What follows belongs to an exercise in optimizing a design on an open flow for small area, a short achievable clock period and few clock cycles per item; a production flow would make more cautious choices.
Function was checked by simulation only, so behaviour that the tests miss may differ from the original.
Not every run is shown, and edits may drop behaviour that the tests do not exercise.

$ cat design.v
module vmul_lane (
    input  logic [31:0] a,
    input  logic [31:0] b,
    input  logic [63:0] r,
    input  logic        sm,
    input  logic        m8,
    input  logic        m16,
    input  logic        s0,
    input  logic        s1,
    output logic [63:0] f
);
    logic [15:0] mx, my;
    assign mx = s0 ? b[31:16] : b[15:0];
    assign my = s0 ? b[15:0]  : b[31:16];
    logic nm8, sm8, sm16, ss0, ss1;
    assign nm8  = ~m8;
    assign sm8  = sm & m8;
    assign sm16 = sm & m16;
    assign ss0  = sm & s0;
    assign ss1  = sm & s1;
    wire px_0_0 = a[0] & mx[0];
    wire px_0_1 = a[0] & mx[1];
    wire px_0_2 = a[0] & mx[2];
    wire px_0_3 = a[0] & mx[3];
    wire px_0_4 = a[0] & mx[4];
    wire px_0_5 = a[0] & mx[5];
    wire px_0_6 = a[0] & mx[6];
    wire px_0_7 = (a[0] & mx[7]) ^ (sm8);
    wire px_0_8 = a[0] & mx[8] & nm8;
    wire px_0_9 = a[0] & mx[9] & nm8;
    wire px_0_10 = a[0] & mx[10] & nm8;
    wire px_0_11 = a[0] & mx[11] & nm8;
    wire px_0_12 = a[0] & mx[12] & nm8;
    wire px_0_13 = a[0] & mx[13] & nm8;
    wire px_0_14 = a[0] & mx[14] & nm8;
    wire px_0_15 = (a[0] & mx[15] & nm8) ^ (sm16 | ss0);
    wire px_1_0 = a[1] & mx[0];
    wire px_1_1 = a[1] & mx[1];
    wire px_1_2 = a[1] & mx[2];
    wire px_1_3 = a[1] & mx[3];
    wire px_1_4 = a[1] & mx[4];
    wire px_1_5 = a[1] & mx[5];
    wire px_1_6 = a[1] & mx[6];
    wire px_1_7 = (a[1] & mx[7]) ^ (sm8);
    wire px_1_8 = a[1] & mx[8] & nm8;
    wire px_1_9 = a[1] & mx[9] & nm8;
    wire px_1_10 = a[1] & mx[10] & nm8;
    wire px_1_11 = a[1] & mx[11] & nm8;
    wire px_1_12 = a[1] & mx[12] & nm8;
    wire px_1_13 = a[1] & mx[13] & nm8;
    wire px_1_14 = a[1] & mx[14] & nm8;
    wire px_1_15 = (a[1] & mx[15] & nm8) ^ (sm16 | ss0);
    wire px_2_0 = a[2] & mx[0];
    wire px_2_1 = a[2] & mx[1];
    wire px_2_2 = a[2] & mx[2];
    wire px_2_3 = a[2] & mx[3];
    wire px_2_4 = a[2] & mx[4];
    wire px_2_5 = a[2] & mx[5];
    wire px_2_6 = a[2] & mx[6];
    wire px_2_7 = (a[2] & mx[7]) ^ (sm8);
    wire px_2_8 = a[2] & mx[8] & nm8;
    wire px_2_9 = a[2] & mx[9] & nm8;
    wire px_2_10 = a[2] & mx[10] & nm8;
    wire px_2_11 = a[2] & mx[11] & nm8;
    wire px_2_12 = a[2] & mx[12] & nm8;
    wire px_2_13 = a[2] & mx[13] & nm8;
    wire px_2_14 = a[2] & mx[14] & nm8;
    wire px_2_15 = (a[2] & mx[15] & nm8) ^ (sm16 | ss0);
    wire px_3_0 = a[3] & mx[0];
    wire px_3_1 = a[3] & mx[1];
    wire px_3_2 = a[3] & mx[2];
    wire px_3_3 = a[3] & mx[3];
    wire px_3_4 = a[3] & mx[4];
    wire px_3_5 = a[3] & mx[5];
    wire px_3_6 = a[3] & mx[6];
    wire px_3_7 = (a[3] & mx[7]) ^ (sm8);
    wire px_3_8 = a[3] & mx[8] & nm8;
    wire px_3_9 = a[3] & mx[9] & nm8;
    wire px_3_10 = a[3] & mx[10] & nm8;
    wire px_3_11 = a[3] & mx[11] & nm8;
    wire px_3_12 = a[3] & mx[12] & nm8;
    wire px_3_13 = a[3] & mx[13] & nm8;
    wire px_3_14 = a[3] & mx[14] & nm8;
    wire px_3_15 = (a[3] & mx[15] & nm8) ^ (sm16 | ss0);
    wire px_4_0 = a[4] & mx[0];
    wire px_4_1 = a[4] & mx[1];
    wire px_4_2 = a[4] & mx[2];
    wire px_4_3 = a[4] & mx[3];
    wire px_4_4 = a[4] & mx[4];
    wire px_4_5 = a[4] & mx[5];
    wire px_4_6 = a[4] & mx[6];
    wire px_4_7 = (a[4] & mx[7]) ^ (sm8);
    wire px_4_8 = a[4] & mx[8] & nm8;
    wire px_4_9 = a[4] & mx[9] & nm8;
    wire px_4_10 = a[4] & mx[10] & nm8;
    wire px_4_11 = a[4] & mx[11] & nm8;
    wire px_4_12 = a[4] & mx[12] & nm8;
    wire px_4_13 = a[4] & mx[13] & nm8;
    wire px_4_14 = a[4] & mx[14] & nm8;
    wire px_4_15 = (a[4] & mx[15] & nm8) ^ (sm16 | ss0);
    wire px_5_0 = a[5] & mx[0];
    wire px_5_1 = a[5] & mx[1];
    wire px_5_2 = a[5] & mx[2];
    wire px_5_3 = a[5] & mx[3];
    wire px_5_4 = a[5] & mx[4];
    wire px_5_5 = a[5] & mx[5];
    wire px_5_6 = a[5] & mx[6];
    wire px_5_7 = (a[5] & mx[7]) ^ (sm8);
    wire px_5_8 = a[5] & mx[8] & nm8;
    wire px_5_9 = a[5] & mx[9] & nm8;
    wire px_5_10 = a[5] & mx[10] & nm8;
    wire px_5_11 = a[5] & mx[11] & nm8;
    wire px_5_12 = a[5] & mx[12] & nm8;
    wire px_5_13 = a[5] & mx[13] & nm8;
    wire px_5_14 = a[5] & mx[14] & nm8;
    wire px_5_15 = (a[5] & mx[15] & nm8) ^ (sm16 | ss0);
    wire px_6_0 = a[6] & mx[0];
    wire px_6_1 = a[6] & mx[1];
    wire px_6_2 = a[6] & mx[2];
    wire px_6_3 = a[6] & mx[3];
    wire px_6_4 = a[6] & mx[4];
    wire px_6_5 = a[6] & mx[5];
    wire px_6_6 = a[6] & mx[6];
    wire px_6_7 = (a[6] & mx[7]) ^ (sm8);
    wire px_6_8 = a[6] & mx[8] & nm8;
    wire px_6_9 = a[6] & mx[9] & nm8;
    wire px_6_10 = a[6] & mx[10] & nm8;
    wire px_6_11 = a[6] & mx[11] & nm8;
    wire px_6_12 = a[6] & mx[12] & nm8;
    wire px_6_13 = a[6] & mx[13] & nm8;
    wire px_6_14 = a[6] & mx[14] & nm8;
    wire px_6_15 = (a[6] & mx[15] & nm8) ^ (sm16 | ss0);
    wire px_7_0 = (a[7] & mx[0]) ^ (sm8);
    wire px_7_1 = (a[7] & mx[1]) ^ (sm8);
    wire px_7_2 = (a[7] & mx[2]) ^ (sm8);
    wire px_7_3 = (a[7] & mx[3]) ^ (sm8);
    wire px_7_4 = (a[7] & mx[4]) ^ (sm8);
    wire px_7_5 = (a[7] & mx[5]) ^ (sm8);
    wire px_7_6 = (a[7] & mx[6]) ^ (sm8);
    wire px_7_7 = a[7] & mx[7];
    wire px_7_8 = a[7] & mx[8] & nm8;
    wire px_7_9 = a[7] & mx[9] & nm8;
    wire px_7_10 = a[7] & mx[10] & nm8;
    wire px_7_11 = a[7] & mx[11] & nm8;
    wire px_7_12 = a[7] & mx[12] & nm8;
    wire px_7_13 = a[7] & mx[13] & nm8;
    wire px_7_14 = a[7] & mx[14] & nm8;
    wire px_7_15 = (a[7] & mx[15] & nm8) ^ (sm16 | ss0);
    wire px_8_0 = a[8] & mx[0] & nm8;
    wire px_8_1 = a[8] & mx[1] & nm8;
    wire px_8_2 = a[8] & mx[2] & nm8;
    wire px_8_3 = a[8] & mx[3] & nm8;
    wire px_8_4 = a[8] & mx[4] & nm8;
    wire px_8_5 = a[8] & mx[5] & nm8;
    wire px_8_6 = a[8] & mx[6] & nm8;
    wire px_8_7 = a[8] & mx[7] & nm8;
    wire px_8_8 = a[8] & mx[8];
    wire px_8_9 = a[8] & mx[9];
    wire px_8_10 = a[8] & mx[10];
    wire px_8_11 = a[8] & mx[11];
    wire px_8_12 = a[8] & mx[12];
    wire px_8_13 = a[8] & mx[13];
    wire px_8_14 = a[8] & mx[14];
    wire px_8_15 = (a[8] & mx[15]) ^ (sm8 | sm16 | ss0);
    wire px_9_0 = a[9] & mx[0] & nm8;
    wire px_9_1 = a[9] & mx[1] & nm8;
    wire px_9_2 = a[9] & mx[2] & nm8;
    wire px_9_3 = a[9] & mx[3] & nm8;
    wire px_9_4 = a[9] & mx[4] & nm8;
    wire px_9_5 = a[9] & mx[5] & nm8;
    wire px_9_6 = a[9] & mx[6] & nm8;
    wire px_9_7 = a[9] & mx[7] & nm8;
    wire px_9_8 = a[9] & mx[8];
    wire px_9_9 = a[9] & mx[9];
    wire px_9_10 = a[9] & mx[10];
    wire px_9_11 = a[9] & mx[11];
    wire px_9_12 = a[9] & mx[12];
    wire px_9_13 = a[9] & mx[13];
    wire px_9_14 = a[9] & mx[14];
    wire px_9_15 = (a[9] & mx[15]) ^ (sm8 | sm16 | ss0);
    wire px_10_0 = a[10] & mx[0] & nm8;
    wire px_10_1 = a[10] & mx[1] & nm8;
    wire px_10_2 = a[10] & mx[2] & nm8;
    wire px_10_3 = a[10] & mx[3] & nm8;
    wire px_10_4 = a[10] & mx[4] & nm8;
    wire px_10_5 = a[10] & mx[5] & nm8;
    wire px_10_6 = a[10] & mx[6] & nm8;
    wire px_10_7 = a[10] & mx[7] & nm8;
    wire px_10_8 = a[10] & mx[8];
    wire px_10_9 = a[10] & mx[9];
    wire px_10_10 = a[10] & mx[10];
    wire px_10_11 = a[10] & mx[11];
    wire px_10_12 = a[10] & mx[12];
    wire px_10_13 = a[10] & mx[13];
    wire px_10_14 = a[10] & mx[14];
    wire px_10_15 = (a[10] & mx[15]) ^ (sm8 | sm16 | ss0);
    wire px_11_0 = a[11] & mx[0] & nm8;
    wire px_11_1 = a[11] & mx[1] & nm8;
    wire px_11_2 = a[11] & mx[2] & nm8;
    wire px_11_3 = a[11] & mx[3] & nm8;
    wire px_11_4 = a[11] & mx[4] & nm8;
    wire px_11_5 = a[11] & mx[5] & nm8;
    wire px_11_6 = a[11] & mx[6] & nm8;
    wire px_11_7 = a[11] & mx[7] & nm8;
    wire px_11_8 = a[11] & mx[8];
    wire px_11_9 = a[11] & mx[9];
    wire px_11_10 = a[11] & mx[10];
    wire px_11_11 = a[11] & mx[11];
    wire px_11_12 = a[11] & mx[12];
    wire px_11_13 = a[11] & mx[13];
    wire px_11_14 = a[11] & mx[14];
    wire px_11_15 = (a[11] & mx[15]) ^ (sm8 | sm16 | ss0);
    wire px_12_0 = a[12] & mx[0] & nm8;
    wire px_12_1 = a[12] & mx[1] & nm8;
    wire px_12_2 = a[12] & mx[2] & nm8;
    wire px_12_3 = a[12] & mx[3] & nm8;
    wire px_12_4 = a[12] & mx[4] & nm8;
    wire px_12_5 = a[12] & mx[5] & nm8;
    wire px_12_6 = a[12] & mx[6] & nm8;
    wire px_12_7 = a[12] & mx[7] & nm8;
    wire px_12_8 = a[12] & mx[8];
    wire px_12_9 = a[12] & mx[9];
    wire px_12_10 = a[12] & mx[10];
    wire px_12_11 = a[12] & mx[11];
    wire px_12_12 = a[12] & mx[12];
    wire px_12_13 = a[12] & mx[13];
    wire px_12_14 = a[12] & mx[14];
    wire px_12_15 = (a[12] & mx[15]) ^ (sm8 | sm16 | ss0);
    wire px_13_0 = a[13] & mx[0] & nm8;
    wire px_13_1 = a[13] & mx[1] & nm8;
    wire px_13_2 = a[13] & mx[2] & nm8;
    wire px_13_3 = a[13] & mx[3] & nm8;
    wire px_13_4 = a[13] & mx[4] & nm8;
    wire px_13_5 = a[13] & mx[5] & nm8;
    wire px_13_6 = a[13] & mx[6] & nm8;
    wire px_13_7 = a[13] & mx[7] & nm8;
    wire px_13_8 = a[13] & mx[8];
    wire px_13_9 = a[13] & mx[9];
    wire px_13_10 = a[13] & mx[10];
    wire px_13_11 = a[13] & mx[11];
    wire px_13_12 = a[13] & mx[12];
    wire px_13_13 = a[13] & mx[13];
    wire px_13_14 = a[13] & mx[14];
    wire px_13_15 = (a[13] & mx[15]) ^ (sm8 | sm16 | ss0);
    wire px_14_0 = a[14] & mx[0] & nm8;
    wire px_14_1 = a[14] & mx[1] & nm8;
    wire px_14_2 = a[14] & mx[2] & nm8;
    wire px_14_3 = a[14] & mx[3] & nm8;
    wire px_14_4 = a[14] & mx[4] & nm8;
    wire px_14_5 = a[14] & mx[5] & nm8;
    wire px_14_6 = a[14] & mx[6] & nm8;
    wire px_14_7 = a[14] & mx[7] & nm8;
    wire px_14_8 = a[14] & mx[8];
    wire px_14_9 = a[14] & mx[9];
    wire px_14_10 = a[14] & mx[10];
    wire px_14_11 = a[14] & mx[11];
    wire px_14_12 = a[14] & mx[12];
    wire px_14_13 = a[14] & mx[13];
    wire px_14_14 = a[14] & mx[14];
    wire px_14_15 = (a[14] & mx[15]) ^ (sm8 | sm16 | ss0);
    wire px_15_0 = (a[15] & mx[0] & nm8) ^ (sm16);
    wire px_15_1 = (a[15] & mx[1] & nm8) ^ (sm16);
    wire px_15_2 = (a[15] & mx[2] & nm8) ^ (sm16);
    wire px_15_3 = (a[15] & mx[3] & nm8) ^ (sm16);
    wire px_15_4 = (a[15] & mx[4] & nm8) ^ (sm16);
    wire px_15_5 = (a[15] & mx[5] & nm8) ^ (sm16);
    wire px_15_6 = (a[15] & mx[6] & nm8) ^ (sm16);
    wire px_15_7 = (a[15] & mx[7] & nm8) ^ (sm16);
    wire px_15_8 = (a[15] & mx[8]) ^ (sm8 | sm16);
    wire px_15_9 = (a[15] & mx[9]) ^ (sm8 | sm16);
    wire px_15_10 = (a[15] & mx[10]) ^ (sm8 | sm16);
    wire px_15_11 = (a[15] & mx[11]) ^ (sm8 | sm16);
    wire px_15_12 = (a[15] & mx[12]) ^ (sm8 | sm16);
    wire px_15_13 = (a[15] & mx[13]) ^ (sm8 | sm16);
    wire px_15_14 = (a[15] & mx[14]) ^ (sm8 | sm16);
    wire px_15_15 = (a[15] & mx[15]) ^ (ss0);
    wire py_0_0 = a[16] & my[0];
    wire py_0_1 = a[16] & my[1];
    wire py_0_2 = a[16] & my[2];
    wire py_0_3 = a[16] & my[3];
    wire py_0_4 = a[16] & my[4];
    wire py_0_5 = a[16] & my[5];
    wire py_0_6 = a[16] & my[6];
    wire py_0_7 = (a[16] & my[7]) ^ (sm8);
    wire py_0_8 = a[16] & my[8] & nm8;
    wire py_0_9 = a[16] & my[9] & nm8;
    wire py_0_10 = a[16] & my[10] & nm8;
    wire py_0_11 = a[16] & my[11] & nm8;
    wire py_0_12 = a[16] & my[12] & nm8;
    wire py_0_13 = a[16] & my[13] & nm8;
    wire py_0_14 = a[16] & my[14] & nm8;
    wire py_0_15 = (a[16] & my[15] & nm8) ^ (sm16 | ss1);
    wire py_1_0 = a[17] & my[0];
    wire py_1_1 = a[17] & my[1];
    wire py_1_2 = a[17] & my[2];
    wire py_1_3 = a[17] & my[3];
    wire py_1_4 = a[17] & my[4];
    wire py_1_5 = a[17] & my[5];
    wire py_1_6 = a[17] & my[6];
    wire py_1_7 = (a[17] & my[7]) ^ (sm8);
    wire py_1_8 = a[17] & my[8] & nm8;
    wire py_1_9 = a[17] & my[9] & nm8;
    wire py_1_10 = a[17] & my[10] & nm8;
    wire py_1_11 = a[17] & my[11] & nm8;
    wire py_1_12 = a[17] & my[12] & nm8;
    wire py_1_13 = a[17] & my[13] & nm8;
    wire py_1_14 = a[17] & my[14] & nm8;
    wire py_1_15 = (a[17] & my[15] & nm8) ^ (sm16 | ss1);
    wire py_2_0 = a[18] & my[0];
    wire py_2_1 = a[18] & my[1];
    wire py_2_2 = a[18] & my[2];
    wire py_2_3 = a[18] & my[3];
    wire py_2_4 = a[18] & my[4];
    wire py_2_5 = a[18] & my[5];
    wire py_2_6 = a[18] & my[6];
    wire py_2_7 = (a[18] & my[7]) ^ (sm8);
    wire py_2_8 = a[18] & my[8] & nm8;
    wire py_2_9 = a[18] & my[9] & nm8;
    wire py_2_10 = a[18] & my[10] & nm8;
    wire py_2_11 = a[18] & my[11] & nm8;
    wire py_2_12 = a[18] & my[12] & nm8;
    wire py_2_13 = a[18] & my[13] & nm8;
    wire py_2_14 = a[18] & my[14] & nm8;
    wire py_2_15 = (a[18] & my[15] & nm8) ^ (sm16 | ss1);
    wire py_3_0 = a[19] & my[0];
    wire py_3_1 = a[19] & my[1];
    wire py_3_2 = a[19] & my[2];
    wire py_3_3 = a[19] & my[3];
    wire py_3_4 = a[19] & my[4];
    wire py_3_5 = a[19] & my[5];
    wire py_3_6 = a[19] & my[6];
    wire py_3_7 = (a[19] & my[7]) ^ (sm8);
    wire py_3_8 = a[19] & my[8] & nm8;
    wire py_3_9 = a[19] & my[9] & nm8;
    wire py_3_10 = a[19] & my[10] & nm8;
    wire py_3_11 = a[19] & my[11] & nm8;
    wire py_3_12 = a[19] & my[12] & nm8;
    wire py_3_13 = a[19] & my[13] & nm8;
    wire py_3_14 = a[19] & my[14] & nm8;
    wire py_3_15 = (a[19] & my[15] & nm8) ^ (sm16 | ss1);
    wire py_4_0 = a[20] & my[0];
    wire py_4_1 = a[20] & my[1];
    wire py_4_2 = a[20] & my[2];
    wire py_4_3 = a[20] & my[3];
    wire py_4_4 = a[20] & my[4];
    wire py_4_5 = a[20] & my[5];
    wire py_4_6 = a[20] & my[6];
    wire py_4_7 = (a[20] & my[7]) ^ (sm8);
    wire py_4_8 = a[20] & my[8] & nm8;
    wire py_4_9 = a[20] & my[9] & nm8;
    wire py_4_10 = a[20] & my[10] & nm8;
    wire py_4_11 = a[20] & my[11] & nm8;
    wire py_4_12 = a[20] & my[12] & nm8;
    wire py_4_13 = a[20] & my[13] & nm8;
    wire py_4_14 = a[20] & my[14] & nm8;
    wire py_4_15 = (a[20] & my[15] & nm8) ^ (sm16 | ss1);
    wire py_5_0 = a[21] & my[0];
    wire py_5_1 = a[21] & my[1];
    wire py_5_2 = a[21] & my[2];
    wire py_5_3 = a[21] & my[3];
    wire py_5_4 = a[21] & my[4];
    wire py_5_5 = a[21] & my[5];
    wire py_5_6 = a[21] & my[6];
    wire py_5_7 = (a[21] & my[7]) ^ (sm8);
    wire py_5_8 = a[21] & my[8] & nm8;
    wire py_5_9 = a[21] & my[9] & nm8;
    wire py_5_10 = a[21] & my[10] & nm8;
    wire py_5_11 = a[21] & my[11] & nm8;
    wire py_5_12 = a[21] & my[12] & nm8;
    wire py_5_13 = a[21] & my[13] & nm8;
    wire py_5_14 = a[21] & my[14] & nm8;
    wire py_5_15 = (a[21] & my[15] & nm8) ^ (sm16 | ss1);
    wire py_6_0 = a[22] & my[0];
    wire py_6_1 = a[22] & my[1];
    wire py_6_2 = a[22] & my[2];
    wire py_6_3 = a[22] & my[3];
    wire py_6_4 = a[22] & my[4];
    wire py_6_5 = a[22] & my[5];
    wire py_6_6 = a[22] & my[6];
    wire py_6_7 = (a[22] & my[7]) ^ (sm8);
    wire py_6_8 = a[22] & my[8] & nm8;
    wire py_6_9 = a[22] & my[9] & nm8;
    wire py_6_10 = a[22] & my[10] & nm8;
    wire py_6_11 = a[22] & my[11] & nm8;
    wire py_6_12 = a[22] & my[12] & nm8;
    wire py_6_13 = a[22] & my[13] & nm8;
    wire py_6_14 = a[22] & my[14] & nm8;
    wire py_6_15 = (a[22] & my[15] & nm8) ^ (sm16 | ss1);
    wire py_7_0 = (a[23] & my[0]) ^ (sm8);
    wire py_7_1 = (a[23] & my[1]) ^ (sm8);
    wire py_7_2 = (a[23] & my[2]) ^ (sm8);
    wire py_7_3 = (a[23] & my[3]) ^ (sm8);
    wire py_7_4 = (a[23] & my[4]) ^ (sm8);
    wire py_7_5 = (a[23] & my[5]) ^ (sm8);
    wire py_7_6 = (a[23] & my[6]) ^ (sm8);
    wire py_7_7 = a[23] & my[7];
    wire py_7_8 = a[23] & my[8] & nm8;
    wire py_7_9 = a[23] & my[9] & nm8;
    wire py_7_10 = a[23] & my[10] & nm8;
    wire py_7_11 = a[23] & my[11] & nm8;
    wire py_7_12 = a[23] & my[12] & nm8;
    wire py_7_13 = a[23] & my[13] & nm8;
    wire py_7_14 = a[23] & my[14] & nm8;
    wire py_7_15 = (a[23] & my[15] & nm8) ^ (sm16 | ss1);
    wire py_8_0 = a[24] & my[0] & nm8;
    wire py_8_1 = a[24] & my[1] & nm8;
    wire py_8_2 = a[24] & my[2] & nm8;
    wire py_8_3 = a[24] & my[3] & nm8;
    wire py_8_4 = a[24] & my[4] & nm8;
    wire py_8_5 = a[24] & my[5] & nm8;
    wire py_8_6 = a[24] & my[6] & nm8;
    wire py_8_7 = a[24] & my[7] & nm8;
    wire py_8_8 = a[24] & my[8];
    wire py_8_9 = a[24] & my[9];
    wire py_8_10 = a[24] & my[10];
    wire py_8_11 = a[24] & my[11];
    wire py_8_12 = a[24] & my[12];
    wire py_8_13 = a[24] & my[13];
    wire py_8_14 = a[24] & my[14];
    wire py_8_15 = (a[24] & my[15]) ^ (sm8 | sm16 | ss1);
    wire py_9_0 = a[25] & my[0] & nm8;
    wire py_9_1 = a[25] & my[1] & nm8;
    wire py_9_2 = a[25] & my[2] & nm8;
    wire py_9_3 = a[25] & my[3] & nm8;
    wire py_9_4 = a[25] & my[4] & nm8;
    wire py_9_5 = a[25] & my[5] & nm8;
    wire py_9_6 = a[25] & my[6] & nm8;
    wire py_9_7 = a[25] & my[7] & nm8;
    wire py_9_8 = a[25] & my[8];
    wire py_9_9 = a[25] & my[9];
    wire py_9_10 = a[25] & my[10];
    wire py_9_11 = a[25] & my[11];
    wire py_9_12 = a[25] & my[12];
    wire py_9_13 = a[25] & my[13];
    wire py_9_14 = a[25] & my[14];
    wire py_9_15 = (a[25] & my[15]) ^ (sm8 | sm16 | ss1);
    wire py_10_0 = a[26] & my[0] & nm8;
    wire py_10_1 = a[26] & my[1] & nm8;
    wire py_10_2 = a[26] & my[2] & nm8;
    wire py_10_3 = a[26] & my[3] & nm8;
    wire py_10_4 = a[26] & my[4] & nm8;
    wire py_10_5 = a[26] & my[5] & nm8;
    wire py_10_6 = a[26] & my[6] & nm8;
    wire py_10_7 = a[26] & my[7] & nm8;
    wire py_10_8 = a[26] & my[8];
    wire py_10_9 = a[26] & my[9];
    wire py_10_10 = a[26] & my[10];
    wire py_10_11 = a[26] & my[11];
    wire py_10_12 = a[26] & my[12];
    wire py_10_13 = a[26] & my[13];
    wire py_10_14 = a[26] & my[14];
    wire py_10_15 = (a[26] & my[15]) ^ (sm8 | sm16 | ss1);
    wire py_11_0 = a[27] & my[0] & nm8;
    wire py_11_1 = a[27] & my[1] & nm8;
    wire py_11_2 = a[27] & my[2] & nm8;
    wire py_11_3 = a[27] & my[3] & nm8;
    wire py_11_4 = a[27] & my[4] & nm8;
    wire py_11_5 = a[27] & my[5] & nm8;
    wire py_11_6 = a[27] & my[6] & nm8;
    wire py_11_7 = a[27] & my[7] & nm8;
    wire py_11_8 = a[27] & my[8];
    wire py_11_9 = a[27] & my[9];
    wire py_11_10 = a[27] & my[10];
    wire py_11_11 = a[27] & my[11];
    wire py_11_12 = a[27] & my[12];
    wire py_11_13 = a[27] & my[13];
    wire py_11_14 = a[27] & my[14];
    wire py_11_15 = (a[27] & my[15]) ^ (sm8 | sm16 | ss1);
    wire py_12_0 = a[28] & my[0] & nm8;
    wire py_12_1 = a[28] & my[1] & nm8;
    wire py_12_2 = a[28] & my[2] & nm8;
    wire py_12_3 = a[28] & my[3] & nm8;
    wire py_12_4 = a[28] & my[4] & nm8;
    wire py_12_5 = a[28] & my[5] & nm8;
    wire py_12_6 = a[28] & my[6] & nm8;
    wire py_12_7 = a[28] & my[7] & nm8;
    wire py_12_8 = a[28] & my[8];
    wire py_12_9 = a[28] & my[9];
    wire py_12_10 = a[28] & my[10];
    wire py_12_11 = a[28] & my[11];
    wire py_12_12 = a[28] & my[12];
    wire py_12_13 = a[28] & my[13];
    wire py_12_14 = a[28] & my[14];
    wire py_12_15 = (a[28] & my[15]) ^ (sm8 | sm16 | ss1);
    wire py_13_0 = a[29] & my[0] & nm8;
    wire py_13_1 = a[29] & my[1] & nm8;
    wire py_13_2 = a[29] & my[2] & nm8;
    wire py_13_3 = a[29] & my[3] & nm8;
    wire py_13_4 = a[29] & my[4] & nm8;
    wire py_13_5 = a[29] & my[5] & nm8;
    wire py_13_6 = a[29] & my[6] & nm8;
    wire py_13_7 = a[29] & my[7] & nm8;
    wire py_13_8 = a[29] & my[8];
    wire py_13_9 = a[29] & my[9];
    wire py_13_10 = a[29] & my[10];
    wire py_13_11 = a[29] & my[11];
    wire py_13_12 = a[29] & my[12];
    wire py_13_13 = a[29] & my[13];
    wire py_13_14 = a[29] & my[14];
    wire py_13_15 = (a[29] & my[15]) ^ (sm8 | sm16 | ss1);
    wire py_14_0 = a[30] & my[0] & nm8;
    wire py_14_1 = a[30] & my[1] & nm8;
    wire py_14_2 = a[30] & my[2] & nm8;
    wire py_14_3 = a[30] & my[3] & nm8;
    wire py_14_4 = a[30] & my[4] & nm8;
    wire py_14_5 = a[30] & my[5] & nm8;
    wire py_14_6 = a[30] & my[6] & nm8;
    wire py_14_7 = a[30] & my[7] & nm8;
    wire py_14_8 = a[30] & my[8];
    wire py_14_9 = a[30] & my[9];
    wire py_14_10 = a[30] & my[10];
    wire py_14_11 = a[30] & my[11];
    wire py_14_12 = a[30] & my[12];
    wire py_14_13 = a[30] & my[13];
    wire py_14_14 = a[30] & my[14];
    wire py_14_15 = (a[30] & my[15]) ^ (sm8 | sm16 | ss1);
    wire py_15_0 = (a[31] & my[0] & nm8) ^ (sm16 | ss0 | ss1);
    wire py_15_1 = (a[31] & my[1] & nm8) ^ (sm16 | ss0 | ss1);
    wire py_15_2 = (a[31] & my[2] & nm8) ^ (sm16 | ss0 | ss1);
    wire py_15_3 = (a[31] & my[3] & nm8) ^ (sm16 | ss0 | ss1);
    wire py_15_4 = (a[31] & my[4] & nm8) ^ (sm16 | ss0 | ss1);
    wire py_15_5 = (a[31] & my[5] & nm8) ^ (sm16 | ss0 | ss1);
    wire py_15_6 = (a[31] & my[6] & nm8) ^ (sm16 | ss0 | ss1);
    wire py_15_7 = (a[31] & my[7] & nm8) ^ (sm16 | ss0 | ss1);
    wire py_15_8 = (a[31] & my[8]) ^ (sm8 | sm16 | ss0 | ss1);
    wire py_15_9 = (a[31] & my[9]) ^ (sm8 | sm16 | ss0 | ss1);
    wire py_15_10 = (a[31] & my[10]) ^ (sm8 | sm16 | ss0 | ss1);
    wire py_15_11 = (a[31] & my[11]) ^ (sm8 | sm16 | ss0 | ss1);
    wire py_15_12 = (a[31] & my[12]) ^ (sm8 | sm16 | ss0 | ss1);
    wire py_15_13 = (a[31] & my[13]) ^ (sm8 | sm16 | ss0 | ss1);
    wire py_15_14 = (a[31] & my[14]) ^ (sm8 | sm16 | ss0 | ss1);
    wire py_15_15 = (a[31] & my[15]) ^ (ss0);
    wire rr0_0 = r[0] & s1;
    wire rr0_1 = r[1] & s1;
    wire rr0_2 = r[2] & s1;
    wire rr0_3 = r[3] & s1;
    wire rr0_4 = r[4] & s1;
    wire rr0_5 = r[5] & s1;
    wire rr0_6 = r[6] & s1;
    wire rr0_7 = r[7] & s1;
    wire rr0_8 = r[8] & s1;
    wire rr0_9 = r[9] & s1;
    wire rr0_10 = r[10] & s1;
    wire rr0_11 = r[11] & s1;
    wire rr0_12 = r[12] & s1;
    wire rr0_13 = r[13] & s1;
    wire rr0_14 = r[14] & s1;
    wire rr0_15 = r[15] & s1;
    wire rr0_16 = r[16] & s1;
    wire rr0_17 = r[17] & s1;
    wire rr0_18 = r[18] & s1;
    wire rr0_19 = r[19] & s1;
    wire rr0_20 = r[20] & s1;
    wire rr0_21 = r[21] & s1;
    wire rr0_22 = r[22] & s1;
    wire rr0_23 = r[23] & s1;
    wire rr0_24 = r[24] & s1;
    wire rr0_25 = r[25] & s1;
    wire rr0_26 = r[26] & s1;
    wire rr0_27 = r[27] & s1;
    wire rr0_28 = r[28] & s1;
    wire rr0_29 = r[29] & s1;
    wire rr0_30 = r[30] & s1;
    wire rr0_31 = (r[31] ^ sm) & s1;
    wire rr1_0 = r[32] & s1;
    wire rr1_1 = r[33] & s1;
    wire rr1_2 = r[34] & s1;
    wire rr1_3 = r[35] & s1;
    wire rr1_4 = r[36] & s1;
    wire rr1_5 = r[37] & s1;
    wire rr1_6 = r[38] & s1;
    wire rr1_7 = r[39] & s1;
    wire rr1_8 = r[40] & s1;
    wire rr1_9 = r[41] & s1;
    wire rr1_10 = r[42] & s1;
    wire rr1_11 = r[43] & s1;
    wire rr1_12 = r[44] & s1;
    wire rr1_13 = r[45] & s1;
    wire rr1_14 = r[46] & s1;
    wire rr1_15 = r[47] & s1;
    wire rr1_16 = r[48] & s1;
    wire rr1_17 = r[49] & s1;
    wire rr1_18 = r[50] & s1;
    wire rr1_19 = r[51] & s1;
    wire rr1_20 = r[52] & s1;
    wire rr1_21 = r[53] & s1;
    wire rr1_22 = r[54] & s1;
    wire rr1_23 = r[55] & s1;
    wire rr1_24 = r[56] & s1;
    wire rr1_25 = r[57] & s1;
    wire rr1_26 = r[58] & s1;
    wire rr1_27 = r[59] & s1;
    wire rr1_28 = r[60] & s1;
    wire rr1_29 = r[61] & s1;
    wire rr1_30 = r[62] & s1;
    wire rr1_31 = (r[63] ^ sm) & s1;
    wire k_8 = sm8;
    wire k_15 = sm8 | ss0;
    wire k_16 = sm16;
    wire k_24 = sm8;
    wire k_31 = sm8 | sm16 | ss0;
    wire k_40 = sm8;
    wire k_47 = sm8 | ss0;
    wire k_48 = sm16;
    wire k_56 = sm8;
    wire k_63 = sm8 | sm16 | ss0 | ss1;
    logic e16, e32;
    assign e16 = nm8;
    assign e32 = s1;
    wire fs_1, fc_2;
    assign fs_1 = px_0_2 ^ px_1_1 ^ px_2_0;
    assign fc_2 = (px_0_2 & px_1_1) | (px_0_2 & px_2_0) | (px_1_1 & px_2_0);
    wire fs_3, fc_4;
    assign fs_3 = px_0_3 ^ px_1_2 ^ px_2_1;
    assign fc_4 = (px_0_3 & px_1_2) | (px_0_3 & px_2_1) | (px_1_2 & px_2_1);
    wire fs_5, fc_6;
    assign fs_5 = px_3_0 ^ fc_2 ^ fs_3;
    assign fc_6 = (px_3_0 & fc_2) | (px_3_0 & fs_3) | (fc_2 & fs_3);
    wire fs_7, fc_8;
    assign fs_7 = px_0_4 ^ px_1_3 ^ px_2_2;
    assign fc_8 = (px_0_4 & px_1_3) | (px_0_4 & px_2_2) | (px_1_3 & px_2_2);
    wire fs_9, fc_10;
    assign fs_9 = px_3_1 ^ px_4_0 ^ fc_4;
    assign fc_10 = (px_3_1 & px_4_0) | (px_3_1 & fc_4) | (px_4_0 & fc_4);
    wire fs_11, fc_12;
    assign fs_11 = fs_7 ^ fc_6 ^ fs_9;
    assign fc_12 = (fs_7 & fc_6) | (fs_7 & fs_9) | (fc_6 & fs_9);
    wire fs_13, fc_14;
    assign fs_13 = px_0_5 ^ px_1_4 ^ px_2_3;
    assign fc_14 = (px_0_5 & px_1_4) | (px_0_5 & px_2_3) | (px_1_4 & px_2_3);
    wire fs_15, fc_16;
    assign fs_15 = px_3_2 ^ px_4_1 ^ px_5_0;
    assign fc_16 = (px_3_2 & px_4_1) | (px_3_2 & px_5_0) | (px_4_1 & px_5_0);
    wire fs_17, fc_18;
    assign fs_17 = fc_8 ^ fs_13 ^ fs_15;
    assign fc_18 = (fc_8 & fs_13) | (fc_8 & fs_15) | (fs_13 & fs_15);
    wire fs_19, fc_20;
    assign fs_19 = fc_10 ^ fs_17 ^ fc_12;
    assign fc_20 = (fc_10 & fs_17) | (fc_10 & fc_12) | (fs_17 & fc_12);
    wire fs_21, fc_22;
    assign fs_21 = px_0_6 ^ px_1_5 ^ px_2_4;
    assign fc_22 = (px_0_6 & px_1_5) | (px_0_6 & px_2_4) | (px_1_5 & px_2_4);
    wire fs_23, fc_24;
    assign fs_23 = px_3_3 ^ px_4_2 ^ px_5_1;
    assign fc_24 = (px_3_3 & px_4_2) | (px_3_3 & px_5_1) | (px_4_2 & px_5_1);
    wire fs_25, fc_26;
    assign fs_25 = px_6_0 ^ fc_14 ^ fc_16;
    assign fc_26 = (px_6_0 & fc_14) | (px_6_0 & fc_16) | (fc_14 & fc_16);
    wire fs_27, fc_28;
    assign fs_27 = fs_21 ^ fs_23 ^ fc_18;
    assign fc_28 = (fs_21 & fs_23) | (fs_21 & fc_18) | (fs_23 & fc_18);
    wire fs_29, fc_30;
    assign fs_29 = fs_25 ^ fs_27 ^ fc_20;
    assign fc_30 = (fs_25 & fs_27) | (fs_25 & fc_20) | (fs_27 & fc_20);
    wire fs_31, fc_32;
    assign fs_31 = px_1_6 ^ px_2_5 ^ px_3_4;
    assign fc_32 = (px_1_6 & px_2_5) | (px_1_6 & px_3_4) | (px_2_5 & px_3_4);
    wire fs_33, fc_34;
    assign fs_33 = px_4_3 ^ px_5_2 ^ px_6_1;
    assign fc_34 = (px_4_3 & px_5_2) | (px_4_3 & px_6_1) | (px_5_2 & px_6_1);
    wire fs_35, fc_36;
    assign fs_35 = px_0_7 ^ px_7_0 ^ fc_22;
    assign fc_36 = (px_0_7 & px_7_0) | (px_0_7 & fc_22) | (px_7_0 & fc_22);
    wire fs_37, fc_38;
    assign fs_37 = fc_24 ^ fs_31 ^ fs_33;
    assign fc_38 = (fc_24 & fs_31) | (fc_24 & fs_33) | (fs_31 & fs_33);
    wire fs_39, fc_40;
    assign fs_39 = fc_26 ^ fs_35 ^ fs_37;
    assign fc_40 = (fc_26 & fs_35) | (fc_26 & fs_37) | (fs_35 & fs_37);
    wire fs_41, fc_42;
    assign fs_41 = fc_28 ^ fs_39 ^ fc_30;
    assign fc_42 = (fc_28 & fs_39) | (fc_28 & fc_30) | (fs_39 & fc_30);
    wire fs_43, fc_44;
    assign fs_43 = k_8 ^ px_0_8 ^ px_2_6;
    assign fc_44 = (k_8 & px_0_8) | (k_8 & px_2_6) | (px_0_8 & px_2_6);
    wire fs_45, fc_46;
    assign fs_45 = px_3_5 ^ px_4_4 ^ px_5_3;
    assign fc_46 = (px_3_5 & px_4_4) | (px_3_5 & px_5_3) | (px_4_4 & px_5_3);
    wire fs_47, fc_48;
    assign fs_47 = px_6_2 ^ px_8_0 ^ px_1_7;
    assign fc_48 = (px_6_2 & px_8_0) | (px_6_2 & px_1_7) | (px_8_0 & px_1_7);
    wire fs_49, fc_50;
    assign fs_49 = px_7_1 ^ fc_32 ^ fc_34;
    assign fc_50 = (px_7_1 & fc_32) | (px_7_1 & fc_34) | (fc_32 & fc_34);
    wire fs_51, fc_52;
    assign fs_51 = fs_43 ^ fs_45 ^ fs_47;
    assign fc_52 = (fs_43 & fs_45) | (fs_43 & fs_47) | (fs_45 & fs_47);
    wire fs_53, fc_54;
    assign fs_53 = fc_36 ^ fc_38 ^ fs_49;
    assign fc_54 = (fc_36 & fc_38) | (fc_36 & fs_49) | (fc_38 & fs_49);
    wire fs_55, fc_56;
    assign fs_55 = fs_51 ^ fc_40 ^ fs_53;
    assign fc_56 = (fs_51 & fc_40) | (fs_51 & fs_53) | (fc_40 & fs_53);
    wire fs_57, fc_58;
    assign fs_57 = px_0_9 ^ px_1_8 ^ px_3_6;
    assign fc_58 = (px_0_9 & px_1_8) | (px_0_9 & px_3_6) | (px_1_8 & px_3_6);
    wire fs_59, fc_60;
    assign fs_59 = px_4_5 ^ px_5_4 ^ px_6_3;
    assign fc_60 = (px_4_5 & px_5_4) | (px_4_5 & px_6_3) | (px_5_4 & px_6_3);
    wire fs_61, fc_62;
    assign fs_61 = px_8_1 ^ px_9_0 ^ px_2_7;
    assign fc_62 = (px_8_1 & px_9_0) | (px_8_1 & px_2_7) | (px_9_0 & px_2_7);
    wire fs_63, fc_64;
    assign fs_63 = px_7_2 ^ fc_44 ^ fc_46;
    assign fc_64 = (px_7_2 & fc_44) | (px_7_2 & fc_46) | (fc_44 & fc_46);
    wire fs_65, fc_66;
    assign fs_65 = fs_57 ^ fs_59 ^ fc_48;
    assign fc_66 = (fs_57 & fs_59) | (fs_57 & fc_48) | (fs_59 & fc_48);
    wire fs_67, fc_68;
    assign fs_67 = fs_61 ^ fc_50 ^ fs_63;
    assign fc_68 = (fs_61 & fc_50) | (fs_61 & fs_63) | (fc_50 & fs_63);
    wire fs_69, fc_70;
    assign fs_69 = fc_52 ^ fs_65 ^ fc_54;
    assign fc_70 = (fc_52 & fs_65) | (fc_52 & fc_54) | (fs_65 & fc_54);
    wire fs_71, fc_72;
    assign fs_71 = fs_67 ^ fs_69 ^ fc_56;
    assign fc_72 = (fs_67 & fs_69) | (fs_67 & fc_56) | (fs_69 & fc_56);
    wire fs_73, fc_74;
    assign fs_73 = px_0_10 ^ px_1_9 ^ px_2_8;
    assign fc_74 = (px_0_10 & px_1_9) | (px_0_10 & px_2_8) | (px_1_9 & px_2_8);
    wire fs_75, fc_76;
    assign fs_75 = px_4_6 ^ px_5_5 ^ px_6_4;
    assign fc_76 = (px_4_6 & px_5_5) | (px_4_6 & px_6_4) | (px_5_5 & px_6_4);
    wire fs_77, fc_78;
    assign fs_77 = px_8_2 ^ px_9_1 ^ px_10_0;
    assign fc_78 = (px_8_2 & px_9_1) | (px_8_2 & px_10_0) | (px_9_1 & px_10_0);
    wire fs_79, fc_80;
    assign fs_79 = px_3_7 ^ px_7_3 ^ fc_58;
    assign fc_80 = (px_3_7 & px_7_3) | (px_3_7 & fc_58) | (px_7_3 & fc_58);
    wire fs_81, fc_82;
    assign fs_81 = fc_60 ^ fs_73 ^ fs_75;
    assign fc_82 = (fc_60 & fs_73) | (fc_60 & fs_75) | (fs_73 & fs_75);
    wire fs_83, fc_84;
    assign fs_83 = fs_77 ^ fc_62 ^ fc_64;
    assign fc_84 = (fs_77 & fc_62) | (fs_77 & fc_64) | (fc_62 & fc_64);
    wire fs_85, fc_86;
    assign fs_85 = fs_79 ^ fs_81 ^ fc_66;
    assign fc_86 = (fs_79 & fs_81) | (fs_79 & fc_66) | (fs_81 & fc_66);
    wire fs_87, fc_88;
    assign fs_87 = fc_68 ^ fs_83 ^ fs_85;
    assign fc_88 = (fc_68 & fs_83) | (fc_68 & fs_85) | (fs_83 & fs_85);
    wire fs_89, fc_90;
    assign fs_89 = fc_70 ^ fs_87 ^ fc_72;
    assign fc_90 = (fc_70 & fs_87) | (fc_70 & fc_72) | (fs_87 & fc_72);
    wire fs_91, fc_92;
    assign fs_91 = px_0_11 ^ px_1_10 ^ px_2_9;
    assign fc_92 = (px_0_11 & px_1_10) | (px_0_11 & px_2_9) | (px_1_10 & px_2_9);
    wire fs_93, fc_94;
    assign fs_93 = px_3_8 ^ px_5_6 ^ px_6_5;
    assign fc_94 = (px_3_8 & px_5_6) | (px_3_8 & px_6_5) | (px_5_6 & px_6_5);
    wire fs_95, fc_96;
    assign fs_95 = px_8_3 ^ px_9_2 ^ px_10_1;
    assign fc_96 = (px_8_3 & px_9_2) | (px_8_3 & px_10_1) | (px_9_2 & px_10_1);
    wire fs_97, fc_98;
    assign fs_97 = px_11_0 ^ px_4_7 ^ px_7_4;
    assign fc_98 = (px_11_0 & px_4_7) | (px_11_0 & px_7_4) | (px_4_7 & px_7_4);
    wire fs_99, fc_100;
    assign fs_99 = fc_74 ^ fc_76 ^ fc_78;
    assign fc_100 = (fc_74 & fc_76) | (fc_74 & fc_78) | (fc_76 & fc_78);
    wire fs_101, fc_102;
    assign fs_101 = fs_91 ^ fs_93 ^ fs_95;
    assign fc_102 = (fs_91 & fs_93) | (fs_91 & fs_95) | (fs_93 & fs_95);
    wire fs_103, fc_104;
    assign fs_103 = fs_97 ^ fc_80 ^ fc_82;
    assign fc_104 = (fs_97 & fc_80) | (fs_97 & fc_82) | (fc_80 & fc_82);
    wire fs_105, fc_106;
    assign fs_105 = fs_99 ^ fs_101 ^ fc_84;
    assign fc_106 = (fs_99 & fs_101) | (fs_99 & fc_84) | (fs_101 & fc_84);
    wire fs_107, fc_108;
    assign fs_107 = fs_103 ^ fc_86 ^ fs_105;
    assign fc_108 = (fs_103 & fc_86) | (fs_103 & fs_105) | (fc_86 & fs_105);
    wire fs_109, fc_110;
    assign fs_109 = fc_88 ^ fs_107 ^ fc_90;
    assign fc_110 = (fc_88 & fs_107) | (fc_88 & fc_90) | (fs_107 & fc_90);
    wire fs_111, fc_112;
    assign fs_111 = px_0_12 ^ px_1_11 ^ px_2_10;
    assign fc_112 = (px_0_12 & px_1_11) | (px_0_12 & px_2_10) | (px_1_11 & px_2_10);
    wire fs_113, fc_114;
    assign fs_113 = px_3_9 ^ px_4_8 ^ px_6_6;
    assign fc_114 = (px_3_9 & px_4_8) | (px_3_9 & px_6_6) | (px_4_8 & px_6_6);
    wire fs_115, fc_116;
    assign fs_115 = px_8_4 ^ px_9_3 ^ px_10_2;
    assign fc_116 = (px_8_4 & px_9_3) | (px_8_4 & px_10_2) | (px_9_3 & px_10_2);
    wire fs_117, fc_118;
    assign fs_117 = px_11_1 ^ px_12_0 ^ px_5_7;
    assign fc_118 = (px_11_1 & px_12_0) | (px_11_1 & px_5_7) | (px_12_0 & px_5_7);
    wire fs_119, fc_120;
    assign fs_119 = px_7_5 ^ fc_92 ^ fc_94;
    assign fc_120 = (px_7_5 & fc_92) | (px_7_5 & fc_94) | (fc_92 & fc_94);
    wire fs_121, fc_122;
    assign fs_121 = fc_96 ^ fs_111 ^ fs_113;
    assign fc_122 = (fc_96 & fs_111) | (fc_96 & fs_113) | (fs_111 & fs_113);
    wire fs_123, fc_124;
    assign fs_123 = fs_115 ^ fc_98 ^ fs_117;
    assign fc_124 = (fs_115 & fc_98) | (fs_115 & fs_117) | (fc_98 & fs_117);
    wire fs_125, fc_126;
    assign fs_125 = fc_100 ^ fc_102 ^ fs_119;
    assign fc_126 = (fc_100 & fc_102) | (fc_100 & fs_119) | (fc_102 & fs_119);
    wire fs_127, fc_128;
    assign fs_127 = fs_121 ^ fs_123 ^ fc_104;
    assign fc_128 = (fs_121 & fs_123) | (fs_121 & fc_104) | (fs_123 & fc_104);
    wire fs_129, fc_130;
    assign fs_129 = fs_125 ^ fc_106 ^ fs_127;
    assign fc_130 = (fs_125 & fc_106) | (fs_125 & fs_127) | (fc_106 & fs_127);
    wire fs_131, fc_132;
    assign fs_131 = fc_108 ^ fs_129 ^ fc_110;
    assign fc_132 = (fc_108 & fs_129) | (fc_108 & fc_110) | (fs_129 & fc_110);
    wire fs_133, fc_134;
    assign fs_133 = px_0_13 ^ px_1_12 ^ px_2_11;
    assign fc_134 = (px_0_13 & px_1_12) | (px_0_13 & px_2_11) | (px_1_12 & px_2_11);
    wire fs_135, fc_136;
    assign fs_135 = px_3_10 ^ px_4_9 ^ px_5_8;
    assign fc_136 = (px_3_10 & px_4_9) | (px_3_10 & px_5_8) | (px_4_9 & px_5_8);
    wire fs_137, fc_138;
    assign fs_137 = px_8_5 ^ px_9_4 ^ px_10_3;
    assign fc_138 = (px_8_5 & px_9_4) | (px_8_5 & px_10_3) | (px_9_4 & px_10_3);
    wire fs_139, fc_140;
    assign fs_139 = px_11_2 ^ px_12_1 ^ px_13_0;
    assign fc_140 = (px_11_2 & px_12_1) | (px_11_2 & px_13_0) | (px_12_1 & px_13_0);
    wire fs_141, fc_142;
    assign fs_141 = px_6_7 ^ px_7_6 ^ fc_112;
    assign fc_142 = (px_6_7 & px_7_6) | (px_6_7 & fc_112) | (px_7_6 & fc_112);
    wire fs_143, fc_144;
    assign fs_143 = fc_114 ^ fc_116 ^ fs_133;
    assign fc_144 = (fc_114 & fc_116) | (fc_114 & fs_133) | (fc_116 & fs_133);
    wire fs_145, fc_146;
    assign fs_145 = fs_135 ^ fs_137 ^ fs_139;
    assign fc_146 = (fs_135 & fs_137) | (fs_135 & fs_139) | (fs_137 & fs_139);
    wire fs_147, fc_148;
    assign fs_147 = fc_118 ^ fc_120 ^ fc_122;
    assign fc_148 = (fc_118 & fc_120) | (fc_118 & fc_122) | (fc_120 & fc_122);
    wire fs_149, fc_150;
    assign fs_149 = fs_141 ^ fs_143 ^ fs_145;
    assign fc_150 = (fs_141 & fs_143) | (fs_141 & fs_145) | (fs_143 & fs_145);
    wire fs_151, fc_152;
    assign fs_151 = fc_124 ^ fc_126 ^ fs_147;
    assign fc_152 = (fc_124 & fc_126) | (fc_124 & fs_147) | (fc_126 & fs_147);
    wire fs_153, fc_154;
    assign fs_153 = fs_149 ^ fc_128 ^ fs_151;
    assign fc_154 = (fs_149 & fc_128) | (fs_149 & fs_151) | (fc_128 & fs_151);
    wire fs_155, fc_156;
    assign fs_155 = fc_130 ^ fs_153 ^ fc_132;
    assign fc_156 = (fc_130 & fs_153) | (fc_130 & fc_132) | (fs_153 & fc_132);
    wire fs_157, fc_158;
    assign fs_157 = px_0_14 ^ px_1_13 ^ px_2_12;
    assign fc_158 = (px_0_14 & px_1_13) | (px_0_14 & px_2_12) | (px_1_13 & px_2_12);
    wire fs_159, fc_160;
    assign fs_159 = px_3_11 ^ px_4_10 ^ px_5_9;
    assign fc_160 = (px_3_11 & px_4_10) | (px_3_11 & px_5_9) | (px_4_10 & px_5_9);
    wire fs_161, fc_162;
    assign fs_161 = px_6_8 ^ px_7_7 ^ px_8_6;
    assign fc_162 = (px_6_8 & px_7_7) | (px_6_8 & px_8_6) | (px_7_7 & px_8_6);
    wire fs_163, fc_164;
    assign fs_163 = px_9_5 ^ px_10_4 ^ px_11_3;
    assign fc_164 = (px_9_5 & px_10_4) | (px_9_5 & px_11_3) | (px_10_4 & px_11_3);
    wire fs_165, fc_166;
    assign fs_165 = px_12_2 ^ px_13_1 ^ px_14_0;
    assign fc_166 = (px_12_2 & px_13_1) | (px_12_2 & px_14_0) | (px_13_1 & px_14_0);
    wire fs_167, fc_168;
    assign fs_167 = fc_134 ^ fc_136 ^ fc_138;
    assign fc_168 = (fc_134 & fc_136) | (fc_134 & fc_138) | (fc_136 & fc_138);
    wire fs_169, fc_170;
    assign fs_169 = fc_140 ^ fs_157 ^ fs_159;
    assign fc_170 = (fc_140 & fs_157) | (fc_140 & fs_159) | (fs_157 & fs_159);
    wire fs_171, fc_172;
    assign fs_171 = fs_161 ^ fs_163 ^ fs_165;
    assign fc_172 = (fs_161 & fs_163) | (fs_161 & fs_165) | (fs_163 & fs_165);
    wire fs_173, fc_174;
    assign fs_173 = fc_142 ^ fc_144 ^ fc_146;
    assign fc_174 = (fc_142 & fc_144) | (fc_142 & fc_146) | (fc_144 & fc_146);
    wire fs_175, fc_176;
    assign fs_175 = fs_167 ^ fs_169 ^ fs_171;
    assign fc_176 = (fs_167 & fs_169) | (fs_167 & fs_171) | (fs_169 & fs_171);
    wire fs_177, fc_178;
    assign fs_177 = fc_148 ^ fc_150 ^ fs_173;
    assign fc_178 = (fc_148 & fc_150) | (fc_148 & fs_173) | (fc_150 & fs_173);
    wire fs_179, fc_180;
    assign fs_179 = fs_175 ^ fc_152 ^ fs_177;
    assign fc_180 = (fs_175 & fc_152) | (fs_175 & fs_177) | (fc_152 & fs_177);
    wire fs_181, fc_182;
    assign fs_181 = fc_154 ^ fs_179 ^ fc_156;
    assign fc_182 = (fc_154 & fs_179) | (fc_154 & fc_156) | (fs_179 & fc_156);
    wire fs_183, fc_184;
    assign fs_183 = k_15 ^ px_1_14 ^ px_2_13;
    assign fc_184 = (k_15 & px_1_14) | (k_15 & px_2_13) | (px_1_14 & px_2_13);
    wire fg_185 = fc_184 & e16;
    wire fs_186, fc_187;
    assign fs_186 = px_3_12 ^ px_4_11 ^ px_5_10;
    assign fc_187 = (px_3_12 & px_4_11) | (px_3_12 & px_5_10) | (px_4_11 & px_5_10);
    wire fg_188 = fc_187 & e16;
    wire fs_189, fc_190;
    assign fs_189 = px_6_9 ^ px_7_8 ^ px_8_7;
    assign fc_190 = (px_6_9 & px_7_8) | (px_6_9 & px_8_7) | (px_7_8 & px_8_7);
    wire fg_191 = fc_190 & e16;
    wire fs_192, fc_193;
    assign fs_192 = px_9_6 ^ px_10_5 ^ px_11_4;
    assign fc_193 = (px_9_6 & px_10_5) | (px_9_6 & px_11_4) | (px_10_5 & px_11_4);
    wire fg_194 = fc_193 & e16;
    wire fs_195, fc_196;
    assign fs_195 = px_12_3 ^ px_13_2 ^ px_14_1;
    assign fc_196 = (px_12_3 & px_13_2) | (px_12_3 & px_14_1) | (px_13_2 & px_14_1);
    wire fg_197 = fc_196 & e16;
    wire fs_198, fc_199;
    assign fs_198 = px_0_15 ^ px_15_0 ^ fc_158;
    assign fc_199 = (px_0_15 & px_15_0) | (px_0_15 & fc_158) | (px_15_0 & fc_158);
    wire fg_200 = fc_199 & e16;
    wire fs_201, fc_202;
    assign fs_201 = fc_160 ^ fc_162 ^ fc_164;
    assign fc_202 = (fc_160 & fc_162) | (fc_160 & fc_164) | (fc_162 & fc_164);
    wire fg_203 = fc_202 & e16;
    wire fs_204, fc_205;
    assign fs_204 = fc_166 ^ fs_183 ^ fs_186;
    assign fc_205 = (fc_166 & fs_183) | (fc_166 & fs_186) | (fs_183 & fs_186);
    wire fg_206 = fc_205 & e16;
    wire fs_207, fc_208;
    assign fs_207 = fs_189 ^ fs_192 ^ fs_195;
    assign fc_208 = (fs_189 & fs_192) | (fs_189 & fs_195) | (fs_192 & fs_195);
    wire fg_209 = fc_208 & e16;
    wire fs_210, fc_211;
    assign fs_210 = fc_168 ^ fc_170 ^ fc_172;
    assign fc_211 = (fc_168 & fc_170) | (fc_168 & fc_172) | (fc_170 & fc_172);
    wire fg_212 = fc_211 & e16;
    wire fs_213, fc_214;
    assign fs_213 = fs_198 ^ fs_201 ^ fs_204;
    assign fc_214 = (fs_198 & fs_201) | (fs_198 & fs_204) | (fs_201 & fs_204);
    wire fg_215 = fc_214 & e16;
    wire fs_216, fc_217;
    assign fs_216 = fs_207 ^ fc_174 ^ fc_176;
    assign fc_217 = (fs_207 & fc_174) | (fs_207 & fc_176) | (fc_174 & fc_176);
    wire fg_218 = fc_217 & e16;
    wire fs_219, fc_220;
    assign fs_219 = fs_210 ^ fs_213 ^ fc_178;
    assign fc_220 = (fs_210 & fs_213) | (fs_210 & fc_178) | (fs_213 & fc_178);
    wire fg_221 = fc_220 & e16;
    wire fs_222, fc_223;
    assign fs_222 = fs_216 ^ fc_180 ^ fs_219;
    assign fc_223 = (fs_216 & fc_180) | (fs_216 & fs_219) | (fc_180 & fs_219);
    wire fg_224 = fc_223 & e16;
    wire fs_225, fc_226;
    assign fs_225 = k_16 ^ rr0_0 ^ rr1_0;
    assign fc_226 = (k_16 & rr0_0) | (k_16 & rr1_0) | (rr0_0 & rr1_0);
    wire fs_227, fc_228;
    assign fs_227 = px_2_14 ^ px_3_13 ^ px_4_12;
    assign fc_228 = (px_2_14 & px_3_13) | (px_2_14 & px_4_12) | (px_3_13 & px_4_12);
    wire fs_229, fc_230;
    assign fs_229 = px_5_11 ^ px_6_10 ^ px_7_9;
    assign fc_230 = (px_5_11 & px_6_10) | (px_5_11 & px_7_9) | (px_6_10 & px_7_9);
    wire fs_231, fc_232;
    assign fs_231 = px_8_8 ^ px_9_7 ^ px_10_6;
    assign fc_232 = (px_8_8 & px_9_7) | (px_8_8 & px_10_6) | (px_9_7 & px_10_6);
    wire fs_233, fc_234;
    assign fs_233 = px_11_5 ^ px_12_4 ^ px_13_3;
    assign fc_234 = (px_11_5 & px_12_4) | (px_11_5 & px_13_3) | (px_12_4 & px_13_3);
    wire fs_235, fc_236;
    assign fs_235 = px_14_2 ^ px_1_15 ^ px_15_1;
    assign fc_236 = (px_14_2 & px_1_15) | (px_14_2 & px_15_1) | (px_1_15 & px_15_1);
    wire fs_237, fc_238;
    assign fs_237 = fs_225 ^ fs_227 ^ fs_229;
    assign fc_238 = (fs_225 & fs_227) | (fs_225 & fs_229) | (fs_227 & fs_229);
    wire fs_239, fc_240;
    assign fs_239 = fs_231 ^ fs_233 ^ fg_185;
    assign fc_240 = (fs_231 & fs_233) | (fs_231 & fg_185) | (fs_233 & fg_185);
    wire fs_241, fc_242;
    assign fs_241 = fg_188 ^ fg_191 ^ fg_194;
    assign fc_242 = (fg_188 & fg_191) | (fg_188 & fg_194) | (fg_191 & fg_194);
    wire fs_243, fc_244;
    assign fs_243 = fg_197 ^ fs_235 ^ fs_237;
    assign fc_244 = (fg_197 & fs_235) | (fg_197 & fs_237) | (fs_235 & fs_237);
    wire fs_245, fc_246;
    assign fs_245 = fg_200 ^ fg_203 ^ fg_206;
    assign fc_246 = (fg_200 & fg_203) | (fg_200 & fg_206) | (fg_203 & fg_206);
    wire fs_247, fc_248;
    assign fs_247 = fg_209 ^ fs_239 ^ fs_241;
    assign fc_248 = (fg_209 & fs_239) | (fg_209 & fs_241) | (fs_239 & fs_241);
    wire fs_249, fc_250;
    assign fs_249 = fs_243 ^ fg_212 ^ fg_215;
    assign fc_250 = (fs_243 & fg_212) | (fs_243 & fg_215) | (fg_212 & fg_215);
    wire fs_251, fc_252;
    assign fs_251 = fs_245 ^ fs_247 ^ fg_218;
    assign fc_252 = (fs_245 & fs_247) | (fs_245 & fg_218) | (fs_247 & fg_218);
    wire fs_253, fc_254;
    assign fs_253 = fs_249 ^ fg_221 ^ fs_251;
    assign fc_254 = (fs_249 & fg_221) | (fs_249 & fs_251) | (fg_221 & fs_251);
    wire fs_255, fc_256;
    assign fs_255 = rr0_1 ^ rr1_1 ^ px_3_14;
    assign fc_256 = (rr0_1 & rr1_1) | (rr0_1 & px_3_14) | (rr1_1 & px_3_14);
    wire fs_257, fc_258;
    assign fs_257 = px_4_13 ^ px_5_12 ^ px_6_11;
    assign fc_258 = (px_4_13 & px_5_12) | (px_4_13 & px_6_11) | (px_5_12 & px_6_11);
    wire fs_259, fc_260;
    assign fs_259 = px_7_10 ^ px_8_9 ^ px_9_8;
    assign fc_260 = (px_7_10 & px_8_9) | (px_7_10 & px_9_8) | (px_8_9 & px_9_8);
    wire fs_261, fc_262;
    assign fs_261 = px_10_7 ^ px_11_6 ^ px_12_5;
    assign fc_262 = (px_10_7 & px_11_6) | (px_10_7 & px_12_5) | (px_11_6 & px_12_5);
    wire fs_263, fc_264;
    assign fs_263 = px_13_4 ^ px_14_3 ^ px_2_15;
    assign fc_264 = (px_13_4 & px_14_3) | (px_13_4 & px_2_15) | (px_14_3 & px_2_15);
    wire fs_265, fc_266;
    assign fs_265 = px_15_2 ^ fc_226 ^ fc_228;
    assign fc_266 = (px_15_2 & fc_226) | (px_15_2 & fc_228) | (fc_226 & fc_228);
    wire fs_267, fc_268;
    assign fs_267 = fc_230 ^ fc_232 ^ fc_234;
    assign fc_268 = (fc_230 & fc_232) | (fc_230 & fc_234) | (fc_232 & fc_234);
    wire fs_269, fc_270;
    assign fs_269 = fs_255 ^ fs_257 ^ fs_259;
    assign fc_270 = (fs_255 & fs_257) | (fs_255 & fs_259) | (fs_257 & fs_259);
    wire fs_271, fc_272;
    assign fs_271 = fs_261 ^ fc_236 ^ fs_263;
    assign fc_272 = (fs_261 & fc_236) | (fs_261 & fs_263) | (fc_236 & fs_263);
    wire fs_273, fc_274;
    assign fs_273 = fc_238 ^ fs_265 ^ fs_267;
    assign fc_274 = (fc_238 & fs_265) | (fc_238 & fs_267) | (fs_265 & fs_267);
    wire fs_275, fc_276;
    assign fs_275 = fs_269 ^ fc_240 ^ fc_242;
    assign fc_276 = (fs_269 & fc_240) | (fs_269 & fc_242) | (fc_240 & fc_242);
    wire fs_277, fc_278;
    assign fs_277 = fs_271 ^ fc_244 ^ fs_273;
    assign fc_278 = (fs_271 & fc_244) | (fs_271 & fs_273) | (fc_244 & fs_273);
    wire fs_279, fc_280;
    assign fs_279 = fc_246 ^ fc_248 ^ fs_275;
    assign fc_280 = (fc_246 & fc_248) | (fc_246 & fs_275) | (fc_248 & fs_275);
    wire fs_281, fc_282;
    assign fs_281 = fs_277 ^ fc_250 ^ fs_279;
    assign fc_282 = (fs_277 & fc_250) | (fs_277 & fs_279) | (fc_250 & fs_279);
    wire fs_283, fc_284;
    assign fs_283 = fc_252 ^ fs_281 ^ fc_254;
    assign fc_284 = (fc_252 & fs_281) | (fc_252 & fc_254) | (fs_281 & fc_254);
    wire fs_285, fc_286;
    assign fs_285 = rr0_2 ^ rr1_2 ^ px_4_14;
    assign fc_286 = (rr0_2 & rr1_2) | (rr0_2 & px_4_14) | (rr1_2 & px_4_14);
    wire fs_287, fc_288;
    assign fs_287 = px_5_13 ^ px_6_12 ^ px_7_11;
    assign fc_288 = (px_5_13 & px_6_12) | (px_5_13 & px_7_11) | (px_6_12 & px_7_11);
    wire fs_289, fc_290;
    assign fs_289 = px_8_10 ^ px_9_9 ^ px_10_8;
    assign fc_290 = (px_8_10 & px_9_9) | (px_8_10 & px_10_8) | (px_9_9 & px_10_8);
    wire fs_291, fc_292;
    assign fs_291 = px_11_7 ^ px_12_6 ^ px_13_5;
    assign fc_292 = (px_11_7 & px_12_6) | (px_11_7 & px_13_5) | (px_12_6 & px_13_5);
    wire fs_293, fc_294;
    assign fs_293 = px_14_4 ^ px_3_15 ^ px_15_3;
    assign fc_294 = (px_14_4 & px_3_15) | (px_14_4 & px_15_3) | (px_3_15 & px_15_3);
    wire fs_295, fc_296;
    assign fs_295 = fc_256 ^ fc_258 ^ fc_260;
    assign fc_296 = (fc_256 & fc_258) | (fc_256 & fc_260) | (fc_258 & fc_260);
    wire fs_297, fc_298;
    assign fs_297 = fc_262 ^ fs_285 ^ fs_287;
    assign fc_298 = (fc_262 & fs_285) | (fc_262 & fs_287) | (fs_285 & fs_287);
    wire fs_299, fc_300;
    assign fs_299 = fs_289 ^ fs_291 ^ fc_264;
    assign fc_300 = (fs_289 & fs_291) | (fs_289 & fc_264) | (fs_291 & fc_264);
    wire fs_301, fc_302;
    assign fs_301 = fs_293 ^ fc_266 ^ fc_268;
    assign fc_302 = (fs_293 & fc_266) | (fs_293 & fc_268) | (fc_266 & fc_268);
    wire fs_303, fc_304;
    assign fs_303 = fc_270 ^ fs_295 ^ fs_297;
    assign fc_304 = (fc_270 & fs_295) | (fc_270 & fs_297) | (fs_295 & fs_297);
    wire fs_305, fc_306;
    assign fs_305 = fc_272 ^ fs_299 ^ fc_274;
    assign fc_306 = (fc_272 & fs_299) | (fc_272 & fc_274) | (fs_299 & fc_274);
    wire fs_307, fc_308;
    assign fs_307 = fs_301 ^ fc_276 ^ fs_303;
    assign fc_308 = (fs_301 & fc_276) | (fs_301 & fs_303) | (fc_276 & fs_303);
    wire fs_309, fc_310;
    assign fs_309 = fs_305 ^ fc_278 ^ fc_280;
    assign fc_310 = (fs_305 & fc_278) | (fs_305 & fc_280) | (fc_278 & fc_280);
    wire fs_311, fc_312;
    assign fs_311 = fs_307 ^ fs_309 ^ fc_282;
    assign fc_312 = (fs_307 & fs_309) | (fs_307 & fc_282) | (fs_309 & fc_282);
    wire fs_313, fc_314;
    assign fs_313 = rr0_3 ^ rr1_3 ^ px_5_14;
    assign fc_314 = (rr0_3 & rr1_3) | (rr0_3 & px_5_14) | (rr1_3 & px_5_14);
    wire fs_315, fc_316;
    assign fs_315 = px_6_13 ^ px_7_12 ^ px_8_11;
    assign fc_316 = (px_6_13 & px_7_12) | (px_6_13 & px_8_11) | (px_7_12 & px_8_11);
    wire fs_317, fc_318;
    assign fs_317 = px_9_10 ^ px_10_9 ^ px_11_8;
    assign fc_318 = (px_9_10 & px_10_9) | (px_9_10 & px_11_8) | (px_10_9 & px_11_8);
    wire fs_319, fc_320;
    assign fs_319 = px_12_7 ^ px_13_6 ^ px_14_5;
    assign fc_320 = (px_12_7 & px_13_6) | (px_12_7 & px_14_5) | (px_13_6 & px_14_5);
    wire fs_321, fc_322;
    assign fs_321 = px_4_15 ^ px_15_4 ^ fc_286;
    assign fc_322 = (px_4_15 & px_15_4) | (px_4_15 & fc_286) | (px_15_4 & fc_286);
    wire fs_323, fc_324;
    assign fs_323 = fc_288 ^ fc_290 ^ fc_292;
    assign fc_324 = (fc_288 & fc_290) | (fc_288 & fc_292) | (fc_290 & fc_292);
    wire fs_325, fc_326;
    assign fs_325 = fs_313 ^ fs_315 ^ fs_317;
    assign fc_326 = (fs_313 & fs_315) | (fs_313 & fs_317) | (fs_315 & fs_317);
    wire fs_327, fc_328;
    assign fs_327 = fs_319 ^ fc_294 ^ fc_296;
    assign fc_328 = (fs_319 & fc_294) | (fs_319 & fc_296) | (fc_294 & fc_296);
    wire fs_329, fc_330;
    assign fs_329 = fc_298 ^ fs_321 ^ fs_323;
    assign fc_330 = (fc_298 & fs_321) | (fc_298 & fs_323) | (fs_321 & fs_323);
    wire fs_331, fc_332;
    assign fs_331 = fs_325 ^ fc_300 ^ fc_302;
    assign fc_332 = (fs_325 & fc_300) | (fs_325 & fc_302) | (fc_300 & fc_302);
    wire fs_333, fc_334;
    assign fs_333 = fs_327 ^ fc_304 ^ fs_329;
    assign fc_334 = (fs_327 & fc_304) | (fs_327 & fs_329) | (fc_304 & fs_329);
    wire fs_335, fc_336;
    assign fs_335 = fc_306 ^ fs_331 ^ fc_308;
    assign fc_336 = (fc_306 & fs_331) | (fc_306 & fc_308) | (fs_331 & fc_308);
    wire fs_337, fc_338;
    assign fs_337 = fs_333 ^ fc_310 ^ fs_335;
    assign fc_338 = (fs_333 & fc_310) | (fs_333 & fs_335) | (fc_310 & fs_335);
    wire fs_339, fc_340;
    assign fs_339 = rr0_4 ^ rr1_4 ^ px_6_14;
    assign fc_340 = (rr0_4 & rr1_4) | (rr0_4 & px_6_14) | (rr1_4 & px_6_14);
    wire fs_341, fc_342;
    assign fs_341 = px_7_13 ^ px_8_12 ^ px_9_11;
    assign fc_342 = (px_7_13 & px_8_12) | (px_7_13 & px_9_11) | (px_8_12 & px_9_11);
    wire fs_343, fc_344;
    assign fs_343 = px_10_10 ^ px_11_9 ^ px_12_8;
    assign fc_344 = (px_10_10 & px_11_9) | (px_10_10 & px_12_8) | (px_11_9 & px_12_8);
    wire fs_345, fc_346;
    assign fs_345 = px_13_7 ^ px_14_6 ^ px_5_15;
    assign fc_346 = (px_13_7 & px_14_6) | (px_13_7 & px_5_15) | (px_14_6 & px_5_15);
    wire fs_347, fc_348;
    assign fs_347 = px_15_5 ^ fc_314 ^ fc_316;
    assign fc_348 = (px_15_5 & fc_314) | (px_15_5 & fc_316) | (fc_314 & fc_316);
    wire fs_349, fc_350;
    assign fs_349 = fc_318 ^ fc_320 ^ fs_339;
    assign fc_350 = (fc_318 & fc_320) | (fc_318 & fs_339) | (fc_320 & fs_339);
    wire fs_351, fc_352;
    assign fs_351 = fs_341 ^ fs_343 ^ fs_345;
    assign fc_352 = (fs_341 & fs_343) | (fs_341 & fs_345) | (fs_343 & fs_345);
    wire fs_353, fc_354;
    assign fs_353 = fc_322 ^ fc_324 ^ fc_326;
    assign fc_354 = (fc_322 & fc_324) | (fc_322 & fc_326) | (fc_324 & fc_326);
    wire fs_355, fc_356;
    assign fs_355 = fs_347 ^ fs_349 ^ fs_351;
    assign fc_356 = (fs_347 & fs_349) | (fs_347 & fs_351) | (fs_349 & fs_351);
    wire fs_357, fc_358;
    assign fs_357 = fc_328 ^ fc_330 ^ fs_353;
    assign fc_358 = (fc_328 & fc_330) | (fc_328 & fs_353) | (fc_330 & fs_353);
    wire fs_359, fc_360;
    assign fs_359 = fs_355 ^ fc_332 ^ fc_334;
    assign fc_360 = (fs_355 & fc_332) | (fs_355 & fc_334) | (fc_332 & fc_334);
    wire fs_361, fc_362;
    assign fs_361 = fs_357 ^ fc_336 ^ fs_359;
    assign fc_362 = (fs_357 & fc_336) | (fs_357 & fs_359) | (fc_336 & fs_359);
    wire fs_363, fc_364;
    assign fs_363 = rr0_5 ^ rr1_5 ^ px_7_14;
    assign fc_364 = (rr0_5 & rr1_5) | (rr0_5 & px_7_14) | (rr1_5 & px_7_14);
    wire fs_365, fc_366;
    assign fs_365 = px_8_13 ^ px_9_12 ^ px_10_11;
    assign fc_366 = (px_8_13 & px_9_12) | (px_8_13 & px_10_11) | (px_9_12 & px_10_11);
    wire fs_367, fc_368;
    assign fs_367 = px_11_10 ^ px_12_9 ^ px_13_8;
    assign fc_368 = (px_11_10 & px_12_9) | (px_11_10 & px_13_8) | (px_12_9 & px_13_8);
    wire fs_369, fc_370;
    assign fs_369 = px_14_7 ^ px_6_15 ^ px_15_6;
    assign fc_370 = (px_14_7 & px_6_15) | (px_14_7 & px_15_6) | (px_6_15 & px_15_6);
    wire fs_371, fc_372;
    assign fs_371 = fc_340 ^ fc_342 ^ fc_344;
    assign fc_372 = (fc_340 & fc_342) | (fc_340 & fc_344) | (fc_342 & fc_344);
    wire fs_373, fc_374;
    assign fs_373 = fs_363 ^ fs_365 ^ fs_367;
    assign fc_374 = (fs_363 & fs_365) | (fs_363 & fs_367) | (fs_365 & fs_367);
    wire fs_375, fc_376;
    assign fs_375 = fc_346 ^ fs_369 ^ fc_348;
    assign fc_376 = (fc_346 & fs_369) | (fc_346 & fc_348) | (fs_369 & fc_348);
    wire fs_377, fc_378;
    assign fs_377 = fc_350 ^ fs_371 ^ fs_373;
    assign fc_378 = (fc_350 & fs_371) | (fc_350 & fs_373) | (fs_371 & fs_373);
    wire fs_379, fc_380;
    assign fs_379 = fc_352 ^ fc_354 ^ fs_375;
    assign fc_380 = (fc_352 & fc_354) | (fc_352 & fs_375) | (fc_354 & fs_375);
    wire fs_381, fc_382;
    assign fs_381 = fs_377 ^ fc_356 ^ fs_379;
    assign fc_382 = (fs_377 & fc_356) | (fs_377 & fs_379) | (fc_356 & fs_379);
    wire fs_383, fc_384;
    assign fs_383 = fc_358 ^ fc_360 ^ fs_381;
    assign fc_384 = (fc_358 & fc_360) | (fc_358 & fs_381) | (fc_360 & fs_381);
    wire fs_385, fc_386;
    assign fs_385 = rr0_6 ^ rr1_6 ^ px_8_14;
    assign fc_386 = (rr0_6 & rr1_6) | (rr0_6 & px_8_14) | (rr1_6 & px_8_14);
    wire fs_387, fc_388;
    assign fs_387 = px_9_13 ^ px_10_12 ^ px_11_11;
    assign fc_388 = (px_9_13 & px_10_12) | (px_9_13 & px_11_11) | (px_10_12 & px_11_11);
    wire fs_389, fc_390;
    assign fs_389 = px_12_10 ^ px_13_9 ^ px_14_8;
    assign fc_390 = (px_12_10 & px_13_9) | (px_12_10 & px_14_8) | (px_13_9 & px_14_8);
    wire fs_391, fc_392;
    assign fs_391 = px_7_15 ^ px_15_7 ^ fc_364;
    assign fc_392 = (px_7_15 & px_15_7) | (px_7_15 & fc_364) | (px_15_7 & fc_364);
    wire fs_393, fc_394;
    assign fs_393 = fc_366 ^ fc_368 ^ fs_385;
    assign fc_394 = (fc_366 & fc_368) | (fc_366 & fs_385) | (fc_368 & fs_385);
    wire fs_395, fc_396;
    assign fs_395 = fs_387 ^ fs_389 ^ fc_370;
    assign fc_396 = (fs_387 & fs_389) | (fs_387 & fc_370) | (fs_389 & fc_370);
    wire fs_397, fc_398;
    assign fs_397 = fc_372 ^ fc_374 ^ fs_391;
    assign fc_398 = (fc_372 & fc_374) | (fc_372 & fs_391) | (fc_374 & fs_391);
    wire fs_399, fc_400;
    assign fs_399 = fs_393 ^ fs_395 ^ fc_376;
    assign fc_400 = (fs_393 & fs_395) | (fs_393 & fc_376) | (fs_395 & fc_376);
    wire fs_401, fc_402;
    assign fs_401 = fc_378 ^ fs_397 ^ fc_380;
    assign fc_402 = (fc_378 & fs_397) | (fc_378 & fc_380) | (fs_397 & fc_380);
    wire fs_403, fc_404;
    assign fs_403 = fs_399 ^ fc_382 ^ fs_401;
    assign fc_404 = (fs_399 & fc_382) | (fs_399 & fs_401) | (fc_382 & fs_401);
    wire fs_405, fc_406;
    assign fs_405 = rr0_7 ^ rr1_7 ^ px_9_14;
    assign fc_406 = (rr0_7 & rr1_7) | (rr0_7 & px_9_14) | (rr1_7 & px_9_14);
    wire fs_407, fc_408;
    assign fs_407 = px_10_13 ^ px_11_12 ^ px_12_11;
    assign fc_408 = (px_10_13 & px_11_12) | (px_10_13 & px_12_11) | (px_11_12 & px_12_11);
    wire fs_409, fc_410;
    assign fs_409 = px_13_10 ^ px_14_9 ^ px_8_15;
    assign fc_410 = (px_13_10 & px_14_9) | (px_13_10 & px_8_15) | (px_14_9 & px_8_15);
    wire fs_411, fc_412;
    assign fs_411 = px_15_8 ^ fc_386 ^ fc_388;
    assign fc_412 = (px_15_8 & fc_386) | (px_15_8 & fc_388) | (fc_386 & fc_388);
    wire fs_413, fc_414;
    assign fs_413 = fc_390 ^ fs_405 ^ fs_407;
    assign fc_414 = (fc_390 & fs_405) | (fc_390 & fs_407) | (fs_405 & fs_407);
    wire fs_415, fc_416;
    assign fs_415 = fs_409 ^ fc_392 ^ fc_394;
    assign fc_416 = (fs_409 & fc_392) | (fs_409 & fc_394) | (fc_392 & fc_394);
    wire fs_417, fc_418;
    assign fs_417 = fs_411 ^ fs_413 ^ fc_396;
    assign fc_418 = (fs_411 & fs_413) | (fs_411 & fc_396) | (fs_413 & fc_396);
    wire fs_419, fc_420;
    assign fs_419 = fc_398 ^ fs_415 ^ fs_417;
    assign fc_420 = (fc_398 & fs_415) | (fc_398 & fs_417) | (fs_415 & fs_417);
    wire fs_421, fc_422;
    assign fs_421 = fc_400 ^ fs_419 ^ fc_402;
    assign fc_422 = (fc_400 & fs_419) | (fc_400 & fc_402) | (fs_419 & fc_402);
    wire fs_423, fc_424;
    assign fs_423 = k_24 ^ rr0_8 ^ rr1_8;
    assign fc_424 = (k_24 & rr0_8) | (k_24 & rr1_8) | (rr0_8 & rr1_8);
    wire fs_425, fc_426;
    assign fs_425 = px_10_14 ^ px_11_13 ^ px_12_12;
    assign fc_426 = (px_10_14 & px_11_13) | (px_10_14 & px_12_12) | (px_11_13 & px_12_12);
    wire fs_427, fc_428;
    assign fs_427 = px_13_11 ^ px_14_10 ^ px_9_15;
    assign fc_428 = (px_13_11 & px_14_10) | (px_13_11 & px_9_15) | (px_14_10 & px_9_15);
    wire fs_429, fc_430;
    assign fs_429 = px_15_9 ^ fc_406 ^ fc_408;
    assign fc_430 = (px_15_9 & fc_406) | (px_15_9 & fc_408) | (fc_406 & fc_408);
    wire fs_431, fc_432;
    assign fs_431 = fs_423 ^ fs_425 ^ fc_410;
    assign fc_432 = (fs_423 & fs_425) | (fs_423 & fc_410) | (fs_425 & fc_410);
    wire fs_433, fc_434;
    assign fs_433 = fs_427 ^ fc_412 ^ fc_414;
    assign fc_434 = (fs_427 & fc_412) | (fs_427 & fc_414) | (fc_412 & fc_414);
    wire fs_435, fc_436;
    assign fs_435 = fs_429 ^ fs_431 ^ fc_416;
    assign fc_436 = (fs_429 & fs_431) | (fs_429 & fc_416) | (fs_431 & fc_416);
    wire fs_437, fc_438;
    assign fs_437 = fs_433 ^ fc_418 ^ fs_435;
    assign fc_438 = (fs_433 & fc_418) | (fs_433 & fs_435) | (fc_418 & fs_435);
    wire fs_439, fc_440;
    assign fs_439 = fc_420 ^ fs_437 ^ fc_422;
    assign fc_440 = (fc_420 & fs_437) | (fc_420 & fc_422) | (fs_437 & fc_422);
    wire fs_441, fc_442;
    assign fs_441 = rr0_9 ^ rr1_9 ^ px_11_14;
    assign fc_442 = (rr0_9 & rr1_9) | (rr0_9 & px_11_14) | (rr1_9 & px_11_14);
    wire fs_443, fc_444;
    assign fs_443 = px_12_13 ^ px_13_12 ^ px_14_11;
    assign fc_444 = (px_12_13 & px_13_12) | (px_12_13 & px_14_11) | (px_13_12 & px_14_11);
    wire fs_445, fc_446;
    assign fs_445 = px_10_15 ^ px_15_10 ^ fc_424;
    assign fc_446 = (px_10_15 & px_15_10) | (px_10_15 & fc_424) | (px_15_10 & fc_424);
    wire fs_447, fc_448;
    assign fs_447 = fc_426 ^ fs_441 ^ fs_443;
    assign fc_448 = (fc_426 & fs_441) | (fc_426 & fs_443) | (fs_441 & fs_443);
    wire fs_449, fc_450;
    assign fs_449 = fc_428 ^ fc_430 ^ fs_445;
    assign fc_450 = (fc_428 & fc_430) | (fc_428 & fs_445) | (fc_430 & fs_445);
    wire fs_451, fc_452;
    assign fs_451 = fs_447 ^ fc_432 ^ fc_434;
    assign fc_452 = (fs_447 & fc_432) | (fs_447 & fc_434) | (fc_432 & fc_434);
    wire fs_453, fc_454;
    assign fs_453 = fs_449 ^ fc_436 ^ fs_451;
    assign fc_454 = (fs_449 & fc_436) | (fs_449 & fs_451) | (fc_436 & fs_451);
    wire fs_455, fc_456;
    assign fs_455 = fc_438 ^ fs_453 ^ fc_440;
    assign fc_456 = (fc_438 & fs_453) | (fc_438 & fc_440) | (fs_453 & fc_440);
    wire fs_457, fc_458;
    assign fs_457 = rr0_10 ^ rr1_10 ^ px_12_14;
    assign fc_458 = (rr0_10 & rr1_10) | (rr0_10 & px_12_14) | (rr1_10 & px_12_14);
    wire fs_459, fc_460;
    assign fs_459 = px_13_13 ^ px_14_12 ^ px_11_15;
    assign fc_460 = (px_13_13 & px_14_12) | (px_13_13 & px_11_15) | (px_14_12 & px_11_15);
    wire fs_461, fc_462;
    assign fs_461 = px_15_11 ^ fc_442 ^ fc_444;
    assign fc_462 = (px_15_11 & fc_442) | (px_15_11 & fc_444) | (fc_442 & fc_444);
    wire fs_463, fc_464;
    assign fs_463 = fs_457 ^ fs_459 ^ fc_446;
    assign fc_464 = (fs_457 & fs_459) | (fs_457 & fc_446) | (fs_459 & fc_446);
    wire fs_465, fc_466;
    assign fs_465 = fc_448 ^ fs_461 ^ fc_450;
    assign fc_466 = (fc_448 & fs_461) | (fc_448 & fc_450) | (fs_461 & fc_450);
    wire fs_467, fc_468;
    assign fs_467 = fs_463 ^ fc_452 ^ fs_465;
    assign fc_468 = (fs_463 & fc_452) | (fs_463 & fs_465) | (fc_452 & fs_465);
    wire fs_469, fc_470;
    assign fs_469 = fc_454 ^ fs_467 ^ fc_456;
    assign fc_470 = (fc_454 & fs_467) | (fc_454 & fc_456) | (fs_467 & fc_456);
    wire fs_471, fc_472;
    assign fs_471 = rr0_11 ^ rr1_11 ^ px_13_14;
    assign fc_472 = (rr0_11 & rr1_11) | (rr0_11 & px_13_14) | (rr1_11 & px_13_14);
    wire fs_473, fc_474;
    assign fs_473 = px_14_13 ^ px_12_15 ^ px_15_12;
    assign fc_474 = (px_14_13 & px_12_15) | (px_14_13 & px_15_12) | (px_12_15 & px_15_12);
    wire fs_475, fc_476;
    assign fs_475 = fc_458 ^ fs_471 ^ fc_460;
    assign fc_476 = (fc_458 & fs_471) | (fc_458 & fc_460) | (fs_471 & fc_460);
    wire fs_477, fc_478;
    assign fs_477 = fs_473 ^ fc_462 ^ fs_475;
    assign fc_478 = (fs_473 & fc_462) | (fs_473 & fs_475) | (fc_462 & fs_475);
    wire fs_479, fc_480;
    assign fs_479 = fc_464 ^ fs_477 ^ fc_466;
    assign fc_480 = (fc_464 & fs_477) | (fc_464 & fc_466) | (fs_477 & fc_466);
    wire fs_481, fc_482;
    assign fs_481 = fc_468 ^ fs_479 ^ fc_470;
    assign fc_482 = (fc_468 & fs_479) | (fc_468 & fc_470) | (fs_479 & fc_470);
    wire fs_483, fc_484;
    assign fs_483 = rr0_12 ^ rr1_12 ^ px_14_14;
    assign fc_484 = (rr0_12 & rr1_12) | (rr0_12 & px_14_14) | (rr1_12 & px_14_14);
    wire fs_485, fc_486;
    assign fs_485 = px_13_15 ^ px_15_13 ^ fc_472;
    assign fc_486 = (px_13_15 & px_15_13) | (px_13_15 & fc_472) | (px_15_13 & fc_472);
    wire fs_487, fc_488;
    assign fs_487 = fs_483 ^ fc_474 ^ fs_485;
    assign fc_488 = (fs_483 & fc_474) | (fs_483 & fs_485) | (fc_474 & fs_485);
    wire fs_489, fc_490;
    assign fs_489 = fc_476 ^ fs_487 ^ fc_478;
    assign fc_490 = (fc_476 & fs_487) | (fc_476 & fc_478) | (fs_487 & fc_478);
    wire fs_491, fc_492;
    assign fs_491 = fs_489 ^ fc_480 ^ fc_482;
    assign fc_492 = (fs_489 & fc_480) | (fs_489 & fc_482) | (fc_480 & fc_482);
    wire fs_493, fc_494;
    assign fs_493 = rr0_13 ^ rr1_13 ^ px_14_15;
    assign fc_494 = (rr0_13 & rr1_13) | (rr0_13 & px_14_15) | (rr1_13 & px_14_15);
    wire fs_495, fc_496;
    assign fs_495 = px_15_14 ^ fc_484 ^ fs_493;
    assign fc_496 = (px_15_14 & fc_484) | (px_15_14 & fs_493) | (fc_484 & fs_493);
    wire fs_497, fc_498;
    assign fs_497 = fc_486 ^ fs_495 ^ fc_488;
    assign fc_498 = (fc_486 & fs_495) | (fc_486 & fc_488) | (fs_495 & fc_488);
    wire fs_499, fc_500;
    assign fs_499 = fs_497 ^ fc_490 ^ fc_492;
    assign fc_500 = (fs_497 & fc_490) | (fs_497 & fc_492) | (fc_490 & fc_492);
    wire fs_501, fc_502;
    assign fs_501 = rr0_14 ^ rr1_14 ^ px_15_15;
    assign fc_502 = (rr0_14 & rr1_14) | (rr0_14 & px_15_15) | (rr1_14 & px_15_15);
    wire fs_503, fc_504;
    assign fs_503 = fc_494 ^ fs_501 ^ fc_496;
    assign fc_504 = (fc_494 & fs_501) | (fc_494 & fc_496) | (fs_501 & fc_496);
    wire fs_505, fc_506;
    assign fs_505 = fs_503 ^ fc_498 ^ fc_500;
    assign fc_506 = (fs_503 & fc_498) | (fs_503 & fc_500) | (fc_498 & fc_500);
    wire fs_507, fc_508;
    assign fs_507 = k_31 ^ rr0_15 ^ rr1_15;
    assign fc_508 = (k_31 & rr0_15) | (k_31 & rr1_15) | (rr0_15 & rr1_15);
    wire fg_509 = fc_508 & e32;
    wire fs_510, fc_511;
    assign fs_510 = fs_507 ^ fc_502 ^ fc_504;
    assign fc_511 = (fs_507 & fc_502) | (fs_507 & fc_504) | (fc_502 & fc_504);
    wire fg_512 = fc_511 & e32;
    wire fs_513, fc_514;
    assign fs_513 = rr0_16 ^ rr1_16 ^ py_0_0;
    assign fc_514 = (rr0_16 & rr1_16) | (rr0_16 & py_0_0) | (rr1_16 & py_0_0);
    wire fs_515, fc_516;
    assign fs_515 = fs_513 ^ fg_509 ^ fg_512;
    assign fc_516 = (fs_513 & fg_509) | (fs_513 & fg_512) | (fg_509 & fg_512);
    wire fs_517, fc_518;
    assign fs_517 = rr0_17 ^ rr1_17 ^ py_0_1;
    assign fc_518 = (rr0_17 & rr1_17) | (rr0_17 & py_0_1) | (rr1_17 & py_0_1);
    wire fs_519, fc_520;
    assign fs_519 = py_1_0 ^ fc_514 ^ fs_517;
    assign fc_520 = (py_1_0 & fc_514) | (py_1_0 & fs_517) | (fc_514 & fs_517);
    wire fs_521, fc_522;
    assign fs_521 = rr0_18 ^ rr1_18 ^ py_0_2;
    assign fc_522 = (rr0_18 & rr1_18) | (rr0_18 & py_0_2) | (rr1_18 & py_0_2);
    wire fs_523, fc_524;
    assign fs_523 = py_1_1 ^ py_2_0 ^ fc_518;
    assign fc_524 = (py_1_1 & py_2_0) | (py_1_1 & fc_518) | (py_2_0 & fc_518);
    wire fs_525, fc_526;
    assign fs_525 = fs_521 ^ fc_520 ^ fs_523;
    assign fc_526 = (fs_521 & fc_520) | (fs_521 & fs_523) | (fc_520 & fs_523);
    wire fs_527, fc_528;
    assign fs_527 = rr0_19 ^ rr1_19 ^ py_0_3;
    assign fc_528 = (rr0_19 & rr1_19) | (rr0_19 & py_0_3) | (rr1_19 & py_0_3);
    wire fs_529, fc_530;
    assign fs_529 = py_1_2 ^ py_2_1 ^ py_3_0;
    assign fc_530 = (py_1_2 & py_2_1) | (py_1_2 & py_3_0) | (py_2_1 & py_3_0);
    wire fs_531, fc_532;
    assign fs_531 = fc_522 ^ fs_527 ^ fs_529;
    assign fc_532 = (fc_522 & fs_527) | (fc_522 & fs_529) | (fs_527 & fs_529);
    wire fs_533, fc_534;
    assign fs_533 = fc_524 ^ fs_531 ^ fc_526;
    assign fc_534 = (fc_524 & fs_531) | (fc_524 & fc_526) | (fs_531 & fc_526);
    wire fs_535, fc_536;
    assign fs_535 = rr0_20 ^ rr1_20 ^ py_0_4;
    assign fc_536 = (rr0_20 & rr1_20) | (rr0_20 & py_0_4) | (rr1_20 & py_0_4);
    wire fs_537, fc_538;
    assign fs_537 = py_1_3 ^ py_2_2 ^ py_3_1;
    assign fc_538 = (py_1_3 & py_2_2) | (py_1_3 & py_3_1) | (py_2_2 & py_3_1);
    wire fs_539, fc_540;
    assign fs_539 = py_4_0 ^ fc_528 ^ fc_530;
    assign fc_540 = (py_4_0 & fc_528) | (py_4_0 & fc_530) | (fc_528 & fc_530);
    wire fs_541, fc_542;
    assign fs_541 = fs_535 ^ fs_537 ^ fc_532;
    assign fc_542 = (fs_535 & fs_537) | (fs_535 & fc_532) | (fs_537 & fc_532);
    wire fs_543, fc_544;
    assign fs_543 = fs_539 ^ fs_541 ^ fc_534;
    assign fc_544 = (fs_539 & fs_541) | (fs_539 & fc_534) | (fs_541 & fc_534);
    wire fs_545, fc_546;
    assign fs_545 = rr0_21 ^ rr1_21 ^ py_0_5;
    assign fc_546 = (rr0_21 & rr1_21) | (rr0_21 & py_0_5) | (rr1_21 & py_0_5);
    wire fs_547, fc_548;
    assign fs_547 = py_1_4 ^ py_2_3 ^ py_3_2;
    assign fc_548 = (py_1_4 & py_2_3) | (py_1_4 & py_3_2) | (py_2_3 & py_3_2);
    wire fs_549, fc_550;
    assign fs_549 = py_4_1 ^ py_5_0 ^ fc_536;
    assign fc_550 = (py_4_1 & py_5_0) | (py_4_1 & fc_536) | (py_5_0 & fc_536);
    wire fs_551, fc_552;
    assign fs_551 = fc_538 ^ fs_545 ^ fs_547;
    assign fc_552 = (fc_538 & fs_545) | (fc_538 & fs_547) | (fs_545 & fs_547);
    wire fs_553, fc_554;
    assign fs_553 = fc_540 ^ fs_549 ^ fs_551;
    assign fc_554 = (fc_540 & fs_549) | (fc_540 & fs_551) | (fs_549 & fs_551);
    wire fs_555, fc_556;
    assign fs_555 = fc_542 ^ fs_553 ^ fc_544;
    assign fc_556 = (fc_542 & fs_553) | (fc_542 & fc_544) | (fs_553 & fc_544);
    wire fs_557, fc_558;
    assign fs_557 = rr0_22 ^ rr1_22 ^ py_0_6;
    assign fc_558 = (rr0_22 & rr1_22) | (rr0_22 & py_0_6) | (rr1_22 & py_0_6);
    wire fs_559, fc_560;
    assign fs_559 = py_1_5 ^ py_2_4 ^ py_3_3;
    assign fc_560 = (py_1_5 & py_2_4) | (py_1_5 & py_3_3) | (py_2_4 & py_3_3);
    wire fs_561, fc_562;
    assign fs_561 = py_4_2 ^ py_5_1 ^ py_6_0;
    assign fc_562 = (py_4_2 & py_5_1) | (py_4_2 & py_6_0) | (py_5_1 & py_6_0);
    wire fs_563, fc_564;
    assign fs_563 = fc_546 ^ fc_548 ^ fs_557;
    assign fc_564 = (fc_546 & fc_548) | (fc_546 & fs_557) | (fc_548 & fs_557);
    wire fs_565, fc_566;
    assign fs_565 = fs_559 ^ fs_561 ^ fc_550;
    assign fc_566 = (fs_559 & fs_561) | (fs_559 & fc_550) | (fs_561 & fc_550);
    wire fs_567, fc_568;
    assign fs_567 = fc_552 ^ fs_563 ^ fs_565;
    assign fc_568 = (fc_552 & fs_563) | (fc_552 & fs_565) | (fs_563 & fs_565);
    wire fs_569, fc_570;
    assign fs_569 = fc_554 ^ fs_567 ^ fc_556;
    assign fc_570 = (fc_554 & fs_567) | (fc_554 & fc_556) | (fs_567 & fc_556);
    wire fs_571, fc_572;
    assign fs_571 = rr0_23 ^ rr1_23 ^ py_1_6;
    assign fc_572 = (rr0_23 & rr1_23) | (rr0_23 & py_1_6) | (rr1_23 & py_1_6);
    wire fs_573, fc_574;
    assign fs_573 = py_2_5 ^ py_3_4 ^ py_4_3;
    assign fc_574 = (py_2_5 & py_3_4) | (py_2_5 & py_4_3) | (py_3_4 & py_4_3);
    wire fs_575, fc_576;
    assign fs_575 = py_5_2 ^ py_6_1 ^ py_0_7;
    assign fc_576 = (py_5_2 & py_6_1) | (py_5_2 & py_0_7) | (py_6_1 & py_0_7);
    wire fs_577, fc_578;
    assign fs_577 = py_7_0 ^ fc_558 ^ fc_560;
    assign fc_578 = (py_7_0 & fc_558) | (py_7_0 & fc_560) | (fc_558 & fc_560);
    wire fs_579, fc_580;
    assign fs_579 = fc_562 ^ fs_571 ^ fs_573;
    assign fc_580 = (fc_562 & fs_571) | (fc_562 & fs_573) | (fs_571 & fs_573);
    wire fs_581, fc_582;
    assign fs_581 = fs_575 ^ fc_564 ^ fs_577;
    assign fc_582 = (fs_575 & fc_564) | (fs_575 & fs_577) | (fc_564 & fs_577);
    wire fs_583, fc_584;
    assign fs_583 = fs_579 ^ fc_566 ^ fs_581;
    assign fc_584 = (fs_579 & fc_566) | (fs_579 & fs_581) | (fc_566 & fs_581);
    wire fs_585, fc_586;
    assign fs_585 = fc_568 ^ fs_583 ^ fc_570;
    assign fc_586 = (fc_568 & fs_583) | (fc_568 & fc_570) | (fs_583 & fc_570);
    wire fs_587, fc_588;
    assign fs_587 = k_40 ^ rr0_24 ^ rr1_24;
    assign fc_588 = (k_40 & rr0_24) | (k_40 & rr1_24) | (rr0_24 & rr1_24);
    wire fs_589, fc_590;
    assign fs_589 = py_0_8 ^ py_2_6 ^ py_3_5;
    assign fc_590 = (py_0_8 & py_2_6) | (py_0_8 & py_3_5) | (py_2_6 & py_3_5);
    wire fs_591, fc_592;
    assign fs_591 = py_4_4 ^ py_5_3 ^ py_6_2;
    assign fc_592 = (py_4_4 & py_5_3) | (py_4_4 & py_6_2) | (py_5_3 & py_6_2);
    wire fs_593, fc_594;
    assign fs_593 = py_8_0 ^ py_1_7 ^ py_7_1;
    assign fc_594 = (py_8_0 & py_1_7) | (py_8_0 & py_7_1) | (py_1_7 & py_7_1);
    wire fs_595, fc_596;
    assign fs_595 = fc_572 ^ fc_574 ^ fs_587;
    assign fc_596 = (fc_572 & fc_574) | (fc_572 & fs_587) | (fc_574 & fs_587);
    wire fs_597, fc_598;
    assign fs_597 = fs_589 ^ fs_591 ^ fc_576;
    assign fc_598 = (fs_589 & fs_591) | (fs_589 & fc_576) | (fs_591 & fc_576);
    wire fs_599, fc_600;
    assign fs_599 = fs_593 ^ fc_578 ^ fc_580;
    assign fc_600 = (fs_593 & fc_578) | (fs_593 & fc_580) | (fc_578 & fc_580);
    wire fs_601, fc_602;
    assign fs_601 = fs_595 ^ fs_597 ^ fc_582;
    assign fc_602 = (fs_595 & fs_597) | (fs_595 & fc_582) | (fs_597 & fc_582);
    wire fs_603, fc_604;
    assign fs_603 = fs_599 ^ fs_601 ^ fc_584;
    assign fc_604 = (fs_599 & fs_601) | (fs_599 & fc_584) | (fs_601 & fc_584);
    wire fs_605, fc_606;
    assign fs_605 = rr0_25 ^ rr1_25 ^ py_0_9;
    assign fc_606 = (rr0_25 & rr1_25) | (rr0_25 & py_0_9) | (rr1_25 & py_0_9);
    wire fs_607, fc_608;
    assign fs_607 = py_1_8 ^ py_3_6 ^ py_4_5;
    assign fc_608 = (py_1_8 & py_3_6) | (py_1_8 & py_4_5) | (py_3_6 & py_4_5);
    wire fs_609, fc_610;
    assign fs_609 = py_5_4 ^ py_6_3 ^ py_8_1;
    assign fc_610 = (py_5_4 & py_6_3) | (py_5_4 & py_8_1) | (py_6_3 & py_8_1);
    wire fs_611, fc_612;
    assign fs_611 = py_9_0 ^ py_2_7 ^ py_7_2;
    assign fc_612 = (py_9_0 & py_2_7) | (py_9_0 & py_7_2) | (py_2_7 & py_7_2);
    wire fs_613, fc_614;
    assign fs_613 = fc_588 ^ fc_590 ^ fc_592;
    assign fc_614 = (fc_588 & fc_590) | (fc_588 & fc_592) | (fc_590 & fc_592);
    wire fs_615, fc_616;
    assign fs_615 = fs_605 ^ fs_607 ^ fs_609;
    assign fc_616 = (fs_605 & fs_607) | (fs_605 & fs_609) | (fs_607 & fs_609);
    wire fs_617, fc_618;
    assign fs_617 = fc_594 ^ fs_611 ^ fc_596;
    assign fc_618 = (fc_594 & fs_611) | (fc_594 & fc_596) | (fs_611 & fc_596);
    wire fs_619, fc_620;
    assign fs_619 = fs_613 ^ fs_615 ^ fc_598;
    assign fc_620 = (fs_613 & fs_615) | (fs_613 & fc_598) | (fs_615 & fc_598);
    wire fs_621, fc_622;
    assign fs_621 = fc_600 ^ fs_617 ^ fs_619;
    assign fc_622 = (fc_600 & fs_617) | (fc_600 & fs_619) | (fs_617 & fs_619);
    wire fs_623, fc_624;
    assign fs_623 = fc_602 ^ fs_621 ^ fc_604;
    assign fc_624 = (fc_602 & fs_621) | (fc_602 & fc_604) | (fs_621 & fc_604);
    wire fs_625, fc_626;
    assign fs_625 = rr0_26 ^ rr1_26 ^ py_0_10;
    assign fc_626 = (rr0_26 & rr1_26) | (rr0_26 & py_0_10) | (rr1_26 & py_0_10);
    wire fs_627, fc_628;
    assign fs_627 = py_1_9 ^ py_2_8 ^ py_4_6;
    assign fc_628 = (py_1_9 & py_2_8) | (py_1_9 & py_4_6) | (py_2_8 & py_4_6);
    wire fs_629, fc_630;
    assign fs_629 = py_5_5 ^ py_6_4 ^ py_8_2;
    assign fc_630 = (py_5_5 & py_6_4) | (py_5_5 & py_8_2) | (py_6_4 & py_8_2);
    wire fs_631, fc_632;
    assign fs_631 = py_9_1 ^ py_10_0 ^ py_3_7;
    assign fc_632 = (py_9_1 & py_10_0) | (py_9_1 & py_3_7) | (py_10_0 & py_3_7);
    wire fs_633, fc_634;
    assign fs_633 = py_7_3 ^ fc_606 ^ fc_608;
    assign fc_634 = (py_7_3 & fc_606) | (py_7_3 & fc_608) | (fc_606 & fc_608);
    wire fs_635, fc_636;
    assign fs_635 = fc_610 ^ fs_625 ^ fs_627;
    assign fc_636 = (fc_610 & fs_625) | (fc_610 & fs_627) | (fs_625 & fs_627);
    wire fs_637, fc_638;
    assign fs_637 = fs_629 ^ fc_612 ^ fs_631;
    assign fc_638 = (fs_629 & fc_612) | (fs_629 & fs_631) | (fc_612 & fs_631);
    wire fs_639, fc_640;
    assign fs_639 = fc_614 ^ fc_616 ^ fs_633;
    assign fc_640 = (fc_614 & fc_616) | (fc_614 & fs_633) | (fc_616 & fs_633);
    wire fs_641, fc_642;
    assign fs_641 = fs_635 ^ fs_637 ^ fc_618;
    assign fc_642 = (fs_635 & fs_637) | (fs_635 & fc_618) | (fs_637 & fc_618);
    wire fs_643, fc_644;
    assign fs_643 = fs_639 ^ fc_620 ^ fs_641;
    assign fc_644 = (fs_639 & fc_620) | (fs_639 & fs_641) | (fc_620 & fs_641);
    wire fs_645, fc_646;
    assign fs_645 = fc_622 ^ fs_643 ^ fc_624;
    assign fc_646 = (fc_622 & fs_643) | (fc_622 & fc_624) | (fs_643 & fc_624);
    wire fs_647, fc_648;
    assign fs_647 = rr0_27 ^ rr1_27 ^ py_0_11;
    assign fc_648 = (rr0_27 & rr1_27) | (rr0_27 & py_0_11) | (rr1_27 & py_0_11);
    wire fs_649, fc_650;
    assign fs_649 = py_1_10 ^ py_2_9 ^ py_3_8;
    assign fc_650 = (py_1_10 & py_2_9) | (py_1_10 & py_3_8) | (py_2_9 & py_3_8);
    wire fs_651, fc_652;
    assign fs_651 = py_5_6 ^ py_6_5 ^ py_8_3;
    assign fc_652 = (py_5_6 & py_6_5) | (py_5_6 & py_8_3) | (py_6_5 & py_8_3);
    wire fs_653, fc_654;
    assign fs_653 = py_9_2 ^ py_10_1 ^ py_11_0;
    assign fc_654 = (py_9_2 & py_10_1) | (py_9_2 & py_11_0) | (py_10_1 & py_11_0);
    wire fs_655, fc_656;
    assign fs_655 = py_4_7 ^ py_7_4 ^ fc_626;
    assign fc_656 = (py_4_7 & py_7_4) | (py_4_7 & fc_626) | (py_7_4 & fc_626);
    wire fs_657, fc_658;
    assign fs_657 = fc_628 ^ fc_630 ^ fs_647;
    assign fc_658 = (fc_628 & fc_630) | (fc_628 & fs_647) | (fc_630 & fs_647);
    wire fs_659, fc_660;
    assign fs_659 = fs_649 ^ fs_651 ^ fs_653;
    assign fc_660 = (fs_649 & fs_651) | (fs_649 & fs_653) | (fs_651 & fs_653);
    wire fs_661, fc_662;
    assign fs_661 = fc_632 ^ fc_634 ^ fc_636;
    assign fc_662 = (fc_632 & fc_634) | (fc_632 & fc_636) | (fc_634 & fc_636);
    wire fs_663, fc_664;
    assign fs_663 = fs_655 ^ fs_657 ^ fs_659;
    assign fc_664 = (fs_655 & fs_657) | (fs_655 & fs_659) | (fs_657 & fs_659);
    wire fs_665, fc_666;
    assign fs_665 = fc_638 ^ fc_640 ^ fs_661;
    assign fc_666 = (fc_638 & fc_640) | (fc_638 & fs_661) | (fc_640 & fs_661);
    wire fs_667, fc_668;
    assign fs_667 = fs_663 ^ fc_642 ^ fs_665;
    assign fc_668 = (fs_663 & fc_642) | (fs_663 & fs_665) | (fc_642 & fs_665);
    wire fs_669, fc_670;
    assign fs_669 = fc_644 ^ fs_667 ^ fc_646;
    assign fc_670 = (fc_644 & fs_667) | (fc_644 & fc_646) | (fs_667 & fc_646);
    wire fs_671, fc_672;
    assign fs_671 = rr0_28 ^ rr1_28 ^ py_0_12;
    assign fc_672 = (rr0_28 & rr1_28) | (rr0_28 & py_0_12) | (rr1_28 & py_0_12);
    wire fs_673, fc_674;
    assign fs_673 = py_1_11 ^ py_2_10 ^ py_3_9;
    assign fc_674 = (py_1_11 & py_2_10) | (py_1_11 & py_3_9) | (py_2_10 & py_3_9);
    wire fs_675, fc_676;
    assign fs_675 = py_4_8 ^ py_6_6 ^ py_8_4;
    assign fc_676 = (py_4_8 & py_6_6) | (py_4_8 & py_8_4) | (py_6_6 & py_8_4);
    wire fs_677, fc_678;
    assign fs_677 = py_9_3 ^ py_10_2 ^ py_11_1;
    assign fc_678 = (py_9_3 & py_10_2) | (py_9_3 & py_11_1) | (py_10_2 & py_11_1);
    wire fs_679, fc_680;
    assign fs_679 = py_12_0 ^ py_5_7 ^ py_7_5;
    assign fc_680 = (py_12_0 & py_5_7) | (py_12_0 & py_7_5) | (py_5_7 & py_7_5);
    wire fs_681, fc_682;
    assign fs_681 = fc_648 ^ fc_650 ^ fc_652;
    assign fc_682 = (fc_648 & fc_650) | (fc_648 & fc_652) | (fc_650 & fc_652);
    wire fs_683, fc_684;
    assign fs_683 = fc_654 ^ fs_671 ^ fs_673;
    assign fc_684 = (fc_654 & fs_671) | (fc_654 & fs_673) | (fs_671 & fs_673);
    wire fs_685, fc_686;
    assign fs_685 = fs_675 ^ fs_677 ^ fs_679;
    assign fc_686 = (fs_675 & fs_677) | (fs_675 & fs_679) | (fs_677 & fs_679);
    wire fs_687, fc_688;
    assign fs_687 = fc_656 ^ fc_658 ^ fc_660;
    assign fc_688 = (fc_656 & fc_658) | (fc_656 & fc_660) | (fc_658 & fc_660);
    wire fs_689, fc_690;
    assign fs_689 = fs_681 ^ fs_683 ^ fs_685;
    assign fc_690 = (fs_681 & fs_683) | (fs_681 & fs_685) | (fs_683 & fs_685);
    wire fs_691, fc_692;
    assign fs_691 = fc_662 ^ fc_664 ^ fs_687;
    assign fc_692 = (fc_662 & fc_664) | (fc_662 & fs_687) | (fc_664 & fs_687);
    wire fs_693, fc_694;
    assign fs_693 = fs_689 ^ fc_666 ^ fs_691;
    assign fc_694 = (fs_689 & fc_666) | (fs_689 & fs_691) | (fc_666 & fs_691);
    wire fs_695, fc_696;
    assign fs_695 = fc_668 ^ fs_693 ^ fc_670;
    assign fc_696 = (fc_668 & fs_693) | (fc_668 & fc_670) | (fs_693 & fc_670);
    wire fs_697, fc_698;
    assign fs_697 = rr0_29 ^ rr1_29 ^ py_0_13;
    assign fc_698 = (rr0_29 & rr1_29) | (rr0_29 & py_0_13) | (rr1_29 & py_0_13);
    wire fs_699, fc_700;
    assign fs_699 = py_1_12 ^ py_2_11 ^ py_3_10;
    assign fc_700 = (py_1_12 & py_2_11) | (py_1_12 & py_3_10) | (py_2_11 & py_3_10);
    wire fs_701, fc_702;
    assign fs_701 = py_4_9 ^ py_5_8 ^ py_8_5;
    assign fc_702 = (py_4_9 & py_5_8) | (py_4_9 & py_8_5) | (py_5_8 & py_8_5);
    wire fs_703, fc_704;
    assign fs_703 = py_9_4 ^ py_10_3 ^ py_11_2;
    assign fc_704 = (py_9_4 & py_10_3) | (py_9_4 & py_11_2) | (py_10_3 & py_11_2);
    wire fs_705, fc_706;
    assign fs_705 = py_12_1 ^ py_13_0 ^ py_6_7;
    assign fc_706 = (py_12_1 & py_13_0) | (py_12_1 & py_6_7) | (py_13_0 & py_6_7);
    wire fs_707, fc_708;
    assign fs_707 = py_7_6 ^ fc_672 ^ fc_674;
    assign fc_708 = (py_7_6 & fc_672) | (py_7_6 & fc_674) | (fc_672 & fc_674);
    wire fs_709, fc_710;
    assign fs_709 = fc_676 ^ fc_678 ^ fs_697;
    assign fc_710 = (fc_676 & fc_678) | (fc_676 & fs_697) | (fc_678 & fs_697);
    wire fs_711, fc_712;
    assign fs_711 = fs_699 ^ fs_701 ^ fs_703;
    assign fc_712 = (fs_699 & fs_701) | (fs_699 & fs_703) | (fs_701 & fs_703);
    wire fs_713, fc_714;
    assign fs_713 = fc_680 ^ fs_705 ^ fc_682;
    assign fc_714 = (fc_680 & fs_705) | (fc_680 & fc_682) | (fs_705 & fc_682);
    wire fs_715, fc_716;
    assign fs_715 = fc_684 ^ fs_707 ^ fs_709;
    assign fc_716 = (fc_684 & fs_707) | (fc_684 & fs_709) | (fs_707 & fs_709);
    wire fs_717, fc_718;
    assign fs_717 = fs_711 ^ fc_686 ^ fc_688;
    assign fc_718 = (fs_711 & fc_686) | (fs_711 & fc_688) | (fc_686 & fc_688);
    wire fs_719, fc_720;
    assign fs_719 = fs_713 ^ fs_715 ^ fc_690;
    assign fc_720 = (fs_713 & fs_715) | (fs_713 & fc_690) | (fs_715 & fc_690);
    wire fs_721, fc_722;
    assign fs_721 = fs_717 ^ fc_692 ^ fs_719;
    assign fc_722 = (fs_717 & fc_692) | (fs_717 & fs_719) | (fc_692 & fs_719);
    wire fs_723, fc_724;
    assign fs_723 = fc_694 ^ fs_721 ^ fc_696;
    assign fc_724 = (fc_694 & fs_721) | (fc_694 & fc_696) | (fs_721 & fc_696);
    wire fs_725, fc_726;
    assign fs_725 = rr0_30 ^ rr1_30 ^ py_0_14;
    assign fc_726 = (rr0_30 & rr1_30) | (rr0_30 & py_0_14) | (rr1_30 & py_0_14);
    wire fs_727, fc_728;
    assign fs_727 = py_1_13 ^ py_2_12 ^ py_3_11;
    assign fc_728 = (py_1_13 & py_2_12) | (py_1_13 & py_3_11) | (py_2_12 & py_3_11);
    wire fs_729, fc_730;
    assign fs_729 = py_4_10 ^ py_5_9 ^ py_6_8;
    assign fc_730 = (py_4_10 & py_5_9) | (py_4_10 & py_6_8) | (py_5_9 & py_6_8);
    wire fs_731, fc_732;
    assign fs_731 = py_7_7 ^ py_8_6 ^ py_9_5;
    assign fc_732 = (py_7_7 & py_8_6) | (py_7_7 & py_9_5) | (py_8_6 & py_9_5);
    wire fs_733, fc_734;
    assign fs_733 = py_10_4 ^ py_11_3 ^ py_12_2;
    assign fc_734 = (py_10_4 & py_11_3) | (py_10_4 & py_12_2) | (py_11_3 & py_12_2);
    wire fs_735, fc_736;
    assign fs_735 = py_13_1 ^ py_14_0 ^ fc_698;
    assign fc_736 = (py_13_1 & py_14_0) | (py_13_1 & fc_698) | (py_14_0 & fc_698);
    wire fs_737, fc_738;
    assign fs_737 = fc_700 ^ fc_702 ^ fc_704;
    assign fc_738 = (fc_700 & fc_702) | (fc_700 & fc_704) | (fc_702 & fc_704);
    wire fs_739, fc_740;
    assign fs_739 = fs_725 ^ fs_727 ^ fs_729;
    assign fc_740 = (fs_725 & fs_727) | (fs_725 & fs_729) | (fs_727 & fs_729);
    wire fs_741, fc_742;
    assign fs_741 = fs_731 ^ fs_733 ^ fc_706;
    assign fc_742 = (fs_731 & fs_733) | (fs_731 & fc_706) | (fs_733 & fc_706);
    wire fs_743, fc_744;
    assign fs_743 = fc_708 ^ fc_710 ^ fc_712;
    assign fc_744 = (fc_708 & fc_710) | (fc_708 & fc_712) | (fc_710 & fc_712);
    wire fs_745, fc_746;
    assign fs_745 = fs_735 ^ fs_737 ^ fs_739;
    assign fc_746 = (fs_735 & fs_737) | (fs_735 & fs_739) | (fs_737 & fs_739);
    wire fs_747, fc_748;
    assign fs_747 = fs_741 ^ fc_714 ^ fc_716;
    assign fc_748 = (fs_741 & fc_714) | (fs_741 & fc_716) | (fc_714 & fc_716);
    wire fs_749, fc_750;
    assign fs_749 = fs_743 ^ fs_745 ^ fc_718;
    assign fc_750 = (fs_743 & fs_745) | (fs_743 & fc_718) | (fs_745 & fc_718);
    wire fs_751, fc_752;
    assign fs_751 = fs_747 ^ fc_720 ^ fs_749;
    assign fc_752 = (fs_747 & fc_720) | (fs_747 & fs_749) | (fc_720 & fs_749);
    wire fs_753, fc_754;
    assign fs_753 = fc_722 ^ fs_751 ^ fc_724;
    assign fc_754 = (fc_722 & fs_751) | (fc_722 & fc_724) | (fs_751 & fc_724);
    wire fs_755, fc_756;
    assign fs_755 = k_47 ^ rr0_31 ^ rr1_31;
    assign fc_756 = (k_47 & rr0_31) | (k_47 & rr1_31) | (rr0_31 & rr1_31);
    wire fg_757 = fc_756 & e16;
    wire fs_758, fc_759;
    assign fs_758 = py_1_14 ^ py_2_13 ^ py_3_12;
    assign fc_759 = (py_1_14 & py_2_13) | (py_1_14 & py_3_12) | (py_2_13 & py_3_12);
    wire fg_760 = fc_759 & e16;
    wire fs_761, fc_762;
    assign fs_761 = py_4_11 ^ py_5_10 ^ py_6_9;
    assign fc_762 = (py_4_11 & py_5_10) | (py_4_11 & py_6_9) | (py_5_10 & py_6_9);
    wire fg_763 = fc_762 & e16;
    wire fs_764, fc_765;
    assign fs_764 = py_7_8 ^ py_8_7 ^ py_9_6;
    assign fc_765 = (py_7_8 & py_8_7) | (py_7_8 & py_9_6) | (py_8_7 & py_9_6);
    wire fg_766 = fc_765 & e16;
    wire fs_767, fc_768;
    assign fs_767 = py_10_5 ^ py_11_4 ^ py_12_3;
    assign fc_768 = (py_10_5 & py_11_4) | (py_10_5 & py_12_3) | (py_11_4 & py_12_3);
    wire fg_769 = fc_768 & e16;
    wire fs_770, fc_771;
    assign fs_770 = py_13_2 ^ py_14_1 ^ py_0_15;
    assign fc_771 = (py_13_2 & py_14_1) | (py_13_2 & py_0_15) | (py_14_1 & py_0_15);
    wire fg_772 = fc_771 & e16;
    wire fs_773, fc_774;
    assign fs_773 = py_15_0 ^ fc_726 ^ fc_728;
    assign fc_774 = (py_15_0 & fc_726) | (py_15_0 & fc_728) | (fc_726 & fc_728);
    wire fg_775 = fc_774 & e16;
    wire fs_776, fc_777;
    assign fs_776 = fc_730 ^ fc_732 ^ fc_734;
    assign fc_777 = (fc_730 & fc_732) | (fc_730 & fc_734) | (fc_732 & fc_734);
    wire fg_778 = fc_777 & e16;
    wire fs_779, fc_780;
    assign fs_779 = fs_755 ^ fs_758 ^ fs_761;
    assign fc_780 = (fs_755 & fs_758) | (fs_755 & fs_761) | (fs_758 & fs_761);
    wire fg_781 = fc_780 & e16;
    wire fs_782, fc_783;
    assign fs_782 = fs_764 ^ fs_767 ^ fs_770;
    assign fc_783 = (fs_764 & fs_767) | (fs_764 & fs_770) | (fs_767 & fs_770);
    wire fg_784 = fc_783 & e16;
    wire fs_785, fc_786;
    assign fs_785 = fc_736 ^ fc_738 ^ fc_740;
    assign fc_786 = (fc_736 & fc_738) | (fc_736 & fc_740) | (fc_738 & fc_740);
    wire fg_787 = fc_786 & e16;
    wire fs_788, fc_789;
    assign fs_788 = fs_773 ^ fs_776 ^ fs_779;
    assign fc_789 = (fs_773 & fs_776) | (fs_773 & fs_779) | (fs_776 & fs_779);
    wire fg_790 = fc_789 & e16;
    wire fs_791, fc_792;
    assign fs_791 = fc_742 ^ fs_782 ^ fc_744;
    assign fc_792 = (fc_742 & fs_782) | (fc_742 & fc_744) | (fs_782 & fc_744);
    wire fg_793 = fc_792 & e16;
    wire fs_794, fc_795;
    assign fs_794 = fc_746 ^ fs_785 ^ fs_788;
    assign fc_795 = (fc_746 & fs_785) | (fc_746 & fs_788) | (fs_785 & fs_788);
    wire fg_796 = fc_795 & e16;
    wire fs_797, fc_798;
    assign fs_797 = fc_748 ^ fs_791 ^ fs_794;
    assign fc_798 = (fc_748 & fs_791) | (fc_748 & fs_794) | (fs_791 & fs_794);
    wire fg_799 = fc_798 & e16;
    wire fs_800, fc_801;
    assign fs_800 = fc_750 ^ fs_797 ^ fc_752;
    assign fc_801 = (fc_750 & fs_797) | (fc_750 & fc_752) | (fs_797 & fc_752);
    wire fg_802 = fc_801 & e16;
    wire fs_803, fc_804;
    assign fs_803 = k_48 ^ py_2_14 ^ py_3_13;
    assign fc_804 = (k_48 & py_2_14) | (k_48 & py_3_13) | (py_2_14 & py_3_13);
    wire fs_805, fc_806;
    assign fs_805 = py_4_12 ^ py_5_11 ^ py_6_10;
    assign fc_806 = (py_4_12 & py_5_11) | (py_4_12 & py_6_10) | (py_5_11 & py_6_10);
    wire fs_807, fc_808;
    assign fs_807 = py_7_9 ^ py_8_8 ^ py_9_7;
    assign fc_808 = (py_7_9 & py_8_8) | (py_7_9 & py_9_7) | (py_8_8 & py_9_7);
    wire fs_809, fc_810;
    assign fs_809 = py_10_6 ^ py_11_5 ^ py_12_4;
    assign fc_810 = (py_10_6 & py_11_5) | (py_10_6 & py_12_4) | (py_11_5 & py_12_4);
    wire fs_811, fc_812;
    assign fs_811 = py_13_3 ^ py_14_2 ^ py_1_15;
    assign fc_812 = (py_13_3 & py_14_2) | (py_13_3 & py_1_15) | (py_14_2 & py_1_15);
    wire fs_813, fc_814;
    assign fs_813 = py_15_1 ^ fs_803 ^ fs_805;
    assign fc_814 = (py_15_1 & fs_803) | (py_15_1 & fs_805) | (fs_803 & fs_805);
    wire fs_815, fc_816;
    assign fs_815 = fs_807 ^ fs_809 ^ fg_757;
    assign fc_816 = (fs_807 & fs_809) | (fs_807 & fg_757) | (fs_809 & fg_757);
    wire fs_817, fc_818;
    assign fs_817 = fg_760 ^ fg_763 ^ fg_766;
    assign fc_818 = (fg_760 & fg_763) | (fg_760 & fg_766) | (fg_763 & fg_766);
    wire fs_819, fc_820;
    assign fs_819 = fg_769 ^ fs_811 ^ fg_772;
    assign fc_820 = (fg_769 & fs_811) | (fg_769 & fg_772) | (fs_811 & fg_772);
    wire fs_821, fc_822;
    assign fs_821 = fs_813 ^ fg_775 ^ fg_778;
    assign fc_822 = (fs_813 & fg_775) | (fs_813 & fg_778) | (fg_775 & fg_778);
    wire fs_823, fc_824;
    assign fs_823 = fs_815 ^ fg_781 ^ fs_817;
    assign fc_824 = (fs_815 & fg_781) | (fs_815 & fs_817) | (fg_781 & fs_817);
    wire fs_825, fc_826;
    assign fs_825 = fg_784 ^ fs_819 ^ fg_787;
    assign fc_826 = (fg_784 & fs_819) | (fg_784 & fg_787) | (fs_819 & fg_787);
    wire fs_827, fc_828;
    assign fs_827 = fs_821 ^ fg_790 ^ fs_823;
    assign fc_828 = (fs_821 & fg_790) | (fs_821 & fs_823) | (fg_790 & fs_823);
    wire fs_829, fc_830;
    assign fs_829 = fg_793 ^ fs_825 ^ fg_796;
    assign fc_830 = (fg_793 & fs_825) | (fg_793 & fg_796) | (fs_825 & fg_796);
    wire fs_831, fc_832;
    assign fs_831 = fs_827 ^ fg_799 ^ fs_829;
    assign fc_832 = (fs_827 & fg_799) | (fs_827 & fs_829) | (fg_799 & fs_829);
    wire fs_833, fc_834;
    assign fs_833 = py_3_14 ^ py_4_13 ^ py_5_12;
    assign fc_834 = (py_3_14 & py_4_13) | (py_3_14 & py_5_12) | (py_4_13 & py_5_12);
    wire fs_835, fc_836;
    assign fs_835 = py_6_11 ^ py_7_10 ^ py_8_9;
    assign fc_836 = (py_6_11 & py_7_10) | (py_6_11 & py_8_9) | (py_7_10 & py_8_9);
    wire fs_837, fc_838;
    assign fs_837 = py_9_8 ^ py_10_7 ^ py_11_6;
    assign fc_838 = (py_9_8 & py_10_7) | (py_9_8 & py_11_6) | (py_10_7 & py_11_6);
    wire fs_839, fc_840;
    assign fs_839 = py_12_5 ^ py_13_4 ^ py_14_3;
    assign fc_840 = (py_12_5 & py_13_4) | (py_12_5 & py_14_3) | (py_13_4 & py_14_3);
    wire fs_841, fc_842;
    assign fs_841 = py_2_15 ^ py_15_2 ^ fc_804;
    assign fc_842 = (py_2_15 & py_15_2) | (py_2_15 & fc_804) | (py_15_2 & fc_804);
    wire fs_843, fc_844;
    assign fs_843 = fc_806 ^ fc_808 ^ fc_810;
    assign fc_844 = (fc_806 & fc_808) | (fc_806 & fc_810) | (fc_808 & fc_810);
    wire fs_845, fc_846;
    assign fs_845 = fs_833 ^ fs_835 ^ fs_837;
    assign fc_846 = (fs_833 & fs_835) | (fs_833 & fs_837) | (fs_835 & fs_837);
    wire fs_847, fc_848;
    assign fs_847 = fs_839 ^ fc_812 ^ fc_814;
    assign fc_848 = (fs_839 & fc_812) | (fs_839 & fc_814) | (fc_812 & fc_814);
    wire fs_849, fc_850;
    assign fs_849 = fs_841 ^ fs_843 ^ fs_845;
    assign fc_850 = (fs_841 & fs_843) | (fs_841 & fs_845) | (fs_843 & fs_845);
    wire fs_851, fc_852;
    assign fs_851 = fc_816 ^ fc_818 ^ fc_820;
    assign fc_852 = (fc_816 & fc_818) | (fc_816 & fc_820) | (fc_818 & fc_820);
    wire fs_853, fc_854;
    assign fs_853 = fs_847 ^ fc_822 ^ fs_849;
    assign fc_854 = (fs_847 & fc_822) | (fs_847 & fs_849) | (fc_822 & fs_849);
    wire fs_855, fc_856;
    assign fs_855 = fc_824 ^ fs_851 ^ fc_826;
    assign fc_856 = (fc_824 & fs_851) | (fc_824 & fc_826) | (fs_851 & fc_826);
    wire fs_857, fc_858;
    assign fs_857 = fs_853 ^ fc_828 ^ fs_855;
    assign fc_858 = (fs_853 & fc_828) | (fs_853 & fs_855) | (fc_828 & fs_855);
    wire fs_859, fc_860;
    assign fs_859 = fc_830 ^ fs_857 ^ fc_832;
    assign fc_860 = (fc_830 & fs_857) | (fc_830 & fc_832) | (fs_857 & fc_832);
    wire fs_861, fc_862;
    assign fs_861 = py_4_14 ^ py_5_13 ^ py_6_12;
    assign fc_862 = (py_4_14 & py_5_13) | (py_4_14 & py_6_12) | (py_5_13 & py_6_12);
    wire fs_863, fc_864;
    assign fs_863 = py_7_11 ^ py_8_10 ^ py_9_9;
    assign fc_864 = (py_7_11 & py_8_10) | (py_7_11 & py_9_9) | (py_8_10 & py_9_9);
    wire fs_865, fc_866;
    assign fs_865 = py_10_8 ^ py_11_7 ^ py_12_6;
    assign fc_866 = (py_10_8 & py_11_7) | (py_10_8 & py_12_6) | (py_11_7 & py_12_6);
    wire fs_867, fc_868;
    assign fs_867 = py_13_5 ^ py_14_4 ^ py_3_15;
    assign fc_868 = (py_13_5 & py_14_4) | (py_13_5 & py_3_15) | (py_14_4 & py_3_15);
    wire fs_869, fc_870;
    assign fs_869 = py_15_3 ^ fc_834 ^ fc_836;
    assign fc_870 = (py_15_3 & fc_834) | (py_15_3 & fc_836) | (fc_834 & fc_836);
    wire fs_871, fc_872;
    assign fs_871 = fc_838 ^ fc_840 ^ fs_861;
    assign fc_872 = (fc_838 & fc_840) | (fc_838 & fs_861) | (fc_840 & fs_861);
    wire fs_873, fc_874;
    assign fs_873 = fs_863 ^ fs_865 ^ fs_867;
    assign fc_874 = (fs_863 & fs_865) | (fs_863 & fs_867) | (fs_865 & fs_867);
    wire fs_875, fc_876;
    assign fs_875 = fc_842 ^ fc_844 ^ fc_846;
    assign fc_876 = (fc_842 & fc_844) | (fc_842 & fc_846) | (fc_844 & fc_846);
    wire fs_877, fc_878;
    assign fs_877 = fs_869 ^ fs_871 ^ fs_873;
    assign fc_878 = (fs_869 & fs_871) | (fs_869 & fs_873) | (fs_871 & fs_873);
    wire fs_879, fc_880;
    assign fs_879 = fc_848 ^ fc_850 ^ fs_875;
    assign fc_880 = (fc_848 & fc_850) | (fc_848 & fs_875) | (fc_850 & fs_875);
    wire fs_881, fc_882;
    assign fs_881 = fc_852 ^ fs_877 ^ fc_854;
    assign fc_882 = (fc_852 & fs_877) | (fc_852 & fc_854) | (fs_877 & fc_854);
    wire fs_883, fc_884;
    assign fs_883 = fs_879 ^ fc_856 ^ fs_881;
    assign fc_884 = (fs_879 & fc_856) | (fs_879 & fs_881) | (fc_856 & fs_881);
    wire fs_885, fc_886;
    assign fs_885 = fc_858 ^ fs_883 ^ fc_860;
    assign fc_886 = (fc_858 & fs_883) | (fc_858 & fc_860) | (fs_883 & fc_860);
    wire fs_887, fc_888;
    assign fs_887 = py_5_14 ^ py_6_13 ^ py_7_12;
    assign fc_888 = (py_5_14 & py_6_13) | (py_5_14 & py_7_12) | (py_6_13 & py_7_12);
    wire fs_889, fc_890;
    assign fs_889 = py_8_11 ^ py_9_10 ^ py_10_9;
    assign fc_890 = (py_8_11 & py_9_10) | (py_8_11 & py_10_9) | (py_9_10 & py_10_9);
    wire fs_891, fc_892;
    assign fs_891 = py_11_8 ^ py_12_7 ^ py_13_6;
    assign fc_892 = (py_11_8 & py_12_7) | (py_11_8 & py_13_6) | (py_12_7 & py_13_6);
    wire fs_893, fc_894;
    assign fs_893 = py_14_5 ^ py_4_15 ^ py_15_4;
    assign fc_894 = (py_14_5 & py_4_15) | (py_14_5 & py_15_4) | (py_4_15 & py_15_4);
    wire fs_895, fc_896;
    assign fs_895 = fc_862 ^ fc_864 ^ fc_866;
    assign fc_896 = (fc_862 & fc_864) | (fc_862 & fc_866) | (fc_864 & fc_866);
    wire fs_897, fc_898;
    assign fs_897 = fs_887 ^ fs_889 ^ fs_891;
    assign fc_898 = (fs_887 & fs_889) | (fs_887 & fs_891) | (fs_889 & fs_891);
    wire fs_899, fc_900;
    assign fs_899 = fc_868 ^ fs_893 ^ fc_870;
    assign fc_900 = (fc_868 & fs_893) | (fc_868 & fc_870) | (fs_893 & fc_870);
    wire fs_901, fc_902;
    assign fs_901 = fc_872 ^ fs_895 ^ fs_897;
    assign fc_902 = (fc_872 & fs_895) | (fc_872 & fs_897) | (fs_895 & fs_897);
    wire fs_903, fc_904;
    assign fs_903 = fc_874 ^ fc_876 ^ fs_899;
    assign fc_904 = (fc_874 & fc_876) | (fc_874 & fs_899) | (fc_876 & fs_899);
    wire fs_905, fc_906;
    assign fs_905 = fs_901 ^ fc_878 ^ fs_903;
    assign fc_906 = (fs_901 & fc_878) | (fs_901 & fs_903) | (fc_878 & fs_903);
    wire fs_907, fc_908;
    assign fs_907 = fc_880 ^ fs_905 ^ fc_882;
    assign fc_908 = (fc_880 & fs_905) | (fc_880 & fc_882) | (fs_905 & fc_882);
    wire fs_909, fc_910;
    assign fs_909 = fc_884 ^ fs_907 ^ fc_886;
    assign fc_910 = (fc_884 & fs_907) | (fc_884 & fc_886) | (fs_907 & fc_886);
    wire fs_911, fc_912;
    assign fs_911 = py_6_14 ^ py_7_13 ^ py_8_12;
    assign fc_912 = (py_6_14 & py_7_13) | (py_6_14 & py_8_12) | (py_7_13 & py_8_12);
    wire fs_913, fc_914;
    assign fs_913 = py_9_11 ^ py_10_10 ^ py_11_9;
    assign fc_914 = (py_9_11 & py_10_10) | (py_9_11 & py_11_9) | (py_10_10 & py_11_9);
    wire fs_915, fc_916;
    assign fs_915 = py_12_8 ^ py_13_7 ^ py_14_6;
    assign fc_916 = (py_12_8 & py_13_7) | (py_12_8 & py_14_6) | (py_13_7 & py_14_6);
    wire fs_917, fc_918;
    assign fs_917 = py_5_15 ^ py_15_5 ^ fc_888;
    assign fc_918 = (py_5_15 & py_15_5) | (py_5_15 & fc_888) | (py_15_5 & fc_888);
    wire fs_919, fc_920;
    assign fs_919 = fc_890 ^ fc_892 ^ fs_911;
    assign fc_920 = (fc_890 & fc_892) | (fc_890 & fs_911) | (fc_892 & fs_911);
    wire fs_921, fc_922;
    assign fs_921 = fs_913 ^ fs_915 ^ fc_894;
    assign fc_922 = (fs_913 & fs_915) | (fs_913 & fc_894) | (fs_915 & fc_894);
    wire fs_923, fc_924;
    assign fs_923 = fc_896 ^ fc_898 ^ fs_917;
    assign fc_924 = (fc_896 & fc_898) | (fc_896 & fs_917) | (fc_898 & fs_917);
    wire fs_925, fc_926;
    assign fs_925 = fs_919 ^ fs_921 ^ fc_900;
    assign fc_926 = (fs_919 & fs_921) | (fs_919 & fc_900) | (fs_921 & fc_900);
    wire fs_927, fc_928;
    assign fs_927 = fc_902 ^ fs_923 ^ fc_904;
    assign fc_928 = (fc_902 & fs_923) | (fc_902 & fc_904) | (fs_923 & fc_904);
    wire fs_929, fc_930;
    assign fs_929 = fs_925 ^ fc_906 ^ fs_927;
    assign fc_930 = (fs_925 & fc_906) | (fs_925 & fs_927) | (fc_906 & fs_927);
    wire fs_931, fc_932;
    assign fs_931 = fs_929 ^ fc_908 ^ fc_910;
    assign fc_932 = (fs_929 & fc_908) | (fs_929 & fc_910) | (fc_908 & fc_910);
    wire fs_933, fc_934;
    assign fs_933 = py_7_14 ^ py_8_13 ^ py_9_12;
    assign fc_934 = (py_7_14 & py_8_13) | (py_7_14 & py_9_12) | (py_8_13 & py_9_12);
    wire fs_935, fc_936;
    assign fs_935 = py_10_11 ^ py_11_10 ^ py_12_9;
    assign fc_936 = (py_10_11 & py_11_10) | (py_10_11 & py_12_9) | (py_11_10 & py_12_9);
    wire fs_937, fc_938;
    assign fs_937 = py_13_8 ^ py_14_7 ^ py_6_15;
    assign fc_938 = (py_13_8 & py_14_7) | (py_13_8 & py_6_15) | (py_14_7 & py_6_15);
    wire fs_939, fc_940;
    assign fs_939 = py_15_6 ^ fc_912 ^ fc_914;
    assign fc_940 = (py_15_6 & fc_912) | (py_15_6 & fc_914) | (fc_912 & fc_914);
    wire fs_941, fc_942;
    assign fs_941 = fc_916 ^ fs_933 ^ fs_935;
    assign fc_942 = (fc_916 & fs_933) | (fc_916 & fs_935) | (fs_933 & fs_935);
    wire fs_943, fc_944;
    assign fs_943 = fs_937 ^ fc_918 ^ fc_920;
    assign fc_944 = (fs_937 & fc_918) | (fs_937 & fc_920) | (fc_918 & fc_920);
    wire fs_945, fc_946;
    assign fs_945 = fs_939 ^ fs_941 ^ fc_922;
    assign fc_946 = (fs_939 & fs_941) | (fs_939 & fc_922) | (fs_941 & fc_922);
    wire fs_947, fc_948;
    assign fs_947 = fc_924 ^ fs_943 ^ fs_945;
    assign fc_948 = (fc_924 & fs_943) | (fc_924 & fs_945) | (fs_943 & fs_945);
    wire fs_949, fc_950;
    assign fs_949 = fc_926 ^ fs_947 ^ fc_928;
    assign fc_950 = (fc_926 & fs_947) | (fc_926 & fc_928) | (fs_947 & fc_928);
    wire fs_951, fc_952;
    assign fs_951 = fc_930 ^ fs_949 ^ fc_932;
    assign fc_952 = (fc_930 & fs_949) | (fc_930 & fc_932) | (fs_949 & fc_932);
    wire fs_953, fc_954;
    assign fs_953 = py_8_14 ^ py_9_13 ^ py_10_12;
    assign fc_954 = (py_8_14 & py_9_13) | (py_8_14 & py_10_12) | (py_9_13 & py_10_12);
    wire fs_955, fc_956;
    assign fs_955 = py_11_11 ^ py_12_10 ^ py_13_9;
    assign fc_956 = (py_11_11 & py_12_10) | (py_11_11 & py_13_9) | (py_12_10 & py_13_9);
    wire fs_957, fc_958;
    assign fs_957 = py_14_8 ^ py_7_15 ^ py_15_7;
    assign fc_958 = (py_14_8 & py_7_15) | (py_14_8 & py_15_7) | (py_7_15 & py_15_7);
    wire fs_959, fc_960;
    assign fs_959 = fc_934 ^ fc_936 ^ fs_953;
    assign fc_960 = (fc_934 & fc_936) | (fc_934 & fs_953) | (fc_936 & fs_953);
    wire fs_961, fc_962;
    assign fs_961 = fs_955 ^ fc_938 ^ fs_957;
    assign fc_962 = (fs_955 & fc_938) | (fs_955 & fs_957) | (fc_938 & fs_957);
    wire fs_963, fc_964;
    assign fs_963 = fc_940 ^ fc_942 ^ fs_959;
    assign fc_964 = (fc_940 & fc_942) | (fc_940 & fs_959) | (fc_942 & fs_959);
    wire fs_965, fc_966;
    assign fs_965 = fs_961 ^ fc_944 ^ fc_946;
    assign fc_966 = (fs_961 & fc_944) | (fs_961 & fc_946) | (fc_944 & fc_946);
    wire fs_967, fc_968;
    assign fs_967 = fs_963 ^ fc_948 ^ fs_965;
    assign fc_968 = (fs_963 & fc_948) | (fs_963 & fs_965) | (fc_948 & fs_965);
    wire fs_969, fc_970;
    assign fs_969 = fs_967 ^ fc_950 ^ fc_952;
    assign fc_970 = (fs_967 & fc_950) | (fs_967 & fc_952) | (fc_950 & fc_952);
    wire fs_971, fc_972;
    assign fs_971 = py_9_14 ^ py_10_13 ^ py_11_12;
    assign fc_972 = (py_9_14 & py_10_13) | (py_9_14 & py_11_12) | (py_10_13 & py_11_12);
    wire fs_973, fc_974;
    assign fs_973 = py_12_11 ^ py_13_10 ^ py_14_9;
    assign fc_974 = (py_12_11 & py_13_10) | (py_12_11 & py_14_9) | (py_13_10 & py_14_9);
    wire fs_975, fc_976;
    assign fs_975 = py_8_15 ^ py_15_8 ^ fc_954;
    assign fc_976 = (py_8_15 & py_15_8) | (py_8_15 & fc_954) | (py_15_8 & fc_954);
    wire fs_977, fc_978;
    assign fs_977 = fc_956 ^ fs_971 ^ fs_973;
    assign fc_978 = (fc_956 & fs_971) | (fc_956 & fs_973) | (fs_971 & fs_973);
    wire fs_979, fc_980;
    assign fs_979 = fc_958 ^ fc_960 ^ fs_975;
    assign fc_980 = (fc_958 & fc_960) | (fc_958 & fs_975) | (fc_960 & fs_975);
    wire fs_981, fc_982;
    assign fs_981 = fs_977 ^ fc_962 ^ fc_964;
    assign fc_982 = (fs_977 & fc_962) | (fs_977 & fc_964) | (fc_962 & fc_964);
    wire fs_983, fc_984;
    assign fs_983 = fs_979 ^ fs_981 ^ fc_966;
    assign fc_984 = (fs_979 & fs_981) | (fs_979 & fc_966) | (fs_981 & fc_966);
    wire fs_985, fc_986;
    assign fs_985 = fc_968 ^ fs_983 ^ fc_970;
    assign fc_986 = (fc_968 & fs_983) | (fc_968 & fc_970) | (fs_983 & fc_970);
    wire fs_987, fc_988;
    assign fs_987 = k_56 ^ py_10_14 ^ py_11_13;
    assign fc_988 = (k_56 & py_10_14) | (k_56 & py_11_13) | (py_10_14 & py_11_13);
    wire fs_989, fc_990;
    assign fs_989 = py_12_12 ^ py_13_11 ^ py_14_10;
    assign fc_990 = (py_12_12 & py_13_11) | (py_12_12 & py_14_10) | (py_13_11 & py_14_10);
    wire fs_991, fc_992;
    assign fs_991 = py_9_15 ^ py_15_9 ^ fc_972;
    assign fc_992 = (py_9_15 & py_15_9) | (py_9_15 & fc_972) | (py_15_9 & fc_972);
    wire fs_993, fc_994;
    assign fs_993 = fc_974 ^ fs_987 ^ fs_989;
    assign fc_994 = (fc_974 & fs_987) | (fc_974 & fs_989) | (fs_987 & fs_989);
    wire fs_995, fc_996;
    assign fs_995 = fc_976 ^ fc_978 ^ fs_991;
    assign fc_996 = (fc_976 & fc_978) | (fc_976 & fs_991) | (fc_978 & fs_991);
    wire fs_997, fc_998;
    assign fs_997 = fs_993 ^ fc_980 ^ fs_995;
    assign fc_998 = (fs_993 & fc_980) | (fs_993 & fs_995) | (fc_980 & fs_995);
    wire fs_999, fc_1000;
    assign fs_999 = fc_982 ^ fs_997 ^ fc_984;
    assign fc_1000 = (fc_982 & fs_997) | (fc_982 & fc_984) | (fs_997 & fc_984);
    wire fs_1001, fc_1002;
    assign fs_1001 = py_11_14 ^ py_12_13 ^ py_13_12;
    assign fc_1002 = (py_11_14 & py_12_13) | (py_11_14 & py_13_12) | (py_12_13 & py_13_12);
    wire fs_1003, fc_1004;
    assign fs_1003 = py_14_11 ^ py_10_15 ^ py_15_10;
    assign fc_1004 = (py_14_11 & py_10_15) | (py_14_11 & py_15_10) | (py_10_15 & py_15_10);
    wire fs_1005, fc_1006;
    assign fs_1005 = fc_988 ^ fc_990 ^ fs_1001;
    assign fc_1006 = (fc_988 & fc_990) | (fc_988 & fs_1001) | (fc_990 & fs_1001);
    wire fs_1007, fc_1008;
    assign fs_1007 = fs_1003 ^ fc_992 ^ fc_994;
    assign fc_1008 = (fs_1003 & fc_992) | (fs_1003 & fc_994) | (fc_992 & fc_994);
    wire fs_1009, fc_1010;
    assign fs_1009 = fs_1005 ^ fc_996 ^ fs_1007;
    assign fc_1010 = (fs_1005 & fc_996) | (fs_1005 & fs_1007) | (fc_996 & fs_1007);
    wire fs_1011, fc_1012;
    assign fs_1011 = fc_998 ^ fs_1009 ^ fc_1000;
    assign fc_1012 = (fc_998 & fs_1009) | (fc_998 & fc_1000) | (fs_1009 & fc_1000);
    wire fs_1013, fc_1014;
    assign fs_1013 = py_12_14 ^ py_13_13 ^ py_14_12;
    assign fc_1014 = (py_12_14 & py_13_13) | (py_12_14 & py_14_12) | (py_13_13 & py_14_12);
    wire fs_1015, fc_1016;
    assign fs_1015 = py_11_15 ^ py_15_11 ^ fc_1002;
    assign fc_1016 = (py_11_15 & py_15_11) | (py_11_15 & fc_1002) | (py_15_11 & fc_1002);
    wire fs_1017, fc_1018;
    assign fs_1017 = fs_1013 ^ fc_1004 ^ fc_1006;
    assign fc_1018 = (fs_1013 & fc_1004) | (fs_1013 & fc_1006) | (fc_1004 & fc_1006);
    wire fs_1019, fc_1020;
    assign fs_1019 = fs_1015 ^ fc_1008 ^ fs_1017;
    assign fc_1020 = (fs_1015 & fc_1008) | (fs_1015 & fs_1017) | (fc_1008 & fs_1017);
    wire fs_1021, fc_1022;
    assign fs_1021 = fc_1010 ^ fs_1019 ^ fc_1012;
    assign fc_1022 = (fc_1010 & fs_1019) | (fc_1010 & fc_1012) | (fs_1019 & fc_1012);
    wire fs_1023, fc_1024;
    assign fs_1023 = py_13_14 ^ py_14_13 ^ py_12_15;
    assign fc_1024 = (py_13_14 & py_14_13) | (py_13_14 & py_12_15) | (py_14_13 & py_12_15);
    wire fs_1025, fc_1026;
    assign fs_1025 = py_15_12 ^ fc_1014 ^ fs_1023;
    assign fc_1026 = (py_15_12 & fc_1014) | (py_15_12 & fs_1023) | (fc_1014 & fs_1023);
    wire fs_1027, fc_1028;
    assign fs_1027 = fc_1016 ^ fs_1025 ^ fc_1018;
    assign fc_1028 = (fc_1016 & fs_1025) | (fc_1016 & fc_1018) | (fs_1025 & fc_1018);
    wire fs_1029, fc_1030;
    assign fs_1029 = fs_1027 ^ fc_1020 ^ fc_1022;
    assign fc_1030 = (fs_1027 & fc_1020) | (fs_1027 & fc_1022) | (fc_1020 & fc_1022);
    wire fs_1031, fc_1032;
    assign fs_1031 = py_14_14 ^ py_13_15 ^ py_15_13;
    assign fc_1032 = (py_14_14 & py_13_15) | (py_14_14 & py_15_13) | (py_13_15 & py_15_13);
    wire fs_1033, fc_1034;
    assign fs_1033 = fc_1024 ^ fs_1031 ^ fc_1026;
    assign fc_1034 = (fc_1024 & fs_1031) | (fc_1024 & fc_1026) | (fs_1031 & fc_1026);
    wire fs_1035, fc_1036;
    assign fs_1035 = fs_1033 ^ fc_1028 ^ fc_1030;
    assign fc_1036 = (fs_1033 & fc_1028) | (fs_1033 & fc_1030) | (fc_1028 & fc_1030);
    wire fs_1037, fc_1038;
    assign fs_1037 = py_14_15 ^ py_15_14 ^ fc_1032;
    assign fc_1038 = (py_14_15 & py_15_14) | (py_14_15 & fc_1032) | (py_15_14 & fc_1032);
    wire fs_1039, fc_1040;
    assign fs_1039 = fs_1037 ^ fc_1034 ^ fc_1036;
    assign fc_1040 = (fs_1037 & fc_1034) | (fs_1037 & fc_1036) | (fc_1034 & fc_1036);
    wire fs_1041, fc_1042;
    assign fs_1041 = py_15_15 ^ fc_1038 ^ fc_1040;
    assign fc_1042 = (py_15_15 & fc_1038) | (py_15_15 & fc_1040) | (fc_1038 & fc_1040);
    logic [66:0] op, oq, os;
    assign op = {k_63, fs_1041, fs_1039, fs_1035, fs_1029, fs_1021, fs_1011, fc_986, fs_985, fs_969, fs_951, fs_931, fs_909, fs_885, fs_859, fg_802, e16, fc_754, fs_753, fs_723, fs_695, fs_669, fs_645, fs_623, fc_586, fs_585, fs_569, fs_555, fs_543, fs_533, fs_525, fc_516, fs_515, e32, fc_506, fs_505, fs_499, fs_491, fs_481, fs_469, fs_455, fs_439, fc_404, fc_384, fc_362, fc_338, fc_312, fc_284, fs_283, fg_224, e16, fc_182, fs_181, fs_155, fs_131, fs_109, fs_89, fs_71, fc_42, fs_41, fs_29, fs_19, fs_11, fs_5, fs_1, px_0_1, px_0_0};
    assign oq = {fc_1042, 1'b0, 1'b0, 1'b0, 1'b0, 1'b0, 1'b0, fs_999, 1'b0, 1'b0, 1'b0, 1'b0, 1'b0, 1'b0, 1'b0, fs_831, 1'b0, fs_800, 1'b0, 1'b0, 1'b0, 1'b0, 1'b0, 1'b0, fs_603, 1'b0, 1'b0, 1'b0, 1'b0, 1'b0, 1'b0, fs_519, 1'b0, 1'b0, fs_510, 1'b0, 1'b0, 1'b0, 1'b0, 1'b0, 1'b0, 1'b0, fs_421, fs_403, fs_383, fs_361, fs_337, fs_311, 1'b0, fs_253, 1'b0, fs_222, 1'b0, 1'b0, 1'b0, 1'b0, 1'b0, 1'b0, fs_55, 1'b0, 1'b0, 1'b0, 1'b0, 1'b0, 1'b0, px_1_0, 1'b0};
    assign os = op + oq;
    assign f = {os[66:51], os[49:34], os[32:17], os[15:0]};
endmodule
module vector_multiplier (
    input  logic         clk,
    input  logic         reset,
    input  logic         start,
    input  logic [1:0]   sew,
    input  logic         signed_mode,
    input  logic [127:0] data_in_A,
    input  logic [127:0] data_in_B,
    output logic         mult_done,
    output logic [255:0] product
);
    logic         busy2;
    logic [255:0] r;
    logic [255:0] f;
    logic m8, m16, m32, s0, s1;
    assign m32 = (sew == 2'b10);
    assign m16 = (sew == 2'b01);
    assign m8  = ~m32 & ~m16;
    assign s0  = m32 & ~busy2;
    assign s1  = m32 & busy2;
    always_ff @(posedge clk) begin
        if (!reset) busy2 <= 1'b0;
        else        busy2 <= start & s0;
    end
    always_ff @(posedge clk) r <= f;
    assign mult_done = (start & ~m32) | busy2;
    assign product   = f;
    genvar l;
    generate
        for (l = 0; l < 4; l++) begin : g_lane
            vmul_lane u_lane (
                .a  (data_in_A[32*l +: 32]),
                .b  (data_in_B[32*l +: 32]),
                .r  (r[64*l +: 64]),
                .sm (signed_mode),
                .m8 (m8),
                .m16(m16),
                .s0 (s0),
                .s1 (s1),
                .f  (f[64*l +: 64])
            );
        end
    endgenerate
endmodule
$ cat run.sh
#!/bin/bash
# synth_recipe.tcl (not shown) runs the flow's synth.tcl, then flattens the netlist and writes it again
# the make line also repeats each setting of config.mk as NAME=value (left out here)
make -C /OpenROAD-flow-scripts/flow DESIGN_CONFIG=/design/flow/config.mk WORK_HOME=/design/flow/orfs CLKGATE_MAP_FILE= SYNTH_SCRIPT=/design/flow/synth_recipe.tcl finish
$ cat config.mk
export PLATFORM = sky130hd
export DESIGN_NAME = vector_multiplier
export DESIGN_NICKNAME = vector_multiplier
export VERILOG_FILES = /design/flow/design.v
export SDC_FILE = /design/flow/constraint.sdc
export NUM_CORES = 4
export LEC_CHECK = 0
export CAP_MARGIN = 20
export CORE_MARGIN = 2
export CORE_UTILIZATION = 40
export SETUP_SLACK_MARGIN = 0.2
export SLEW_MARGIN = 20
$ cat constraint.sdc
create_clock -name core_clock -period 12.0 [get_ports {clk}]
set_input_delay 2.4000 -clock core_clock [delete_from_list [all_inputs] [get_ports {clk}]]
set_output_delay 2.4000 -clock core_clock [all_outputs]
set_load 0.01 [all_outputs]
==> results.toml, run 1 <==
[outcome]
check.faults = "setup timing"
status = "finished with violations"

[logic_synthesis]
yosysTopAreaCell = "fa_1"
yosysUniqueCellTypes = 80
async_flop_share_pct = 0
ys_warn_count = 1
ys_seq_elements = 257
synth_top_family_by_area = "adder cells"
yosysSeqAreaShare_pct = 6.534
synth_top_area_share_pct = 51.25
synth_common_cells = "fa_1, inv_1, nand2_1"
synth_simple_gate_area_share_pct = 18.55
syn_area_sq_um = 78740

[job]
drv_cap = 0

[place]
portBuffers = 518
dpl.hpwl_mm = 295.4
dp_slack_ns = -2.404
place_area_sq_um = 102300
gp_congestion = 1.077

[floorplan]
rows = 162
core_sq_um = 195200

[finish]
drive_gt1_share_pct = 29.67
inv_count = 1834
area.sequential_sq_um = 5149
seq_cell_count = 257
nMultiInputCombCells = 6230
clock_area_share_pct = 1.311
signal_buffers = 2690
dominant_cells = "multi-input combinational cells"
seq_share_pct = 4.713
reg_top3 = "r x256, busy2 x1"
layoutNonFillerInstCount = 13767

[clock_tree]
cts_made_buffers = 41
clock_latency_ns = 0.70
root_buffer = "clkbuf_16"
ctsHtreeMaxLevel = 2
cts_sinks = 257
tritoncts = "yes"
cts_buffer_depth = 3

[route]
avgViaCountPerCell = 5.052
ant_nets = 0
drt-total-wl_mm = 343.3
post_drt_wl_per_cell_microns = 24.93
dr.pass1.iters = 8
num_vias = 69545

[global_route]
grt_pass1_vias = 74616
gr-usage-met2_pct = 51.70
grt_first_pass_wirelength_mm = 497.3
grt_overflow = 0
antenna_found_initial = 70
use_met1_pct = 47.59

[timing]
fmax_mhz = 74.19
hold_slack_ns = 0.9997
final-hold-violation-count = 0
tightestPinTransition_ns = 0.8288
skew_ns = 0.03826
finalSetupViolCount = 193
finalWorstSetupSlack_ns = -1.479

[critical_path]
cpMaxStageDelayCell = "fa_1"
worstSetupEndpointType = "output port"
arrival_ns = 11.08
critPathRequiredTime_ns = 9.60
crit_family = "adder cells"
start_kind = "primary input"
critPathMostFrequentCell = "fa_2"

[min_path]
hp-class = "reg -> reg"
Testbench counts for the RTL of run 1, summed over its fixed seeds: cycles 6,369, items 4,800.
[run 1: layer usage]
| metal | wire, microns | share of wire (%) | up-vias |
|---|---|---|---|
| li1 | - | - | 29890 |
| met3 | 29980 | 8.7 | 646 |
| met2 | 152100 | 44 | 2963 |
| met5 | 45 | 0.013 | - |
| met1 | 141200 | 41 | 36040 |
| met4 | 19860 | 5.8 | 6 |
[run 1: path summary, 6_finish.rpt]
kind | from | endpoint | slack, ns | depth (start not counted)
worst max-delay path | sew[0] | product[126] | -1.48 | 38
worst min-delay path | busy2 | busy2 | 1.0 | 4
worst max register to register | busy2 | r[125] | 3.13 | 36
worst min register to register | busy2 | busy2 | 1.0 | 4
[run 1: cells in the final DEF, fill, tap and decap left out, types with 67 or more instances in the layout]
master           netlist  final
and2_1               484    448
and3_1               183    179
buf_12                 0    100
buf_2                 53     67
buf_4                  5   1981
buf_6                  0    155
clkdlybuf4s50_1        0    338
dfxtp_1              257    256
fa_1                2016   1799
fa_2                   0    217
inv_1               1833   1782
mux2i_1              121     72
nand2_1             1133   1099
nand3_1               99     87
nor2_1               736    683
nor2b_1              251    240
xnor2_1              386    313
xor2_1               224    201
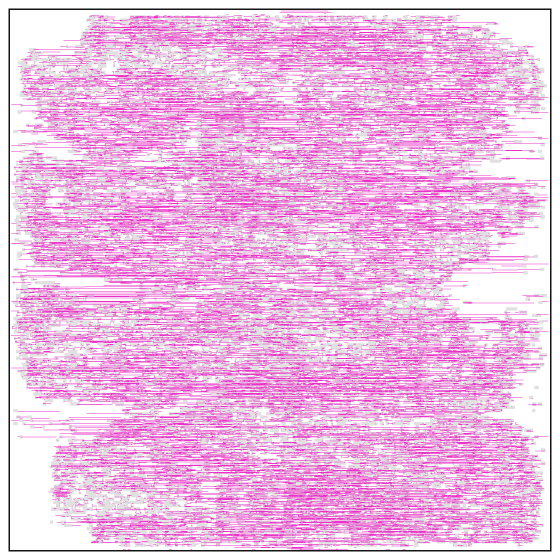
Run 1: the metal 1 layer
Cells faint in the background.
The layer holds 41% of the routed length. The wires run mostly horizontal. The longest straight run is 119 microns. The layer carries 141 mm of wire. 12,319 nets have wire on it.

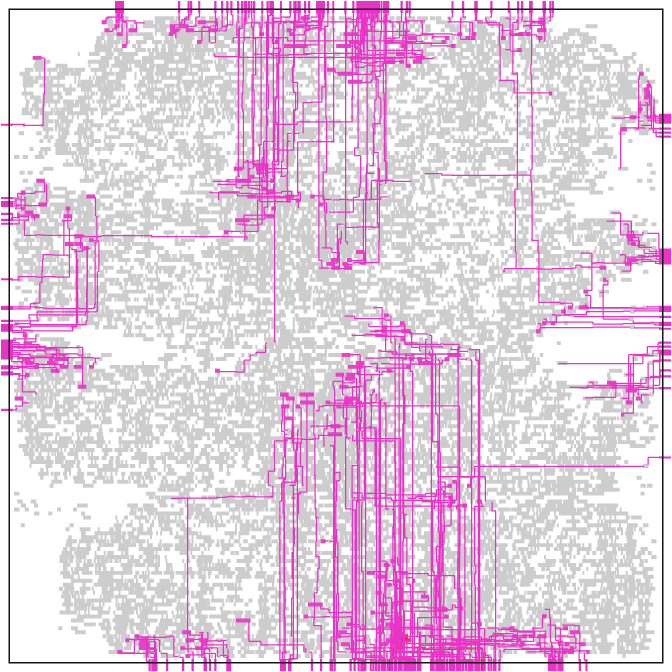
Run 1: I/O nets highlighted
Key: red = sew [bits 2, direction input, end cells 4, buffers 3, wire 114 microns]; magenta = product [bits 256, direction output, end cells 256, buffers 345, wire 26.2 mm]

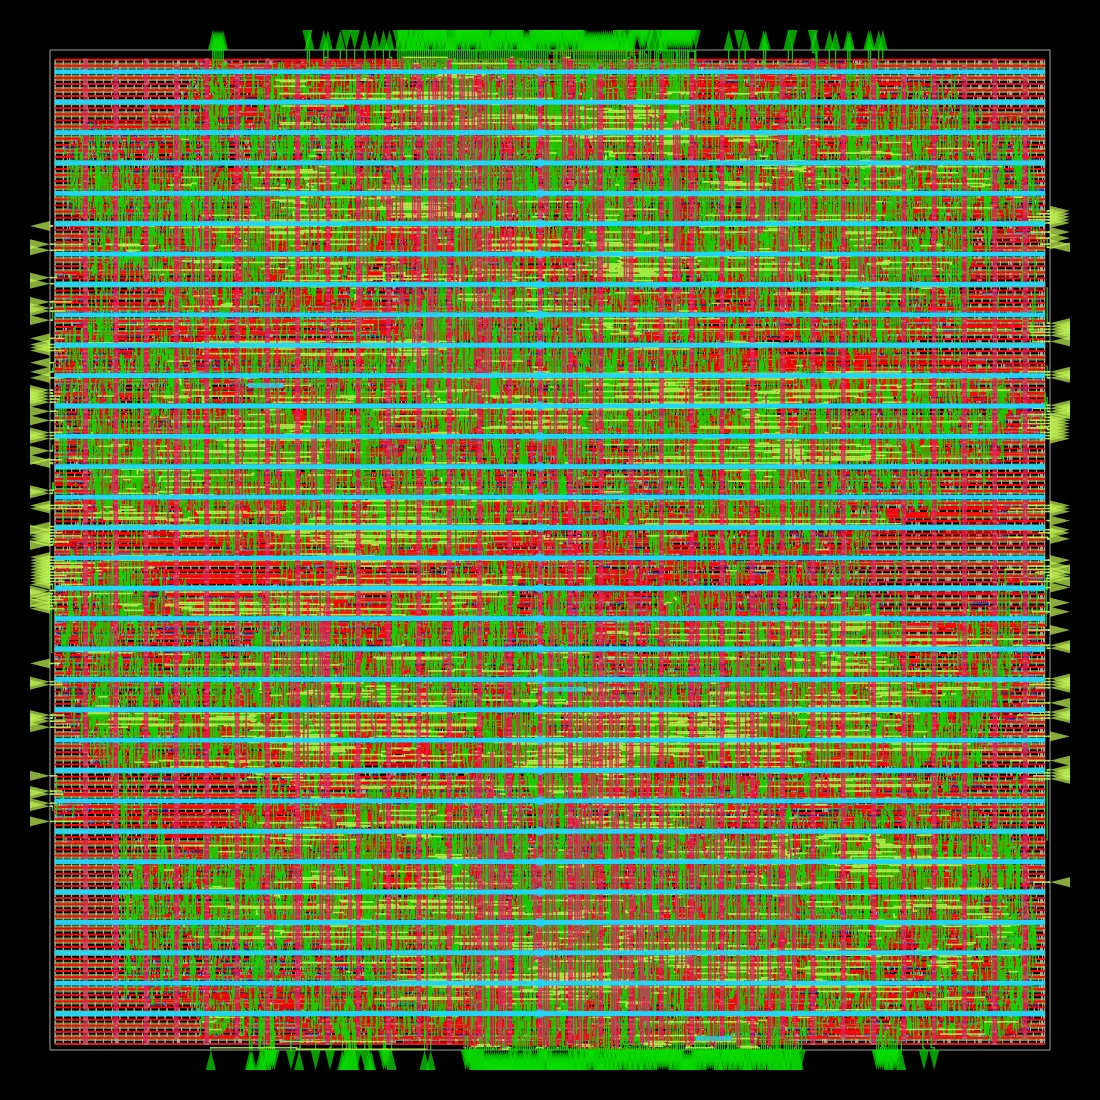
Run 1: final layout
cell area after layout: 109,300 sq um
final core occ: 55.97%
die area: 200,400 sq um
Die Wd: 447.7 microns
Die Span Y: 447.7 microns

Run 1, wiring heat map:
The die is cut into 22 by 22 equal tiles; dark purple is low, yellow is high, scaled to the fullest tile. Values are wire area over tile area, all layers added.
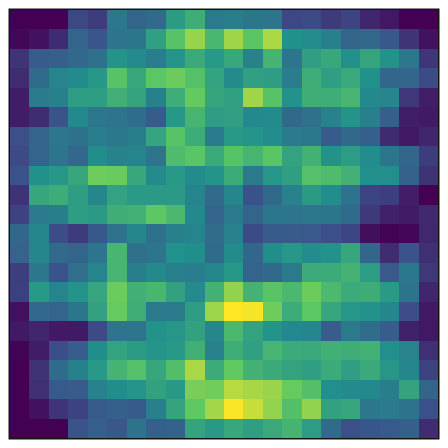

## Run 2: large edit since run 1, in outline
design.v: 2206 -> 2174 lines; modules unchanged: 0
  vmul_fa: new, 4 lines
  vmul_ha: new, 4 lines
  vmul_lane: edited, 2162 -> 2127 lines
  vector_multiplier: edited, 44 -> 39 lines
==> module vmul_ha as of run 2 <==
module vmul_ha (input logic a, input logic b, output logic s, output logic co);
    assign s  = a ^ b;
    assign co = a & b;
endmodule
==> module vmul_fa as of run 2 <==
module vmul_fa (input logic a, input logic b, input logic c, output logic s, output logic co);
    assign s  = a ^ b ^ c;
    assign co = (a & b) | (a & c) | (b & c);
endmodule
==> module vector_multiplier as of run 2 <==
module vector_multiplier (
    input  logic         clk,
    input  logic         reset,
    input  logic         start,
    input  logic [1:0]   sew,
    input  logic         signed_mode,
    input  logic [127:0] data_in_A,
    input  logic [127:0] data_in_B,
    output logic         mult_done,
    output logic [255:0] product
);
    logic         busy2;
    logic [255:0] r;
    logic [255:0] f;
    logic m32, s0;
    assign m32 = sew[1];
    assign s0  = m32 & ~busy2;
    always_ff @(posedge clk) begin
        if (!reset) busy2 <= 1'b0;
        else        busy2 <= start & s0;
    end
    always_ff @(posedge clk) r <= f;
    assign mult_done = (start & ~m32) | busy2;
    assign product   = f;
    genvar l;
    generate
        for (l = 0; l < 4; l++) begin : g_lane
            vmul_lane u_lane (
                .a  (data_in_A[32*l +: 32]),
                .b  (data_in_B[32*l +: 32]),
                .r  (r[64*l +: 64]),
                .sm (signed_mode),
                .sew(sew),
                .busy2(busy2),
                .f  (f[64*l +: 64])
            );
        end
    endgenerate
endmodule
--- a/config.mk
+++ b/config.mk
@@ -9,4 +9,7 @@
 export CORE_MARGIN = 2
 export CORE_UTILIZATION = 40
+export GPL_TIMING_DRIVEN = 0
 export SETUP_SLACK_MARGIN = 0.2
 export SLEW_MARGIN = 20
+export SYNTH_HIERARCHICAL = 1
+export SYNTH_MINIMUM_KEEP_SIZE = 0
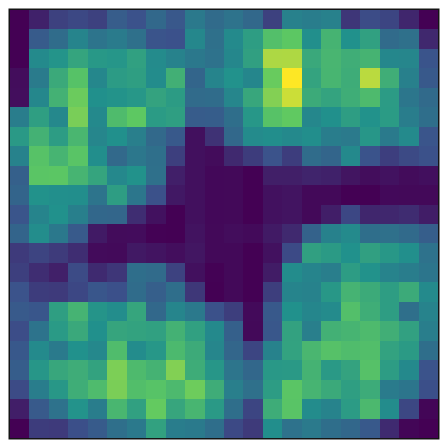
Run 2: wiring heat map
The die is cut into 22 by 22 equal tiles; dark purple is low, yellow is high, scaled to the fullest tile. Values are wire area over tile area, all layers added.
The emptiest ninth of the die: center. 4.3% of the tiles are nearly empty. The fullest tile reaches 0.63. The mean over all tiles is 0.24.
via count: 58,718
drt wl/cell: 26.20 microns
Total GRT Usage: 29.19%
Post-Route WL: 281.2 mm

==> run 2 against run 1 <==
Against the previous run:
- the layout still fails its checks (setup timing)
- final cell count is 22% lower
- die area down 3.6%
- critical path depth is 9 lower
- synthesized cell count is 18% lower
- core utilization fell by 4.9 points
- first-iteration DRC count fell by 29%
==> results.toml, run 2 <==
[route]
dr.pass1.iters = 5
ant_nets = 0
drcViolationCount = 0
met1_length_mm = 113.0
maxUsedRoutingLayer = "met4"
wl_met3_mm = 18.98
initialDrtViolationCount = 4168
avgViaCountPerCell = 5.472
met2_length_mm = 132.9

[min_path]
hold_start = "busy2"
holdPathEnd = "busy2"
hold_depth = 2
hp-class = "reg -> reg"

[finish]
multi_input_area_sq_um = 74820
multi_input_area_share_pct = 77.78
fillCellCount = 16805
dominant_cells = "multi-input combinational cells"
post-route-util_pct = 51.11
nClkBuffers = 49
seq_share_pct = 5.350
final_cell_mix = "fa_1, nor2b_1, and2_1"
area.sequential_sq_um = 5146
inv_count = 69
largest_register_ffs = 256
clock_area_share_pct = 1.420
drive_gt1_share_pct = 19.20
syn_to_final_growth_pct = 26.77
regMostFlops = "r"
antenna_cells = 13
reg_top3 = "r x256, busy2 x1"
seq_cell_count = 257
nMultiInputCombCells = 6518
layout_commonest_cell = "fa_1"
signal_buffers = 1309
buf_share_pct = 11.90
fin_nets = 10744

[clock_tree]
cts.repair.resized = 1133
ctsHtreeMaxLevel = 2
tritoncts = "yes"
cts_buffer_depth = 3
cts_setup_buffers = 269
cts_sinks = 257
cts_made_buffers = 39
postCtsHoldBufs = 0
root_buffer = "clkbuf_16"
path_clk_slew_ns = 0.07
clock_latency_ns = 0.66

[critical_path]
crit_family = "adder cells"
critical_path.endpoint = "product[63]"
critPathRequiredTime_ns = 9.60
critical_path.max_stage_delay_ns = 0.60
rr_worst_depth = 24
criticalPathCategory = "in -> out"
worstReg2RegEnd = "r[254]"
critPathLaunch = "sew[1]"
start_kind = "primary input"
cpMaxStageDelayCell = "fa_1"
regToRegStartpoint = "busy2"
arrival_ns = 9.72
critPathBufInv = 7
reg2reg_slack_ns = 3.95
worstSetupEndpointType = "output port"
critPathMaxFanout = 7
cp.depth = 29

[outcome]
status = "finished with violations"
check.faults = "setup timing"

[logic_synthesis]
ys_warn_count = 7
yosysUniqueCellTypes = 57
synth_common_cells = "fa_1, nor2b_1, and2_1"
yosysTopAreaCell = "fa_1"
synth_area_per_cell_sq_um = 10.63
ys_top_cells_by_area = "fa_1, nor2b_1, and2_1"
synth_top_area_share_pct = 48.86
synth_most_common_cell = "fa_1"
ys_seq_elements = 257
async_flop_share_pct = 0
syn_area_sq_um = 75880
synth_ff_type = "dfxtp_1"
yosysSeqAreaShare_pct = 6.780
syn_inst = 7136
synth_edf_count = 0

[global_route]
grt_max_degree = 14
grt_first_pass_wirelength_mm = 420.3
grt_overflow = 0
use_met3_pct = 4.815
antenna_found_initial = 22
grt_pass1_vias = 65098
gr-usage-met2_pct = 47.15
busiest_layer = "met2"

[floorplan]
die_area_sq_um = 193200
num_tap_cells = 2495
initial_utilization_pct = 40.32
ios = 519
die_h_microns = 439.5
rows = 159
core_sq_um = 188200
die_width_microns = 439.5

[timing]
finalSetupViolCount = 7
rsz0062_at_grt = "true"
hold_slack_ns = 1.098
skew_ns = 0.04515
final-hold-violation-count = 0
finalWorstSetupSlack_ns = -0.1194
fin_crit_ns = 12.12
tightestPinTransition_ns = 1.036
fin_setup_tns_ns = -0.6973
timing.final.max_slew_violations = 0
fmax_mhz = 82.51
slew_headroom_pct = 30.45
final.period_utilization_pct = 101.0

[place]
portBuffers = 518
gp_congestion = 0.9518
dpl.hpwl_mm = 224.9
dp_slack_ns = -2.932

[job]
drv_cap = 0
Testbench counts for the RTL of run 2, summed over its fixed seeds: cycles 6,369, items 4,800.
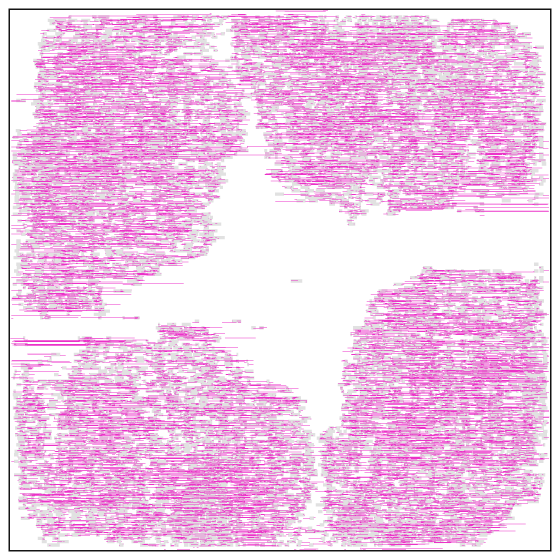
Run 2: the metal 1 layer
Cells faint in the background.
The layer carries 113 mm of wire. 9,720 nets have wire on it.
grt met1 use: 38.16%

run 2: changes by cell type after synthesis, moves of 75 or more:
cell	previous run	this run
a21oi_1	45	132
and2_1	484	928
and3_1	183	272
fa_1	2016	1852
ha_1	70	436
inv_1	1833	61
mux2_2	112	0
nand2_1	1133	348
nand2b_1	39	132
nand3_1	99	24
nor2_1	736	340
nor2b_1	251	960
xor2_1	224	132
run 2: Yosys stat by module (local to each module, per instance):
module / times used / cells / flops+latches / area, sq um
vector_multiplier: 1 / 260 / 257 / 5166
vmul_fa: 1836 / 1 / 0 / 20.02
vmul_ha: 188 / 1 / 0 / 12.51
vmul_lane: 4 / 1213 / 0 / 7901
run 2: kinds of logic after synthesis:
family,after synthesis,synth area share (%)
adder cells (fa/ha/maj),2288,56.05
AND/OR/NAND/NOR,3169,23.80
flip-flops,257,6.780
XOR/XNOR,532,6.141
multiplexers,112,1.477
AO/OA/AOI/OAI,417,3.901
buffers and inverters,361,1.845
run 2: stage by stage:
stage	instances	area, sq um
2_1_floorplan	7136	75910
3_3_place_gp	10149	84220
3_5_place_dp	10166	84790
4_1_cts	10514	92740
5_1_grt	10726	96180
6_report	10731	96190
Run 2, I/O nets highlighted:
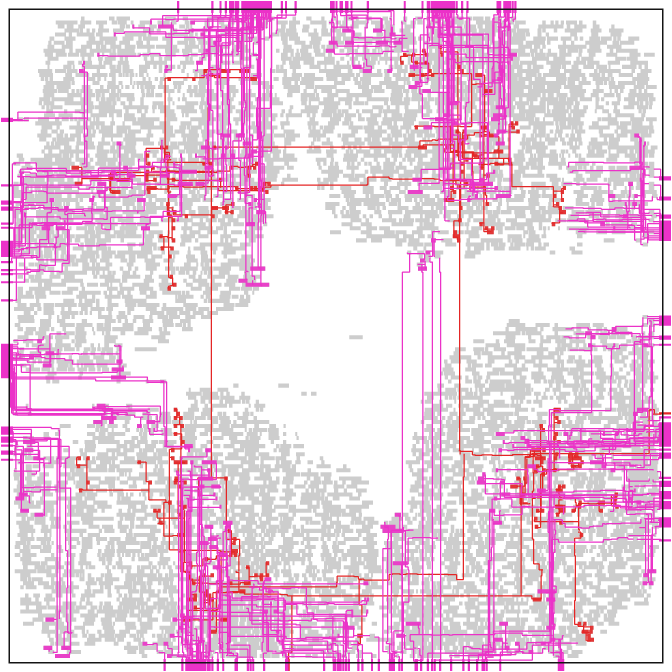

==> inputs of run 3 (changes only) <==
--- a/config.mk
+++ b/config.mk
@@ -7,9 +7,8 @@
 export LEC_CHECK = 0
 export CAP_MARGIN = 20
 export CORE_MARGIN = 2
-export CORE_UTILIZATION = 40
-export GPL_TIMING_DRIVEN = 0
-export SETUP_SLACK_MARGIN = 0.2
+export CORE_UTILIZATION = 55
+export SETUP_SLACK_MARGIN = 0.5
 export SLEW_MARGIN = 20
 export SYNTH_HIERARCHICAL = 1
 export SYNTH_MINIMUM_KEEP_SIZE = 0
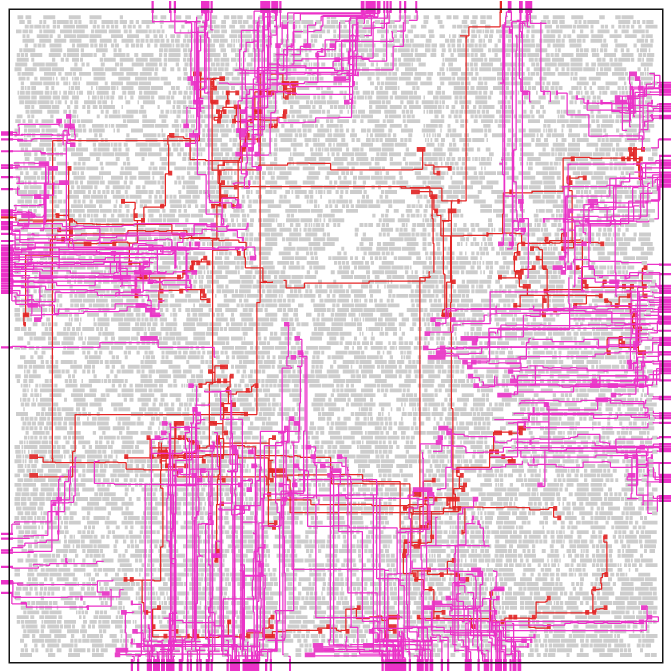
Run 3: I/O nets highlighted
Key: magenta = product [bits 256, direction output, end cells 256, buffers 367, wire 25.9 mm]; red = sew [bits 2, direction input, end cells 294, buffers 24, wire 6,280 microns]
IO Count: 519
Port Buffers: 518

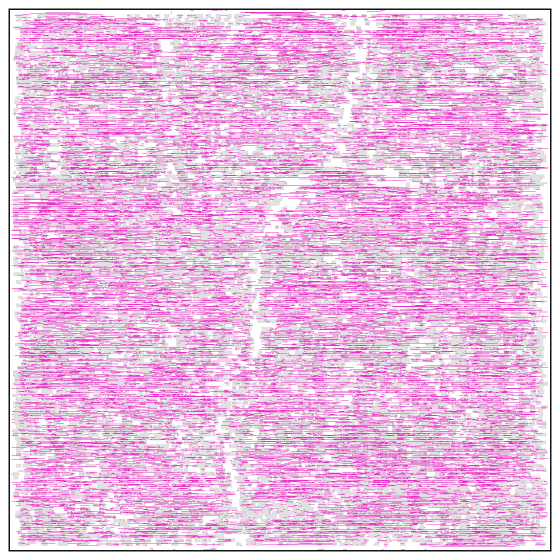
Run 3: the metal 1 layer
Cells faint in the background.
The layer holds 39% of the routed length. The longest straight run is 82.6 microns.

==> run 3 against run 2 <==
Against the previous run:
- the run now finishes clean
- register-to-register slack improved by 0.31 ns
- largest cell class unchanged
- synthesized cell count did not move
- worst setup slack improved by 0.42 ns
- clock skew fell by 0.024 ns
- via count rose by 3.0%
- non-clock buffer count rose by 493
- sequential share of layout area barely moved
- global-route usage rose by 9.1 points
- final area rose by 0.62%
- die area fell by 27%
==> results.toml, run 3 <==
[timing]
final-hold-violation-count = 0
final.period_utilization_pct = 97.47
finalWorstSetupSlack_ns = 0.3030
finalSetupViolCount = 0
fmax_mhz = 85.49
slew_headroom_pct = 46.05
fin_setup_tns_ns = 0
tightestPinTransition_ns = 0.8067
skew_ns = 0.02132
hold_slack_ns = 0.9275
fin_crit_ns = 11.70
timing.final.max_slew_violations = 0
rsz0062_at_grt = "true"

[critical_path]
cpMaxStageDelayCell = "fa_1"
critical_path.endpoint = "product[191]"
start_kind = "primary input"
rr_worst_depth = 26
regToRegStartpoint = "busy2"
critical_path.max_stage_delay_ns = 0.56
critPathLaunch = "sew[1]"
worstReg2RegEnd = "r[61]"
arrival_ns = 9.30
criticalPathCategory = "in -> out"
critPathRequiredTime_ns = 9.60
reg2reg_slack_ns = 4.26
critPathMaxFanout = 6
worstSetupEndpointType = "output port"

[logic_synthesis]
ys_seq_elements = 257
syn_inst = 7136
synth_most_common_cell = "fa_1"
ys_warn_count = 7
synth_area_per_cell_sq_um = 10.63
yosysTopAreaCell = "fa_1"
yosysUniqueCellTypes = 57
synth_edf_count = 0
synth_common_cells = "fa_1, nor2b_1, and2_1"
synth_top_area_share_pct = 48.86
yosysSeqAreaShare_pct = 6.780
syn_area_sq_um = 75880
async_flop_share_pct = 0
ys_top_cells_by_area = "fa_1, nor2b_1, and2_1"
synth_ff_type = "dfxtp_1"

[place]
placedCellCount = 10313
dpl.hpwl_mm = 221.1
dp_slack_ns = -0.3735
place_area_sq_um = 91350
gp_congestion = 0.9804

[clock_tree]
cts.repair.resized = 497
postCtsHoldBufs = 0
cts_sinks = 257
cts_buffer_depth = 3
ctsHtreeMaxLevel = 2
cts_setup_buffers = 65
clock_latency_ns = 0.61
cts_made_buffers = 39
tritoncts = "yes"
root_buffer = "clkbuf_16"
path_clk_slew_ns = 0.07

[global_route]
grt_first_pass_wirelength_mm = 405.6
busiest_layer = "met2"
grt_overflow = 0
antenna_found_initial = 23
grt_max_degree = 72
gr-usage-met2_pct = 61.37
grt_pass1_vias = 66538
track_usage_pct = 38.31
use_met1_pct = 50.69
use_met3_pct = 7.608

[job]
drv_cap = 0

[floorplan]
die_h_microns = 375.4
die_area_sq_um = 140900
die_width_microns = 375.4
initial_utilization_pct = 55.32
core_sq_um = 137200
rows = 136

[route]
met1_length_mm = 104.9
avgViaCountPerCell = 5.756
dr.pass1.iters = 5
drcViolationCount = 0
maxUsedRoutingLayer = "met5"
num_vias = 60508
met2_length_mm = 125.3
ant_nets = 0
wl_met3_mm = 21.69
drt-total-wl_mm = 266.6
initialDrtViolationCount = 4089
post_drt_wl_per_cell_microns = 25.36

[finish]
largest_register_ffs = 256
fillCellCount = 10323
drive_gt1_share_pct = 22.27
final_cell_mix = "fa_1, buf_4, nor2b_1"
reg_top3 = "r x256, busy2 x1"
layout_commonest_cell = "fa_1"
syn_to_final_growth_pct = 27.55
fin_nets = 11237
post-route-util_pct = 70.57
fin_area_sq_um = 96790
layoutNonFillerInstCount = 10512
regMostFlops = "r"

[min_path]
holdPathEnd = "busy2"
hold_depth = 1
hp-class = "reg -> reg"
hold_start = "busy2"

[outcome]
status = "timing/DRC/antenna clean"
run 3: cell counts after synthesis:
No cell type changed its count.
run 3: cell families after synthesis:
kind of cell | synth area share (%)
AND/OR/NAND/NOR | 23.80
XOR/XNOR | 6.141
multiplexers | 1.477
AO/OA/AOI/OAI | 3.901
buffers and inverters | 1.845
adder cells (fa/ha/maj) | 56.05
flip-flops | 6.780
run 3: per-module statistics from Yosys (local to each module, per instance):
module / cells inside / flops+latches
vmul_fa: 1 / 0
vector_multiplier: 260 / 257
vmul_lane: 1213 / 0
vmul_ha: 1 / 0
run 3: critical path, delay by kind of cell:
family,cells,cell delay (ns)
AOI/OAI and AO/OA,8,1.47
adders and majority gates,6,2.42
buffers and inverters,10,1.52
muxes,1,0.15
and+or+nand+nor,5,1.29
run 3: cell type report:
cell class                      count  area (sq um)  share of cell area [%]
Sequential cell                   257          5149                   5.320
Clock inverter                     21         259.0                  0.2676
Timing Repair Buffer             1802         15570                   16.08
Multi-Input combinational cell   6518         72220                   74.62
Tap cell                         1794          2245                   2.319
Clock buffer                       48          1082                   1.118
Inverter                           69         259.0                  0.2676
Antenna cell                        3         7.507                0.007757
Run 3, final layout:
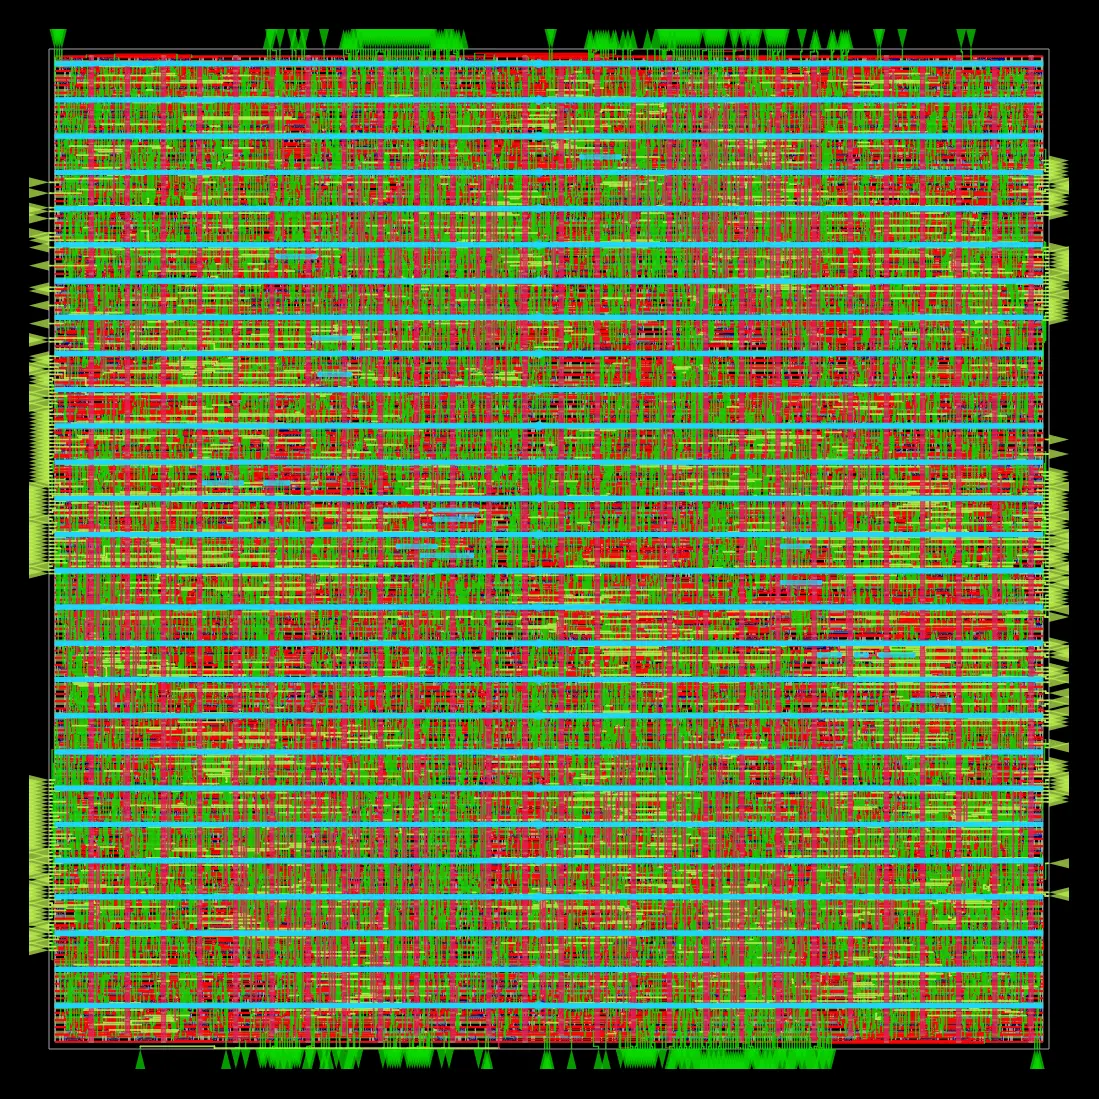

==> run 4: too many edits to list; what changed since run 3 <==
design.v: 2174 -> 2215 lines; modules unchanged: 3
  vmul_pg_t: new, 3 lines
  vmul_pgp_t: new, 5 lines
  vmul_pg_n: new, 3 lines
  vmul_pgp_n: new, 5 lines
  vmul_lane: edited, 2127 -> 2152 lines
==> module vmul_pgp_n as of run 4 <==
module vmul_pgp_n (input logic g1, input logic p1, input logic g0, input logic p0,
                   output logic g, output logic p);
    assign g = ~(g1 & (p1 | g0));
    assign p = ~(p1 | p0);
endmodule
==> module vmul_pgp_t as of run 4 <==
module vmul_pgp_t (input logic g1, input logic p1, input logic g0, input logic p0,
                   output logic g, output logic p);
    assign g = ~(g1 | (p1 & g0));
    assign p = ~(p1 & p0);
endmodule
==> module vmul_pg_t as of run 4 <==
module vmul_pg_t (input logic g1, input logic p1, input logic g0, output logic g);
    assign g = ~(g1 | (p1 & g0));
endmodule
==> module vmul_pg_n as of run 4 <==
module vmul_pg_n (input logic g1, input logic p1, input logic g0, output logic g);
    assign g = ~(g1 & (p1 | g0));
endmodule
--- a/config.mk
+++ b/config.mk
@@ -9,5 +9,5 @@
 export CORE_MARGIN = 2
 export CORE_UTILIZATION = 55
-export SETUP_SLACK_MARGIN = 0.5
+export SETUP_SLACK_MARGIN = 0.3
 export SLEW_MARGIN = 20
 export SYNTH_HIERARCHICAL = 1
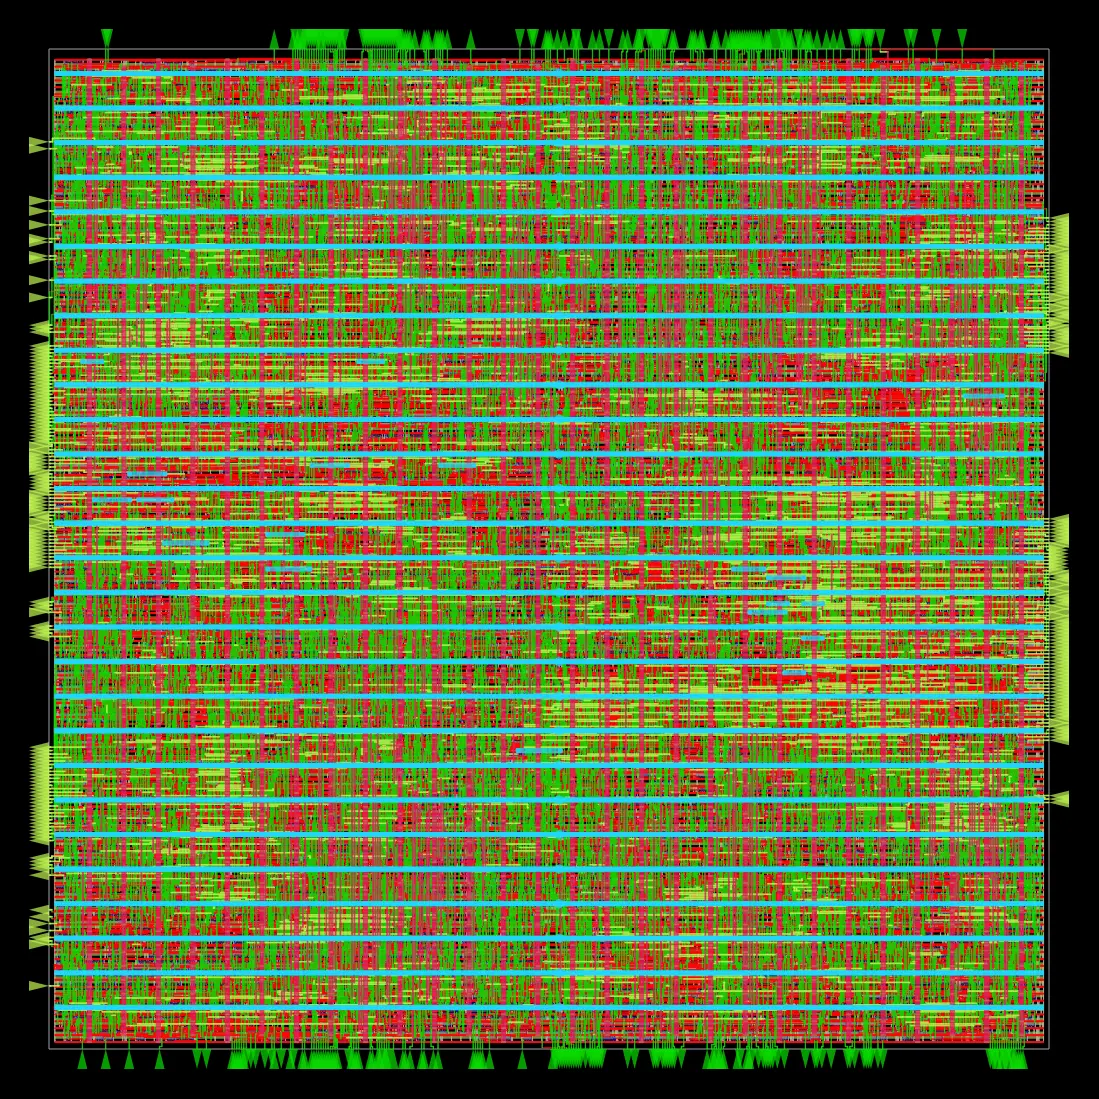
Run 4: final layout
Post-Route WL: 309.1 mm
Die Span Y: 393.2 microns
die area: 154,600 sq um
Die Wd: 393.2 microns

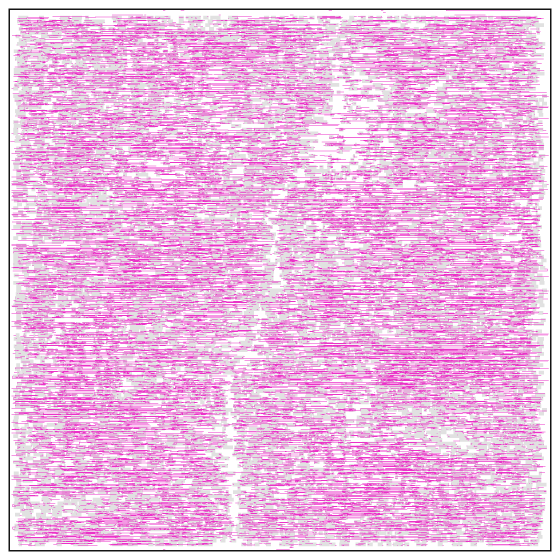
Run 4: the metal 1 layer
Cells faint in the background.
via count: 65,816
grt met1 use: 54.87%

==> run 4 against run 3 <==
Against the previous run:
- non-clock buffer count is 609 lower
- critical endpoint is now product[84]
- critical path depth is 8 lower
- register-to-register slack improved by 0.42 ns
- sequential share of layout area about the same
- via count up 8.8%
- final cell count up 4.7%
- highest routed layer unchanged
- die area rose by 9.7%
- worst setup slack improved by 0.087 ns
- critical path type unchanged
- worst hold slack improved by 0.28 ns
- still clean on timing, DRC and antenna
- global-route usage increased by 2.3 points
==> results.toml, run 4 <==
[outcome]
status = "timing/DRC/antenna clean"

[floorplan]
ios = 519
num_tap_cells = 2016
core_sq_um = 150100
initial_utilization_pct = 55.48
rows = 142

[timing]
finalWorstSetupSlack_ns = 0.3903
rsz0062_at_grt = "true"
tightestPinTransition_ns = 1.131
hold_slack_ns = 1.205
fmax_mhz = 86.14
slew_headroom_pct = 24.11
final.period_utilization_pct = 96.75
finalSetupViolCount = 0
skew_ns = 0.01943
final-hold-violation-count = 0

[finish]
layout_commonest_cell = "fa_1"
inv_count = 65
layoutNonFillerInstCount = 11010
buf_share_pct = 10.87
fin_nets = 11493
largest_register_ffs = 256
fillCellCount = 12295
seq_share_pct = 5.283
regMostFlops = "r"
dominant_cells = "multi-input combinational cells"
area.sequential_sq_um = 5149
multi_input_area_sq_um = 77450
post-route-util_pct = 64.91
signal_buffers = 1193
seq_cell_count = 257
syn_to_final_growth_pct = 17.00
antenna_cells = 6
reg_top3 = "r x256, busy2 x1"
drive_gt1_share_pct = 20.35
clock_area_share_pct = 1.512

[clock_tree]
root_buffer = "clkbuf_16"
cts_buffer_depth = 3
cts_made_buffers = 40
postCtsHoldBufs = 0
tritoncts = "yes"
path_clk_slew_ns = 0.06
cts_sinks = 257

[critical_path]
start_kind = "primary input"
criticalPathCategory = "in -> out"
critical_path.endpoint = "product[84]"
critical_path.max_stage_delay_ns = 0.66
critPathMaxFanout = 5
arrival_ns = 9.21
cpMaxStageDelayCell = "clkdlybuf4s50_1"
cp.depth = 22

[place]
dpl.hpwl_mm = 260.6
gp_congestion = 1.010
dp_slack_ns = -0.1838
place_area_sq_um = 94610

[global_route]
antenna_found_initial = 29
grt_pass1_vias = 71086
grt_max_degree = 75
grt_first_pass_wirelength_mm = 460.0
grt_overflow = 0

[route]
initialDrtViolationCount = 5441
avgViaCountPerCell = 5.978
drcViolationCount = 0
post_drt_wl_per_cell_microns = 28.08

[min_path]
hold_depth = 5
hold_start = "r[50]"
hp-class = "reg -> reg"

[logic_synthesis]
yosysTopAreaCell = "fa_1"
synth_common_cells = "fa_1, and2_1, nand2_1"
synth_top_family_by_area = "adder cells"
ys_warn_count = 7
syn_area_sq_um = 83290
syn_inst = 8036
synth_edf_count = 0
synth_ff_type = "dfxtp_1"
synth_top_area_share_pct = 44.13
ys_top_cells_by_area = "fa_1, and2_1, ha_1"
yosysUniqueCellTypes = 38
yosys-mux-area-fraction_pct = 4.513
synth_xor_area_share_pct = 5.510
async_flop_share_pct = 0
synth_most_common_cell = "fa_1"
synth_area_per_cell_sq_um = 10.36
synth_compound_area_share_pct = 9.028
ys_seq_elements = 257

[job]
drv_cap = 0
Testbench counts for the RTL of run 4, summed over its fixed seeds: cycles 6,369, items 4,800.
[run 4: changes by cell type after synthesis, moves of 72 or more]
cell     before  now
nor3_1       84    0
mux2i_1     112  188
o21ai_0      36  108
nor2_1      340  236
o21ai_2       8  228
nor2b_1     960  752
o21ai_1      24  116
a21oi_1     132    0
nand2_1     348  772
and2b_1       0  124
mux2_2        0  120
a21oi_2       0  484
[run 4: timing repair]
| action | CTS | global route |
|---|---|---|
| gates cloned | 0 | 2 |
| pin swaps | 2 | 17 |
| endpoints found under the setup margin | 116 | 146 |
| gates resized for setup | 71 | 232 |
| buffers inserted | 3 | 10 |
[run 4: routing by layer]
layer | track usage, % | wire [microns] | up-vias
met5 | 0 | 230 | -
met4 | 17.83 | 16040 | 38
met2 | 62.59 | 139900 | 3281
met3 | 9.532 | 29730 | 696
li1 | - | - | 27742
met1 | 54.87 | 123200 | 34059

static timing again, ports no longer ideal:
No port has a modelled driver above. Below, the same layouts with a new extraction and two added sets of constraints. Step 1 assumes that a clkbuf_16 drives the clock port and a buf_2 every other input. Step 2 times the ports against the registers' clock, not the clock port: input delays grow and output delays shrink by t, the midpoint of the rising clock arrivals with the driver on. a / b / c = ideal ports / drivers / drivers and shift; a / b = the first two.
| run | t, ns | slack for setup (ns) | worst setup path at the end |
|---|---|---|---|
| run 1 | 0.778 | -1.479 / -1.514 / -1.514 | input to output |
| run 2 | 0.712 | -0.119 / -0.157 / -0.157 | input to output |
| run 3 | 0.668 | 0.303 / 0.059 / 0.059 | input to output |
| run 4 | 0.713 | 0.390 / 0.268 / 0.268 | input to output |
For run 3, which loses most, drivers alone change the setup slack by -0.244 ns; drivers and shift together by -0.244 ns.
